From an optimization exercise on the open Yosys and OpenROAD flow, aimed at small area and a short achievable clock period; shortcuts taken in it are not production practice. At most, simulation tests tie the RTL to the original design; equivalence was not proved. Not every run is shown, and edits may drop behaviour that the tests do not exercise. Function not checked in run 1: the RTL went through the layout flow alone. Power figures rest on the tool's default switching activity, not on a simulated workload.

### I/O nets highlighted, run 1

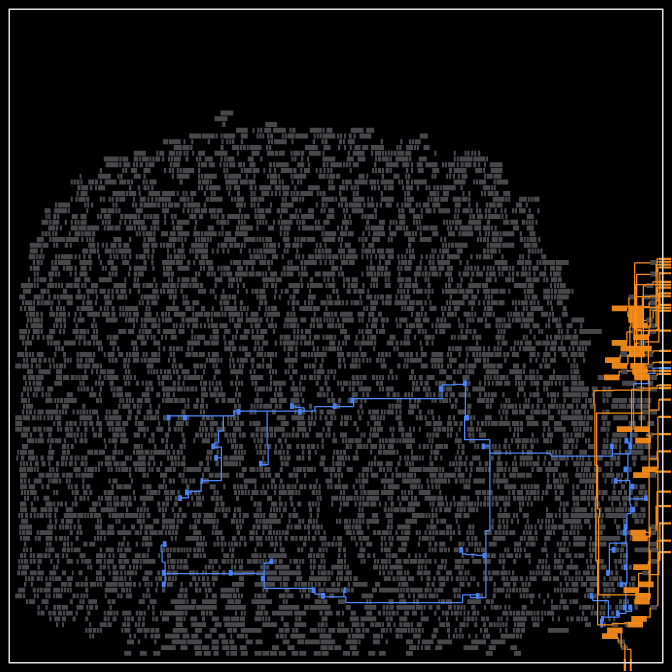
### Cell density map, run 1

The die is cut into 31 by 31 equal tiles; dark blue is low, red is high, 0 to 100% covered.
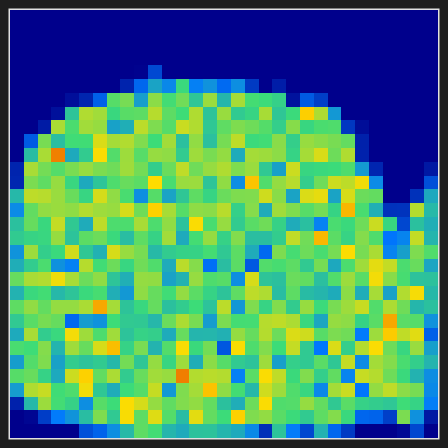
### Ports around the boundary, run 1

Pins as bars across the die edge, other pins in grey.
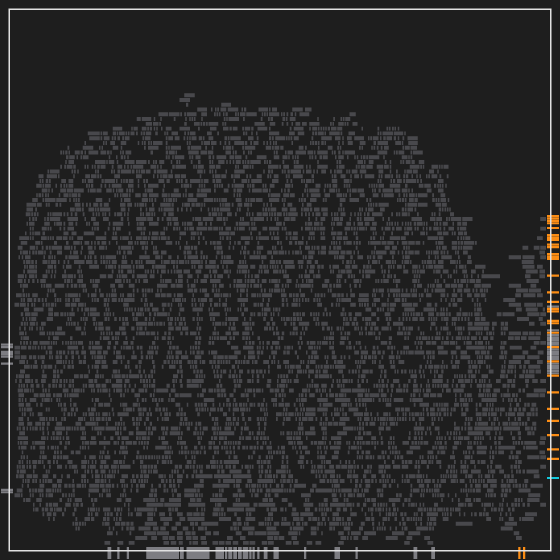
## config.mk

```make
export PLATFORM = sky130hd
export DESIGN_NAME = divider
export DESIGN_NICKNAME = divider
export VERILOG_FILES = /design/flow/design.v
export SDC_FILE = /design/flow/constraint.sdc
export NUM_CORES = 4
export LEC_CHECK = 0
export ABC_AREA = 1
export CAP_MARGIN = 20
export CORE_MARGIN = 2
export CORE_UTILIZATION = 40
export SLEW_MARGIN = 20
```

## constraint.sdc

```tcl
create_clock -name core_clock -period 150.0 [get_ports {clock}]
set_input_delay 30.0000 -clock core_clock [delete_from_list [all_inputs] [get_ports {clock}]]
set_output_delay 30.0000 -clock core_clock [all_outputs]
set_load 0.01 [all_outputs]
```

## run.sh

```bash
#!/bin/bash
# synth_recipe.tcl (not shown) runs the flow's synth.tcl, then flattens the netlist and writes it again
# the make line also repeats each setting of config.mk as NAME=value (left out here)
make -C /OpenROAD-flow-scripts/flow DESIGN_CONFIG=/design/flow/config.mk WORK_HOME=/design/flow/orfs CLKGATE_MAP_FILE= SYNTH_SCRIPT=/design/flow/synth_recipe.tcl finish
```

## design.v

```verilog
module divider
        (
                input wire signed [31:0] data1,
                input wire signed [31:0] data2,
                input wire clock,
                input wire reset_n,
                output reg signed [31:0] q,
                output reg signed [31:0] r
        );
        wire        sa = data1[31];
        wire        sb = data2[31];
        wire        sq = sa ^ sb;
        wire        bz = ~|data2;
        wire [31:0] ora, orb;
        assign ora[0] = 1'b0;
        assign orb[0] = 1'b0;
        genvar j;
        generate
                for (j = 1; j < 32; j = j + 1) begin : neg_in
                        assign ora[j] = ora[j-1] | data1[j-1];
                        assign orb[j] = orb[j-1] | data2[j-1];
                end
        endgenerate
        wire [31:0] ua = data1 ^ ({32{sa}} & ora);
        wire [31:0] ub = data2 ^ ({32{sb}} & orb);
        wire [31:0] nb = ~ub;
        wire [31:0] hz;
        assign hz[31] = 1'b1;
        generate
                for (j = 30; j >= 0; j = j - 1) begin : hzc
                        assign hz[j] = hz[j+1] & ~ub[j+1];
                end
        endgenerate
        wire [31:0] uq;
        wire [0:0] t0, r0;
        assign t0 = ua[31];
        wire g0_b0 = t0[0] | nb[0];
        assign uq[31] = g0_b0 & hz[0] & ~bz;
        assign r0[0] = t0[0] ^ (uq[31] & (nb[0] ^ 1'b1));
        wire [1:0] t1, r1;
        assign t1 = {r0, ua[30]};
        wire g1_b0 = t1[0] | nb[0];
        wire g1_b1 = t1[1] & nb[1];
        wire p1_b1 = t1[1] | nb[1];
        wire g1_0 = g1_b1 | (p1_b1 & g1_b0);
        assign uq[30] = g1_0 & hz[1] & ~bz;
        assign r1[0] = t1[0] ^ (uq[30] & (nb[0] ^ 1'b1));
        assign r1[1] = t1[1] ^ (uq[30] & (nb[1] ^ g1_b0));
        wire [2:0] t2, r2;
        assign t2 = {r1, ua[29]};
        wire g2_b0 = t2[0] | nb[0];
        wire g2_b1 = t2[1] & nb[1];
        wire p2_b1 = t2[1] | nb[1];
        wire g2_b2 = t2[2] & nb[2];
        wire p2_b2 = t2[2] | nb[2];
        wire g2_0 = g2_b1 | (p2_b1 & g2_b0);
        wire g2_1 = g2_b2 | (p2_b2 & g2_0);
        assign uq[29] = g2_1 & hz[2] & ~bz;
        assign r2[0] = t2[0] ^ (uq[29] & (nb[0] ^ 1'b1));
        assign r2[1] = t2[1] ^ (uq[29] & (nb[1] ^ g2_b0));
        assign r2[2] = t2[2] ^ (uq[29] & (nb[2] ^ g2_0));
        wire [3:0] t3, r3;
        assign t3 = {r2, ua[28]};
        wire g3_b0 = t3[0] | nb[0];
        wire g3_b1 = t3[1] & nb[1];
        wire p3_b1 = t3[1] | nb[1];
        wire g3_b2 = t3[2] & nb[2];
        wire p3_b2 = t3[2] | nb[2];
        wire g3_b3 = t3[3] & nb[3];
        wire p3_b3 = t3[3] | nb[3];
        wire g3_0 = g3_b1 | (p3_b1 & g3_b0);
        wire g3_1 = g3_b2 | (p3_b2 & g3_0);
        wire g3_2 = g3_b3 | (p3_b3 & g3_1);
        assign uq[28] = g3_2 & hz[3] & ~bz;
        assign r3[0] = t3[0] ^ (uq[28] & (nb[0] ^ 1'b1));
        assign r3[1] = t3[1] ^ (uq[28] & (nb[1] ^ g3_b0));
        assign r3[2] = t3[2] ^ (uq[28] & (nb[2] ^ g3_0));
        assign r3[3] = t3[3] ^ (uq[28] & (nb[3] ^ g3_1));
        wire [4:0] t4, r4;
        assign t4 = {r3, ua[27]};
        wire g4_b0 = t4[0] | nb[0];
        wire g4_b1 = t4[1] & nb[1];
        wire p4_b1 = t4[1] | nb[1];
        wire g4_b2 = t4[2] & nb[2];
        wire p4_b2 = t4[2] | nb[2];
        wire g4_b3 = t4[3] & nb[3];
        wire p4_b3 = t4[3] | nb[3];
        wire g4_b4 = t4[4] & nb[4];
        wire p4_b4 = t4[4] | nb[4];
        wire g4_0 = g4_b1 | (p4_b1 & g4_b0);
        wire g4_1 = g4_b2 | (p4_b2 & g4_0);
        wire g4_2 = g4_b3 | (p4_b3 & g4_1);
        wire g4_3 = g4_b4 | (p4_b4 & g4_2);
        assign uq[27] = g4_3 & hz[4] & ~bz;
        assign r4[0] = t4[0] ^ (uq[27] & (nb[0] ^ 1'b1));
        assign r4[1] = t4[1] ^ (uq[27] & (nb[1] ^ g4_b0));
        assign r4[2] = t4[2] ^ (uq[27] & (nb[2] ^ g4_0));
        assign r4[3] = t4[3] ^ (uq[27] & (nb[3] ^ g4_1));
        assign r4[4] = t4[4] ^ (uq[27] & (nb[4] ^ g4_2));
        wire [5:0] t5, r5;
        assign t5 = {r4, ua[26]};
        wire g5_b0 = t5[0] | nb[0];
        wire g5_b1 = t5[1] & nb[1];
        wire p5_b1 = t5[1] | nb[1];
        wire g5_b2 = t5[2] & nb[2];
        wire p5_b2 = t5[2] | nb[2];
        wire g5_b3 = t5[3] & nb[3];
        wire p5_b3 = t5[3] | nb[3];
        wire g5_b4 = t5[4] & nb[4];
        wire p5_b4 = t5[4] | nb[4];
        wire g5_b5 = t5[5] & nb[5];
        wire p5_b5 = t5[5] | nb[5];
        wire g5_0 = g5_b1 | (p5_b1 & g5_b0);
        wire g5_1 = g5_b2 | (p5_b2 & g5_0);
        wire g5_2 = g5_b3 | (p5_b3 & g5_1);
        wire g5_3 = g5_b4 | (p5_b4 & g5_2);
        wire g5_4 = g5_b5 | (p5_b5 & g5_3);
        assign uq[26] = g5_4 & hz[5] & ~bz;
        assign r5[0] = t5[0] ^ (uq[26] & (nb[0] ^ 1'b1));
        assign r5[1] = t5[1] ^ (uq[26] & (nb[1] ^ g5_b0));
        assign r5[2] = t5[2] ^ (uq[26] & (nb[2] ^ g5_0));
        assign r5[3] = t5[3] ^ (uq[26] & (nb[3] ^ g5_1));
        assign r5[4] = t5[4] ^ (uq[26] & (nb[4] ^ g5_2));
        assign r5[5] = t5[5] ^ (uq[26] & (nb[5] ^ g5_3));
        wire [6:0] t6, r6;
        assign t6 = {r5, ua[25]};
        wire g6_b0 = t6[0] | nb[0];
        wire g6_b1 = t6[1] & nb[1];
        wire p6_b1 = t6[1] | nb[1];
        wire g6_b2 = t6[2] & nb[2];
        wire p6_b2 = t6[2] | nb[2];
        wire g6_b3 = t6[3] & nb[3];
        wire p6_b3 = t6[3] | nb[3];
        wire g6_b4 = t6[4] & nb[4];
        wire p6_b4 = t6[4] | nb[4];
        wire g6_b5 = t6[5] & nb[5];
        wire p6_b5 = t6[5] | nb[5];
        wire g6_b6 = t6[6] & nb[6];
        wire p6_b6 = t6[6] | nb[6];
        wire g6_0 = g6_b1 | (p6_b1 & g6_b0);
        wire g6_1 = g6_b2 | (p6_b2 & g6_0);
        wire g6_2 = g6_b3 | (p6_b3 & g6_1);
        wire g6_3 = g6_b4 | (p6_b4 & g6_2);
        wire g6_4 = g6_b5 | (p6_b5 & g6_3);
        wire g6_5 = g6_b6 | (p6_b6 & g6_4);
        assign uq[25] = g6_5 & hz[6] & ~bz;
        assign r6[0] = t6[0] ^ (uq[25] & (nb[0] ^ 1'b1));
        assign r6[1] = t6[1] ^ (uq[25] & (nb[1] ^ g6_b0));
        assign r6[2] = t6[2] ^ (uq[25] & (nb[2] ^ g6_0));
        assign r6[3] = t6[3] ^ (uq[25] & (nb[3] ^ g6_1));
        assign r6[4] = t6[4] ^ (uq[25] & (nb[4] ^ g6_2));
        assign r6[5] = t6[5] ^ (uq[25] & (nb[5] ^ g6_3));
        assign r6[6] = t6[6] ^ (uq[25] & (nb[6] ^ g6_4));
        wire [7:0] t7, r7;
        assign t7 = {r6, ua[24]};
        wire g7_b0 = t7[0] | nb[0];
        wire g7_b1 = t7[1] & nb[1];
        wire p7_b1 = t7[1] | nb[1];
        wire g7_b2 = t7[2] & nb[2];
        wire p7_b2 = t7[2] | nb[2];
        wire g7_b3 = t7[3] & nb[3];
        wire p7_b3 = t7[3] | nb[3];
        wire g7_b4 = t7[4] & nb[4];
        wire p7_b4 = t7[4] | nb[4];
        wire g7_b5 = t7[5] & nb[5];
        wire p7_b5 = t7[5] | nb[5];
        wire g7_b6 = t7[6] & nb[6];
        wire p7_b6 = t7[6] | nb[6];
        wire g7_b7 = t7[7] & nb[7];
        wire p7_b7 = t7[7] | nb[7];
        wire g7_0 = g7_b1 | (p7_b1 & g7_b0);
        wire g7_1 = g7_b2 | (p7_b2 & g7_0);
        wire g7_2 = g7_b3 | (p7_b3 & g7_1);
        wire g7_3 = g7_b4 | (p7_b4 & g7_2);
        wire g7_4 = g7_b5 | (p7_b5 & g7_3);
        wire g7_5 = g7_b6 | (p7_b6 & g7_4);
        wire g7_6 = g7_b7 | (p7_b7 & g7_5);
        assign uq[24] = g7_6 & hz[7] & ~bz;
        assign r7[0] = t7[0] ^ (uq[24] & (nb[0] ^ 1'b1));
        assign r7[1] = t7[1] ^ (uq[24] & (nb[1] ^ g7_b0));
        assign r7[2] = t7[2] ^ (uq[24] & (nb[2] ^ g7_0));
        assign r7[3] = t7[3] ^ (uq[24] & (nb[3] ^ g7_1));
        assign r7[4] = t7[4] ^ (uq[24] & (nb[4] ^ g7_2));
        assign r7[5] = t7[5] ^ (uq[24] & (nb[5] ^ g7_3));
        assign r7[6] = t7[6] ^ (uq[24] & (nb[6] ^ g7_4));
        assign r7[7] = t7[7] ^ (uq[24] & (nb[7] ^ g7_5));
        wire [8:0] t8, r8;
        assign t8 = {r7, ua[23]};
        wire g8_b0 = t8[0] | nb[0];
        wire g8_b1 = t8[1] & nb[1];
        wire p8_b1 = t8[1] | nb[1];
        wire g8_b2 = t8[2] & nb[2];
        wire p8_b2 = t8[2] | nb[2];
        wire g8_b3 = t8[3] & nb[3];
        wire p8_b3 = t8[3] | nb[3];
        wire g8_b4 = t8[4] & nb[4];
        wire p8_b4 = t8[4] | nb[4];
        wire g8_b5 = t8[5] & nb[5];
        wire p8_b5 = t8[5] | nb[5];
        wire g8_b6 = t8[6] & nb[6];
        wire p8_b6 = t8[6] | nb[6];
        wire g8_b7 = t8[7] & nb[7];
        wire p8_b7 = t8[7] | nb[7];
        wire g8_b8 = t8[8] & nb[8];
        wire p8_b8 = t8[8] | nb[8];
        wire g8_0 = g8_b1 | (p8_b1 & g8_b0);
        wire g8_1 = g8_b2 | (p8_b2 & g8_0);
        wire g8_2 = g8_b3 | (p8_b3 & g8_1);
        wire g8_3 = g8_b4 | (p8_b4 & g8_2);
        wire g8_4 = g8_b5 | (p8_b5 & g8_3);
        wire g8_5 = g8_b6 | (p8_b6 & g8_4);
        wire g8_6 = g8_b7 | (p8_b7 & g8_5);
        wire g8_7 = g8_b8 | (p8_b8 & g8_6);
        assign uq[23] = g8_7 & hz[8] & ~bz;
        assign r8[0] = t8[0] ^ (uq[23] & (nb[0] ^ 1'b1));
        assign r8[1] = t8[1] ^ (uq[23] & (nb[1] ^ g8_b0));
        assign r8[2] = t8[2] ^ (uq[23] & (nb[2] ^ g8_0));
        assign r8[3] = t8[3] ^ (uq[23] & (nb[3] ^ g8_1));
        assign r8[4] = t8[4] ^ (uq[23] & (nb[4] ^ g8_2));
        assign r8[5] = t8[5] ^ (uq[23] & (nb[5] ^ g8_3));
        assign r8[6] = t8[6] ^ (uq[23] & (nb[6] ^ g8_4));
        assign r8[7] = t8[7] ^ (uq[23] & (nb[7] ^ g8_5));
        assign r8[8] = t8[8] ^ (uq[23] & (nb[8] ^ g8_6));
        wire [9:0] t9, r9;
        assign t9 = {r8, ua[22]};
        wire g9_b0 = t9[0] | nb[0];
        wire g9_b1 = t9[1] & nb[1];
        wire p9_b1 = t9[1] | nb[1];
        wire g9_b2 = t9[2] & nb[2];
        wire p9_b2 = t9[2] | nb[2];
        wire g9_b3 = t9[3] & nb[3];
        wire p9_b3 = t9[3] | nb[3];
        wire g9_b4 = t9[4] & nb[4];
        wire p9_b4 = t9[4] | nb[4];
        wire g9_b5 = t9[5] & nb[5];
        wire p9_b5 = t9[5] | nb[5];
        wire g9_b6 = t9[6] & nb[6];
        wire p9_b6 = t9[6] | nb[6];
        wire g9_b7 = t9[7] & nb[7];
        wire p9_b7 = t9[7] | nb[7];
        wire g9_b8 = t9[8] & nb[8];
        wire p9_b8 = t9[8] | nb[8];
        wire g9_b9 = t9[9] & nb[9];
        wire p9_b9 = t9[9] | nb[9];
        wire g9_0 = g9_b1 | (p9_b1 & g9_b0);
        wire g9_1 = g9_b2 | (p9_b2 & g9_0);
        wire g9_2 = g9_b3 | (p9_b3 & g9_1);
        wire g9_3 = g9_b4 | (p9_b4 & g9_2);
        wire g9_4 = g9_b5 | (p9_b5 & g9_3);
        wire g9_5 = g9_b6 | (p9_b6 & g9_4);
        wire g9_6 = g9_b7 | (p9_b7 & g9_5);
        wire g9_7 = g9_b8 | (p9_b8 & g9_6);
        wire g9_8 = g9_b9 | (p9_b9 & g9_7);
        assign uq[22] = g9_8 & hz[9] & ~bz;
        assign r9[0] = t9[0] ^ (uq[22] & (nb[0] ^ 1'b1));
        assign r9[1] = t9[1] ^ (uq[22] & (nb[1] ^ g9_b0));
        assign r9[2] = t9[2] ^ (uq[22] & (nb[2] ^ g9_0));
        assign r9[3] = t9[3] ^ (uq[22] & (nb[3] ^ g9_1));
        assign r9[4] = t9[4] ^ (uq[22] & (nb[4] ^ g9_2));
        assign r9[5] = t9[5] ^ (uq[22] & (nb[5] ^ g9_3));
        assign r9[6] = t9[6] ^ (uq[22] & (nb[6] ^ g9_4));
        assign r9[7] = t9[7] ^ (uq[22] & (nb[7] ^ g9_5));
        assign r9[8] = t9[8] ^ (uq[22] & (nb[8] ^ g9_6));
        assign r9[9] = t9[9] ^ (uq[22] & (nb[9] ^ g9_7));
        wire [10:0] t10, r10;
        assign t10 = {r9, ua[21]};
        wire g10_b0 = t10[0] | nb[0];
        wire g10_b1 = t10[1] & nb[1];
        wire p10_b1 = t10[1] | nb[1];
        wire g10_b2 = t10[2] & nb[2];
        wire p10_b2 = t10[2] | nb[2];
        wire g10_b3 = t10[3] & nb[3];
        wire p10_b3 = t10[3] | nb[3];
        wire g10_b4 = t10[4] & nb[4];
        wire p10_b4 = t10[4] | nb[4];
        wire g10_b5 = t10[5] & nb[5];
        wire p10_b5 = t10[5] | nb[5];
        wire g10_b6 = t10[6] & nb[6];
        wire p10_b6 = t10[6] | nb[6];
        wire g10_b7 = t10[7] & nb[7];
        wire p10_b7 = t10[7] | nb[7];
        wire g10_b8 = t10[8] & nb[8];
        wire p10_b8 = t10[8] | nb[8];
        wire g10_b9 = t10[9] & nb[9];
        wire p10_b9 = t10[9] | nb[9];
        wire g10_b10 = t10[10] & nb[10];
        wire p10_b10 = t10[10] | nb[10];
        wire g10_0 = g10_b1 | (p10_b1 & g10_b0);
        wire g10_1 = g10_b2 | (p10_b2 & g10_0);
        wire g10_2 = g10_b3 | (p10_b3 & g10_1);
        wire g10_3 = g10_b4 | (p10_b4 & g10_2);
        wire g10_4 = g10_b5 | (p10_b5 & g10_3);
        wire g10_5 = g10_b6 | (p10_b6 & g10_4);
        wire g10_6 = g10_b7 | (p10_b7 & g10_5);
        wire g10_7 = g10_b8 | (p10_b8 & g10_6);
        wire g10_8 = g10_b9 | (p10_b9 & g10_7);
        wire g10_9 = g10_b10 | (p10_b10 & g10_8);
        assign uq[21] = g10_9 & hz[10] & ~bz;
        assign r10[0] = t10[0] ^ (uq[21] & (nb[0] ^ 1'b1));
        assign r10[1] = t10[1] ^ (uq[21] & (nb[1] ^ g10_b0));
        assign r10[2] = t10[2] ^ (uq[21] & (nb[2] ^ g10_0));
        assign r10[3] = t10[3] ^ (uq[21] & (nb[3] ^ g10_1));
        assign r10[4] = t10[4] ^ (uq[21] & (nb[4] ^ g10_2));
        assign r10[5] = t10[5] ^ (uq[21] & (nb[5] ^ g10_3));
        assign r10[6] = t10[6] ^ (uq[21] & (nb[6] ^ g10_4));
        assign r10[7] = t10[7] ^ (uq[21] & (nb[7] ^ g10_5));
        assign r10[8] = t10[8] ^ (uq[21] & (nb[8] ^ g10_6));
        assign r10[9] = t10[9] ^ (uq[21] & (nb[9] ^ g10_7));
        assign r10[10] = t10[10] ^ (uq[21] & (nb[10] ^ g10_8));
        wire [11:0] t11, r11;
        assign t11 = {r10, ua[20]};
        wire g11_b0 = t11[0] | nb[0];
        wire g11_b1 = t11[1] & nb[1];
        wire p11_b1 = t11[1] | nb[1];
        wire g11_b2 = t11[2] & nb[2];
        wire p11_b2 = t11[2] | nb[2];
        wire g11_b3 = t11[3] & nb[3];
        wire p11_b3 = t11[3] | nb[3];
        wire g11_b4 = t11[4] & nb[4];
        wire p11_b4 = t11[4] | nb[4];
        wire g11_b5 = t11[5] & nb[5];
        wire p11_b5 = t11[5] | nb[5];
        wire g11_b6 = t11[6] & nb[6];
        wire p11_b6 = t11[6] | nb[6];
        wire g11_b7 = t11[7] & nb[7];
        wire p11_b7 = t11[7] | nb[7];
        wire g11_b8 = t11[8] & nb[8];
        wire p11_b8 = t11[8] | nb[8];
        wire g11_b9 = t11[9] & nb[9];
        wire p11_b9 = t11[9] | nb[9];
        wire g11_b10 = t11[10] & nb[10];
        wire p11_b10 = t11[10] | nb[10];
        wire g11_b11 = t11[11] & nb[11];
        wire p11_b11 = t11[11] | nb[11];
        wire g11_0 = g11_b1 | (p11_b1 & g11_b0);
        wire g11_1 = g11_b2 | (p11_b2 & g11_0);
        wire g11_2 = g11_b3 | (p11_b3 & g11_1);
        wire g11_3 = g11_b4 | (p11_b4 & g11_2);
        wire g11_4 = g11_b5 | (p11_b5 & g11_3);
        wire g11_5 = g11_b6 | (p11_b6 & g11_4);
        wire g11_6 = g11_b7 | (p11_b7 & g11_5);
        wire g11_7 = g11_b8 | (p11_b8 & g11_6);
        wire g11_8 = g11_b9 | (p11_b9 & g11_7);
        wire g11_9 = g11_b10 | (p11_b10 & g11_8);
        wire g11_10 = g11_b11 | (p11_b11 & g11_9);
        assign uq[20] = g11_10 & hz[11] & ~bz;
        assign r11[0] = t11[0] ^ (uq[20] & (nb[0] ^ 1'b1));
        assign r11[1] = t11[1] ^ (uq[20] & (nb[1] ^ g11_b0));
        assign r11[2] = t11[2] ^ (uq[20] & (nb[2] ^ g11_0));
        assign r11[3] = t11[3] ^ (uq[20] & (nb[3] ^ g11_1));
        assign r11[4] = t11[4] ^ (uq[20] & (nb[4] ^ g11_2));
        assign r11[5] = t11[5] ^ (uq[20] & (nb[5] ^ g11_3));
        assign r11[6] = t11[6] ^ (uq[20] & (nb[6] ^ g11_4));
        assign r11[7] = t11[7] ^ (uq[20] & (nb[7] ^ g11_5));
        assign r11[8] = t11[8] ^ (uq[20] & (nb[8] ^ g11_6));
        assign r11[9] = t11[9] ^ (uq[20] & (nb[9] ^ g11_7));
        assign r11[10] = t11[10] ^ (uq[20] & (nb[10] ^ g11_8));
        assign r11[11] = t11[11] ^ (uq[20] & (nb[11] ^ g11_9));
        wire [12:0] t12, r12;
        assign t12 = {r11, ua[19]};
        wire g12_b0 = t12[0] | nb[0];
        wire g12_b1 = t12[1] & nb[1];
        wire p12_b1 = t12[1] | nb[1];
        wire g12_b2 = t12[2] & nb[2];
        wire p12_b2 = t12[2] | nb[2];
        wire g12_b3 = t12[3] & nb[3];
        wire p12_b3 = t12[3] | nb[3];
        wire g12_b4 = t12[4] & nb[4];
        wire p12_b4 = t12[4] | nb[4];
        wire g12_b5 = t12[5] & nb[5];
        wire p12_b5 = t12[5] | nb[5];
        wire g12_b6 = t12[6] & nb[6];
        wire p12_b6 = t12[6] | nb[6];
        wire g12_b7 = t12[7] & nb[7];
        wire p12_b7 = t12[7] | nb[7];
        wire g12_b8 = t12[8] & nb[8];
        wire p12_b8 = t12[8] | nb[8];
        wire g12_b9 = t12[9] & nb[9];
        wire p12_b9 = t12[9] | nb[9];
        wire g12_b10 = t12[10] & nb[10];
        wire p12_b10 = t12[10] | nb[10];
        wire g12_b11 = t12[11] & nb[11];
        wire p12_b11 = t12[11] | nb[11];
        wire g12_b12 = t12[12] & nb[12];
        wire p12_b12 = t12[12] | nb[12];
        wire g12_0 = g12_b1 | (p12_b1 & g12_b0);
        wire g12_1 = g12_b2 | (p12_b2 & g12_0);
        wire g12_2 = g12_b3 | (p12_b3 & g12_1);
        wire g12_3 = g12_b4 | (p12_b4 & g12_2);
        wire g12_4 = g12_b5 | (p12_b5 & g12_3);
        wire g12_5 = g12_b6 | (p12_b6 & g12_4);
        wire g12_6 = g12_b7 | (p12_b7 & g12_5);
        wire g12_7 = g12_b8 | (p12_b8 & g12_6);
        wire g12_8 = g12_b9 | (p12_b9 & g12_7);
        wire g12_9 = g12_b10 | (p12_b10 & g12_8);
        wire g12_10 = g12_b11 | (p12_b11 & g12_9);
        wire g12_11 = g12_b12 | (p12_b12 & g12_10);
        assign uq[19] = g12_11 & hz[12] & ~bz;
        assign r12[0] = t12[0] ^ (uq[19] & (nb[0] ^ 1'b1));
        assign r12[1] = t12[1] ^ (uq[19] & (nb[1] ^ g12_b0));
        assign r12[2] = t12[2] ^ (uq[19] & (nb[2] ^ g12_0));
        assign r12[3] = t12[3] ^ (uq[19] & (nb[3] ^ g12_1));
        assign r12[4] = t12[4] ^ (uq[19] & (nb[4] ^ g12_2));
        assign r12[5] = t12[5] ^ (uq[19] & (nb[5] ^ g12_3));
        assign r12[6] = t12[6] ^ (uq[19] & (nb[6] ^ g12_4));
        assign r12[7] = t12[7] ^ (uq[19] & (nb[7] ^ g12_5));
        assign r12[8] = t12[8] ^ (uq[19] & (nb[8] ^ g12_6));
        assign r12[9] = t12[9] ^ (uq[19] & (nb[9] ^ g12_7));
        assign r12[10] = t12[10] ^ (uq[19] & (nb[10] ^ g12_8));
        assign r12[11] = t12[11] ^ (uq[19] & (nb[11] ^ g12_9));
        assign r12[12] = t12[12] ^ (uq[19] & (nb[12] ^ g12_10));
        wire [13:0] t13, r13;
        assign t13 = {r12, ua[18]};
        wire g13_b0 = t13[0] | nb[0];
        wire g13_b1 = t13[1] & nb[1];
        wire p13_b1 = t13[1] | nb[1];
        wire g13_b2 = t13[2] & nb[2];
        wire p13_b2 = t13[2] | nb[2];
        wire g13_b3 = t13[3] & nb[3];
        wire p13_b3 = t13[3] | nb[3];
        wire g13_b4 = t13[4] & nb[4];
        wire p13_b4 = t13[4] | nb[4];
        wire g13_b5 = t13[5] & nb[5];
        wire p13_b5 = t13[5] | nb[5];
        wire g13_b6 = t13[6] & nb[6];
        wire p13_b6 = t13[6] | nb[6];
        wire g13_b7 = t13[7] & nb[7];
        wire p13_b7 = t13[7] | nb[7];
        wire g13_b8 = t13[8] & nb[8];
        wire p13_b8 = t13[8] | nb[8];
        wire g13_b9 = t13[9] & nb[9];
        wire p13_b9 = t13[9] | nb[9];
        wire g13_b10 = t13[10] & nb[10];
        wire p13_b10 = t13[10] | nb[10];
        wire g13_b11 = t13[11] & nb[11];
        wire p13_b11 = t13[11] | nb[11];
        wire g13_b12 = t13[12] & nb[12];
        wire p13_b12 = t13[12] | nb[12];
        wire g13_b13 = t13[13] & nb[13];
        wire p13_b13 = t13[13] | nb[13];
        wire g13_0 = g13_b1 | (p13_b1 & g13_b0);
        wire g13_1 = g13_b2 | (p13_b2 & g13_0);
        wire g13_2 = g13_b3 | (p13_b3 & g13_1);
        wire g13_3 = g13_b4 | (p13_b4 & g13_2);
        wire g13_4 = g13_b5 | (p13_b5 & g13_3);
        wire g13_5 = g13_b6 | (p13_b6 & g13_4);
        wire g13_6 = g13_b7 | (p13_b7 & g13_5);
        wire g13_7 = g13_b8 | (p13_b8 & g13_6);
        wire g13_8 = g13_b9 | (p13_b9 & g13_7);
        wire g13_9 = g13_b10 | (p13_b10 & g13_8);
        wire g13_10 = g13_b11 | (p13_b11 & g13_9);
        wire g13_11 = g13_b12 | (p13_b12 & g13_10);
        wire g13_12 = g13_b13 | (p13_b13 & g13_11);
        assign uq[18] = g13_12 & hz[13] & ~bz;
        assign r13[0] = t13[0] ^ (uq[18] & (nb[0] ^ 1'b1));
        assign r13[1] = t13[1] ^ (uq[18] & (nb[1] ^ g13_b0));
        assign r13[2] = t13[2] ^ (uq[18] & (nb[2] ^ g13_0));
        assign r13[3] = t13[3] ^ (uq[18] & (nb[3] ^ g13_1));
        assign r13[4] = t13[4] ^ (uq[18] & (nb[4] ^ g13_2));
        assign r13[5] = t13[5] ^ (uq[18] & (nb[5] ^ g13_3));
        assign r13[6] = t13[6] ^ (uq[18] & (nb[6] ^ g13_4));
        assign r13[7] = t13[7] ^ (uq[18] & (nb[7] ^ g13_5));
        assign r13[8] = t13[8] ^ (uq[18] & (nb[8] ^ g13_6));
        assign r13[9] = t13[9] ^ (uq[18] & (nb[9] ^ g13_7));
        assign r13[10] = t13[10] ^ (uq[18] & (nb[10] ^ g13_8));
        assign r13[11] = t13[11] ^ (uq[18] & (nb[11] ^ g13_9));
        assign r13[12] = t13[12] ^ (uq[18] & (nb[12] ^ g13_10));
        assign r13[13] = t13[13] ^ (uq[18] & (nb[13] ^ g13_11));
        wire [14:0] t14, r14;
        assign t14 = {r13, ua[17]};
        wire g14_b0 = t14[0] | nb[0];
        wire g14_b1 = t14[1] & nb[1];
        wire p14_b1 = t14[1] | nb[1];
        wire g14_b2 = t14[2] & nb[2];
        wire p14_b2 = t14[2] | nb[2];
        wire g14_b3 = t14[3] & nb[3];
        wire p14_b3 = t14[3] | nb[3];
        wire g14_b4 = t14[4] & nb[4];
        wire p14_b4 = t14[4] | nb[4];
        wire g14_b5 = t14[5] & nb[5];
        wire p14_b5 = t14[5] | nb[5];
        wire g14_b6 = t14[6] & nb[6];
        wire p14_b6 = t14[6] | nb[6];
        wire g14_b7 = t14[7] & nb[7];
        wire p14_b7 = t14[7] | nb[7];
        wire g14_b8 = t14[8] & nb[8];
        wire p14_b8 = t14[8] | nb[8];
        wire g14_b9 = t14[9] & nb[9];
        wire p14_b9 = t14[9] | nb[9];
        wire g14_b10 = t14[10] & nb[10];
        wire p14_b10 = t14[10] | nb[10];
        wire g14_b11 = t14[11] & nb[11];
        wire p14_b11 = t14[11] | nb[11];
        wire g14_b12 = t14[12] & nb[12];
        wire p14_b12 = t14[12] | nb[12];
        wire g14_b13 = t14[13] & nb[13];
        wire p14_b13 = t14[13] | nb[13];
        wire g14_b14 = t14[14] & nb[14];
        wire p14_b14 = t14[14] | nb[14];
        wire g14_0 = g14_b1 | (p14_b1 & g14_b0);
        wire g14_1 = g14_b2 | (p14_b2 & g14_0);
        wire g14_2 = g14_b3 | (p14_b3 & g14_1);
        wire g14_3 = g14_b4 | (p14_b4 & g14_2);
        wire g14_4 = g14_b5 | (p14_b5 & g14_3);
        wire g14_5 = g14_b6 | (p14_b6 & g14_4);
        wire g14_6 = g14_b7 | (p14_b7 & g14_5);
        wire g14_7 = g14_b8 | (p14_b8 & g14_6);
        wire g14_8 = g14_b9 | (p14_b9 & g14_7);
        wire g14_9 = g14_b10 | (p14_b10 & g14_8);
        wire g14_10 = g14_b11 | (p14_b11 & g14_9);
        wire g14_11 = g14_b12 | (p14_b12 & g14_10);
        wire g14_12 = g14_b13 | (p14_b13 & g14_11);
        wire g14_13 = g14_b14 | (p14_b14 & g14_12);
        assign uq[17] = g14_13 & hz[14] & ~bz;
        assign r14[0] = t14[0] ^ (uq[17] & (nb[0] ^ 1'b1));
        assign r14[1] = t14[1] ^ (uq[17] & (nb[1] ^ g14_b0));
        assign r14[2] = t14[2] ^ (uq[17] & (nb[2] ^ g14_0));
        assign r14[3] = t14[3] ^ (uq[17] & (nb[3] ^ g14_1));
        assign r14[4] = t14[4] ^ (uq[17] & (nb[4] ^ g14_2));
        assign r14[5] = t14[5] ^ (uq[17] & (nb[5] ^ g14_3));
        assign r14[6] = t14[6] ^ (uq[17] & (nb[6] ^ g14_4));
        assign r14[7] = t14[7] ^ (uq[17] & (nb[7] ^ g14_5));
        assign r14[8] = t14[8] ^ (uq[17] & (nb[8] ^ g14_6));
        assign r14[9] = t14[9] ^ (uq[17] & (nb[9] ^ g14_7));
        assign r14[10] = t14[10] ^ (uq[17] & (nb[10] ^ g14_8));
        assign r14[11] = t14[11] ^ (uq[17] & (nb[11] ^ g14_9));
        assign r14[12] = t14[12] ^ (uq[17] & (nb[12] ^ g14_10));
        assign r14[13] = t14[13] ^ (uq[17] & (nb[13] ^ g14_11));
        assign r14[14] = t14[14] ^ (uq[17] & (nb[14] ^ g14_12));
        wire [15:0] t15, r15;
        assign t15 = {r14, ua[16]};
        wire g15_b0 = t15[0] | nb[0];
        wire g15_b1 = t15[1] & nb[1];
        wire p15_b1 = t15[1] | nb[1];
        wire g15_b2 = t15[2] & nb[2];
        wire p15_b2 = t15[2] | nb[2];
        wire g15_b3 = t15[3] & nb[3];
        wire p15_b3 = t15[3] | nb[3];
        wire g15_b4 = t15[4] & nb[4];
        wire p15_b4 = t15[4] | nb[4];
        wire g15_b5 = t15[5] & nb[5];
        wire p15_b5 = t15[5] | nb[5];
        wire g15_b6 = t15[6] & nb[6];
        wire p15_b6 = t15[6] | nb[6];
        wire g15_b7 = t15[7] & nb[7];
        wire p15_b7 = t15[7] | nb[7];
        wire g15_b8 = t15[8] & nb[8];
        wire p15_b8 = t15[8] | nb[8];
        wire g15_b9 = t15[9] & nb[9];
        wire p15_b9 = t15[9] | nb[9];
        wire g15_b10 = t15[10] & nb[10];
        wire p15_b10 = t15[10] | nb[10];
        wire g15_b11 = t15[11] & nb[11];
        wire p15_b11 = t15[11] | nb[11];
        wire g15_b12 = t15[12] & nb[12];
        wire p15_b12 = t15[12] | nb[12];
        wire g15_b13 = t15[13] & nb[13];
        wire p15_b13 = t15[13] | nb[13];
        wire g15_b14 = t15[14] & nb[14];
        wire p15_b14 = t15[14] | nb[14];
        wire g15_b15 = t15[15] & nb[15];
        wire p15_b15 = t15[15] | nb[15];
        wire g15_0 = g15_b1 | (p15_b1 & g15_b0);
        wire g15_1 = g15_b2 | (p15_b2 & g15_0);
        wire g15_2 = g15_b3 | (p15_b3 & g15_1);
        wire g15_3 = g15_b4 | (p15_b4 & g15_2);
        wire g15_4 = g15_b5 | (p15_b5 & g15_3);
        wire g15_5 = g15_b6 | (p15_b6 & g15_4);
        wire g15_6 = g15_b7 | (p15_b7 & g15_5);
        wire g15_7 = g15_b8 | (p15_b8 & g15_6);
        wire g15_8 = g15_b9 | (p15_b9 & g15_7);
        wire g15_9 = g15_b10 | (p15_b10 & g15_8);
        wire g15_10 = g15_b11 | (p15_b11 & g15_9);
        wire g15_11 = g15_b12 | (p15_b12 & g15_10);
        wire g15_12 = g15_b13 | (p15_b13 & g15_11);
        wire g15_13 = g15_b14 | (p15_b14 & g15_12);
        wire g15_14 = g15_b15 | (p15_b15 & g15_13);
        assign uq[16] = g15_14 & hz[15] & ~bz;
        assign r15[0] = t15[0] ^ (uq[16] & (nb[0] ^ 1'b1));
        assign r15[1] = t15[1] ^ (uq[16] & (nb[1] ^ g15_b0));
        assign r15[2] = t15[2] ^ (uq[16] & (nb[2] ^ g15_0));
        assign r15[3] = t15[3] ^ (uq[16] & (nb[3] ^ g15_1));
        assign r15[4] = t15[4] ^ (uq[16] & (nb[4] ^ g15_2));
        assign r15[5] = t15[5] ^ (uq[16] & (nb[5] ^ g15_3));
        assign r15[6] = t15[6] ^ (uq[16] & (nb[6] ^ g15_4));
        assign r15[7] = t15[7] ^ (uq[16] & (nb[7] ^ g15_5));
        assign r15[8] = t15[8] ^ (uq[16] & (nb[8] ^ g15_6));
        assign r15[9] = t15[9] ^ (uq[16] & (nb[9] ^ g15_7));
        assign r15[10] = t15[10] ^ (uq[16] & (nb[10] ^ g15_8));
        assign r15[11] = t15[11] ^ (uq[16] & (nb[11] ^ g15_9));
        assign r15[12] = t15[12] ^ (uq[16] & (nb[12] ^ g15_10));
        assign r15[13] = t15[13] ^ (uq[16] & (nb[13] ^ g15_11));
        assign r15[14] = t15[14] ^ (uq[16] & (nb[14] ^ g15_12));
        assign r15[15] = t15[15] ^ (uq[16] & (nb[15] ^ g15_13));
        wire [16:0] t16, r16;
        assign t16 = {r15, ua[15]};
        wire g16_b0 = t16[0] | nb[0];
        wire g16_b1 = t16[1] & nb[1];
        wire p16_b1 = t16[1] | nb[1];
        wire g16_b2 = t16[2] & nb[2];
        wire p16_b2 = t16[2] | nb[2];
        wire g16_b3 = t16[3] & nb[3];
        wire p16_b3 = t16[3] | nb[3];
        wire g16_b4 = t16[4] & nb[4];
        wire p16_b4 = t16[4] | nb[4];
        wire g16_b5 = t16[5] & nb[5];
        wire p16_b5 = t16[5] | nb[5];
        wire g16_b6 = t16[6] & nb[6];
        wire p16_b6 = t16[6] | nb[6];
        wire g16_b7 = t16[7] & nb[7];
        wire p16_b7 = t16[7] | nb[7];
        wire g16_b8 = t16[8] & nb[8];
        wire p16_b8 = t16[8] | nb[8];
        wire g16_b9 = t16[9] & nb[9];
        wire p16_b9 = t16[9] | nb[9];
        wire g16_b10 = t16[10] & nb[10];
        wire p16_b10 = t16[10] | nb[10];
        wire g16_b11 = t16[11] & nb[11];
        wire p16_b11 = t16[11] | nb[11];
        wire g16_b12 = t16[12] & nb[12];
        wire p16_b12 = t16[12] | nb[12];
        wire g16_b13 = t16[13] & nb[13];
        wire p16_b13 = t16[13] | nb[13];
        wire g16_b14 = t16[14] & nb[14];
        wire p16_b14 = t16[14] | nb[14];
        wire g16_b15 = t16[15] & nb[15];
        wire p16_b15 = t16[15] | nb[15];
        wire g16_b16 = t16[16] & nb[16];
        wire p16_b16 = t16[16] | nb[16];
        wire g16_0 = g16_b1 | (p16_b1 & g16_b0);
        wire g16_1 = g16_b2 | (p16_b2 & g16_0);
        wire g16_2 = g16_b3 | (p16_b3 & g16_1);
        wire g16_3 = g16_b4 | (p16_b4 & g16_2);
        wire g16_4 = g16_b5 | (p16_b5 & g16_3);
        wire g16_5 = g16_b6 | (p16_b6 & g16_4);
        wire g16_6 = g16_b7 | (p16_b7 & g16_5);
        wire g16_7 = g16_b8 | (p16_b8 & g16_6);
        wire g16_8 = g16_b9 | (p16_b9 & g16_7);
        wire g16_9 = g16_b10 | (p16_b10 & g16_8);
        wire g16_10 = g16_b11 | (p16_b11 & g16_9);
        wire g16_11 = g16_b12 | (p16_b12 & g16_10);
        wire g16_12 = g16_b13 | (p16_b13 & g16_11);
        wire g16_13 = g16_b14 | (p16_b14 & g16_12);
        wire g16_14 = g16_b15 | (p16_b15 & g16_13);
        wire g16_15 = g16_b16 | (p16_b16 & g16_14);
        assign uq[15] = g16_15 & hz[16] & ~bz;
        assign r16[0] = t16[0] ^ (uq[15] & (nb[0] ^ 1'b1));
        assign r16[1] = t16[1] ^ (uq[15] & (nb[1] ^ g16_b0));
        assign r16[2] = t16[2] ^ (uq[15] & (nb[2] ^ g16_0));
        assign r16[3] = t16[3] ^ (uq[15] & (nb[3] ^ g16_1));
        assign r16[4] = t16[4] ^ (uq[15] & (nb[4] ^ g16_2));
        assign r16[5] = t16[5] ^ (uq[15] & (nb[5] ^ g16_3));
        assign r16[6] = t16[6] ^ (uq[15] & (nb[6] ^ g16_4));
        assign r16[7] = t16[7] ^ (uq[15] & (nb[7] ^ g16_5));
        assign r16[8] = t16[8] ^ (uq[15] & (nb[8] ^ g16_6));
        assign r16[9] = t16[9] ^ (uq[15] & (nb[9] ^ g16_7));
        assign r16[10] = t16[10] ^ (uq[15] & (nb[10] ^ g16_8));
        assign r16[11] = t16[11] ^ (uq[15] & (nb[11] ^ g16_9));
        assign r16[12] = t16[12] ^ (uq[15] & (nb[12] ^ g16_10));
        assign r16[13] = t16[13] ^ (uq[15] & (nb[13] ^ g16_11));
        assign r16[14] = t16[14] ^ (uq[15] & (nb[14] ^ g16_12));
        assign r16[15] = t16[15] ^ (uq[15] & (nb[15] ^ g16_13));
        assign r16[16] = t16[16] ^ (uq[15] & (nb[16] ^ g16_14));
        wire [17:0] t17, r17;
        assign t17 = {r16, ua[14]};
        wire g17_b0 = t17[0] | nb[0];
        wire g17_b1 = t17[1] & nb[1];
        wire p17_b1 = t17[1] | nb[1];
        wire g17_b2 = t17[2] & nb[2];
        wire p17_b2 = t17[2] | nb[2];
        wire g17_b3 = t17[3] & nb[3];
        wire p17_b3 = t17[3] | nb[3];
        wire g17_b4 = t17[4] & nb[4];
        wire p17_b4 = t17[4] | nb[4];
        wire g17_b5 = t17[5] & nb[5];
        wire p17_b5 = t17[5] | nb[5];
        wire g17_b6 = t17[6] & nb[6];
        wire p17_b6 = t17[6] | nb[6];
        wire g17_b7 = t17[7] & nb[7];
        wire p17_b7 = t17[7] | nb[7];
        wire g17_b8 = t17[8] & nb[8];
        wire p17_b8 = t17[8] | nb[8];
        wire g17_b9 = t17[9] & nb[9];
        wire p17_b9 = t17[9] | nb[9];
        wire g17_b10 = t17[10] & nb[10];
        wire p17_b10 = t17[10] | nb[10];
        wire g17_b11 = t17[11] & nb[11];
        wire p17_b11 = t17[11] | nb[11];
        wire g17_b12 = t17[12] & nb[12];
        wire p17_b12 = t17[12] | nb[12];
        wire g17_b13 = t17[13] & nb[13];
        wire p17_b13 = t17[13] | nb[13];
        wire g17_b14 = t17[14] & nb[14];
        wire p17_b14 = t17[14] | nb[14];
        wire g17_b15 = t17[15] & nb[15];
        wire p17_b15 = t17[15] | nb[15];
        wire g17_b16 = t17[16] & nb[16];
        wire p17_b16 = t17[16] | nb[16];
        wire g17_b17 = t17[17] & nb[17];
        wire p17_b17 = t17[17] | nb[17];
        wire g17_0 = g17_b1 | (p17_b1 & g17_b0);
        wire g17_1 = g17_b2 | (p17_b2 & g17_0);
        wire g17_2 = g17_b3 | (p17_b3 & g17_1);
        wire g17_3 = g17_b4 | (p17_b4 & g17_2);
        wire g17_4 = g17_b5 | (p17_b5 & g17_3);
        wire g17_5 = g17_b6 | (p17_b6 & g17_4);
        wire g17_6 = g17_b7 | (p17_b7 & g17_5);
        wire g17_7 = g17_b8 | (p17_b8 & g17_6);
        wire g17_8 = g17_b9 | (p17_b9 & g17_7);
        wire g17_9 = g17_b10 | (p17_b10 & g17_8);
        wire g17_10 = g17_b11 | (p17_b11 & g17_9);
        wire g17_11 = g17_b12 | (p17_b12 & g17_10);
        wire g17_12 = g17_b13 | (p17_b13 & g17_11);
        wire g17_13 = g17_b14 | (p17_b14 & g17_12);
        wire g17_14 = g17_b15 | (p17_b15 & g17_13);
        wire g17_15 = g17_b16 | (p17_b16 & g17_14);
        wire g17_16 = g17_b17 | (p17_b17 & g17_15);
        assign uq[14] = g17_16 & hz[17] & ~bz;
        assign r17[0] = t17[0] ^ (uq[14] & (nb[0] ^ 1'b1));
        assign r17[1] = t17[1] ^ (uq[14] & (nb[1] ^ g17_b0));
        assign r17[2] = t17[2] ^ (uq[14] & (nb[2] ^ g17_0));
        assign r17[3] = t17[3] ^ (uq[14] & (nb[3] ^ g17_1));
        assign r17[4] = t17[4] ^ (uq[14] & (nb[4] ^ g17_2));
        assign r17[5] = t17[5] ^ (uq[14] & (nb[5] ^ g17_3));
        assign r17[6] = t17[6] ^ (uq[14] & (nb[6] ^ g17_4));
        assign r17[7] = t17[7] ^ (uq[14] & (nb[7] ^ g17_5));
        assign r17[8] = t17[8] ^ (uq[14] & (nb[8] ^ g17_6));
        assign r17[9] = t17[9] ^ (uq[14] & (nb[9] ^ g17_7));
        assign r17[10] = t17[10] ^ (uq[14] & (nb[10] ^ g17_8));
        assign r17[11] = t17[11] ^ (uq[14] & (nb[11] ^ g17_9));
        assign r17[12] = t17[12] ^ (uq[14] & (nb[12] ^ g17_10));
        assign r17[13] = t17[13] ^ (uq[14] & (nb[13] ^ g17_11));
        assign r17[14] = t17[14] ^ (uq[14] & (nb[14] ^ g17_12));
        assign r17[15] = t17[15] ^ (uq[14] & (nb[15] ^ g17_13));
        assign r17[16] = t17[16] ^ (uq[14] & (nb[16] ^ g17_14));
        assign r17[17] = t17[17] ^ (uq[14] & (nb[17] ^ g17_15));
        wire [18:0] t18, r18;
        assign t18 = {r17, ua[13]};
        wire g18_b0 = t18[0] | nb[0];
        wire g18_b1 = t18[1] & nb[1];
        wire p18_b1 = t18[1] | nb[1];
        wire g18_b2 = t18[2] & nb[2];
        wire p18_b2 = t18[2] | nb[2];
        wire g18_b3 = t18[3] & nb[3];
        wire p18_b3 = t18[3] | nb[3];
        wire g18_b4 = t18[4] & nb[4];
        wire p18_b4 = t18[4] | nb[4];
        wire g18_b5 = t18[5] & nb[5];
        wire p18_b5 = t18[5] | nb[5];
        wire g18_b6 = t18[6] & nb[6];
        wire p18_b6 = t18[6] | nb[6];
        wire g18_b7 = t18[7] & nb[7];
        wire p18_b7 = t18[7] | nb[7];
        wire g18_b8 = t18[8] & nb[8];
        wire p18_b8 = t18[8] | nb[8];
        wire g18_b9 = t18[9] & nb[9];
        wire p18_b9 = t18[9] | nb[9];
        wire g18_b10 = t18[10] & nb[10];
        wire p18_b10 = t18[10] | nb[10];
        wire g18_b11 = t18[11] & nb[11];
        wire p18_b11 = t18[11] | nb[11];
        wire g18_b12 = t18[12] & nb[12];
        wire p18_b12 = t18[12] | nb[12];
        wire g18_b13 = t18[13] & nb[13];
        wire p18_b13 = t18[13] | nb[13];
        wire g18_b14 = t18[14] & nb[14];
        wire p18_b14 = t18[14] | nb[14];
        wire g18_b15 = t18[15] & nb[15];
        wire p18_b15 = t18[15] | nb[15];
        wire g18_b16 = t18[16] & nb[16];
        wire p18_b16 = t18[16] | nb[16];
        wire g18_b17 = t18[17] & nb[17];
        wire p18_b17 = t18[17] | nb[17];
        wire g18_b18 = t18[18] & nb[18];
        wire p18_b18 = t18[18] | nb[18];
        wire g18_0 = g18_b1 | (p18_b1 & g18_b0);
        wire g18_1 = g18_b2 | (p18_b2 & g18_0);
        wire g18_2 = g18_b3 | (p18_b3 & g18_1);
        wire g18_3 = g18_b4 | (p18_b4 & g18_2);
        wire g18_4 = g18_b5 | (p18_b5 & g18_3);
        wire g18_5 = g18_b6 | (p18_b6 & g18_4);
        wire g18_6 = g18_b7 | (p18_b7 & g18_5);
        wire g18_7 = g18_b8 | (p18_b8 & g18_6);
        wire g18_8 = g18_b9 | (p18_b9 & g18_7);
        wire g18_9 = g18_b10 | (p18_b10 & g18_8);
        wire g18_10 = g18_b11 | (p18_b11 & g18_9);
        wire g18_11 = g18_b12 | (p18_b12 & g18_10);
        wire g18_12 = g18_b13 | (p18_b13 & g18_11);
        wire g18_13 = g18_b14 | (p18_b14 & g18_12);
        wire g18_14 = g18_b15 | (p18_b15 & g18_13);
        wire g18_15 = g18_b16 | (p18_b16 & g18_14);
        wire g18_16 = g18_b17 | (p18_b17 & g18_15);
        wire g18_17 = g18_b18 | (p18_b18 & g18_16);
        assign uq[13] = g18_17 & hz[18] & ~bz;
        assign r18[0] = t18[0] ^ (uq[13] & (nb[0] ^ 1'b1));
        assign r18[1] = t18[1] ^ (uq[13] & (nb[1] ^ g18_b0));
        assign r18[2] = t18[2] ^ (uq[13] & (nb[2] ^ g18_0));
        assign r18[3] = t18[3] ^ (uq[13] & (nb[3] ^ g18_1));
        assign r18[4] = t18[4] ^ (uq[13] & (nb[4] ^ g18_2));
        assign r18[5] = t18[5] ^ (uq[13] & (nb[5] ^ g18_3));
        assign r18[6] = t18[6] ^ (uq[13] & (nb[6] ^ g18_4));
        assign r18[7] = t18[7] ^ (uq[13] & (nb[7] ^ g18_5));
        assign r18[8] = t18[8] ^ (uq[13] & (nb[8] ^ g18_6));
        assign r18[9] = t18[9] ^ (uq[13] & (nb[9] ^ g18_7));
        assign r18[10] = t18[10] ^ (uq[13] & (nb[10] ^ g18_8));
        assign r18[11] = t18[11] ^ (uq[13] & (nb[11] ^ g18_9));
        assign r18[12] = t18[12] ^ (uq[13] & (nb[12] ^ g18_10));
        assign r18[13] = t18[13] ^ (uq[13] & (nb[13] ^ g18_11));
        assign r18[14] = t18[14] ^ (uq[13] & (nb[14] ^ g18_12));
        assign r18[15] = t18[15] ^ (uq[13] & (nb[15] ^ g18_13));
        assign r18[16] = t18[16] ^ (uq[13] & (nb[16] ^ g18_14));
        assign r18[17] = t18[17] ^ (uq[13] & (nb[17] ^ g18_15));
        assign r18[18] = t18[18] ^ (uq[13] & (nb[18] ^ g18_16));
        wire [19:0] t19, r19;
        assign t19 = {r18, ua[12]};
        wire g19_b0 = t19[0] | nb[0];
        wire g19_b1 = t19[1] & nb[1];
        wire p19_b1 = t19[1] | nb[1];
        wire g19_b2 = t19[2] & nb[2];
        wire p19_b2 = t19[2] | nb[2];
        wire g19_b3 = t19[3] & nb[3];
        wire p19_b3 = t19[3] | nb[3];
        wire g19_b4 = t19[4] & nb[4];
        wire p19_b4 = t19[4] | nb[4];
        wire g19_b5 = t19[5] & nb[5];
        wire p19_b5 = t19[5] | nb[5];
        wire g19_b6 = t19[6] & nb[6];
        wire p19_b6 = t19[6] | nb[6];
        wire g19_b7 = t19[7] & nb[7];
        wire p19_b7 = t19[7] | nb[7];
        wire g19_b8 = t19[8] & nb[8];
        wire p19_b8 = t19[8] | nb[8];
        wire g19_b9 = t19[9] & nb[9];
        wire p19_b9 = t19[9] | nb[9];
        wire g19_b10 = t19[10] & nb[10];
        wire p19_b10 = t19[10] | nb[10];
        wire g19_b11 = t19[11] & nb[11];
        wire p19_b11 = t19[11] | nb[11];
        wire g19_b12 = t19[12] & nb[12];
        wire p19_b12 = t19[12] | nb[12];
        wire g19_b13 = t19[13] & nb[13];
        wire p19_b13 = t19[13] | nb[13];
        wire g19_b14 = t19[14] & nb[14];
        wire p19_b14 = t19[14] | nb[14];
        wire g19_b15 = t19[15] & nb[15];
        wire p19_b15 = t19[15] | nb[15];
        wire g19_b16 = t19[16] & nb[16];
        wire p19_b16 = t19[16] | nb[16];
        wire g19_b17 = t19[17] & nb[17];
        wire p19_b17 = t19[17] | nb[17];
        wire g19_b18 = t19[18] & nb[18];
        wire p19_b18 = t19[18] | nb[18];
        wire g19_b19 = t19[19] & nb[19];
        wire p19_b19 = t19[19] | nb[19];
        wire g19_0 = g19_b1 | (p19_b1 & g19_b0);
        wire g19_1 = g19_b2 | (p19_b2 & g19_0);
        wire g19_2 = g19_b3 | (p19_b3 & g19_1);
        wire g19_3 = g19_b4 | (p19_b4 & g19_2);
        wire g19_4 = g19_b5 | (p19_b5 & g19_3);
        wire g19_5 = g19_b6 | (p19_b6 & g19_4);
        wire g19_6 = g19_b7 | (p19_b7 & g19_5);
        wire g19_7 = g19_b8 | (p19_b8 & g19_6);
        wire g19_8 = g19_b9 | (p19_b9 & g19_7);
        wire g19_9 = g19_b10 | (p19_b10 & g19_8);
        wire g19_10 = g19_b11 | (p19_b11 & g19_9);
        wire g19_11 = g19_b12 | (p19_b12 & g19_10);
        wire g19_12 = g19_b13 | (p19_b13 & g19_11);
        wire g19_13 = g19_b14 | (p19_b14 & g19_12);
        wire g19_14 = g19_b15 | (p19_b15 & g19_13);
        wire g19_15 = g19_b16 | (p19_b16 & g19_14);
        wire g19_16 = g19_b17 | (p19_b17 & g19_15);
        wire g19_17 = g19_b18 | (p19_b18 & g19_16);
        wire g19_18 = g19_b19 | (p19_b19 & g19_17);
        assign uq[12] = g19_18 & hz[19] & ~bz;
        assign r19[0] = t19[0] ^ (uq[12] & (nb[0] ^ 1'b1));
        assign r19[1] = t19[1] ^ (uq[12] & (nb[1] ^ g19_b0));
        assign r19[2] = t19[2] ^ (uq[12] & (nb[2] ^ g19_0));
        assign r19[3] = t19[3] ^ (uq[12] & (nb[3] ^ g19_1));
        assign r19[4] = t19[4] ^ (uq[12] & (nb[4] ^ g19_2));
        assign r19[5] = t19[5] ^ (uq[12] & (nb[5] ^ g19_3));
        assign r19[6] = t19[6] ^ (uq[12] & (nb[6] ^ g19_4));
        assign r19[7] = t19[7] ^ (uq[12] & (nb[7] ^ g19_5));
        assign r19[8] = t19[8] ^ (uq[12] & (nb[8] ^ g19_6));
        assign r19[9] = t19[9] ^ (uq[12] & (nb[9] ^ g19_7));
        assign r19[10] = t19[10] ^ (uq[12] & (nb[10] ^ g19_8));
        assign r19[11] = t19[11] ^ (uq[12] & (nb[11] ^ g19_9));
        assign r19[12] = t19[12] ^ (uq[12] & (nb[12] ^ g19_10));
        assign r19[13] = t19[13] ^ (uq[12] & (nb[13] ^ g19_11));
        assign r19[14] = t19[14] ^ (uq[12] & (nb[14] ^ g19_12));
        assign r19[15] = t19[15] ^ (uq[12] & (nb[15] ^ g19_13));
        assign r19[16] = t19[16] ^ (uq[12] & (nb[16] ^ g19_14));
        assign r19[17] = t19[17] ^ (uq[12] & (nb[17] ^ g19_15));
        assign r19[18] = t19[18] ^ (uq[12] & (nb[18] ^ g19_16));
        assign r19[19] = t19[19] ^ (uq[12] & (nb[19] ^ g19_17));
        wire [20:0] t20, r20;
        assign t20 = {r19, ua[11]};
        wire g20_b0 = t20[0] | nb[0];
        wire g20_b1 = t20[1] & nb[1];
        wire p20_b1 = t20[1] | nb[1];
        wire g20_b2 = t20[2] & nb[2];
        wire p20_b2 = t20[2] | nb[2];
        wire g20_b3 = t20[3] & nb[3];
        wire p20_b3 = t20[3] | nb[3];
        wire g20_b4 = t20[4] & nb[4];
        wire p20_b4 = t20[4] | nb[4];
        wire g20_b5 = t20[5] & nb[5];
        wire p20_b5 = t20[5] | nb[5];
        wire g20_b6 = t20[6] & nb[6];
        wire p20_b6 = t20[6] | nb[6];
        wire g20_b7 = t20[7] & nb[7];
        wire p20_b7 = t20[7] | nb[7];
        wire g20_b8 = t20[8] & nb[8];
        wire p20_b8 = t20[8] | nb[8];
        wire g20_b9 = t20[9] & nb[9];
        wire p20_b9 = t20[9] | nb[9];
        wire g20_b10 = t20[10] & nb[10];
        wire p20_b10 = t20[10] | nb[10];
        wire g20_b11 = t20[11] & nb[11];
        wire p20_b11 = t20[11] | nb[11];
        wire g20_b12 = t20[12] & nb[12];
        wire p20_b12 = t20[12] | nb[12];
        wire g20_b13 = t20[13] & nb[13];
        wire p20_b13 = t20[13] | nb[13];
        wire g20_b14 = t20[14] & nb[14];
        wire p20_b14 = t20[14] | nb[14];
        wire g20_b15 = t20[15] & nb[15];
        wire p20_b15 = t20[15] | nb[15];
        wire g20_b16 = t20[16] & nb[16];
        wire p20_b16 = t20[16] | nb[16];
        wire g20_b17 = t20[17] & nb[17];
        wire p20_b17 = t20[17] | nb[17];
        wire g20_b18 = t20[18] & nb[18];
        wire p20_b18 = t20[18] | nb[18];
        wire g20_b19 = t20[19] & nb[19];
        wire p20_b19 = t20[19] | nb[19];
        wire g20_b20 = t20[20] & nb[20];
        wire p20_b20 = t20[20] | nb[20];
        wire g20_0 = g20_b1 | (p20_b1 & g20_b0);
        wire g20_1 = g20_b2 | (p20_b2 & g20_0);
        wire g20_2 = g20_b3 | (p20_b3 & g20_1);
        wire g20_3 = g20_b4 | (p20_b4 & g20_2);
        wire g20_4 = g20_b5 | (p20_b5 & g20_3);
        wire g20_5 = g20_b6 | (p20_b6 & g20_4);
        wire g20_6 = g20_b7 | (p20_b7 & g20_5);
        wire g20_7 = g20_b8 | (p20_b8 & g20_6);
        wire g20_8 = g20_b9 | (p20_b9 & g20_7);
        wire g20_9 = g20_b10 | (p20_b10 & g20_8);
        wire g20_10 = g20_b11 | (p20_b11 & g20_9);
        wire g20_11 = g20_b12 | (p20_b12 & g20_10);
        wire g20_12 = g20_b13 | (p20_b13 & g20_11);
        wire g20_13 = g20_b14 | (p20_b14 & g20_12);
        wire g20_14 = g20_b15 | (p20_b15 & g20_13);
        wire g20_15 = g20_b16 | (p20_b16 & g20_14);
        wire g20_16 = g20_b17 | (p20_b17 & g20_15);
        wire g20_17 = g20_b18 | (p20_b18 & g20_16);
        wire g20_18 = g20_b19 | (p20_b19 & g20_17);
        wire g20_19 = g20_b20 | (p20_b20 & g20_18);
        assign uq[11] = g20_19 & hz[20] & ~bz;
        assign r20[0] = t20[0] ^ (uq[11] & (nb[0] ^ 1'b1));
        assign r20[1] = t20[1] ^ (uq[11] & (nb[1] ^ g20_b0));
        assign r20[2] = t20[2] ^ (uq[11] & (nb[2] ^ g20_0));
        assign r20[3] = t20[3] ^ (uq[11] & (nb[3] ^ g20_1));
        assign r20[4] = t20[4] ^ (uq[11] & (nb[4] ^ g20_2));
        assign r20[5] = t20[5] ^ (uq[11] & (nb[5] ^ g20_3));
        assign r20[6] = t20[6] ^ (uq[11] & (nb[6] ^ g20_4));
        assign r20[7] = t20[7] ^ (uq[11] & (nb[7] ^ g20_5));
        assign r20[8] = t20[8] ^ (uq[11] & (nb[8] ^ g20_6));
        assign r20[9] = t20[9] ^ (uq[11] & (nb[9] ^ g20_7));
        assign r20[10] = t20[10] ^ (uq[11] & (nb[10] ^ g20_8));
        assign r20[11] = t20[11] ^ (uq[11] & (nb[11] ^ g20_9));
        assign r20[12] = t20[12] ^ (uq[11] & (nb[12] ^ g20_10));
        assign r20[13] = t20[13] ^ (uq[11] & (nb[13] ^ g20_11));
        assign r20[14] = t20[14] ^ (uq[11] & (nb[14] ^ g20_12));
        assign r20[15] = t20[15] ^ (uq[11] & (nb[15] ^ g20_13));
        assign r20[16] = t20[16] ^ (uq[11] & (nb[16] ^ g20_14));
        assign r20[17] = t20[17] ^ (uq[11] & (nb[17] ^ g20_15));
        assign r20[18] = t20[18] ^ (uq[11] & (nb[18] ^ g20_16));
        assign r20[19] = t20[19] ^ (uq[11] & (nb[19] ^ g20_17));
        assign r20[20] = t20[20] ^ (uq[11] & (nb[20] ^ g20_18));
        wire [21:0] t21, r21;
        assign t21 = {r20, ua[10]};
        wire g21_b0 = t21[0] | nb[0];
        wire g21_b1 = t21[1] & nb[1];
        wire p21_b1 = t21[1] | nb[1];
        wire g21_b2 = t21[2] & nb[2];
        wire p21_b2 = t21[2] | nb[2];
        wire g21_b3 = t21[3] & nb[3];
        wire p21_b3 = t21[3] | nb[3];
        wire g21_b4 = t21[4] & nb[4];
        wire p21_b4 = t21[4] | nb[4];
        wire g21_b5 = t21[5] & nb[5];
        wire p21_b5 = t21[5] | nb[5];
        wire g21_b6 = t21[6] & nb[6];
        wire p21_b6 = t21[6] | nb[6];
        wire g21_b7 = t21[7] & nb[7];
        wire p21_b7 = t21[7] | nb[7];
        wire g21_b8 = t21[8] & nb[8];
        wire p21_b8 = t21[8] | nb[8];
        wire g21_b9 = t21[9] & nb[9];
        wire p21_b9 = t21[9] | nb[9];
        wire g21_b10 = t21[10] & nb[10];
        wire p21_b10 = t21[10] | nb[10];
        wire g21_b11 = t21[11] & nb[11];
        wire p21_b11 = t21[11] | nb[11];
        wire g21_b12 = t21[12] & nb[12];
        wire p21_b12 = t21[12] | nb[12];
        wire g21_b13 = t21[13] & nb[13];
        wire p21_b13 = t21[13] | nb[13];
        wire g21_b14 = t21[14] & nb[14];
        wire p21_b14 = t21[14] | nb[14];
        wire g21_b15 = t21[15] & nb[15];
        wire p21_b15 = t21[15] | nb[15];
        wire g21_b16 = t21[16] & nb[16];
        wire p21_b16 = t21[16] | nb[16];
        wire g21_b17 = t21[17] & nb[17];
        wire p21_b17 = t21[17] | nb[17];
        wire g21_b18 = t21[18] & nb[18];
        wire p21_b18 = t21[18] | nb[18];
        wire g21_b19 = t21[19] & nb[19];
        wire p21_b19 = t21[19] | nb[19];
        wire g21_b20 = t21[20] & nb[20];
        wire p21_b20 = t21[20] | nb[20];
        wire g21_b21 = t21[21] & nb[21];
        wire p21_b21 = t21[21] | nb[21];
        wire g21_0 = g21_b1 | (p21_b1 & g21_b0);
        wire g21_1 = g21_b2 | (p21_b2 & g21_0);
        wire g21_2 = g21_b3 | (p21_b3 & g21_1);
        wire g21_3 = g21_b4 | (p21_b4 & g21_2);
        wire g21_4 = g21_b5 | (p21_b5 & g21_3);
        wire g21_5 = g21_b6 | (p21_b6 & g21_4);
        wire g21_6 = g21_b7 | (p21_b7 & g21_5);
        wire g21_7 = g21_b8 | (p21_b8 & g21_6);
        wire g21_8 = g21_b9 | (p21_b9 & g21_7);
        wire g21_9 = g21_b10 | (p21_b10 & g21_8);
        wire g21_10 = g21_b11 | (p21_b11 & g21_9);
        wire g21_11 = g21_b12 | (p21_b12 & g21_10);
        wire g21_12 = g21_b13 | (p21_b13 & g21_11);
        wire g21_13 = g21_b14 | (p21_b14 & g21_12);
        wire g21_14 = g21_b15 | (p21_b15 & g21_13);
        wire g21_15 = g21_b16 | (p21_b16 & g21_14);
        wire g21_16 = g21_b17 | (p21_b17 & g21_15);
        wire g21_17 = g21_b18 | (p21_b18 & g21_16);
        wire g21_18 = g21_b19 | (p21_b19 & g21_17);
        wire g21_19 = g21_b20 | (p21_b20 & g21_18);
        wire g21_20 = g21_b21 | (p21_b21 & g21_19);
        assign uq[10] = g21_20 & hz[21] & ~bz;
        assign r21[0] = t21[0] ^ (uq[10] & (nb[0] ^ 1'b1));
        assign r21[1] = t21[1] ^ (uq[10] & (nb[1] ^ g21_b0));
        assign r21[2] = t21[2] ^ (uq[10] & (nb[2] ^ g21_0));
        assign r21[3] = t21[3] ^ (uq[10] & (nb[3] ^ g21_1));
        assign r21[4] = t21[4] ^ (uq[10] & (nb[4] ^ g21_2));
        assign r21[5] = t21[5] ^ (uq[10] & (nb[5] ^ g21_3));
        assign r21[6] = t21[6] ^ (uq[10] & (nb[6] ^ g21_4));
        assign r21[7] = t21[7] ^ (uq[10] & (nb[7] ^ g21_5));
        assign r21[8] = t21[8] ^ (uq[10] & (nb[8] ^ g21_6));
        assign r21[9] = t21[9] ^ (uq[10] & (nb[9] ^ g21_7));
        assign r21[10] = t21[10] ^ (uq[10] & (nb[10] ^ g21_8));
        assign r21[11] = t21[11] ^ (uq[10] & (nb[11] ^ g21_9));
        assign r21[12] = t21[12] ^ (uq[10] & (nb[12] ^ g21_10));
        assign r21[13] = t21[13] ^ (uq[10] & (nb[13] ^ g21_11));
        assign r21[14] = t21[14] ^ (uq[10] & (nb[14] ^ g21_12));
        assign r21[15] = t21[15] ^ (uq[10] & (nb[15] ^ g21_13));
        assign r21[16] = t21[16] ^ (uq[10] & (nb[16] ^ g21_14));
        assign r21[17] = t21[17] ^ (uq[10] & (nb[17] ^ g21_15));
        assign r21[18] = t21[18] ^ (uq[10] & (nb[18] ^ g21_16));
        assign r21[19] = t21[19] ^ (uq[10] & (nb[19] ^ g21_17));
        assign r21[20] = t21[20] ^ (uq[10] & (nb[20] ^ g21_18));
        assign r21[21] = t21[21] ^ (uq[10] & (nb[21] ^ g21_19));
        wire [22:0] t22, r22;
        assign t22 = {r21, ua[9]};
        wire g22_b0 = t22[0] | nb[0];
        wire g22_b1 = t22[1] & nb[1];
        wire p22_b1 = t22[1] | nb[1];
        wire g22_b2 = t22[2] & nb[2];
        wire p22_b2 = t22[2] | nb[2];
        wire g22_b3 = t22[3] & nb[3];
        wire p22_b3 = t22[3] | nb[3];
        wire g22_b4 = t22[4] & nb[4];
        wire p22_b4 = t22[4] | nb[4];
        wire g22_b5 = t22[5] & nb[5];
        wire p22_b5 = t22[5] | nb[5];
        wire g22_b6 = t22[6] & nb[6];
        wire p22_b6 = t22[6] | nb[6];
        wire g22_b7 = t22[7] & nb[7];
        wire p22_b7 = t22[7] | nb[7];
        wire g22_b8 = t22[8] & nb[8];
        wire p22_b8 = t22[8] | nb[8];
        wire g22_b9 = t22[9] & nb[9];
        wire p22_b9 = t22[9] | nb[9];
        wire g22_b10 = t22[10] & nb[10];
        wire p22_b10 = t22[10] | nb[10];
        wire g22_b11 = t22[11] & nb[11];
        wire p22_b11 = t22[11] | nb[11];
        wire g22_b12 = t22[12] & nb[12];
        wire p22_b12 = t22[12] | nb[12];
        wire g22_b13 = t22[13] & nb[13];
        wire p22_b13 = t22[13] | nb[13];
        wire g22_b14 = t22[14] & nb[14];
        wire p22_b14 = t22[14] | nb[14];
        wire g22_b15 = t22[15] & nb[15];
        wire p22_b15 = t22[15] | nb[15];
        wire g22_b16 = t22[16] & nb[16];
        wire p22_b16 = t22[16] | nb[16];
        wire g22_b17 = t22[17] & nb[17];
        wire p22_b17 = t22[17] | nb[17];
        wire g22_b18 = t22[18] & nb[18];
        wire p22_b18 = t22[18] | nb[18];
        wire g22_b19 = t22[19] & nb[19];
        wire p22_b19 = t22[19] | nb[19];
        wire g22_b20 = t22[20] & nb[20];
        wire p22_b20 = t22[20] | nb[20];
        wire g22_b21 = t22[21] & nb[21];
        wire p22_b21 = t22[21] | nb[21];
        wire g22_b22 = t22[22] & nb[22];
        wire p22_b22 = t22[22] | nb[22];
        wire g22_0 = g22_b1 | (p22_b1 & g22_b0);
        wire g22_1 = g22_b2 | (p22_b2 & g22_0);
        wire g22_2 = g22_b3 | (p22_b3 & g22_1);
        wire g22_3 = g22_b4 | (p22_b4 & g22_2);
        wire g22_4 = g22_b5 | (p22_b5 & g22_3);
        wire g22_5 = g22_b6 | (p22_b6 & g22_4);
        wire g22_6 = g22_b7 | (p22_b7 & g22_5);
        wire g22_7 = g22_b8 | (p22_b8 & g22_6);
        wire g22_8 = g22_b9 | (p22_b9 & g22_7);
        wire g22_9 = g22_b10 | (p22_b10 & g22_8);
        wire g22_10 = g22_b11 | (p22_b11 & g22_9);
        wire g22_11 = g22_b12 | (p22_b12 & g22_10);
        wire g22_12 = g22_b13 | (p22_b13 & g22_11);
        wire g22_13 = g22_b14 | (p22_b14 & g22_12);
        wire g22_14 = g22_b15 | (p22_b15 & g22_13);
        wire g22_15 = g22_b16 | (p22_b16 & g22_14);
        wire g22_16 = g22_b17 | (p22_b17 & g22_15);
        wire g22_17 = g22_b18 | (p22_b18 & g22_16);
        wire g22_18 = g22_b19 | (p22_b19 & g22_17);
        wire g22_19 = g22_b20 | (p22_b20 & g22_18);
        wire g22_20 = g22_b21 | (p22_b21 & g22_19);
        wire g22_21 = g22_b22 | (p22_b22 & g22_20);
        assign uq[9] = g22_21 & hz[22] & ~bz;
        assign r22[0] = t22[0] ^ (uq[9] & (nb[0] ^ 1'b1));
        assign r22[1] = t22[1] ^ (uq[9] & (nb[1] ^ g22_b0));
        assign r22[2] = t22[2] ^ (uq[9] & (nb[2] ^ g22_0));
        assign r22[3] = t22[3] ^ (uq[9] & (nb[3] ^ g22_1));
        assign r22[4] = t22[4] ^ (uq[9] & (nb[4] ^ g22_2));
        assign r22[5] = t22[5] ^ (uq[9] & (nb[5] ^ g22_3));
        assign r22[6] = t22[6] ^ (uq[9] & (nb[6] ^ g22_4));
        assign r22[7] = t22[7] ^ (uq[9] & (nb[7] ^ g22_5));
        assign r22[8] = t22[8] ^ (uq[9] & (nb[8] ^ g22_6));
        assign r22[9] = t22[9] ^ (uq[9] & (nb[9] ^ g22_7));
        assign r22[10] = t22[10] ^ (uq[9] & (nb[10] ^ g22_8));
        assign r22[11] = t22[11] ^ (uq[9] & (nb[11] ^ g22_9));
        assign r22[12] = t22[12] ^ (uq[9] & (nb[12] ^ g22_10));
        assign r22[13] = t22[13] ^ (uq[9] & (nb[13] ^ g22_11));
        assign r22[14] = t22[14] ^ (uq[9] & (nb[14] ^ g22_12));
        assign r22[15] = t22[15] ^ (uq[9] & (nb[15] ^ g22_13));
        assign r22[16] = t22[16] ^ (uq[9] & (nb[16] ^ g22_14));
        assign r22[17] = t22[17] ^ (uq[9] & (nb[17] ^ g22_15));
        assign r22[18] = t22[18] ^ (uq[9] & (nb[18] ^ g22_16));
        assign r22[19] = t22[19] ^ (uq[9] & (nb[19] ^ g22_17));
        assign r22[20] = t22[20] ^ (uq[9] & (nb[20] ^ g22_18));
        assign r22[21] = t22[21] ^ (uq[9] & (nb[21] ^ g22_19));
        assign r22[22] = t22[22] ^ (uq[9] & (nb[22] ^ g22_20));
        wire [23:0] t23, r23;
        assign t23 = {r22, ua[8]};
        wire g23_b0 = t23[0] | nb[0];
        wire g23_b1 = t23[1] & nb[1];
        wire p23_b1 = t23[1] | nb[1];
        wire g23_b2 = t23[2] & nb[2];
        wire p23_b2 = t23[2] | nb[2];
        wire g23_b3 = t23[3] & nb[3];
        wire p23_b3 = t23[3] | nb[3];
        wire g23_b4 = t23[4] & nb[4];
        wire p23_b4 = t23[4] | nb[4];
        wire g23_b5 = t23[5] & nb[5];
        wire p23_b5 = t23[5] | nb[5];
        wire g23_b6 = t23[6] & nb[6];
        wire p23_b6 = t23[6] | nb[6];
        wire g23_b7 = t23[7] & nb[7];
        wire p23_b7 = t23[7] | nb[7];
        wire g23_b8 = t23[8] & nb[8];
        wire p23_b8 = t23[8] | nb[8];
        wire g23_b9 = t23[9] & nb[9];
        wire p23_b9 = t23[9] | nb[9];
        wire g23_b10 = t23[10] & nb[10];
        wire p23_b10 = t23[10] | nb[10];
        wire g23_b11 = t23[11] & nb[11];
        wire p23_b11 = t23[11] | nb[11];
        wire g23_b12 = t23[12] & nb[12];
        wire p23_b12 = t23[12] | nb[12];
        wire g23_b13 = t23[13] & nb[13];
        wire p23_b13 = t23[13] | nb[13];
        wire g23_b14 = t23[14] & nb[14];
        wire p23_b14 = t23[14] | nb[14];
        wire g23_b15 = t23[15] & nb[15];
        wire p23_b15 = t23[15] | nb[15];
        wire g23_b16 = t23[16] & nb[16];
        wire p23_b16 = t23[16] | nb[16];
        wire g23_b17 = t23[17] & nb[17];
        wire p23_b17 = t23[17] | nb[17];
        wire g23_b18 = t23[18] & nb[18];
        wire p23_b18 = t23[18] | nb[18];
        wire g23_b19 = t23[19] & nb[19];
        wire p23_b19 = t23[19] | nb[19];
        wire g23_b20 = t23[20] & nb[20];
        wire p23_b20 = t23[20] | nb[20];
        wire g23_b21 = t23[21] & nb[21];
        wire p23_b21 = t23[21] | nb[21];
        wire g23_b22 = t23[22] & nb[22];
        wire p23_b22 = t23[22] | nb[22];
        wire g23_b23 = t23[23] & nb[23];
        wire p23_b23 = t23[23] | nb[23];
        wire g23_0 = g23_b1 | (p23_b1 & g23_b0);
        wire g23_1 = g23_b2 | (p23_b2 & g23_0);
        wire g23_2 = g23_b3 | (p23_b3 & g23_1);
        wire g23_3 = g23_b4 | (p23_b4 & g23_2);
        wire g23_4 = g23_b5 | (p23_b5 & g23_3);
        wire g23_5 = g23_b6 | (p23_b6 & g23_4);
        wire g23_6 = g23_b7 | (p23_b7 & g23_5);
        wire g23_7 = g23_b8 | (p23_b8 & g23_6);
        wire g23_8 = g23_b9 | (p23_b9 & g23_7);
        wire g23_9 = g23_b10 | (p23_b10 & g23_8);
        wire g23_10 = g23_b11 | (p23_b11 & g23_9);
        wire g23_11 = g23_b12 | (p23_b12 & g23_10);
        wire g23_12 = g23_b13 | (p23_b13 & g23_11);
        wire g23_13 = g23_b14 | (p23_b14 & g23_12);
        wire g23_14 = g23_b15 | (p23_b15 & g23_13);
        wire g23_15 = g23_b16 | (p23_b16 & g23_14);
        wire g23_16 = g23_b17 | (p23_b17 & g23_15);
        wire g23_17 = g23_b18 | (p23_b18 & g23_16);
        wire g23_18 = g23_b19 | (p23_b19 & g23_17);
        wire g23_19 = g23_b20 | (p23_b20 & g23_18);
        wire g23_20 = g23_b21 | (p23_b21 & g23_19);
        wire g23_21 = g23_b22 | (p23_b22 & g23_20);
        wire g23_22 = g23_b23 | (p23_b23 & g23_21);
        assign uq[8] = g23_22 & hz[23] & ~bz;
        assign r23[0] = t23[0] ^ (uq[8] & (nb[0] ^ 1'b1));
        assign r23[1] = t23[1] ^ (uq[8] & (nb[1] ^ g23_b0));
        assign r23[2] = t23[2] ^ (uq[8] & (nb[2] ^ g23_0));
        assign r23[3] = t23[3] ^ (uq[8] & (nb[3] ^ g23_1));
        assign r23[4] = t23[4] ^ (uq[8] & (nb[4] ^ g23_2));
        assign r23[5] = t23[5] ^ (uq[8] & (nb[5] ^ g23_3));
        assign r23[6] = t23[6] ^ (uq[8] & (nb[6] ^ g23_4));
        assign r23[7] = t23[7] ^ (uq[8] & (nb[7] ^ g23_5));
        assign r23[8] = t23[8] ^ (uq[8] & (nb[8] ^ g23_6));
        assign r23[9] = t23[9] ^ (uq[8] & (nb[9] ^ g23_7));
        assign r23[10] = t23[10] ^ (uq[8] & (nb[10] ^ g23_8));
        assign r23[11] = t23[11] ^ (uq[8] & (nb[11] ^ g23_9));
        assign r23[12] = t23[12] ^ (uq[8] & (nb[12] ^ g23_10));
        assign r23[13] = t23[13] ^ (uq[8] & (nb[13] ^ g23_11));
        assign r23[14] = t23[14] ^ (uq[8] & (nb[14] ^ g23_12));
        assign r23[15] = t23[15] ^ (uq[8] & (nb[15] ^ g23_13));
        assign r23[16] = t23[16] ^ (uq[8] & (nb[16] ^ g23_14));
        assign r23[17] = t23[17] ^ (uq[8] & (nb[17] ^ g23_15));
        assign r23[18] = t23[18] ^ (uq[8] & (nb[18] ^ g23_16));
        assign r23[19] = t23[19] ^ (uq[8] & (nb[19] ^ g23_17));
        assign r23[20] = t23[20] ^ (uq[8] & (nb[20] ^ g23_18));
        assign r23[21] = t23[21] ^ (uq[8] & (nb[21] ^ g23_19));
        assign r23[22] = t23[22] ^ (uq[8] & (nb[22] ^ g23_20));
        assign r23[23] = t23[23] ^ (uq[8] & (nb[23] ^ g23_21));
        wire [24:0] t24, r24;
        assign t24 = {r23, ua[7]};
        wire g24_b0 = t24[0] | nb[0];
        wire g24_b1 = t24[1] & nb[1];
        wire p24_b1 = t24[1] | nb[1];
        wire g24_b2 = t24[2] & nb[2];
        wire p24_b2 = t24[2] | nb[2];
        wire g24_b3 = t24[3] & nb[3];
        wire p24_b3 = t24[3] | nb[3];
        wire g24_b4 = t24[4] & nb[4];
        wire p24_b4 = t24[4] | nb[4];
        wire g24_b5 = t24[5] & nb[5];
        wire p24_b5 = t24[5] | nb[5];
        wire g24_b6 = t24[6] & nb[6];
        wire p24_b6 = t24[6] | nb[6];
        wire g24_b7 = t24[7] & nb[7];
        wire p24_b7 = t24[7] | nb[7];
        wire g24_b8 = t24[8] & nb[8];
        wire p24_b8 = t24[8] | nb[8];
        wire g24_b9 = t24[9] & nb[9];
        wire p24_b9 = t24[9] | nb[9];
        wire g24_b10 = t24[10] & nb[10];
        wire p24_b10 = t24[10] | nb[10];
        wire g24_b11 = t24[11] & nb[11];
        wire p24_b11 = t24[11] | nb[11];
        wire g24_b12 = t24[12] & nb[12];
        wire p24_b12 = t24[12] | nb[12];
        wire g24_b13 = t24[13] & nb[13];
        wire p24_b13 = t24[13] | nb[13];
        wire g24_b14 = t24[14] & nb[14];
        wire p24_b14 = t24[14] | nb[14];
        wire g24_b15 = t24[15] & nb[15];
        wire p24_b15 = t24[15] | nb[15];
        wire g24_b16 = t24[16] & nb[16];
        wire p24_b16 = t24[16] | nb[16];
        wire g24_b17 = t24[17] & nb[17];
        wire p24_b17 = t24[17] | nb[17];
        wire g24_b18 = t24[18] & nb[18];
        wire p24_b18 = t24[18] | nb[18];
        wire g24_b19 = t24[19] & nb[19];
        wire p24_b19 = t24[19] | nb[19];
        wire g24_b20 = t24[20] & nb[20];
        wire p24_b20 = t24[20] | nb[20];
        wire g24_b21 = t24[21] & nb[21];
        wire p24_b21 = t24[21] | nb[21];
        wire g24_b22 = t24[22] & nb[22];
        wire p24_b22 = t24[22] | nb[22];
        wire g24_b23 = t24[23] & nb[23];
        wire p24_b23 = t24[23] | nb[23];
        wire g24_b24 = t24[24] & nb[24];
        wire p24_b24 = t24[24] | nb[24];
        wire g24_0 = g24_b1 | (p24_b1 & g24_b0);
        wire g24_1 = g24_b2 | (p24_b2 & g24_0);
        wire g24_2 = g24_b3 | (p24_b3 & g24_1);
        wire g24_3 = g24_b4 | (p24_b4 & g24_2);
        wire g24_4 = g24_b5 | (p24_b5 & g24_3);
        wire g24_5 = g24_b6 | (p24_b6 & g24_4);
        wire g24_6 = g24_b7 | (p24_b7 & g24_5);
        wire g24_7 = g24_b8 | (p24_b8 & g24_6);
        wire g24_8 = g24_b9 | (p24_b9 & g24_7);
        wire g24_9 = g24_b10 | (p24_b10 & g24_8);
        wire g24_10 = g24_b11 | (p24_b11 & g24_9);
        wire g24_11 = g24_b12 | (p24_b12 & g24_10);
        wire g24_12 = g24_b13 | (p24_b13 & g24_11);
        wire g24_13 = g24_b14 | (p24_b14 & g24_12);
        wire g24_14 = g24_b15 | (p24_b15 & g24_13);
        wire g24_15 = g24_b16 | (p24_b16 & g24_14);
        wire g24_16 = g24_b17 | (p24_b17 & g24_15);
        wire g24_17 = g24_b18 | (p24_b18 & g24_16);
        wire g24_18 = g24_b19 | (p24_b19 & g24_17);
        wire g24_19 = g24_b20 | (p24_b20 & g24_18);
        wire g24_20 = g24_b21 | (p24_b21 & g24_19);
        wire g24_21 = g24_b22 | (p24_b22 & g24_20);
        wire g24_22 = g24_b23 | (p24_b23 & g24_21);
        wire g24_23 = g24_b24 | (p24_b24 & g24_22);
        assign uq[7] = g24_23 & hz[24] & ~bz;
        assign r24[0] = t24[0] ^ (uq[7] & (nb[0] ^ 1'b1));
        assign r24[1] = t24[1] ^ (uq[7] & (nb[1] ^ g24_b0));
        assign r24[2] = t24[2] ^ (uq[7] & (nb[2] ^ g24_0));
        assign r24[3] = t24[3] ^ (uq[7] & (nb[3] ^ g24_1));
        assign r24[4] = t24[4] ^ (uq[7] & (nb[4] ^ g24_2));
        assign r24[5] = t24[5] ^ (uq[7] & (nb[5] ^ g24_3));
        assign r24[6] = t24[6] ^ (uq[7] & (nb[6] ^ g24_4));
        assign r24[7] = t24[7] ^ (uq[7] & (nb[7] ^ g24_5));
        assign r24[8] = t24[8] ^ (uq[7] & (nb[8] ^ g24_6));
        assign r24[9] = t24[9] ^ (uq[7] & (nb[9] ^ g24_7));
        assign r24[10] = t24[10] ^ (uq[7] & (nb[10] ^ g24_8));
        assign r24[11] = t24[11] ^ (uq[7] & (nb[11] ^ g24_9));
        assign r24[12] = t24[12] ^ (uq[7] & (nb[12] ^ g24_10));
        assign r24[13] = t24[13] ^ (uq[7] & (nb[13] ^ g24_11));
        assign r24[14] = t24[14] ^ (uq[7] & (nb[14] ^ g24_12));
        assign r24[15] = t24[15] ^ (uq[7] & (nb[15] ^ g24_13));
        assign r24[16] = t24[16] ^ (uq[7] & (nb[16] ^ g24_14));
        assign r24[17] = t24[17] ^ (uq[7] & (nb[17] ^ g24_15));
        assign r24[18] = t24[18] ^ (uq[7] & (nb[18] ^ g24_16));
        assign r24[19] = t24[19] ^ (uq[7] & (nb[19] ^ g24_17));
        assign r24[20] = t24[20] ^ (uq[7] & (nb[20] ^ g24_18));
        assign r24[21] = t24[21] ^ (uq[7] & (nb[21] ^ g24_19));
        assign r24[22] = t24[22] ^ (uq[7] & (nb[22] ^ g24_20));
        assign r24[23] = t24[23] ^ (uq[7] & (nb[23] ^ g24_21));
        assign r24[24] = t24[24] ^ (uq[7] & (nb[24] ^ g24_22));
        wire [25:0] t25, r25;
        assign t25 = {r24, ua[6]};
        wire g25_b0 = t25[0] | nb[0];
        wire g25_b1 = t25[1] & nb[1];
        wire p25_b1 = t25[1] | nb[1];
        wire g25_b2 = t25[2] & nb[2];
        wire p25_b2 = t25[2] | nb[2];
        wire g25_b3 = t25[3] & nb[3];
        wire p25_b3 = t25[3] | nb[3];
        wire g25_b4 = t25[4] & nb[4];
        wire p25_b4 = t25[4] | nb[4];
        wire g25_b5 = t25[5] & nb[5];
        wire p25_b5 = t25[5] | nb[5];
        wire g25_b6 = t25[6] & nb[6];
        wire p25_b6 = t25[6] | nb[6];
        wire g25_b7 = t25[7] & nb[7];
        wire p25_b7 = t25[7] | nb[7];
        wire g25_b8 = t25[8] & nb[8];
        wire p25_b8 = t25[8] | nb[8];
        wire g25_b9 = t25[9] & nb[9];
        wire p25_b9 = t25[9] | nb[9];
        wire g25_b10 = t25[10] & nb[10];
        wire p25_b10 = t25[10] | nb[10];
        wire g25_b11 = t25[11] & nb[11];
        wire p25_b11 = t25[11] | nb[11];
        wire g25_b12 = t25[12] & nb[12];
        wire p25_b12 = t25[12] | nb[12];
        wire g25_b13 = t25[13] & nb[13];
        wire p25_b13 = t25[13] | nb[13];
        wire g25_b14 = t25[14] & nb[14];
        wire p25_b14 = t25[14] | nb[14];
        wire g25_b15 = t25[15] & nb[15];
        wire p25_b15 = t25[15] | nb[15];
        wire g25_b16 = t25[16] & nb[16];
        wire p25_b16 = t25[16] | nb[16];
        wire g25_b17 = t25[17] & nb[17];
        wire p25_b17 = t25[17] | nb[17];
        wire g25_b18 = t25[18] & nb[18];
        wire p25_b18 = t25[18] | nb[18];
        wire g25_b19 = t25[19] & nb[19];
        wire p25_b19 = t25[19] | nb[19];
        wire g25_b20 = t25[20] & nb[20];
        wire p25_b20 = t25[20] | nb[20];
        wire g25_b21 = t25[21] & nb[21];
        wire p25_b21 = t25[21] | nb[21];
        wire g25_b22 = t25[22] & nb[22];
        wire p25_b22 = t25[22] | nb[22];
        wire g25_b23 = t25[23] & nb[23];
        wire p25_b23 = t25[23] | nb[23];
        wire g25_b24 = t25[24] & nb[24];
        wire p25_b24 = t25[24] | nb[24];
        wire g25_b25 = t25[25] & nb[25];
        wire p25_b25 = t25[25] | nb[25];
        wire g25_0 = g25_b1 | (p25_b1 & g25_b0);
        wire g25_1 = g25_b2 | (p25_b2 & g25_0);
        wire g25_2 = g25_b3 | (p25_b3 & g25_1);
        wire g25_3 = g25_b4 | (p25_b4 & g25_2);
        wire g25_4 = g25_b5 | (p25_b5 & g25_3);
        wire g25_5 = g25_b6 | (p25_b6 & g25_4);
        wire g25_6 = g25_b7 | (p25_b7 & g25_5);
        wire g25_7 = g25_b8 | (p25_b8 & g25_6);
        wire g25_8 = g25_b9 | (p25_b9 & g25_7);
        wire g25_9 = g25_b10 | (p25_b10 & g25_8);
        wire g25_10 = g25_b11 | (p25_b11 & g25_9);
        wire g25_11 = g25_b12 | (p25_b12 & g25_10);
        wire g25_12 = g25_b13 | (p25_b13 & g25_11);
        wire g25_13 = g25_b14 | (p25_b14 & g25_12);
        wire g25_14 = g25_b15 | (p25_b15 & g25_13);
        wire g25_15 = g25_b16 | (p25_b16 & g25_14);
        wire g25_16 = g25_b17 | (p25_b17 & g25_15);
        wire g25_17 = g25_b18 | (p25_b18 & g25_16);
        wire g25_18 = g25_b19 | (p25_b19 & g25_17);
        wire g25_19 = g25_b20 | (p25_b20 & g25_18);
        wire g25_20 = g25_b21 | (p25_b21 & g25_19);
        wire g25_21 = g25_b22 | (p25_b22 & g25_20);
        wire g25_22 = g25_b23 | (p25_b23 & g25_21);
        wire g25_23 = g25_b24 | (p25_b24 & g25_22);
        wire g25_24 = g25_b25 | (p25_b25 & g25_23);
        assign uq[6] = g25_24 & hz[25] & ~bz;
        assign r25[0] = t25[0] ^ (uq[6] & (nb[0] ^ 1'b1));
        assign r25[1] = t25[1] ^ (uq[6] & (nb[1] ^ g25_b0));
        assign r25[2] = t25[2] ^ (uq[6] & (nb[2] ^ g25_0));
        assign r25[3] = t25[3] ^ (uq[6] & (nb[3] ^ g25_1));
        assign r25[4] = t25[4] ^ (uq[6] & (nb[4] ^ g25_2));
        assign r25[5] = t25[5] ^ (uq[6] & (nb[5] ^ g25_3));
        assign r25[6] = t25[6] ^ (uq[6] & (nb[6] ^ g25_4));
        assign r25[7] = t25[7] ^ (uq[6] & (nb[7] ^ g25_5));
        assign r25[8] = t25[8] ^ (uq[6] & (nb[8] ^ g25_6));
        assign r25[9] = t25[9] ^ (uq[6] & (nb[9] ^ g25_7));
        assign r25[10] = t25[10] ^ (uq[6] & (nb[10] ^ g25_8));
        assign r25[11] = t25[11] ^ (uq[6] & (nb[11] ^ g25_9));
        assign r25[12] = t25[12] ^ (uq[6] & (nb[12] ^ g25_10));
        assign r25[13] = t25[13] ^ (uq[6] & (nb[13] ^ g25_11));
        assign r25[14] = t25[14] ^ (uq[6] & (nb[14] ^ g25_12));
        assign r25[15] = t25[15] ^ (uq[6] & (nb[15] ^ g25_13));
        assign r25[16] = t25[16] ^ (uq[6] & (nb[16] ^ g25_14));
        assign r25[17] = t25[17] ^ (uq[6] & (nb[17] ^ g25_15));
        assign r25[18] = t25[18] ^ (uq[6] & (nb[18] ^ g25_16));
        assign r25[19] = t25[19] ^ (uq[6] & (nb[19] ^ g25_17));
        assign r25[20] = t25[20] ^ (uq[6] & (nb[20] ^ g25_18));
        assign r25[21] = t25[21] ^ (uq[6] & (nb[21] ^ g25_19));
        assign r25[22] = t25[22] ^ (uq[6] & (nb[22] ^ g25_20));
        assign r25[23] = t25[23] ^ (uq[6] & (nb[23] ^ g25_21));
        assign r25[24] = t25[24] ^ (uq[6] & (nb[24] ^ g25_22));
        assign r25[25] = t25[25] ^ (uq[6] & (nb[25] ^ g25_23));
        wire [26:0] t26, r26;
        assign t26 = {r25, ua[5]};
        wire g26_b0 = t26[0] | nb[0];
        wire g26_b1 = t26[1] & nb[1];
        wire p26_b1 = t26[1] | nb[1];
        wire g26_b2 = t26[2] & nb[2];
        wire p26_b2 = t26[2] | nb[2];
        wire g26_b3 = t26[3] & nb[3];
        wire p26_b3 = t26[3] | nb[3];
        wire g26_b4 = t26[4] & nb[4];
        wire p26_b4 = t26[4] | nb[4];
        wire g26_b5 = t26[5] & nb[5];
        wire p26_b5 = t26[5] | nb[5];
        wire g26_b6 = t26[6] & nb[6];
        wire p26_b6 = t26[6] | nb[6];
        wire g26_b7 = t26[7] & nb[7];
        wire p26_b7 = t26[7] | nb[7];
        wire g26_b8 = t26[8] & nb[8];
        wire p26_b8 = t26[8] | nb[8];
        wire g26_b9 = t26[9] & nb[9];
        wire p26_b9 = t26[9] | nb[9];
        wire g26_b10 = t26[10] & nb[10];
        wire p26_b10 = t26[10] | nb[10];
        wire g26_b11 = t26[11] & nb[11];
        wire p26_b11 = t26[11] | nb[11];
        wire g26_b12 = t26[12] & nb[12];
        wire p26_b12 = t26[12] | nb[12];
        wire g26_b13 = t26[13] & nb[13];
        wire p26_b13 = t26[13] | nb[13];
        wire g26_b14 = t26[14] & nb[14];
        wire p26_b14 = t26[14] | nb[14];
        wire g26_b15 = t26[15] & nb[15];
        wire p26_b15 = t26[15] | nb[15];
        wire g26_b16 = t26[16] & nb[16];
        wire p26_b16 = t26[16] | nb[16];
        wire g26_b17 = t26[17] & nb[17];
        wire p26_b17 = t26[17] | nb[17];
        wire g26_b18 = t26[18] & nb[18];
        wire p26_b18 = t26[18] | nb[18];
        wire g26_b19 = t26[19] & nb[19];
        wire p26_b19 = t26[19] | nb[19];
        wire g26_b20 = t26[20] & nb[20];
        wire p26_b20 = t26[20] | nb[20];
        wire g26_b21 = t26[21] & nb[21];
        wire p26_b21 = t26[21] | nb[21];
        wire g26_b22 = t26[22] & nb[22];
        wire p26_b22 = t26[22] | nb[22];
        wire g26_b23 = t26[23] & nb[23];
        wire p26_b23 = t26[23] | nb[23];
        wire g26_b24 = t26[24] & nb[24];
        wire p26_b24 = t26[24] | nb[24];
        wire g26_b25 = t26[25] & nb[25];
        wire p26_b25 = t26[25] | nb[25];
        wire g26_b26 = t26[26] & nb[26];
        wire p26_b26 = t26[26] | nb[26];
        wire g26_0 = g26_b1 | (p26_b1 & g26_b0);
        wire g26_1 = g26_b2 | (p26_b2 & g26_0);
        wire g26_2 = g26_b3 | (p26_b3 & g26_1);
        wire g26_3 = g26_b4 | (p26_b4 & g26_2);
        wire g26_4 = g26_b5 | (p26_b5 & g26_3);
        wire g26_5 = g26_b6 | (p26_b6 & g26_4);
        wire g26_6 = g26_b7 | (p26_b7 & g26_5);
        wire g26_7 = g26_b8 | (p26_b8 & g26_6);
        wire g26_8 = g26_b9 | (p26_b9 & g26_7);
        wire g26_9 = g26_b10 | (p26_b10 & g26_8);
        wire g26_10 = g26_b11 | (p26_b11 & g26_9);
        wire g26_11 = g26_b12 | (p26_b12 & g26_10);
        wire g26_12 = g26_b13 | (p26_b13 & g26_11);
        wire g26_13 = g26_b14 | (p26_b14 & g26_12);
        wire g26_14 = g26_b15 | (p26_b15 & g26_13);
        wire g26_15 = g26_b16 | (p26_b16 & g26_14);
        wire g26_16 = g26_b17 | (p26_b17 & g26_15);
        wire g26_17 = g26_b18 | (p26_b18 & g26_16);
        wire g26_18 = g26_b19 | (p26_b19 & g26_17);
        wire g26_19 = g26_b20 | (p26_b20 & g26_18);
        wire g26_20 = g26_b21 | (p26_b21 & g26_19);
        wire g26_21 = g26_b22 | (p26_b22 & g26_20);
        wire g26_22 = g26_b23 | (p26_b23 & g26_21);
        wire g26_23 = g26_b24 | (p26_b24 & g26_22);
        wire g26_24 = g26_b25 | (p26_b25 & g26_23);
        wire g26_25 = g26_b26 | (p26_b26 & g26_24);
        assign uq[5] = g26_25 & hz[26] & ~bz;
        assign r26[0] = t26[0] ^ (uq[5] & (nb[0] ^ 1'b1));
        assign r26[1] = t26[1] ^ (uq[5] & (nb[1] ^ g26_b0));
        assign r26[2] = t26[2] ^ (uq[5] & (nb[2] ^ g26_0));
        assign r26[3] = t26[3] ^ (uq[5] & (nb[3] ^ g26_1));
        assign r26[4] = t26[4] ^ (uq[5] & (nb[4] ^ g26_2));
        assign r26[5] = t26[5] ^ (uq[5] & (nb[5] ^ g26_3));
        assign r26[6] = t26[6] ^ (uq[5] & (nb[6] ^ g26_4));
        assign r26[7] = t26[7] ^ (uq[5] & (nb[7] ^ g26_5));
        assign r26[8] = t26[8] ^ (uq[5] & (nb[8] ^ g26_6));
        assign r26[9] = t26[9] ^ (uq[5] & (nb[9] ^ g26_7));
        assign r26[10] = t26[10] ^ (uq[5] & (nb[10] ^ g26_8));
        assign r26[11] = t26[11] ^ (uq[5] & (nb[11] ^ g26_9));
        assign r26[12] = t26[12] ^ (uq[5] & (nb[12] ^ g26_10));
        assign r26[13] = t26[13] ^ (uq[5] & (nb[13] ^ g26_11));
        assign r26[14] = t26[14] ^ (uq[5] & (nb[14] ^ g26_12));
        assign r26[15] = t26[15] ^ (uq[5] & (nb[15] ^ g26_13));
        assign r26[16] = t26[16] ^ (uq[5] & (nb[16] ^ g26_14));
        assign r26[17] = t26[17] ^ (uq[5] & (nb[17] ^ g26_15));
        assign r26[18] = t26[18] ^ (uq[5] & (nb[18] ^ g26_16));
        assign r26[19] = t26[19] ^ (uq[5] & (nb[19] ^ g26_17));
        assign r26[20] = t26[20] ^ (uq[5] & (nb[20] ^ g26_18));
        assign r26[21] = t26[21] ^ (uq[5] & (nb[21] ^ g26_19));
        assign r26[22] = t26[22] ^ (uq[5] & (nb[22] ^ g26_20));
        assign r26[23] = t26[23] ^ (uq[5] & (nb[23] ^ g26_21));
        assign r26[24] = t26[24] ^ (uq[5] & (nb[24] ^ g26_22));
        assign r26[25] = t26[25] ^ (uq[5] & (nb[25] ^ g26_23));
        assign r26[26] = t26[26] ^ (uq[5] & (nb[26] ^ g26_24));
        wire [27:0] t27, r27;
        assign t27 = {r26, ua[4]};
        wire g27_b0 = t27[0] | nb[0];
        wire g27_b1 = t27[1] & nb[1];
        wire p27_b1 = t27[1] | nb[1];
        wire g27_b2 = t27[2] & nb[2];
        wire p27_b2 = t27[2] | nb[2];
        wire g27_b3 = t27[3] & nb[3];
        wire p27_b3 = t27[3] | nb[3];
        wire g27_b4 = t27[4] & nb[4];
        wire p27_b4 = t27[4] | nb[4];
        wire g27_b5 = t27[5] & nb[5];
        wire p27_b5 = t27[5] | nb[5];
        wire g27_b6 = t27[6] & nb[6];
        wire p27_b6 = t27[6] | nb[6];
        wire g27_b7 = t27[7] & nb[7];
        wire p27_b7 = t27[7] | nb[7];
        wire g27_b8 = t27[8] & nb[8];
        wire p27_b8 = t27[8] | nb[8];
        wire g27_b9 = t27[9] & nb[9];
        wire p27_b9 = t27[9] | nb[9];
        wire g27_b10 = t27[10] & nb[10];
        wire p27_b10 = t27[10] | nb[10];
        wire g27_b11 = t27[11] & nb[11];
        wire p27_b11 = t27[11] | nb[11];
        wire g27_b12 = t27[12] & nb[12];
        wire p27_b12 = t27[12] | nb[12];
        wire g27_b13 = t27[13] & nb[13];
        wire p27_b13 = t27[13] | nb[13];
        wire g27_b14 = t27[14] & nb[14];
        wire p27_b14 = t27[14] | nb[14];
        wire g27_b15 = t27[15] & nb[15];
        wire p27_b15 = t27[15] | nb[15];
        wire g27_b16 = t27[16] & nb[16];
        wire p27_b16 = t27[16] | nb[16];
        wire g27_b17 = t27[17] & nb[17];
        wire p27_b17 = t27[17] | nb[17];
        wire g27_b18 = t27[18] & nb[18];
        wire p27_b18 = t27[18] | nb[18];
        wire g27_b19 = t27[19] & nb[19];
        wire p27_b19 = t27[19] | nb[19];
        wire g27_b20 = t27[20] & nb[20];
        wire p27_b20 = t27[20] | nb[20];
        wire g27_b21 = t27[21] & nb[21];
        wire p27_b21 = t27[21] | nb[21];
        wire g27_b22 = t27[22] & nb[22];
        wire p27_b22 = t27[22] | nb[22];
        wire g27_b23 = t27[23] & nb[23];
        wire p27_b23 = t27[23] | nb[23];
        wire g27_b24 = t27[24] & nb[24];
        wire p27_b24 = t27[24] | nb[24];
        wire g27_b25 = t27[25] & nb[25];
        wire p27_b25 = t27[25] | nb[25];
        wire g27_b26 = t27[26] & nb[26];
        wire p27_b26 = t27[26] | nb[26];
        wire g27_b27 = t27[27] & nb[27];
        wire p27_b27 = t27[27] | nb[27];
        wire g27_0 = g27_b1 | (p27_b1 & g27_b0);
        wire g27_1 = g27_b2 | (p27_b2 & g27_0);
        wire g27_2 = g27_b3 | (p27_b3 & g27_1);
        wire g27_3 = g27_b4 | (p27_b4 & g27_2);
        wire g27_4 = g27_b5 | (p27_b5 & g27_3);
        wire g27_5 = g27_b6 | (p27_b6 & g27_4);
        wire g27_6 = g27_b7 | (p27_b7 & g27_5);
        wire g27_7 = g27_b8 | (p27_b8 & g27_6);
        wire g27_8 = g27_b9 | (p27_b9 & g27_7);
        wire g27_9 = g27_b10 | (p27_b10 & g27_8);
        wire g27_10 = g27_b11 | (p27_b11 & g27_9);
        wire g27_11 = g27_b12 | (p27_b12 & g27_10);
        wire g27_12 = g27_b13 | (p27_b13 & g27_11);
        wire g27_13 = g27_b14 | (p27_b14 & g27_12);
        wire g27_14 = g27_b15 | (p27_b15 & g27_13);
        wire g27_15 = g27_b16 | (p27_b16 & g27_14);
        wire g27_16 = g27_b17 | (p27_b17 & g27_15);
        wire g27_17 = g27_b18 | (p27_b18 & g27_16);
        wire g27_18 = g27_b19 | (p27_b19 & g27_17);
        wire g27_19 = g27_b20 | (p27_b20 & g27_18);
        wire g27_20 = g27_b21 | (p27_b21 & g27_19);
        wire g27_21 = g27_b22 | (p27_b22 & g27_20);
        wire g27_22 = g27_b23 | (p27_b23 & g27_21);
        wire g27_23 = g27_b24 | (p27_b24 & g27_22);
        wire g27_24 = g27_b25 | (p27_b25 & g27_23);
        wire g27_25 = g27_b26 | (p27_b26 & g27_24);
        wire g27_26 = g27_b27 | (p27_b27 & g27_25);
        assign uq[4] = g27_26 & hz[27] & ~bz;
        assign r27[0] = t27[0] ^ (uq[4] & (nb[0] ^ 1'b1));
        assign r27[1] = t27[1] ^ (uq[4] & (nb[1] ^ g27_b0));
        assign r27[2] = t27[2] ^ (uq[4] & (nb[2] ^ g27_0));
        assign r27[3] = t27[3] ^ (uq[4] & (nb[3] ^ g27_1));
        assign r27[4] = t27[4] ^ (uq[4] & (nb[4] ^ g27_2));
        assign r27[5] = t27[5] ^ (uq[4] & (nb[5] ^ g27_3));
        assign r27[6] = t27[6] ^ (uq[4] & (nb[6] ^ g27_4));
        assign r27[7] = t27[7] ^ (uq[4] & (nb[7] ^ g27_5));
        assign r27[8] = t27[8] ^ (uq[4] & (nb[8] ^ g27_6));
        assign r27[9] = t27[9] ^ (uq[4] & (nb[9] ^ g27_7));
        assign r27[10] = t27[10] ^ (uq[4] & (nb[10] ^ g27_8));
        assign r27[11] = t27[11] ^ (uq[4] & (nb[11] ^ g27_9));
        assign r27[12] = t27[12] ^ (uq[4] & (nb[12] ^ g27_10));
        assign r27[13] = t27[13] ^ (uq[4] & (nb[13] ^ g27_11));
        assign r27[14] = t27[14] ^ (uq[4] & (nb[14] ^ g27_12));
        assign r27[15] = t27[15] ^ (uq[4] & (nb[15] ^ g27_13));
        assign r27[16] = t27[16] ^ (uq[4] & (nb[16] ^ g27_14));
        assign r27[17] = t27[17] ^ (uq[4] & (nb[17] ^ g27_15));
        assign r27[18] = t27[18] ^ (uq[4] & (nb[18] ^ g27_16));
        assign r27[19] = t27[19] ^ (uq[4] & (nb[19] ^ g27_17));
        assign r27[20] = t27[20] ^ (uq[4] & (nb[20] ^ g27_18));
        assign r27[21] = t27[21] ^ (uq[4] & (nb[21] ^ g27_19));
        assign r27[22] = t27[22] ^ (uq[4] & (nb[22] ^ g27_20));
        assign r27[23] = t27[23] ^ (uq[4] & (nb[23] ^ g27_21));
        assign r27[24] = t27[24] ^ (uq[4] & (nb[24] ^ g27_22));
        assign r27[25] = t27[25] ^ (uq[4] & (nb[25] ^ g27_23));
        assign r27[26] = t27[26] ^ (uq[4] & (nb[26] ^ g27_24));
        assign r27[27] = t27[27] ^ (uq[4] & (nb[27] ^ g27_25));
        wire [28:0] t28, r28;
        assign t28 = {r27, ua[3]};
        wire g28_b0 = t28[0] | nb[0];
        wire g28_b1 = t28[1] & nb[1];
        wire p28_b1 = t28[1] | nb[1];
        wire g28_b2 = t28[2] & nb[2];
        wire p28_b2 = t28[2] | nb[2];
        wire g28_b3 = t28[3] & nb[3];
        wire p28_b3 = t28[3] | nb[3];
        wire g28_b4 = t28[4] & nb[4];
        wire p28_b4 = t28[4] | nb[4];
        wire g28_b5 = t28[5] & nb[5];
        wire p28_b5 = t28[5] | nb[5];
        wire g28_b6 = t28[6] & nb[6];
        wire p28_b6 = t28[6] | nb[6];
        wire g28_b7 = t28[7] & nb[7];
        wire p28_b7 = t28[7] | nb[7];
        wire g28_b8 = t28[8] & nb[8];
        wire p28_b8 = t28[8] | nb[8];
        wire g28_b9 = t28[9] & nb[9];
        wire p28_b9 = t28[9] | nb[9];
        wire g28_b10 = t28[10] & nb[10];
        wire p28_b10 = t28[10] | nb[10];
        wire g28_b11 = t28[11] & nb[11];
        wire p28_b11 = t28[11] | nb[11];
        wire g28_b12 = t28[12] & nb[12];
        wire p28_b12 = t28[12] | nb[12];
        wire g28_b13 = t28[13] & nb[13];
        wire p28_b13 = t28[13] | nb[13];
        wire g28_b14 = t28[14] & nb[14];
        wire p28_b14 = t28[14] | nb[14];
        wire g28_b15 = t28[15] & nb[15];
        wire p28_b15 = t28[15] | nb[15];
        wire g28_b16 = t28[16] & nb[16];
        wire p28_b16 = t28[16] | nb[16];
        wire g28_b17 = t28[17] & nb[17];
        wire p28_b17 = t28[17] | nb[17];
        wire g28_b18 = t28[18] & nb[18];
        wire p28_b18 = t28[18] | nb[18];
        wire g28_b19 = t28[19] & nb[19];
        wire p28_b19 = t28[19] | nb[19];
        wire g28_b20 = t28[20] & nb[20];
        wire p28_b20 = t28[20] | nb[20];
        wire g28_b21 = t28[21] & nb[21];
        wire p28_b21 = t28[21] | nb[21];
        wire g28_b22 = t28[22] & nb[22];
        wire p28_b22 = t28[22] | nb[22];
        wire g28_b23 = t28[23] & nb[23];
        wire p28_b23 = t28[23] | nb[23];
        wire g28_b24 = t28[24] & nb[24];
        wire p28_b24 = t28[24] | nb[24];
        wire g28_b25 = t28[25] & nb[25];
        wire p28_b25 = t28[25] | nb[25];
        wire g28_b26 = t28[26] & nb[26];
        wire p28_b26 = t28[26] | nb[26];
        wire g28_b27 = t28[27] & nb[27];
        wire p28_b27 = t28[27] | nb[27];
        wire g28_b28 = t28[28] & nb[28];
        wire p28_b28 = t28[28] | nb[28];
        wire g28_0 = g28_b1 | (p28_b1 & g28_b0);
        wire g28_1 = g28_b2 | (p28_b2 & g28_0);
        wire g28_2 = g28_b3 | (p28_b3 & g28_1);
        wire g28_3 = g28_b4 | (p28_b4 & g28_2);
        wire g28_4 = g28_b5 | (p28_b5 & g28_3);
        wire g28_5 = g28_b6 | (p28_b6 & g28_4);
        wire g28_6 = g28_b7 | (p28_b7 & g28_5);
        wire g28_7 = g28_b8 | (p28_b8 & g28_6);
        wire g28_8 = g28_b9 | (p28_b9 & g28_7);
        wire g28_9 = g28_b10 | (p28_b10 & g28_8);
        wire g28_10 = g28_b11 | (p28_b11 & g28_9);
        wire g28_11 = g28_b12 | (p28_b12 & g28_10);
        wire g28_12 = g28_b13 | (p28_b13 & g28_11);
        wire g28_13 = g28_b14 | (p28_b14 & g28_12);
        wire g28_14 = g28_b15 | (p28_b15 & g28_13);
        wire g28_15 = g28_b16 | (p28_b16 & g28_14);
        wire g28_16 = g28_b17 | (p28_b17 & g28_15);
        wire g28_17 = g28_b18 | (p28_b18 & g28_16);
        wire g28_18 = g28_b19 | (p28_b19 & g28_17);
        wire g28_19 = g28_b20 | (p28_b20 & g28_18);
        wire g28_20 = g28_b21 | (p28_b21 & g28_19);
        wire g28_21 = g28_b22 | (p28_b22 & g28_20);
        wire g28_22 = g28_b23 | (p28_b23 & g28_21);
        wire g28_23 = g28_b24 | (p28_b24 & g28_22);
        wire g28_24 = g28_b25 | (p28_b25 & g28_23);
        wire g28_25 = g28_b26 | (p28_b26 & g28_24);
        wire g28_26 = g28_b27 | (p28_b27 & g28_25);
        wire g28_27 = g28_b28 | (p28_b28 & g28_26);
        assign uq[3] = g28_27 & hz[28] & ~bz;
        assign r28[0] = t28[0] ^ (uq[3] & (nb[0] ^ 1'b1));
        assign r28[1] = t28[1] ^ (uq[3] & (nb[1] ^ g28_b0));
        assign r28[2] = t28[2] ^ (uq[3] & (nb[2] ^ g28_0));
        assign r28[3] = t28[3] ^ (uq[3] & (nb[3] ^ g28_1));
        assign r28[4] = t28[4] ^ (uq[3] & (nb[4] ^ g28_2));
        assign r28[5] = t28[5] ^ (uq[3] & (nb[5] ^ g28_3));
        assign r28[6] = t28[6] ^ (uq[3] & (nb[6] ^ g28_4));
        assign r28[7] = t28[7] ^ (uq[3] & (nb[7] ^ g28_5));
        assign r28[8] = t28[8] ^ (uq[3] & (nb[8] ^ g28_6));
        assign r28[9] = t28[9] ^ (uq[3] & (nb[9] ^ g28_7));
        assign r28[10] = t28[10] ^ (uq[3] & (nb[10] ^ g28_8));
        assign r28[11] = t28[11] ^ (uq[3] & (nb[11] ^ g28_9));
        assign r28[12] = t28[12] ^ (uq[3] & (nb[12] ^ g28_10));
        assign r28[13] = t28[13] ^ (uq[3] & (nb[13] ^ g28_11));
        assign r28[14] = t28[14] ^ (uq[3] & (nb[14] ^ g28_12));
        assign r28[15] = t28[15] ^ (uq[3] & (nb[15] ^ g28_13));
        assign r28[16] = t28[16] ^ (uq[3] & (nb[16] ^ g28_14));
        assign r28[17] = t28[17] ^ (uq[3] & (nb[17] ^ g28_15));
        assign r28[18] = t28[18] ^ (uq[3] & (nb[18] ^ g28_16));
        assign r28[19] = t28[19] ^ (uq[3] & (nb[19] ^ g28_17));
        assign r28[20] = t28[20] ^ (uq[3] & (nb[20] ^ g28_18));
        assign r28[21] = t28[21] ^ (uq[3] & (nb[21] ^ g28_19));
        assign r28[22] = t28[22] ^ (uq[3] & (nb[22] ^ g28_20));
        assign r28[23] = t28[23] ^ (uq[3] & (nb[23] ^ g28_21));
        assign r28[24] = t28[24] ^ (uq[3] & (nb[24] ^ g28_22));
        assign r28[25] = t28[25] ^ (uq[3] & (nb[25] ^ g28_23));
        assign r28[26] = t28[26] ^ (uq[3] & (nb[26] ^ g28_24));
        assign r28[27] = t28[27] ^ (uq[3] & (nb[27] ^ g28_25));
        assign r28[28] = t28[28] ^ (uq[3] & (nb[28] ^ g28_26));
        wire [29:0] t29, r29;
        assign t29 = {r28, ua[2]};
        wire g29_b0 = t29[0] | nb[0];
        wire g29_b1 = t29[1] & nb[1];
        wire p29_b1 = t29[1] | nb[1];
        wire g29_b2 = t29[2] & nb[2];
        wire p29_b2 = t29[2] | nb[2];
        wire g29_b3 = t29[3] & nb[3];
        wire p29_b3 = t29[3] | nb[3];
        wire g29_b4 = t29[4] & nb[4];
        wire p29_b4 = t29[4] | nb[4];
        wire g29_b5 = t29[5] & nb[5];
        wire p29_b5 = t29[5] | nb[5];
        wire g29_b6 = t29[6] & nb[6];
        wire p29_b6 = t29[6] | nb[6];
        wire g29_b7 = t29[7] & nb[7];
        wire p29_b7 = t29[7] | nb[7];
        wire g29_b8 = t29[8] & nb[8];
        wire p29_b8 = t29[8] | nb[8];
        wire g29_b9 = t29[9] & nb[9];
        wire p29_b9 = t29[9] | nb[9];
        wire g29_b10 = t29[10] & nb[10];
        wire p29_b10 = t29[10] | nb[10];
        wire g29_b11 = t29[11] & nb[11];
        wire p29_b11 = t29[11] | nb[11];
        wire g29_b12 = t29[12] & nb[12];
        wire p29_b12 = t29[12] | nb[12];
        wire g29_b13 = t29[13] & nb[13];
        wire p29_b13 = t29[13] | nb[13];
        wire g29_b14 = t29[14] & nb[14];
        wire p29_b14 = t29[14] | nb[14];
        wire g29_b15 = t29[15] & nb[15];
        wire p29_b15 = t29[15] | nb[15];
        wire g29_b16 = t29[16] & nb[16];
        wire p29_b16 = t29[16] | nb[16];
        wire g29_b17 = t29[17] & nb[17];
        wire p29_b17 = t29[17] | nb[17];
        wire g29_b18 = t29[18] & nb[18];
        wire p29_b18 = t29[18] | nb[18];
        wire g29_b19 = t29[19] & nb[19];
        wire p29_b19 = t29[19] | nb[19];
        wire g29_b20 = t29[20] & nb[20];
        wire p29_b20 = t29[20] | nb[20];
        wire g29_b21 = t29[21] & nb[21];
        wire p29_b21 = t29[21] | nb[21];
        wire g29_b22 = t29[22] & nb[22];
        wire p29_b22 = t29[22] | nb[22];
        wire g29_b23 = t29[23] & nb[23];
        wire p29_b23 = t29[23] | nb[23];
        wire g29_b24 = t29[24] & nb[24];
        wire p29_b24 = t29[24] | nb[24];
        wire g29_b25 = t29[25] & nb[25];
        wire p29_b25 = t29[25] | nb[25];
        wire g29_b26 = t29[26] & nb[26];
        wire p29_b26 = t29[26] | nb[26];
        wire g29_b27 = t29[27] & nb[27];
        wire p29_b27 = t29[27] | nb[27];
        wire g29_b28 = t29[28] & nb[28];
        wire p29_b28 = t29[28] | nb[28];
        wire g29_b29 = t29[29] & nb[29];
        wire p29_b29 = t29[29] | nb[29];
        wire g29_0 = g29_b1 | (p29_b1 & g29_b0);
        wire g29_1 = g29_b2 | (p29_b2 & g29_0);
        wire g29_2 = g29_b3 | (p29_b3 & g29_1);
        wire g29_3 = g29_b4 | (p29_b4 & g29_2);
        wire g29_4 = g29_b5 | (p29_b5 & g29_3);
        wire g29_5 = g29_b6 | (p29_b6 & g29_4);
        wire g29_6 = g29_b7 | (p29_b7 & g29_5);
        wire g29_7 = g29_b8 | (p29_b8 & g29_6);
        wire g29_8 = g29_b9 | (p29_b9 & g29_7);
        wire g29_9 = g29_b10 | (p29_b10 & g29_8);
        wire g29_10 = g29_b11 | (p29_b11 & g29_9);
        wire g29_11 = g29_b12 | (p29_b12 & g29_10);
        wire g29_12 = g29_b13 | (p29_b13 & g29_11);
        wire g29_13 = g29_b14 | (p29_b14 & g29_12);
        wire g29_14 = g29_b15 | (p29_b15 & g29_13);
        wire g29_15 = g29_b16 | (p29_b16 & g29_14);
        wire g29_16 = g29_b17 | (p29_b17 & g29_15);
        wire g29_17 = g29_b18 | (p29_b18 & g29_16);
        wire g29_18 = g29_b19 | (p29_b19 & g29_17);
        wire g29_19 = g29_b20 | (p29_b20 & g29_18);
        wire g29_20 = g29_b21 | (p29_b21 & g29_19);
        wire g29_21 = g29_b22 | (p29_b22 & g29_20);
        wire g29_22 = g29_b23 | (p29_b23 & g29_21);
        wire g29_23 = g29_b24 | (p29_b24 & g29_22);
        wire g29_24 = g29_b25 | (p29_b25 & g29_23);
        wire g29_25 = g29_b26 | (p29_b26 & g29_24);
        wire g29_26 = g29_b27 | (p29_b27 & g29_25);
        wire g29_27 = g29_b28 | (p29_b28 & g29_26);
        wire g29_28 = g29_b29 | (p29_b29 & g29_27);
        assign uq[2] = g29_28 & hz[29] & ~bz;
        assign r29[0] = t29[0] ^ (uq[2] & (nb[0] ^ 1'b1));
        assign r29[1] = t29[1] ^ (uq[2] & (nb[1] ^ g29_b0));
        assign r29[2] = t29[2] ^ (uq[2] & (nb[2] ^ g29_0));
        assign r29[3] = t29[3] ^ (uq[2] & (nb[3] ^ g29_1));
        assign r29[4] = t29[4] ^ (uq[2] & (nb[4] ^ g29_2));
        assign r29[5] = t29[5] ^ (uq[2] & (nb[5] ^ g29_3));
        assign r29[6] = t29[6] ^ (uq[2] & (nb[6] ^ g29_4));
        assign r29[7] = t29[7] ^ (uq[2] & (nb[7] ^ g29_5));
        assign r29[8] = t29[8] ^ (uq[2] & (nb[8] ^ g29_6));
        assign r29[9] = t29[9] ^ (uq[2] & (nb[9] ^ g29_7));
        assign r29[10] = t29[10] ^ (uq[2] & (nb[10] ^ g29_8));
        assign r29[11] = t29[11] ^ (uq[2] & (nb[11] ^ g29_9));
        assign r29[12] = t29[12] ^ (uq[2] & (nb[12] ^ g29_10));
        assign r29[13] = t29[13] ^ (uq[2] & (nb[13] ^ g29_11));
        assign r29[14] = t29[14] ^ (uq[2] & (nb[14] ^ g29_12));
        assign r29[15] = t29[15] ^ (uq[2] & (nb[15] ^ g29_13));
        assign r29[16] = t29[16] ^ (uq[2] & (nb[16] ^ g29_14));
        assign r29[17] = t29[17] ^ (uq[2] & (nb[17] ^ g29_15));
        assign r29[18] = t29[18] ^ (uq[2] & (nb[18] ^ g29_16));
        assign r29[19] = t29[19] ^ (uq[2] & (nb[19] ^ g29_17));
        assign r29[20] = t29[20] ^ (uq[2] & (nb[20] ^ g29_18));
        assign r29[21] = t29[21] ^ (uq[2] & (nb[21] ^ g29_19));
        assign r29[22] = t29[22] ^ (uq[2] & (nb[22] ^ g29_20));
        assign r29[23] = t29[23] ^ (uq[2] & (nb[23] ^ g29_21));
        assign r29[24] = t29[24] ^ (uq[2] & (nb[24] ^ g29_22));
        assign r29[25] = t29[25] ^ (uq[2] & (nb[25] ^ g29_23));
        assign r29[26] = t29[26] ^ (uq[2] & (nb[26] ^ g29_24));
        assign r29[27] = t29[27] ^ (uq[2] & (nb[27] ^ g29_25));
        assign r29[28] = t29[28] ^ (uq[2] & (nb[28] ^ g29_26));
        assign r29[29] = t29[29] ^ (uq[2] & (nb[29] ^ g29_27));
        wire [30:0] t30, r30;
        assign t30 = {r29, ua[1]};
        wire g30_b0 = t30[0] | nb[0];
        wire g30_b1 = t30[1] & nb[1];
        wire p30_b1 = t30[1] | nb[1];
        wire g30_b2 = t30[2] & nb[2];
        wire p30_b2 = t30[2] | nb[2];
        wire g30_b3 = t30[3] & nb[3];
        wire p30_b3 = t30[3] | nb[3];
        wire g30_b4 = t30[4] & nb[4];
        wire p30_b4 = t30[4] | nb[4];
        wire g30_b5 = t30[5] & nb[5];
        wire p30_b5 = t30[5] | nb[5];
        wire g30_b6 = t30[6] & nb[6];
        wire p30_b6 = t30[6] | nb[6];
        wire g30_b7 = t30[7] & nb[7];
        wire p30_b7 = t30[7] | nb[7];
        wire g30_b8 = t30[8] & nb[8];
        wire p30_b8 = t30[8] | nb[8];
        wire g30_b9 = t30[9] & nb[9];
        wire p30_b9 = t30[9] | nb[9];
        wire g30_b10 = t30[10] & nb[10];
        wire p30_b10 = t30[10] | nb[10];
        wire g30_b11 = t30[11] & nb[11];
        wire p30_b11 = t30[11] | nb[11];
        wire g30_b12 = t30[12] & nb[12];
        wire p30_b12 = t30[12] | nb[12];
        wire g30_b13 = t30[13] & nb[13];
        wire p30_b13 = t30[13] | nb[13];
        wire g30_b14 = t30[14] & nb[14];
        wire p30_b14 = t30[14] | nb[14];
        wire g30_b15 = t30[15] & nb[15];
        wire p30_b15 = t30[15] | nb[15];
        wire g30_b16 = t30[16] & nb[16];
        wire p30_b16 = t30[16] | nb[16];
        wire g30_b17 = t30[17] & nb[17];
        wire p30_b17 = t30[17] | nb[17];
        wire g30_b18 = t30[18] & nb[18];
        wire p30_b18 = t30[18] | nb[18];
        wire g30_b19 = t30[19] & nb[19];
        wire p30_b19 = t30[19] | nb[19];
        wire g30_b20 = t30[20] & nb[20];
        wire p30_b20 = t30[20] | nb[20];
        wire g30_b21 = t30[21] & nb[21];
        wire p30_b21 = t30[21] | nb[21];
        wire g30_b22 = t30[22] & nb[22];
        wire p30_b22 = t30[22] | nb[22];
        wire g30_b23 = t30[23] & nb[23];
        wire p30_b23 = t30[23] | nb[23];
        wire g30_b24 = t30[24] & nb[24];
        wire p30_b24 = t30[24] | nb[24];
        wire g30_b25 = t30[25] & nb[25];
        wire p30_b25 = t30[25] | nb[25];
        wire g30_b26 = t30[26] & nb[26];
        wire p30_b26 = t30[26] | nb[26];
        wire g30_b27 = t30[27] & nb[27];
        wire p30_b27 = t30[27] | nb[27];
        wire g30_b28 = t30[28] & nb[28];
        wire p30_b28 = t30[28] | nb[28];
        wire g30_b29 = t30[29] & nb[29];
        wire p30_b29 = t30[29] | nb[29];
        wire g30_b30 = t30[30] & nb[30];
        wire p30_b30 = t30[30] | nb[30];
        wire g30_0 = g30_b1 | (p30_b1 & g30_b0);
        wire g30_1 = g30_b2 | (p30_b2 & g30_0);
        wire g30_2 = g30_b3 | (p30_b3 & g30_1);
        wire g30_3 = g30_b4 | (p30_b4 & g30_2);
        wire g30_4 = g30_b5 | (p30_b5 & g30_3);
        wire g30_5 = g30_b6 | (p30_b6 & g30_4);
        wire g30_6 = g30_b7 | (p30_b7 & g30_5);
        wire g30_7 = g30_b8 | (p30_b8 & g30_6);
        wire g30_8 = g30_b9 | (p30_b9 & g30_7);
        wire g30_9 = g30_b10 | (p30_b10 & g30_8);
        wire g30_10 = g30_b11 | (p30_b11 & g30_9);
        wire g30_11 = g30_b12 | (p30_b12 & g30_10);
        wire g30_12 = g30_b13 | (p30_b13 & g30_11);
        wire g30_13 = g30_b14 | (p30_b14 & g30_12);
        wire g30_14 = g30_b15 | (p30_b15 & g30_13);
        wire g30_15 = g30_b16 | (p30_b16 & g30_14);
        wire g30_16 = g30_b17 | (p30_b17 & g30_15);
        wire g30_17 = g30_b18 | (p30_b18 & g30_16);
        wire g30_18 = g30_b19 | (p30_b19 & g30_17);
        wire g30_19 = g30_b20 | (p30_b20 & g30_18);
        wire g30_20 = g30_b21 | (p30_b21 & g30_19);
        wire g30_21 = g30_b22 | (p30_b22 & g30_20);
        wire g30_22 = g30_b23 | (p30_b23 & g30_21);
        wire g30_23 = g30_b24 | (p30_b24 & g30_22);
        wire g30_24 = g30_b25 | (p30_b25 & g30_23);
        wire g30_25 = g30_b26 | (p30_b26 & g30_24);
        wire g30_26 = g30_b27 | (p30_b27 & g30_25);
        wire g30_27 = g30_b28 | (p30_b28 & g30_26);
        wire g30_28 = g30_b29 | (p30_b29 & g30_27);
        wire g30_29 = g30_b30 | (p30_b30 & g30_28);
        assign uq[1] = g30_29 & hz[30] & ~bz;
        assign r30[0] = t30[0] ^ (uq[1] & (nb[0] ^ 1'b1));
        assign r30[1] = t30[1] ^ (uq[1] & (nb[1] ^ g30_b0));
        assign r30[2] = t30[2] ^ (uq[1] & (nb[2] ^ g30_0));
        assign r30[3] = t30[3] ^ (uq[1] & (nb[3] ^ g30_1));
        assign r30[4] = t30[4] ^ (uq[1] & (nb[4] ^ g30_2));
        assign r30[5] = t30[5] ^ (uq[1] & (nb[5] ^ g30_3));
        assign r30[6] = t30[6] ^ (uq[1] & (nb[6] ^ g30_4));
        assign r30[7] = t30[7] ^ (uq[1] & (nb[7] ^ g30_5));
        assign r30[8] = t30[8] ^ (uq[1] & (nb[8] ^ g30_6));
        assign r30[9] = t30[9] ^ (uq[1] & (nb[9] ^ g30_7));
        assign r30[10] = t30[10] ^ (uq[1] & (nb[10] ^ g30_8));
        assign r30[11] = t30[11] ^ (uq[1] & (nb[11] ^ g30_9));
        assign r30[12] = t30[12] ^ (uq[1] & (nb[12] ^ g30_10));
        assign r30[13] = t30[13] ^ (uq[1] & (nb[13] ^ g30_11));
        assign r30[14] = t30[14] ^ (uq[1] & (nb[14] ^ g30_12));
        assign r30[15] = t30[15] ^ (uq[1] & (nb[15] ^ g30_13));
        assign r30[16] = t30[16] ^ (uq[1] & (nb[16] ^ g30_14));
        assign r30[17] = t30[17] ^ (uq[1] & (nb[17] ^ g30_15));
        assign r30[18] = t30[18] ^ (uq[1] & (nb[18] ^ g30_16));
        assign r30[19] = t30[19] ^ (uq[1] & (nb[19] ^ g30_17));
        assign r30[20] = t30[20] ^ (uq[1] & (nb[20] ^ g30_18));
        assign r30[21] = t30[21] ^ (uq[1] & (nb[21] ^ g30_19));
        assign r30[22] = t30[22] ^ (uq[1] & (nb[22] ^ g30_20));
        assign r30[23] = t30[23] ^ (uq[1] & (nb[23] ^ g30_21));
        assign r30[24] = t30[24] ^ (uq[1] & (nb[24] ^ g30_22));
        assign r30[25] = t30[25] ^ (uq[1] & (nb[25] ^ g30_23));
        assign r30[26] = t30[26] ^ (uq[1] & (nb[26] ^ g30_24));
        assign r30[27] = t30[27] ^ (uq[1] & (nb[27] ^ g30_25));
        assign r30[28] = t30[28] ^ (uq[1] & (nb[28] ^ g30_26));
        assign r30[29] = t30[29] ^ (uq[1] & (nb[29] ^ g30_27));
        assign r30[30] = t30[30] ^ (uq[1] & (nb[30] ^ g30_28));
        wire [31:0] t31, r31;
        assign t31 = {r30, ua[0]};
        wire g31_b0 = t31[0] | nb[0];
        wire g31_b1 = t31[1] & nb[1];
        wire p31_b1 = t31[1] | nb[1];
        wire g31_b2 = t31[2] & nb[2];
        wire p31_b2 = t31[2] | nb[2];
        wire g31_b3 = t31[3] & nb[3];
        wire p31_b3 = t31[3] | nb[3];
        wire g31_b4 = t31[4] & nb[4];
        wire p31_b4 = t31[4] | nb[4];
        wire g31_b5 = t31[5] & nb[5];
        wire p31_b5 = t31[5] | nb[5];
        wire g31_b6 = t31[6] & nb[6];
        wire p31_b6 = t31[6] | nb[6];
        wire g31_b7 = t31[7] & nb[7];
        wire p31_b7 = t31[7] | nb[7];
        wire g31_b8 = t31[8] & nb[8];
        wire p31_b8 = t31[8] | nb[8];
        wire g31_b9 = t31[9] & nb[9];
        wire p31_b9 = t31[9] | nb[9];
        wire g31_b10 = t31[10] & nb[10];
        wire p31_b10 = t31[10] | nb[10];
        wire g31_b11 = t31[11] & nb[11];
        wire p31_b11 = t31[11] | nb[11];
        wire g31_b12 = t31[12] & nb[12];
        wire p31_b12 = t31[12] | nb[12];
        wire g31_b13 = t31[13] & nb[13];
        wire p31_b13 = t31[13] | nb[13];
        wire g31_b14 = t31[14] & nb[14];
        wire p31_b14 = t31[14] | nb[14];
        wire g31_b15 = t31[15] & nb[15];
        wire p31_b15 = t31[15] | nb[15];
        wire g31_b16 = t31[16] & nb[16];
        wire p31_b16 = t31[16] | nb[16];
        wire g31_b17 = t31[17] & nb[17];
        wire p31_b17 = t31[17] | nb[17];
        wire g31_b18 = t31[18] & nb[18];
        wire p31_b18 = t31[18] | nb[18];
        wire g31_b19 = t31[19] & nb[19];
        wire p31_b19 = t31[19] | nb[19];
        wire g31_b20 = t31[20] & nb[20];
        wire p31_b20 = t31[20] | nb[20];
        wire g31_b21 = t31[21] & nb[21];
        wire p31_b21 = t31[21] | nb[21];
        wire g31_b22 = t31[22] & nb[22];
        wire p31_b22 = t31[22] | nb[22];
        wire g31_b23 = t31[23] & nb[23];
        wire p31_b23 = t31[23] | nb[23];
        wire g31_b24 = t31[24] & nb[24];
        wire p31_b24 = t31[24] | nb[24];
        wire g31_b25 = t31[25] & nb[25];
        wire p31_b25 = t31[25] | nb[25];
        wire g31_b26 = t31[26] & nb[26];
        wire p31_b26 = t31[26] | nb[26];
        wire g31_b27 = t31[27] & nb[27];
        wire p31_b27 = t31[27] | nb[27];
        wire g31_b28 = t31[28] & nb[28];
        wire p31_b28 = t31[28] | nb[28];
        wire g31_b29 = t31[29] & nb[29];
        wire p31_b29 = t31[29] | nb[29];
        wire g31_b30 = t31[30] & nb[30];
        wire p31_b30 = t31[30] | nb[30];
        wire g31_b31 = t31[31] & nb[31];
        wire p31_b31 = t31[31] | nb[31];
        wire g31_0 = g31_b1 | (p31_b1 & g31_b0);
        wire g31_1 = g31_b2 | (p31_b2 & g31_0);
        wire g31_2 = g31_b3 | (p31_b3 & g31_1);
        wire g31_3 = g31_b4 | (p31_b4 & g31_2);
        wire g31_4 = g31_b5 | (p31_b5 & g31_3);
        wire g31_5 = g31_b6 | (p31_b6 & g31_4);
        wire g31_6 = g31_b7 | (p31_b7 & g31_5);
        wire g31_7 = g31_b8 | (p31_b8 & g31_6);
        wire g31_8 = g31_b9 | (p31_b9 & g31_7);
        wire g31_9 = g31_b10 | (p31_b10 & g31_8);
        wire g31_10 = g31_b11 | (p31_b11 & g31_9);
        wire g31_11 = g31_b12 | (p31_b12 & g31_10);
        wire g31_12 = g31_b13 | (p31_b13 & g31_11);
        wire g31_13 = g31_b14 | (p31_b14 & g31_12);
        wire g31_14 = g31_b15 | (p31_b15 & g31_13);
        wire g31_15 = g31_b16 | (p31_b16 & g31_14);
        wire g31_16 = g31_b17 | (p31_b17 & g31_15);
        wire g31_17 = g31_b18 | (p31_b18 & g31_16);
        wire g31_18 = g31_b19 | (p31_b19 & g31_17);
        wire g31_19 = g31_b20 | (p31_b20 & g31_18);
        wire g31_20 = g31_b21 | (p31_b21 & g31_19);
        wire g31_21 = g31_b22 | (p31_b22 & g31_20);
        wire g31_22 = g31_b23 | (p31_b23 & g31_21);
        wire g31_23 = g31_b24 | (p31_b24 & g31_22);
        wire g31_24 = g31_b25 | (p31_b25 & g31_23);
        wire g31_25 = g31_b26 | (p31_b26 & g31_24);
        wire g31_26 = g31_b27 | (p31_b27 & g31_25);
        wire g31_27 = g31_b28 | (p31_b28 & g31_26);
        wire g31_28 = g31_b29 | (p31_b29 & g31_27);
        wire g31_29 = g31_b30 | (p31_b30 & g31_28);
        wire g31_30 = g31_b31 | (p31_b31 & g31_29);
        assign uq[0] = g31_30 & hz[31] & ~bz;
        assign r31[0] = t31[0] ^ (uq[0] & (nb[0] ^ 1'b1));
        assign r31[1] = t31[1] ^ (uq[0] & (nb[1] ^ g31_b0));
        assign r31[2] = t31[2] ^ (uq[0] & (nb[2] ^ g31_0));
        assign r31[3] = t31[3] ^ (uq[0] & (nb[3] ^ g31_1));
        assign r31[4] = t31[4] ^ (uq[0] & (nb[4] ^ g31_2));
        assign r31[5] = t31[5] ^ (uq[0] & (nb[5] ^ g31_3));
        assign r31[6] = t31[6] ^ (uq[0] & (nb[6] ^ g31_4));
        assign r31[7] = t31[7] ^ (uq[0] & (nb[7] ^ g31_5));
        assign r31[8] = t31[8] ^ (uq[0] & (nb[8] ^ g31_6));
        assign r31[9] = t31[9] ^ (uq[0] & (nb[9] ^ g31_7));
        assign r31[10] = t31[10] ^ (uq[0] & (nb[10] ^ g31_8));
        assign r31[11] = t31[11] ^ (uq[0] & (nb[11] ^ g31_9));
        assign r31[12] = t31[12] ^ (uq[0] & (nb[12] ^ g31_10));
        assign r31[13] = t31[13] ^ (uq[0] & (nb[13] ^ g31_11));
        assign r31[14] = t31[14] ^ (uq[0] & (nb[14] ^ g31_12));
        assign r31[15] = t31[15] ^ (uq[0] & (nb[15] ^ g31_13));
        assign r31[16] = t31[16] ^ (uq[0] & (nb[16] ^ g31_14));
        assign r31[17] = t31[17] ^ (uq[0] & (nb[17] ^ g31_15));
        assign r31[18] = t31[18] ^ (uq[0] & (nb[18] ^ g31_16));
        assign r31[19] = t31[19] ^ (uq[0] & (nb[19] ^ g31_17));
        assign r31[20] = t31[20] ^ (uq[0] & (nb[20] ^ g31_18));
        assign r31[21] = t31[21] ^ (uq[0] & (nb[21] ^ g31_19));
        assign r31[22] = t31[22] ^ (uq[0] & (nb[22] ^ g31_20));
        assign r31[23] = t31[23] ^ (uq[0] & (nb[23] ^ g31_21));
        assign r31[24] = t31[24] ^ (uq[0] & (nb[24] ^ g31_22));
        assign r31[25] = t31[25] ^ (uq[0] & (nb[25] ^ g31_23));
        assign r31[26] = t31[26] ^ (uq[0] & (nb[26] ^ g31_24));
        assign r31[27] = t31[27] ^ (uq[0] & (nb[27] ^ g31_25));
        assign r31[28] = t31[28] ^ (uq[0] & (nb[28] ^ g31_26));
        assign r31[29] = t31[29] ^ (uq[0] & (nb[29] ^ g31_27));
        assign r31[30] = t31[30] ^ (uq[0] & (nb[30] ^ g31_28));
        assign r31[31] = t31[31] ^ (uq[0] & (nb[31] ^ g31_29));
        wire [31:0] orq, orr;
        assign orq[0] = 1'b0;
        assign orr[0] = 1'b0;
        generate
                for (j = 1; j < 32; j = j + 1) begin : neg_out
                        assign orq[j] = orq[j-1] | uq[j-1];
                        assign orr[j] = orr[j-1] | r31[j-1];
                end
        endgenerate
        wire [31:0] qs = uq ^ ({32{sq}} & orq);
        wire [31:0] rs = r31 ^ ({32{sa}} & orr);
        always @(posedge clock) begin
                if (!reset_n) begin
                        q <= 32'd0;
                        r <= 32'd0;
                end else begin
                        q <= qs;
                        r <= rs;
                end
        end
endmodule
```

==> flow_metrics.env, run 1 <==
export IMPL_cts_tree="built"
export IMPL_yosysTopAreaCellShare_pct=16.55
export IMPL_status="timing/DRC/antenna clean"
export IMPL_leakage_nw=18.04
export IMPL_ir_worst_vdd_mv=0.004678
export IMPL_syn_num_nets=5788
export IMPL_internal_power_mw=0.1186
export IMPL_buffers=193
export IMPL_met3_length_um=4939
export IMPL_final_cells=6934
export IMPL_dp_slack_ps=46990
export IMPL_met3_usage_pct=1.773
export IMPL_seqPwrFrac_pct=7.8
export IMPL_worstHoldPathCells=4
export IMPL_finalWorstSetupSlack_ps=46900
export IMPL_p_clk_share_pct=8.7
export IMPL_clock_net_power_mw=0.0265
export IMPL_synth_ff_type="dfxtp_1"
export IMPL_synth_adder_area_share_pct=0.1080
export IMPL_hp_class="input port to register"
export IMPL_fillers=9945
export IMPL_synth_commonest_cells="nand2_1 (1635), inv_1 (650), nand3_1 (521)"
export IMPL_nMultiInputCombCells=4566
export IMPL_top_usage_layer="met2"
export IMPL_cts_resized=0
export IMPL_seq_share_pct=3.383
export IMPL_n_antenna_cell=0
export IMPL_period_needed_ps=103100
export IMPL_synth_area_top_cells="nand2_1 (17%), nand3_2 (12%), xor2_1 (9.8%)"
export IMPL_place_inst=6918
export IMPL_rsz0062_at_grt="false"
export IMPL_whs_ps=30280
export IMPL_nClkBuffers=9
export IMPL_mostFrequentLayoutCells="nand2_1 (1635), inv_1 (644), nand3_1 (521)"
export IMPL_ant_nets=0
export IMPL_netlist_instances=5722
export IMPL_synth_compound_area_share_pct=5.385
export IMPL_final_common_cell="nand2_1"
export IMPL_via_per_inst=5.012
export IMPL_maxPowerGroup="combinational logic"
export IMPL_track_usage_pct=22.94
export IMPL_n_tap_cell=1243
export IMPL_slowest_stage="a2111oi_1"
export IMPL_cp_arrival_ps=103360
export IMPL_met1Wirelength_um=48570
export IMPL_n_all_inverters=852
export IMPL_clkCellAreaFrac_pct=0.9249
export IMPL_setup_tns_ps=0
export IMPL_ios=130
export IMPL_dpl_cell_area_um2=37530
## Picture notes: 'I/O nets highlighted'
| colour | port | direction | edge | end cells | buffers | wire |
|---|---|---|---|---|---|---|
| blue | reset_n | input | right | 49 | 2 | 906 um |
| orange | r | output | 30 right, 2 bottom | 32 | 32 | 1250 um |

## Picture notes: 'Cell density map'
mean over tiles: 38%
fullest tile: 86%
emptiest ninth of the die: top right
tiles over 75% full: 1.5%
nearly empty tiles: 25%
final core utilization: 41.26%
core area: 91800 um2
starting density of the core: 40.40%

## Picture notes: 'Ports around the boundary'
| colour | port | pins | direction | edge |
|---|---|---|---|---|
| cyan | clock | 1 | input | right |
| orange | r | 32 | output | 30 right, 2 bottom |
all pins by edge: 74 bottom, 48 right, 8 left
Chip Width: 308.5 um
input/output buffers: 129
die extent in y: 308.5 um

## Run 2: large edit since run 1, in outline
design.v: 2199 -> 2787 lines; modules unchanged: 0
  divider: edited, 2199 -> 2787 lines
--- a/config.mk
+++ b/config.mk
@@ -9,4 +9,5 @@
 export CAP_MARGIN = 20
 export CORE_MARGIN = 2
-export CORE_UTILIZATION = 40
+export CORE_UTILIZATION = 60
+export PLACE_DENSITY = 0.8
 export SLEW_MARGIN = 20
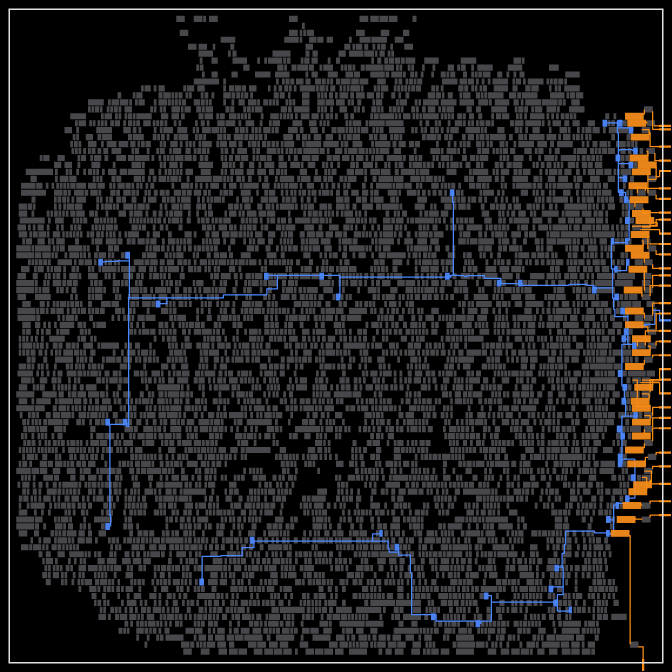
*I/O nets highlighted, run 2*
IO Pins: 130

==> run 2 against run 1 <==
Non-clock buffer count shrank 3. Wire length grew 2.0%. Synthesized cell count grew 12%. Still clean. Critical path type unchanged. Clock-buffer cell count is the same. Largest power group unchanged.
==> flow_metrics.env, run 2 <==
export IMPL_status="timing/DRC/antenna clean"
export IMPL_synth_most_common_cell="nand2_1"
export IMPL_port_buffers=129
export IMPL_ir_worst_vdd_mv=0.007144
export IMPL_met3_length_um=8722
export IMPL_yosysTopAreaCellShare_pct=20.05
export IMPL_nClkBuffers=9
export IMPL_netlist_instances=6386
export IMPL_whs_ps=30280
export IMPL_synth_top_family_by_area="simple AND/OR/NAND/NOR gates"
export IMPL_ant_nets=0
export IMPL_met3_usage_pct=4.190
export IMPL_fp_dieW_um=255.1
export IMPL_utilization_pct=60.66
export IMPL_synth_area_top_cells="nand2_1 (20%), xor2_1 (9.7%), nand3_1 (8.5%)"
export IMPL_slowest_stage="a21boi_4"
export IMPL_seqPwrFrac_pct=6.7
export IMPL_buffers=190
export IMPL_maxPowerGroup="combinational logic"
export IMPL_dpl_cell_area_um2=37700
export IMPL_cts_sinks=64
export IMPL_die_h_um=255.1
export IMPL_cp_arrival_ps=86830
export IMPL_layout_nets=6409
export IMPL_leakage_nw=19.48
export IMPL_rsz0062_at_grt="false"
export IMPL_clkCellAreaFrac_pct=0.9272
export IMPL_fillers=6214
export IMPL_syn_num_nets=6452
export IMPL_initial_core_util_pct=60.30
export IMPL_hp_class="input port to register"
export IMPL_pg_seq_mw=0.0243
export IMPL_clock_net_power_mw=0.0286
export IMPL_worstHoldPathCells=4
export IMPL_p_clk_share_pct=7.9
export IMPL_synth_ff_type="dfxtp_1"
export IMPL_nMultiInputCombCells=5280
export IMPL_n_all_inverters=798
export IMPL_synth_adder_area_share_pct=0.08269
export IMPL_synth_commonest_cells="nand2_1 (2021), inv_1 (665), nand3_1 (644)"
export IMPL_synth_compound_area_share_pct=10.95
export IMPL_setup_tns_ps=0
export IMPL_internal_power_mw=0.1397
export IMPL_p_comb_mw=0.310
export IMPL_dp_slack_ps=64030
export IMPL_n_antenna_cell=0
export IMPL_period_needed_ps=86530
export IMPL_seq_share_pct=3.367
export IMPL_mostFrequentLayoutCells="nand2_1 (2021), inv_1 (660), nand3_1 (644)"
export IMPL_cts_tree="built"
export IMPL_finalWorstSetupSlack_ps=63470
export IMPL_place_inst=7178
export IMPL_met1Wirelength_um=47010
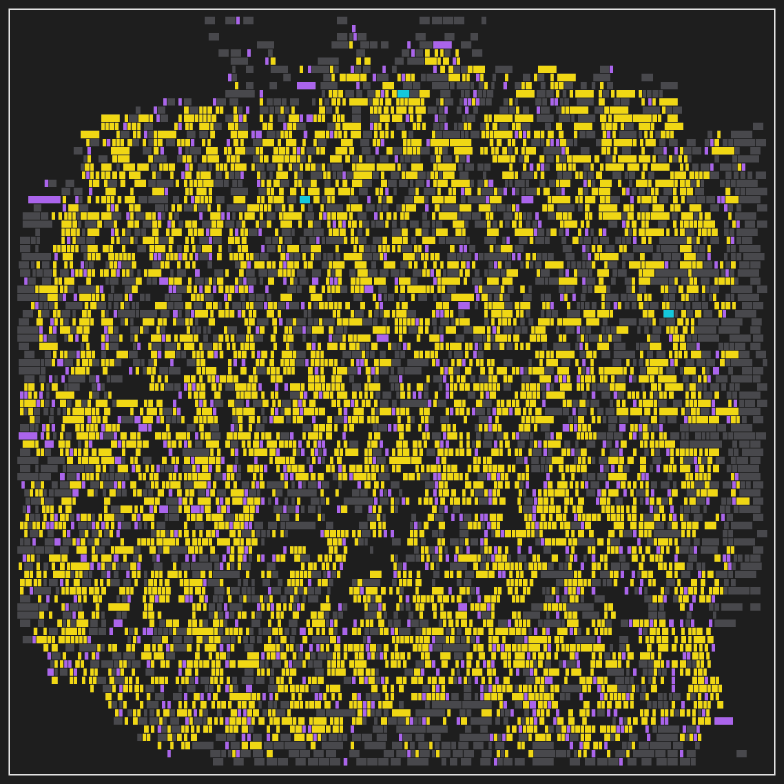
*Selected gate families, run 2*
| colour | family | cells | most used |
|---|---|---|---|
| yellow | nand cells | 3495 | nand2_1 |
| cyan | fa/ha/maj cells | 3 | maj3_1 |
| purple | inv cells | 798 | inv_1 |
leading cell type in the layout, fill and taps excluded: nand2_1
fin cells: 7194

## Run 3: what changed since run 2
--- a/config.mk
+++ b/config.mk
@@ -8,6 +8,5 @@
 export ABC_AREA = 1
 export CAP_MARGIN = 20
 export CORE_MARGIN = 2
-export CORE_UTILIZATION = 60
-export PLACE_DENSITY = 0.8
+export CORE_UTILIZATION = 40
 export SLEW_MARGIN = 20
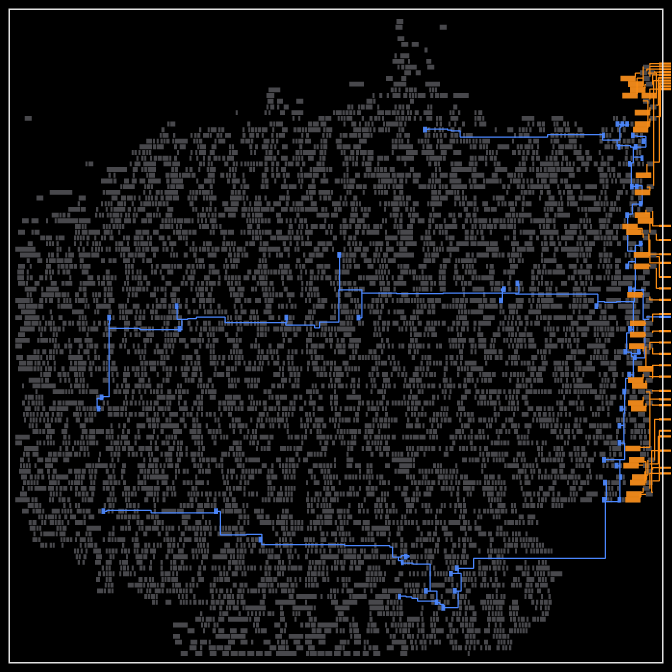
*I/O nets highlighted, run 3*
| colour | port | direction | edge | end cells | buffers | wire |
|---|---|---|---|---|---|---|
| blue | reset_n | input | right | 57 | 2 | 1230 um |
| orange | r | output | right | 32 | 32 | 604 um |

==> run 3 against run 2 <==
Still clean on timing, DRC and antenna. Wire length grew 9.6%. Total power fell by 0.16%. Global-route usage decreased by 9.2 points. Synthesized cell count stayed put. Cell count rose by 5.8%.
==> flow_metrics.env, run 3 <==
export IMPL_met1Wirelength_um=57770
export IMPL_ctsHoldBuffers=0
export IMPL_rsz0062_at_grt="false"
export IMPL_startpoint="data2[2]"
export IMPL_synth_most_common_cell="nand2_1"
export IMPL_p_clk_share_pct=6.7
export IMPL_antenna_found_initial=2
export IMPL_slowest_stage="a21boi_4"
export IMPL_ys_seq_elements=64
export IMPL_place_inst=7589
export IMPL_buffer_area_share_pct=4.679
export IMPL_n_all_inverters=798
export IMPL_synthesis_area_um2=37830
export IMPL_clock_net_power_mw=0.0241
export IMPL_leakage_nw=19.50
export IMPL_drive_above_1_share_pct=18.05
export IMPL_final_cells=7608
export IMPL_num_vias=39410
export IMPL_ir_worst_vdd_mv=0.005318
export IMPL_synth_top_family_by_area="simple AND/OR/NAND/NOR gates"
export IMPL_path_delay_family="simple AND/OR/NAND/NOR gates"
export IMPL_firstDrtPassIters=8
export IMPL_hp_start="reset_n"
export IMPL_grt_overflow_total=0
export IMPL_port_buffers=129
export IMPL_met3_usage_pct=1.997
export IMPL_synth_simple_area_share_pct=56.75
export IMPL_netlist_instances=6386
export IMPL_seqPwrFrac_pct=6.7
export IMPL_p_total_mw=0.3618
export IMPL_p_comb_mw=0.313
export IMPL_clk_pin_slew_ps=80
export IMPL_fmax_mhz=11.64
export IMPL_maxPowerGroup="combinational logic"
export IMPL_met3_length_um=7015
export IMPL_fillers=10260
export IMPL_synth_edf_count=0
export IMPL_seq_share_pct=3.318
export IMPL_buffers=195
export IMPL_finalSetupViolations=0
export IMPL_syn_num_nets=6452
export IMPL_max_cap_violations=0
export IMPL_die_h_um=311.5
export IMPL_synthXorXnorAreaFrac_pct=11.95
export IMPL_cts_buffer_depth=2
export IMPL_report_final_slew_viol_count=0
export IMPL_post_cts_buffers=0
export IMPL_ios=130
export IMPL_nMultiInputCombCells=5280
export IMPL_finalWorstSetupSlack_ps=64090
export IMPL_hp_class="input port to register"
export IMPL_cts_sinks=64
export IMPL_synth_area_top_cells="nand2_1 (20%), xor2_1 (9.7%), nand3_1 (8.5%)"
export IMPL_status="timing/DRC/antenna clean"
export IMPL_via_per_inst=5.180
export IMPL_period_needed_ps=85910
export IMPL_drc=0
export IMPL_final_common_cell="nand2_1"
export IMPL_die_area_um2=97040
export IMPL_worstHoldPathCells=4
export IMPL_gp_congestion=0.8999
export IMPL_seq_area_frac_synth_pct=3.387
export IMPL_yosysTopAreaCellShare_pct=20.05
export IMPL_multi_input_area_share_pct=78.89
export IMPL_synth_adder_area_share_pct=0.08269
export IMPL_critPathMaxStageDelay_ps=690
export IMPL_grt_first_pass_wirelength_um=196300
export IMPL_whs_ps=30350
export IMPL_grt_max_degree=57
export IMPL_internal_power_mw=0.1363
export IMPL_pg_seq_mw=0.0244
export IMPL_synth_ff_type="dfxtp_1"
export IMPL_n_antenna_cell=1
export IMPL_fp_dieW_um=311.5
export IMPL_grt_pass1_vias=36100
export IMPL_fin_crit_sh_pct=57.27
export IMPL_nClkBuffers=9
export IMPL_mostFrequentLayoutCells="nand2_1 (2021), inv_1 (660), nand3_1 (644)"
export IMPL_utilization_pct=41.31
export IMPL_syn_area_per_cell_um2=5.924
export IMPL_ant_nets=0
export IMPL_largest_cell_class="multi-input combinational cells"
export IMPL_synth_compound_area_share_pct=10.95
export IMPL_dp_slack_ps=63450
export IMPL_clkCellAreaFrac_pct=0.7648
export IMPL_cts_max_level=3
export IMPL_crit_type="input port to register"
export IMPL_cp_arrival_ps=86210
export IMPL_layout_nets=6414
export IMPL_synth_commonest_cells="nand2_1 (2021), inv_1 (665), nand3_1 (644)"
export IMPL_dpl_cell_area_um2=38250
export IMPL_p_sw_mw=0.2254
export IMPL_grt_use_met2_pct=41.11
export IMPL_cts_tree="built"
export IMPL_ys_async_sr_fraction_pct=0
export IMPL_nFlopsAndLatches=64
export IMPL_relSlewSlack_pct=23.62
export IMPL_initial_core_util_pct=40.47
export IMPL_setup_tns_ps=0
export IMPL_startpoint_type="input port"
export IMPL_critPathCaptureType="register"
export IMPL_wl_met2_um=54550
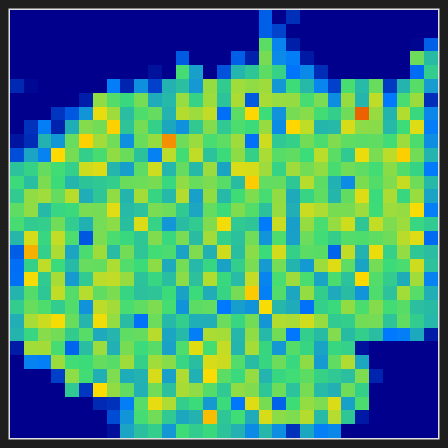
*Cell density map, run 3*
The die is cut into 31 by 31 equal tiles; dark blue is low, red is high, 0 to 100% covered.
fullest tile: 89%
emptiest ninth of the die: top left
mean over tiles: 38%
nearly empty tiles: 21%
tiles over 75% full: 1.4%

## Run 4: what changed since run 3
==> flow/run.sh (new file) <==
#!/bin/bash
# The standard ORFS layout with two changes:
#  - synthesis maps with flow/abc.script (area-oriented, no upsizing to a
#    0-delay target), so the netlist starts small;
#  - repair_timing (after CTS and after global routing) aims for a setup
#    slack of flow/setup_margin ns instead of 0, sizing up only the gates
#    the placed design needs to run faster.
# The design's SDC and clock period are used unchanged everywhere.
set -euo pipefail
HERE=$(pwd)
MARGIN=$(cat flow/setup_margin)
{
  echo 'proc abc {args} {'
  echo '  set i [lsearch -exact $args -script]'
  echo "  lset args [expr {\$i + 1}] $HERE/flow/abc.script"
  echo '  yosys abc {*}$args'
  echo '}'
  cat synth_recipe.tcl
} > own_synth.tcl
sed "s#SYNTH_SCRIPT=[^ ]*#SYNTH_SCRIPT=$HERE/own_synth.tcl#" standard.sh > own_standard.sh
grep -q "SYNTH_SCRIPT=$HERE/own_synth.tcl" own_standard.sh
bash own_standard.sh SETUP_SLACK_MARGIN=$MARGIN finish > flow_make.log 2>&1
==> flow/abc.script (new file) <==
strash
dch
map -B 0.9
topo
stime -c
==> flow/setup_margin (new file) <==
60
==> standard.sh (new file) <==
#!/bin/bash
# synth_recipe.tcl (not shown) runs the flow's synth.tcl, then flattens the netlist and writes it again
# the make line also repeats each setting of config.mk as NAME=value (left out here)
make -C /OpenROAD-flow-scripts/flow DESIGN_CONFIG=/design/flow/config.mk WORK_HOME=/design/flow/orfs CLKGATE_MAP_FILE= SYNTH_SCRIPT=/design/flow/synth_recipe.tcl "${@:-finish}"
--- a/config.mk
+++ b/config.mk
@@ -5,7 +5,6 @@
 export SDC_FILE = /design/flow/constraint.sdc
 export NUM_CORES = 4
 export LEC_CHECK = 0
-export ABC_AREA = 1
 export CAP_MARGIN = 20
 export CORE_MARGIN = 2
 export CORE_UTILIZATION = 40
removed: run.sh
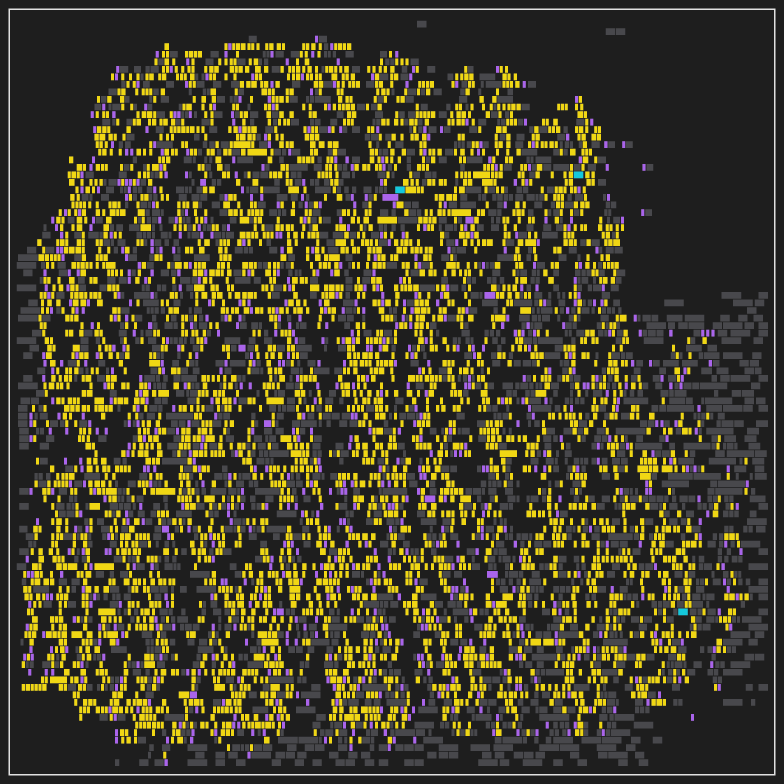
*Selected gate families, run 4*
multi-input gate share of the layout cell area: 76.01%
fin cells: 7414

==> run 4 against run 3 <==
Still clean on timing, DRC and antenna. Sequential share of layout area increased by 0.31 points. Non-clock buffer count is 93 higher. Total power shrank 6.9%. Worst hold slack lost 200 ps. Combinational power shrank 8.3%. First-iteration DRC count is 34% higher. Critical path depth increased by 6. Critical endpoint unchanged. Largest cell class unchanged.
==> flow_metrics.env, run 4 <==
export IMPL_cp_arrival_ps=84910
export IMPL_fin_crit_sh_pct=56.42
export IMPL_drive_above_1_share_pct=8.306
export IMPL_post_cts_buffers=15
export IMPL_met3_length_um=13240
export IMPL_ys_seq_elements=64
export IMPL_cts_sinks=64
export IMPL_num_vias=41260
export IMPL_clk_pin_slew_ps=70
export IMPL_cts_buffer_depth=2
export IMPL_grt_first_pass_wirelength_um=193700
export IMPL_cts_tree="built"
export IMPL_finalWorstSetupSlack_ps=65370
export IMPL_grt_max_degree=55
export IMPL_grt_use_met2_pct=52.55
export IMPL_drc=0
export IMPL_cts_max_level=3
export IMPL_buffers=288
export IMPL_internal_power_mw=0.1299
export IMPL_path_delay_family="simple AND/OR/NAND/NOR gates"
export IMPL_die_h_um=275.7
export IMPL_startpoint_type="input port"
export IMPL_synth_commonest_cells="nand2_1 (2443), nand3_1 (848), clkinv_1 (798)"
export IMPL_seq_share_pct=3.628
export IMPL_netlist_instances=6142
export IMPL_port_buffers=129
export IMPL_synthXorXnorAreaFrac_pct=14.50
export IMPL_gp_congestion=0.9844
export IMPL_via_per_inst=5.565
export IMPL_fillers=8051
export IMPL_critPathCaptureType="register"
export IMPL_die_area_um2=76030
export IMPL_nClkBuffers=9
export IMPL_startpoint="data2[18]"
export IMPL_dp_slack_ps=49260
export IMPL_fp_dieW_um=275.7
export IMPL_fmax_mhz=11.82
export IMPL_hp_start="reset_n"
export IMPL_finalSetupViolations=0
export IMPL_met1Wirelength_um=53370
export IMPL_status="timing/DRC/antenna clean"
export IMPL_leakage_nw=16.42
export IMPL_nFlopsAndLatches=64
export IMPL_buffer_area_share_pct=7.359
export IMPL_place_inst=7320
export IMPL_critPathMaxStageDelay_ps=500
export IMPL_p_total_mw=0.3367
export IMPL_synth_area_top_cells="nand2_1 (31%), nand3_1 (14%), xor2_1 (13%)"
export IMPL_seqPwrFrac_pct=7.3
export IMPL_final_common_cell="nand2_1"
export IMPL_hp_class="input port to register"
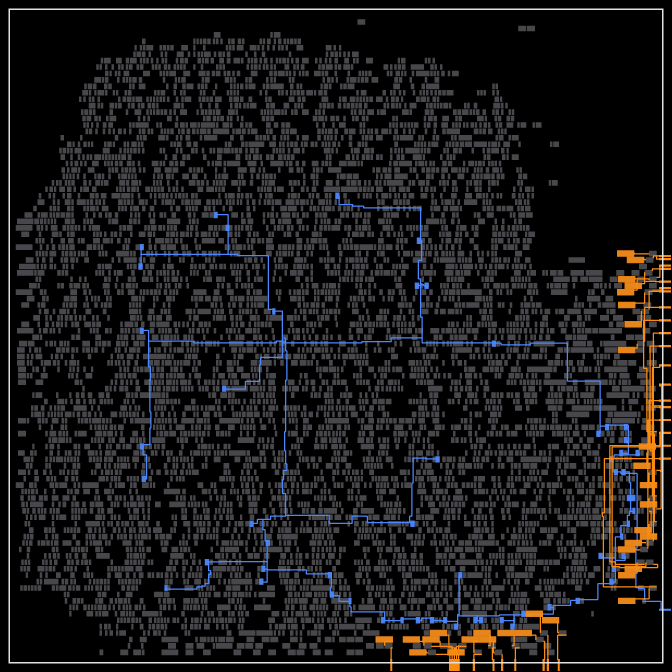
*I/O nets highlighted, run 4*

--- run 5: outline of the changes from run 4 ---
design.v: 2787 -> 3170 lines; modules unchanged: 0
  divider: edited, 2787 -> 3170 lines
==> run.sh (new file) <==
#!/bin/bash
# synth_recipe.tcl (not shown) runs the flow's synth.tcl, then flattens the netlist and writes it again
# the make line also repeats each setting of config.mk as NAME=value (left out here)
make -C /OpenROAD-flow-scripts/flow DESIGN_CONFIG=/design/flow/config.mk WORK_HOME=/design/flow/orfs CLKGATE_MAP_FILE= SYNTH_SCRIPT=/design/flow/synth_recipe.tcl finish
--- a/config.mk
+++ b/config.mk
@@ -6,4 +6,5 @@
 export NUM_CORES = 4
 export LEC_CHECK = 0
+export ABC_AREA = 1
 export CAP_MARGIN = 20
 export CORE_MARGIN = 2
removed: flow/run.sh
removed: flow/abc.script
removed: flow/setup_margin
removed: standard.sh
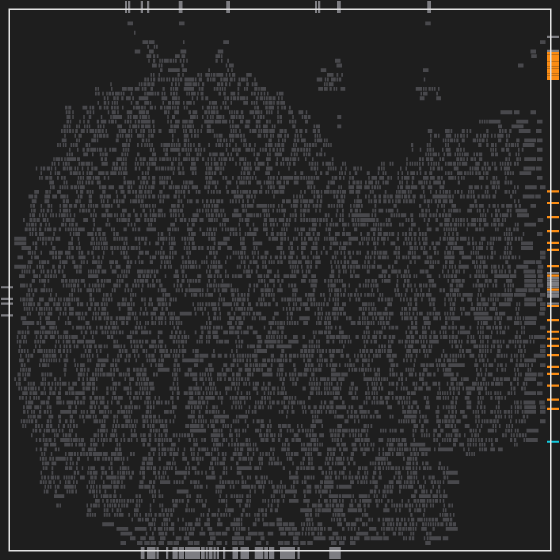
*Ports around the boundary, run 5*
Pins as bars across the die edge, other pins in grey.
| colour | port | pins | direction | edge |
|---|---|---|---|---|
| cyan | clock | 1 | input | right |
| orange | r | 32 | output | right |
die extent in y: 313.8 um
Chip Width: 313.8 um

==> run 5 against run 4 <==
Cell area up 11%. Synthesized cell count increased by 13%. Wire length grew 9.4%. Die area increased by 29%. Sequential cell count unchanged. Synthesized area rose by 30%. Non-clock buffer count decreased by 86. Highest routed layer is now met4.
==> flow_metrics.env, run 5 <==
export IMPL_drc=0
export IMPL_cts_max_level=3
export IMPL_critPathMaxStageDelay_ps=740
export IMPL_path_delay_family="simple AND/OR/NAND/NOR gates"
export IMPL_place_inst=8151
export IMPL_met3_length_um=10180
export IMPL_synthXorXnorAreaFrac_pct=11.29
export IMPL_status="timing/DRC/antenna clean"
export IMPL_grt_use_met2_pct=44.92
export IMPL_drt_iter0_markers=4048
export IMPL_internal_power_mw=0.1527
export IMPL_dp_slack_ps=68490
export IMPL_p_total_mw=0.4107
export IMPL_worstPathMaxFanout=66
export IMPL_ys_seq_elements=64
export IMPL_startpoint="data2[31]"
export IMPL_seq_share_pct=3.261
export IMPL_buffers=202
export IMPL_synth_commonest_cells="nand2_1 (2313), nand3_1 (799), inv_1 (772)"
export IMPL_critPathCaptureType="register"
export IMPL_post_cts_buffers=0
export IMPL_fmax_mhz=12.24
export IMPL_initial_core_util_pct=40.39
export IMPL_p_sw_share_pct=62.82
export IMPL_via_per_inst=5.335
export IMPL_grt_first_pass_wirelength_um=215700
export IMPL_die_area_um2=98440
export IMPL_cts_buffer_depth=2
export IMPL_nClkBuffers=10
export IMPL_fillers=10610
export IMPL_nFlopsAndLatches=64
export IMPL_buffer_area_share_pct=4.694
export IMPL_hp_start="reset_n"
export IMPL_startpoint_type="input port"
export IMPL_met1Wirelength_um=62570
export IMPL_synth_area_top_cells="nand2_1 (23%), nand3_1 (10%), xor2_1 (9.4%)"
export IMPL_seqPwrFrac_pct=6.1
export IMPL_fin_crit_sh_pct=54.44
export IMPL_num_vias=43570
export IMPL_finalSetupViolations=0
export IMPL_routed_wl_um=140800
export IMPL_drive_above_1_share_pct=14.85
export IMPL_grt_max_degree=67
export IMPL_final_common_cell="nand2_1"
export IMPL_gp_congestion=0.9875
export IMPL_netlist_instances=6948
export IMPL_cp_arrival_ps=82020
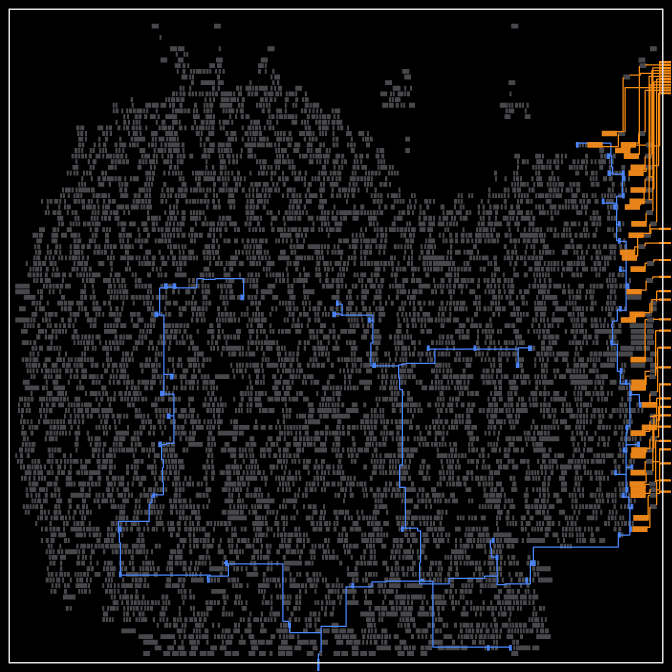
*I/O nets highlighted, run 5*
| colour | port | direction | edge | end cells | buffers | wire |
|---|---|---|---|---|---|---|
| blue | reset_n | input | bottom | 59 | 2 | 1270 um |
| orange | r | output | right | 32 | 32 | 1070 um |

## Run 6: what changed since run 5
==> flow/run.sh (new file) <==
#!/bin/bash
set -euo pipefail
MARGIN=$(cat flow/setup_margin)
bash standard.sh SETUP_SLACK_MARGIN=$MARGIN SKIP_GATE_CLONING=1 finish > flow_make.log 2>&1
==> flow/setup_margin (new file) <==
76
==> standard.sh (new file) <==
#!/bin/bash
# synth_recipe.tcl (not shown) runs the flow's synth.tcl, then flattens the netlist and writes it again
# the make line also repeats each setting of config.mk as NAME=value (left out here)
make -C /OpenROAD-flow-scripts/flow DESIGN_CONFIG=/design/flow/config.mk WORK_HOME=/design/flow/orfs CLKGATE_MAP_FILE= SYNTH_SCRIPT=/design/flow/synth_recipe.tcl "${@:-finish}"
removed: run.sh
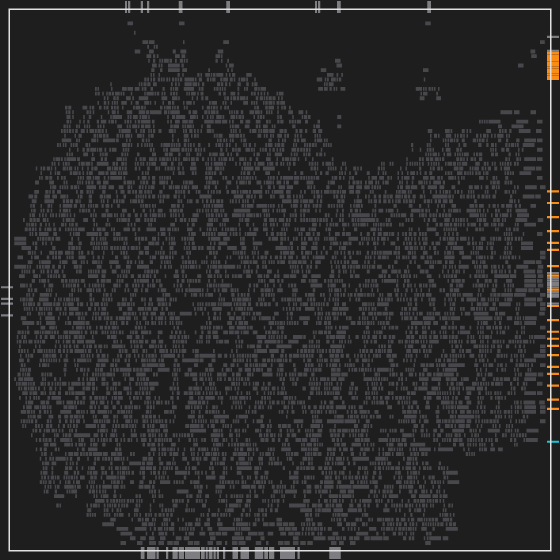
*Ports around the boundary, run 6*
Pins as bars across the die edge, other pins in grey.
| colour | port | pins | direction | edge |
|---|---|---|---|---|
| orange | r | 32 | output | right |
| cyan | clock | 1 | input | right |

==> run 6 against run 5 <==
Critical path depth grew 30. Global-route usage grew 0.69 points. Utilization grew 2.2 points. Critical path type unchanged. Highest routed layer unchanged. Non-clock buffer count grew 95. Critical endpoint is now r[31]$_SDFF_PN0_. Fmax grew 10%.
==> flow_metrics.env, run 6 <==
export IMPL_synthesis_area_um2=38380
export IMPL_internal_power_mw=0.1638
export IMPL_worstPathMaxFanout=23
export IMPL_drt_iter0_markers=4371
export IMPL_slowest_stage="clkdlybuf4s50_1"
export IMPL_drc=0
export IMPL_p_comb_mw=0.379
export IMPL_cts_max_level=3
export IMPL_nMultiInputCombCells=5720
export IMPL_startpoint_type="input port"
export IMPL_grt_first_pass_wirelength_um=220600
export IMPL_synth_most_common_cell="nand2_1"
export IMPL_nClkBuffers=10
export IMPL_status="timing/DRC/antenna clean"
export IMPL_dp_slack_ps=68490
export IMPL_grt_use_met2_pct=46.42
export IMPL_critPathCaptureType="register"
export IMPL_fmax_mhz=13.47
export IMPL_p_total_mw=0.4318
export IMPL_num_vias=44230
export IMPL_startpoint="data2[1]"
export IMPL_critPathMaxStageDelay_ps=460
export IMPL_fillers=10420
export IMPL_final_common_cell="nand2_1"
export IMPL_cp_arrival_ps=74560
export IMPL_die_area_um2=98440
export IMPL_cp_endpoint="r[31]$_SDFF_PN0_"
export IMPL_post_cts_buffers=73
export IMPL_die_h_um=313.8
export IMPL_dp_hpwl_um=111800
export IMPL_nFlopsAndLatches=64
export IMPL_met1Wirelength_um=63510
export IMPL_rows=113
export IMPL_place_inst=8151
export IMPL_fp_dieW_um=313.8
export IMPL_seq_share_pct=3.096
export IMPL_fin_crit_sh_pct=49.51
export IMPL_routed_wl_um=144900
export IMPL_grt_overflow_total=0
export IMPL_initial_core_util_pct=40.39
export IMPL_gp_congestion=0.9875
export IMPL_seq_area_frac_synth_pct=3.338
export IMPL_netlist_instances=6948
export IMPL_ys_seq_elements=64
export IMPL_seqPwrFrac_pct=5.8
export IMPL_path_delay_family="simple AND/OR/NAND/NOR gates"
export IMPL_cts_buffer_depth=2
export IMPL_finalSetupViolations=0
export IMPL_cts_tree="built"
export IMPL_clock_net_power_mw=0.0280
export IMPL_p_sw_share_pct=62.06
export IMPL_synth_area_top_cells="nand2_1 (23%), nand3_1 (10%), xor2_1 (9.4%)"
export IMPL_multi_input_area_share_pct=76.85
export IMPL_grt_max_degree=60
export IMPL_largestRegisters="q x32, r x32"
export IMPL_drive_above_1_share_pct=17.85
export IMPL_via_per_inst=5.352
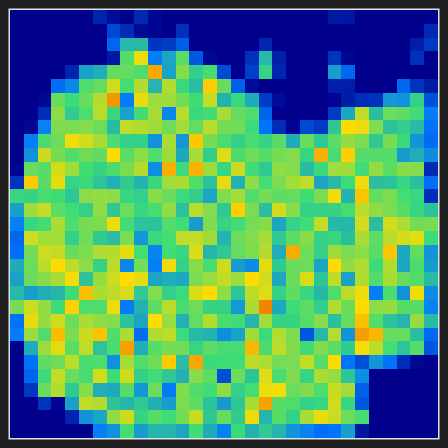
*Cell density map, run 6*
The die is cut into 31 by 31 equal tiles; dark blue is low, red is high, 0 to 100% covered.
tiles over 75% full: 2.8%
nearly empty tiles: 19%
mean over tiles: 40%

## Run 7: what changed since run 6
==> flow/run.sh (replaced) <==
#!/bin/bash
# The standard layout (standard.sh, standard synthesis included), except
# that repair_timing after CTS and after global routing aims for a setup
# slack of flow/setup_margin ns instead of 0, using gate up-sizing only (no
# buffering, pin swaps or cloning), so the netlist keeps the synthesized
# structure. The design's SDC and clock period are used unchanged.
set -euo pipefail
MARGIN=$(cat flow/setup_margin)
bash standard.sh SETUP_SLACK_MARGIN=$MARGIN SETUP_MOVE_SEQUENCE=sizeup \
  SKIP_GATE_CLONING=1 SKIP_PIN_SWAP=1 finish > flow_make.log 2>&1
==> flow/setup_margin (replaced) <==
74
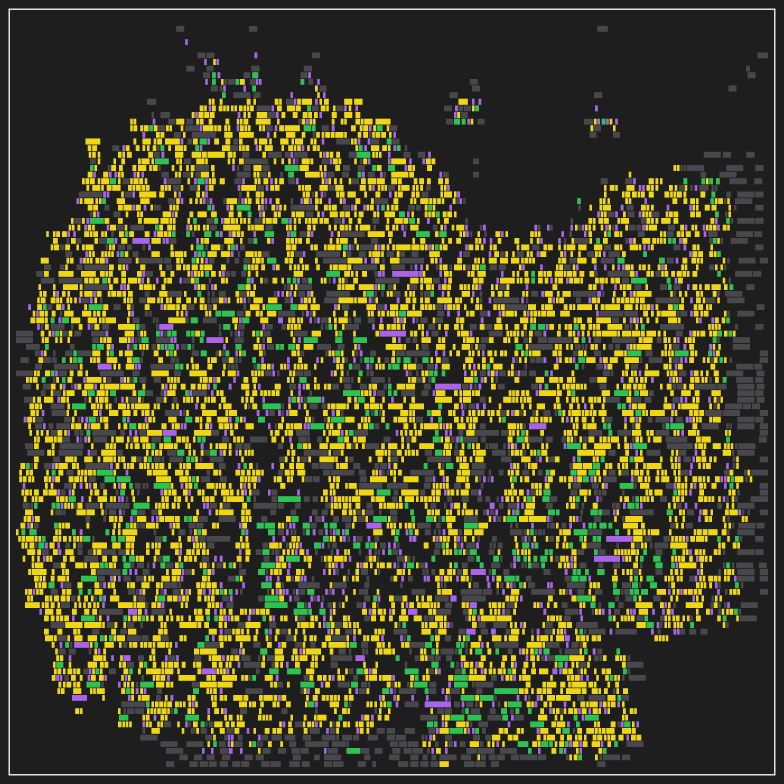
*Selected gate families, run 7*
fin cells: 8168
multi-input gate share of the layout cell area: 79.74%

==> run 7 against run 6 <==
Non-clock buffer count is 95 lower. Die area did not move. Global-route usage fell by 0.57 points. Utilization up 2.7 points. Critical path depth fell by 40. Highest routed layer unchanged. Still clean on timing, DRC and antenna.
==> flow_metrics.env, run 7 <==
export IMPL_status="timing/DRC/antenna clean"
export IMPL_fillers=10150
export IMPL_die_area_um2=98440
export IMPL_yosysTopAreaCellShare_pct=22.62
export IMPL_grt_use_met2_pct=45.08
export IMPL_die_h_um=313.8
export IMPL_via_per_inst=5.434
export IMPL_synthesis_area_um2=38380
export IMPL_internal_power_mw=0.1664
export IMPL_startpoint="data2[18]"
export IMPL_syn_area_per_cell_um2=5.524
export IMPL_cts_tree="built"
export IMPL_cp_endpoint="q[21]$_SDFF_PN0_"
export IMPL_met1Wirelength_um=62410
export IMPL_cts_max_level=3
export IMPL_fmax_mhz=13.36
export IMPL_grt_first_pass_wirelength_um=216600
export IMPL_p_sw_share_pct=62.94
export IMPL_ys_seq_elements=64
export IMPL_slowest_stage="a21oi_4"
export IMPL_nMultiInputCombCells=5720
export IMPL_rows=113
export IMPL_initial_core_util_pct=40.39
export IMPL_critPathMaxStageDelay_ps=820
export IMPL_p_total_mw=0.4491
export IMPL_fin_crit_sh_pct=49.92
export IMPL_relSlewSlack_pct=26.08
export IMPL_nClkBuffers=10
export IMPL_seq_area_frac_synth_pct=3.338
export IMPL_num_vias=44390
export IMPL_finalSetupViolations=0
export IMPL_critPathCaptureType="register"
export IMPL_p_comb_mw=0.396
export IMPL_synth_area_leader_cell="nand2_1"
export IMPL_worstPathMaxFanout=66
export IMPL_grt_max_degree=67
export IMPL_dp_hpwl_um=111800
export IMPL_synth_area_top_cells="nand2_1 (23%), nand3_1 (10%), xor2_1 (9.4%)"
export IMPL_routed_wl_um=145700
export IMPL_dp_slack_ps=68490
export IMPL_post_cts_buffers=0
export IMPL_seq_share_pct=2.915
export IMPL_rsz0062_at_grt="true"
export IMPL_gp_congestion=0.9875
export IMPL_fp_dieW_um=313.8
export IMPL_drc=0
export IMPL_cts_buffer_depth=2
export IMPL_path_delay_family="simple AND/OR/NAND/NOR gates"
export IMPL_cp_arrival_ps=75230
export IMPL_startpoint_type="input port"
export IMPL_nFlopsAndLatches=64
export IMPL_grt_overflow_total=0
export IMPL_drive_above_1_share_pct=23.32
export IMPL_largestRegisters="q x32, r x32"
export IMPL_final_common_cell="nand2_1"
export IMPL_place_inst=8151
export IMPL_seqPwrFrac_pct=5.6
export IMPL_drt_iter0_markers=3985
export IMPL_routedWlPerCell_um=17.83
export IMPL_netlist_instances=6948
export IMPL_clock_net_power_mw=0.0279
export IMPL_synth_most_common_cell="nand2_1"
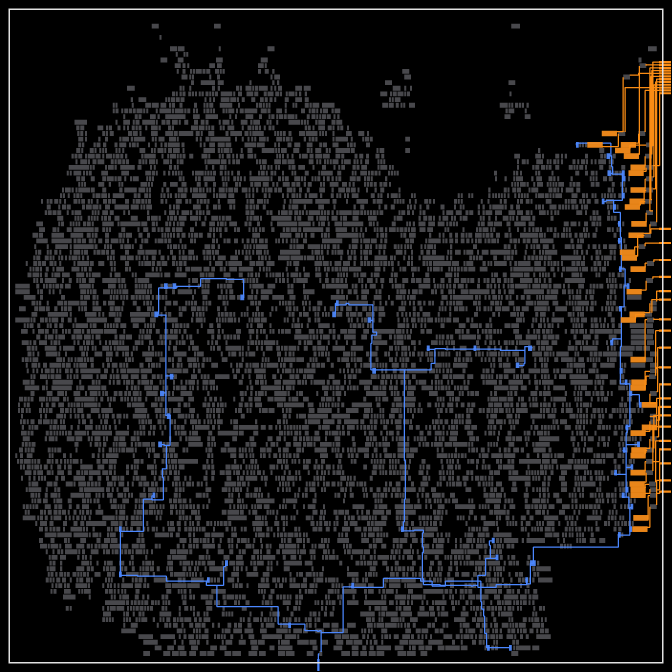
*I/O nets highlighted, run 7*
| colour | port | direction | edge | end cells | buffers | wire |
|---|---|---|---|---|---|---|
| blue | reset_n | input | bottom | 59 | 2 | 1280 um |
| orange | r | output | right | 32 | 32 | 1070 um |

--- run 8: outline of the changes from run 7 ---
design.v: 3170 -> 3190 lines; modules unchanged: 0
  divider: edited, 3170 -> 3190 lines
==> run.sh (new file) <==
#!/bin/bash
# synth_recipe.tcl (not shown) runs the flow's synth.tcl, then flattens the netlist and writes it again
# the make line also repeats each setting of config.mk as NAME=value (left out here)
make -C /OpenROAD-flow-scripts/flow DESIGN_CONFIG=/design/flow/config.mk WORK_HOME=/design/flow/orfs CLKGATE_MAP_FILE= SYNTH_SCRIPT=/design/flow/synth_recipe.tcl finish
removed: flow/run.sh
removed: flow/setup_margin
removed: standard.sh
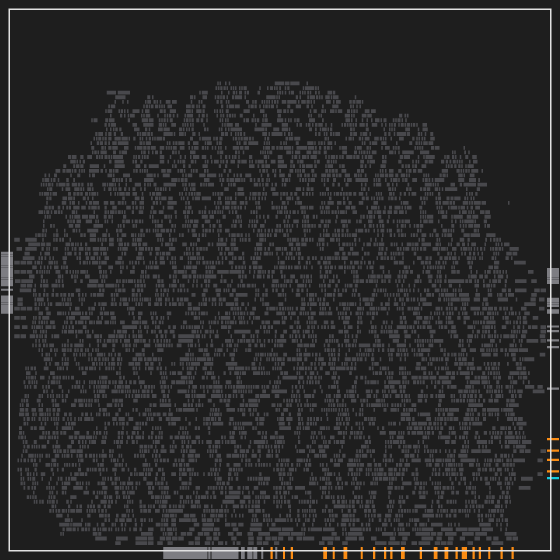
*Ports around the boundary, run 8*
Pins as bars across the die edge, other pins in grey.
Chip Width: 319.6 um
die extent in y: 319.6 um

==> run 8 against run 7 <==
Via count decreased by 3.2%. Wire length decreased by 3.6%. Combinational power increased by 1%. Critical path depth increased by 28. Setup slack got worse by 4100 ps. Cell count decreased by 1.4%. Die area increased by 3.7%. Sequential cell count unchanged. Clock power decreased by 21%. Clock-buffer cell count unchanged.
==> flow_metrics.env, run 8 <==
export IMPL_final_common_cell="nand2_1"
export IMPL_gp_congestion=0.9648
export IMPL_nMultiInputCombCells=5660
export IMPL_critPathCaptureType="register"
export IMPL_drc=0
export IMPL_internal_power_mw=0.1614
export IMPL_largestRegisters="q x32, r x32"
export IMPL_fillers=10730
export IMPL_syn_area_per_cell_um2=5.857
export IMPL_slowest_stage="a21boi_2"
export IMPL_cts_buffer_depth=2
export IMPL_drive_above_1_share_pct=19.79
export IMPL_routed_wl_um=140400
export IMPL_routedWlPerCell_um=17.43
export IMPL_die_area_um2=102100
export IMPL_critPathMaxStageDelay_ps=740
export IMPL_status="timing/DRC/antenna clean"
export IMPL_cts_tree="built"
export IMPL_dp_hpwl_um=108100
export IMPL_rows=115
export IMPL_grt_max_degree=70
export IMPL_finalSetupViolations=0
export IMPL_p_comb_mw=0.401
export IMPL_via_per_inst=5.337
export IMPL_rsz0062_at_grt="false"
export IMPL_cp_arrival_ps=79250
export IMPL_fmax_mhz=12.67
export IMPL_nClkBuffers=10
export IMPL_grt_first_pass_wirelength_um=215400
export IMPL_num_vias=42990
export IMPL_yosysTopAreaCellShare_pct=20.35
export IMPL_post_cts_buffers=0
export IMPL_startpoint="data2[31]"
export IMPL_seq_area_frac_synth_pct=3.217
export IMPL_synthesis_area_um2=39830
export IMPL_place_inst=8036
export IMPL_cp_endpoint="r[11]$_SDFF_PN0_"
export IMPL_fin_crit_sh_pct=52.63
export IMPL_met1Wirelength_um=64450
export IMPL_p_total_mw=0.4478
export IMPL_cts_max_level=3
export IMPL_dp_slack_ps=70820
export IMPL_drt_iter0_markers=3771
export IMPL_ys_seq_elements=64
export IMPL_nFlopsAndLatches=64
export IMPL_grt_overflow_total=0
export IMPL_p_sw_share_pct=63.96
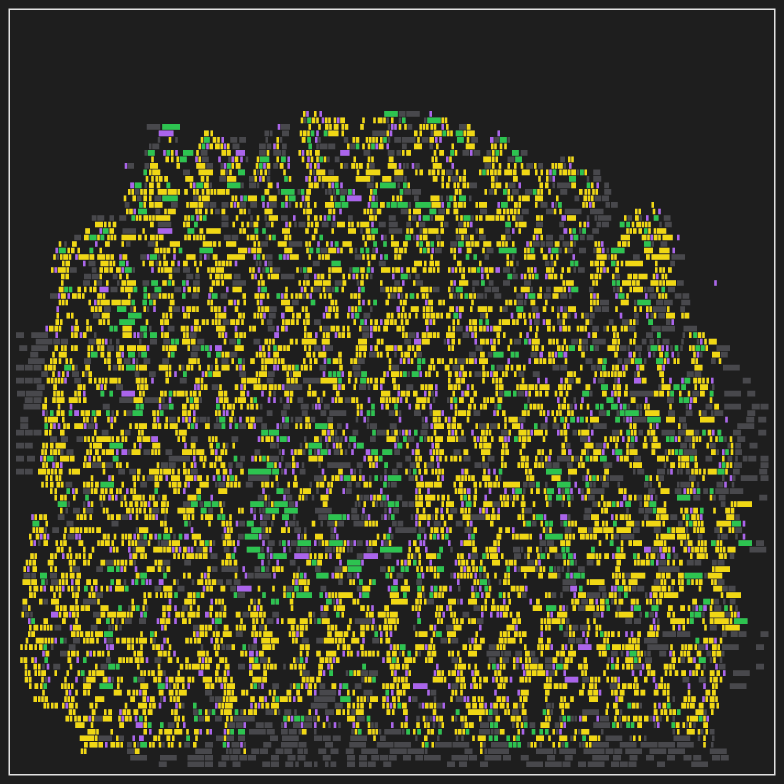
*Selected gate families, run 8*
| colour | family | cells | most used |
|---|---|---|---|
| green | aoi and oai cells | 611 | a21oi_1 |
| yellow | nand cells | 3809 | nand2_1 |
| purple | inv cells | 824 | inv_1 |
multi-input gate share of the layout cell area: 79.28%
fin cells: 8054


==> layout pictures side by side <==
Cell density map.
image #1
The die is cut into 31 by 31 equal tiles; dark blue is low, red is high, 0 to 100% covered.
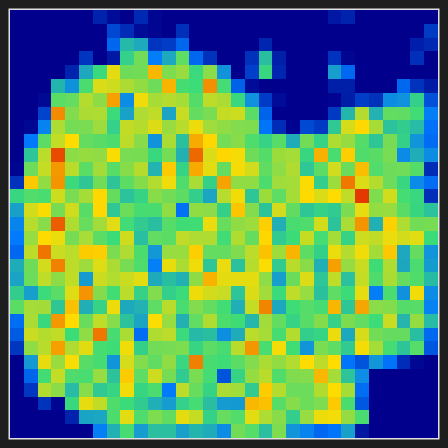
image #2
The die is cut into 28 by 28 equal tiles; dark blue is low, red is high, 0 to 100% covered.
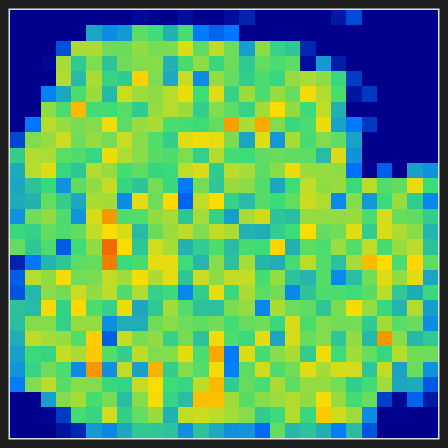
image #3
The die is cut into 32 by 32 equal tiles; dark blue is low, red is high, 0 to 100% covered.
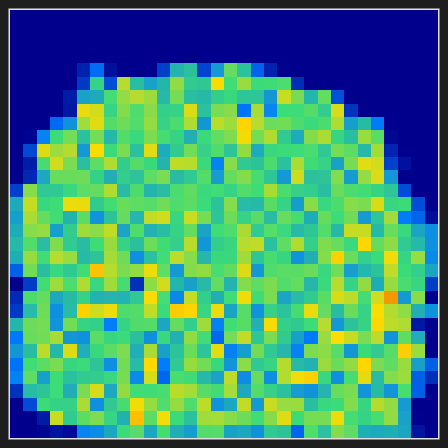
image #4
The die is cut into 26 by 26 equal tiles; dark blue is low, red is high, 0 to 100% covered.
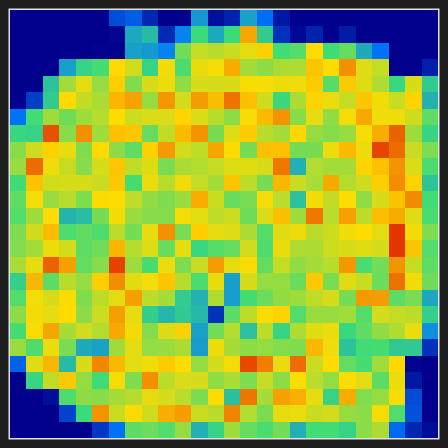
| picture | from |
|---|---|
| image #4 | run 2 |
| image #3 | run 8 |
| image #1 | run 7 |
| image #2 | run 4 |
- highest utilization: image #4

Key to image #1:
fullest tile: 94%
mean over tiles: 43%
nearly empty tiles: 19%
emptiest ninth of the die: top right
tiles over 75% full: 6.1%


==> screenshots <==
Selected gate families.
picture 1
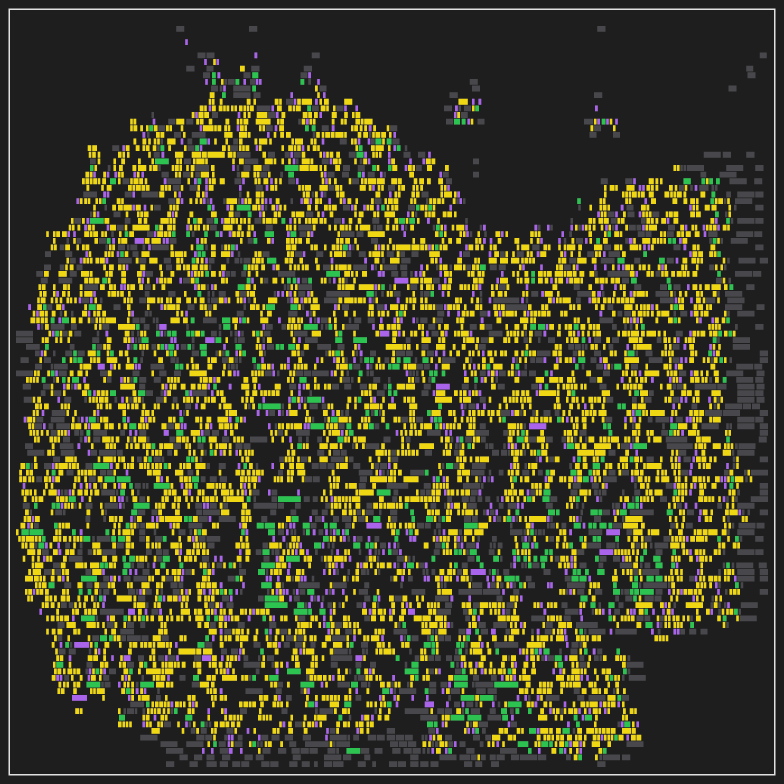
picture 2
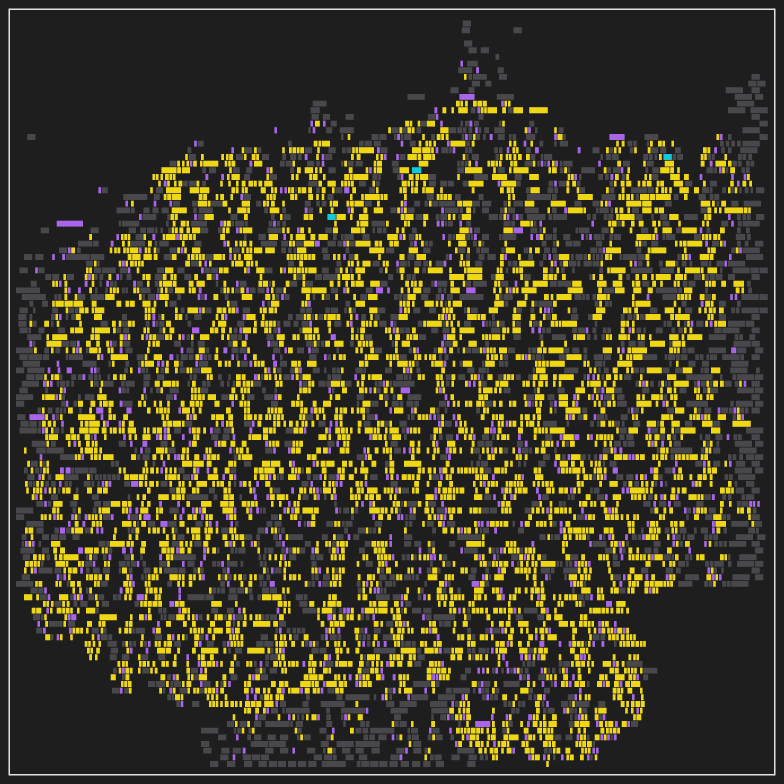
picture 3
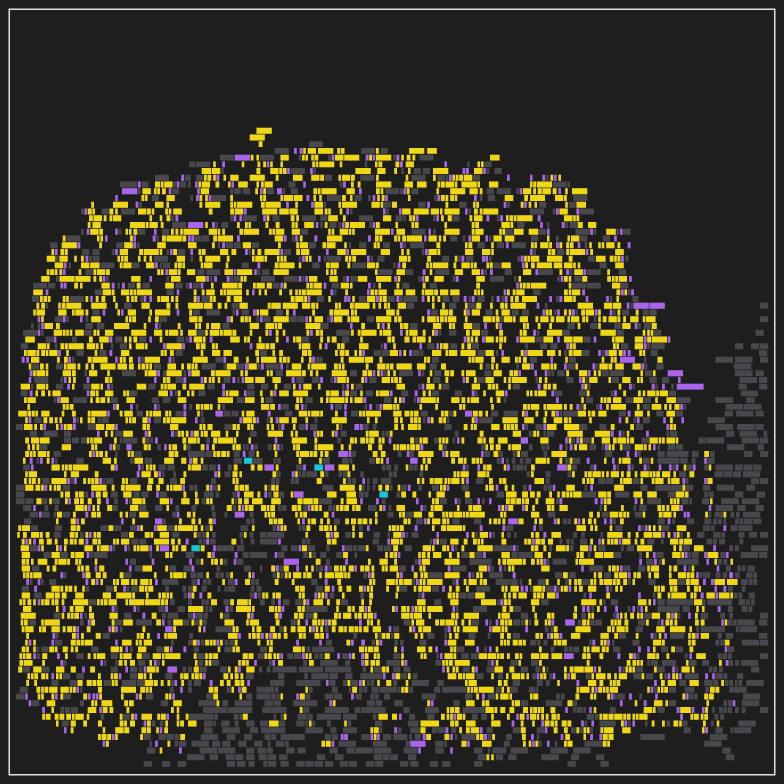
picture 3 -> run 1
picture 2 -> run 3
picture 1 -> run 6

Key to picture 3:
| colour | family | cells | most used |
|---|---|---|---|
| cyan | fa/ha/maj cells | 4 | maj3_1 |
| yellow | nand cells | 3154 | nand2_1 |
| purple | inv cells | 852 | inv_1 |

afterwards: timing with drivers on the ports:
How much do the figures lean on ideal ports? The routed layouts below were timed once more, with nothing changed but the port constraints.
Step 1 (the two cells are an assumption about what drives the block):
set clk [get_ports {clock}]
set_driving_cell -lib_cell sky130_fd_sc_hd__clkbuf_16 $clk
set_driving_cell -lib_cell sky130_fd_sc_hd__buf_2 [delete_from_list [all_inputs] $clk]
Step 2, shift: input delay + t, output delay - t, t = (earliest + latest rising clock arrival at the registers) / 2. This alone moves slack from input paths to output paths.
Slacks: ideal ports / drivers / drivers and shift; pairs: ideal ports / drivers.
run	t (ns)	setup WS [ns]	worst data-port slew with drivers (ns)
run 1	0.416	46.897 / 46.923 / 46.507	0.07
run 2	0.459	63.466 / 63.503 / 63.044	0.06
run 3	0.454	64.088 / 64.128 / 63.675	0.14
run 4	0.451	65.368 / 65.400 / 64.949	0.08
run 5	0.466	68.333 / 68.371 / 67.905	0.06
run 6	0.469	75.737 / 75.781 / 75.312	0.06
run 7	0.467	75.127 / 75.153 / 74.687	0.07
run 8	0.451	71.048 / 71.091 / 70.640	0.12
After both steps setup and hold are still met in every run listed. The setup slack of run 7, which loses most, moves by +0.026 ns with the drivers and by -0.440 ns with both steps.
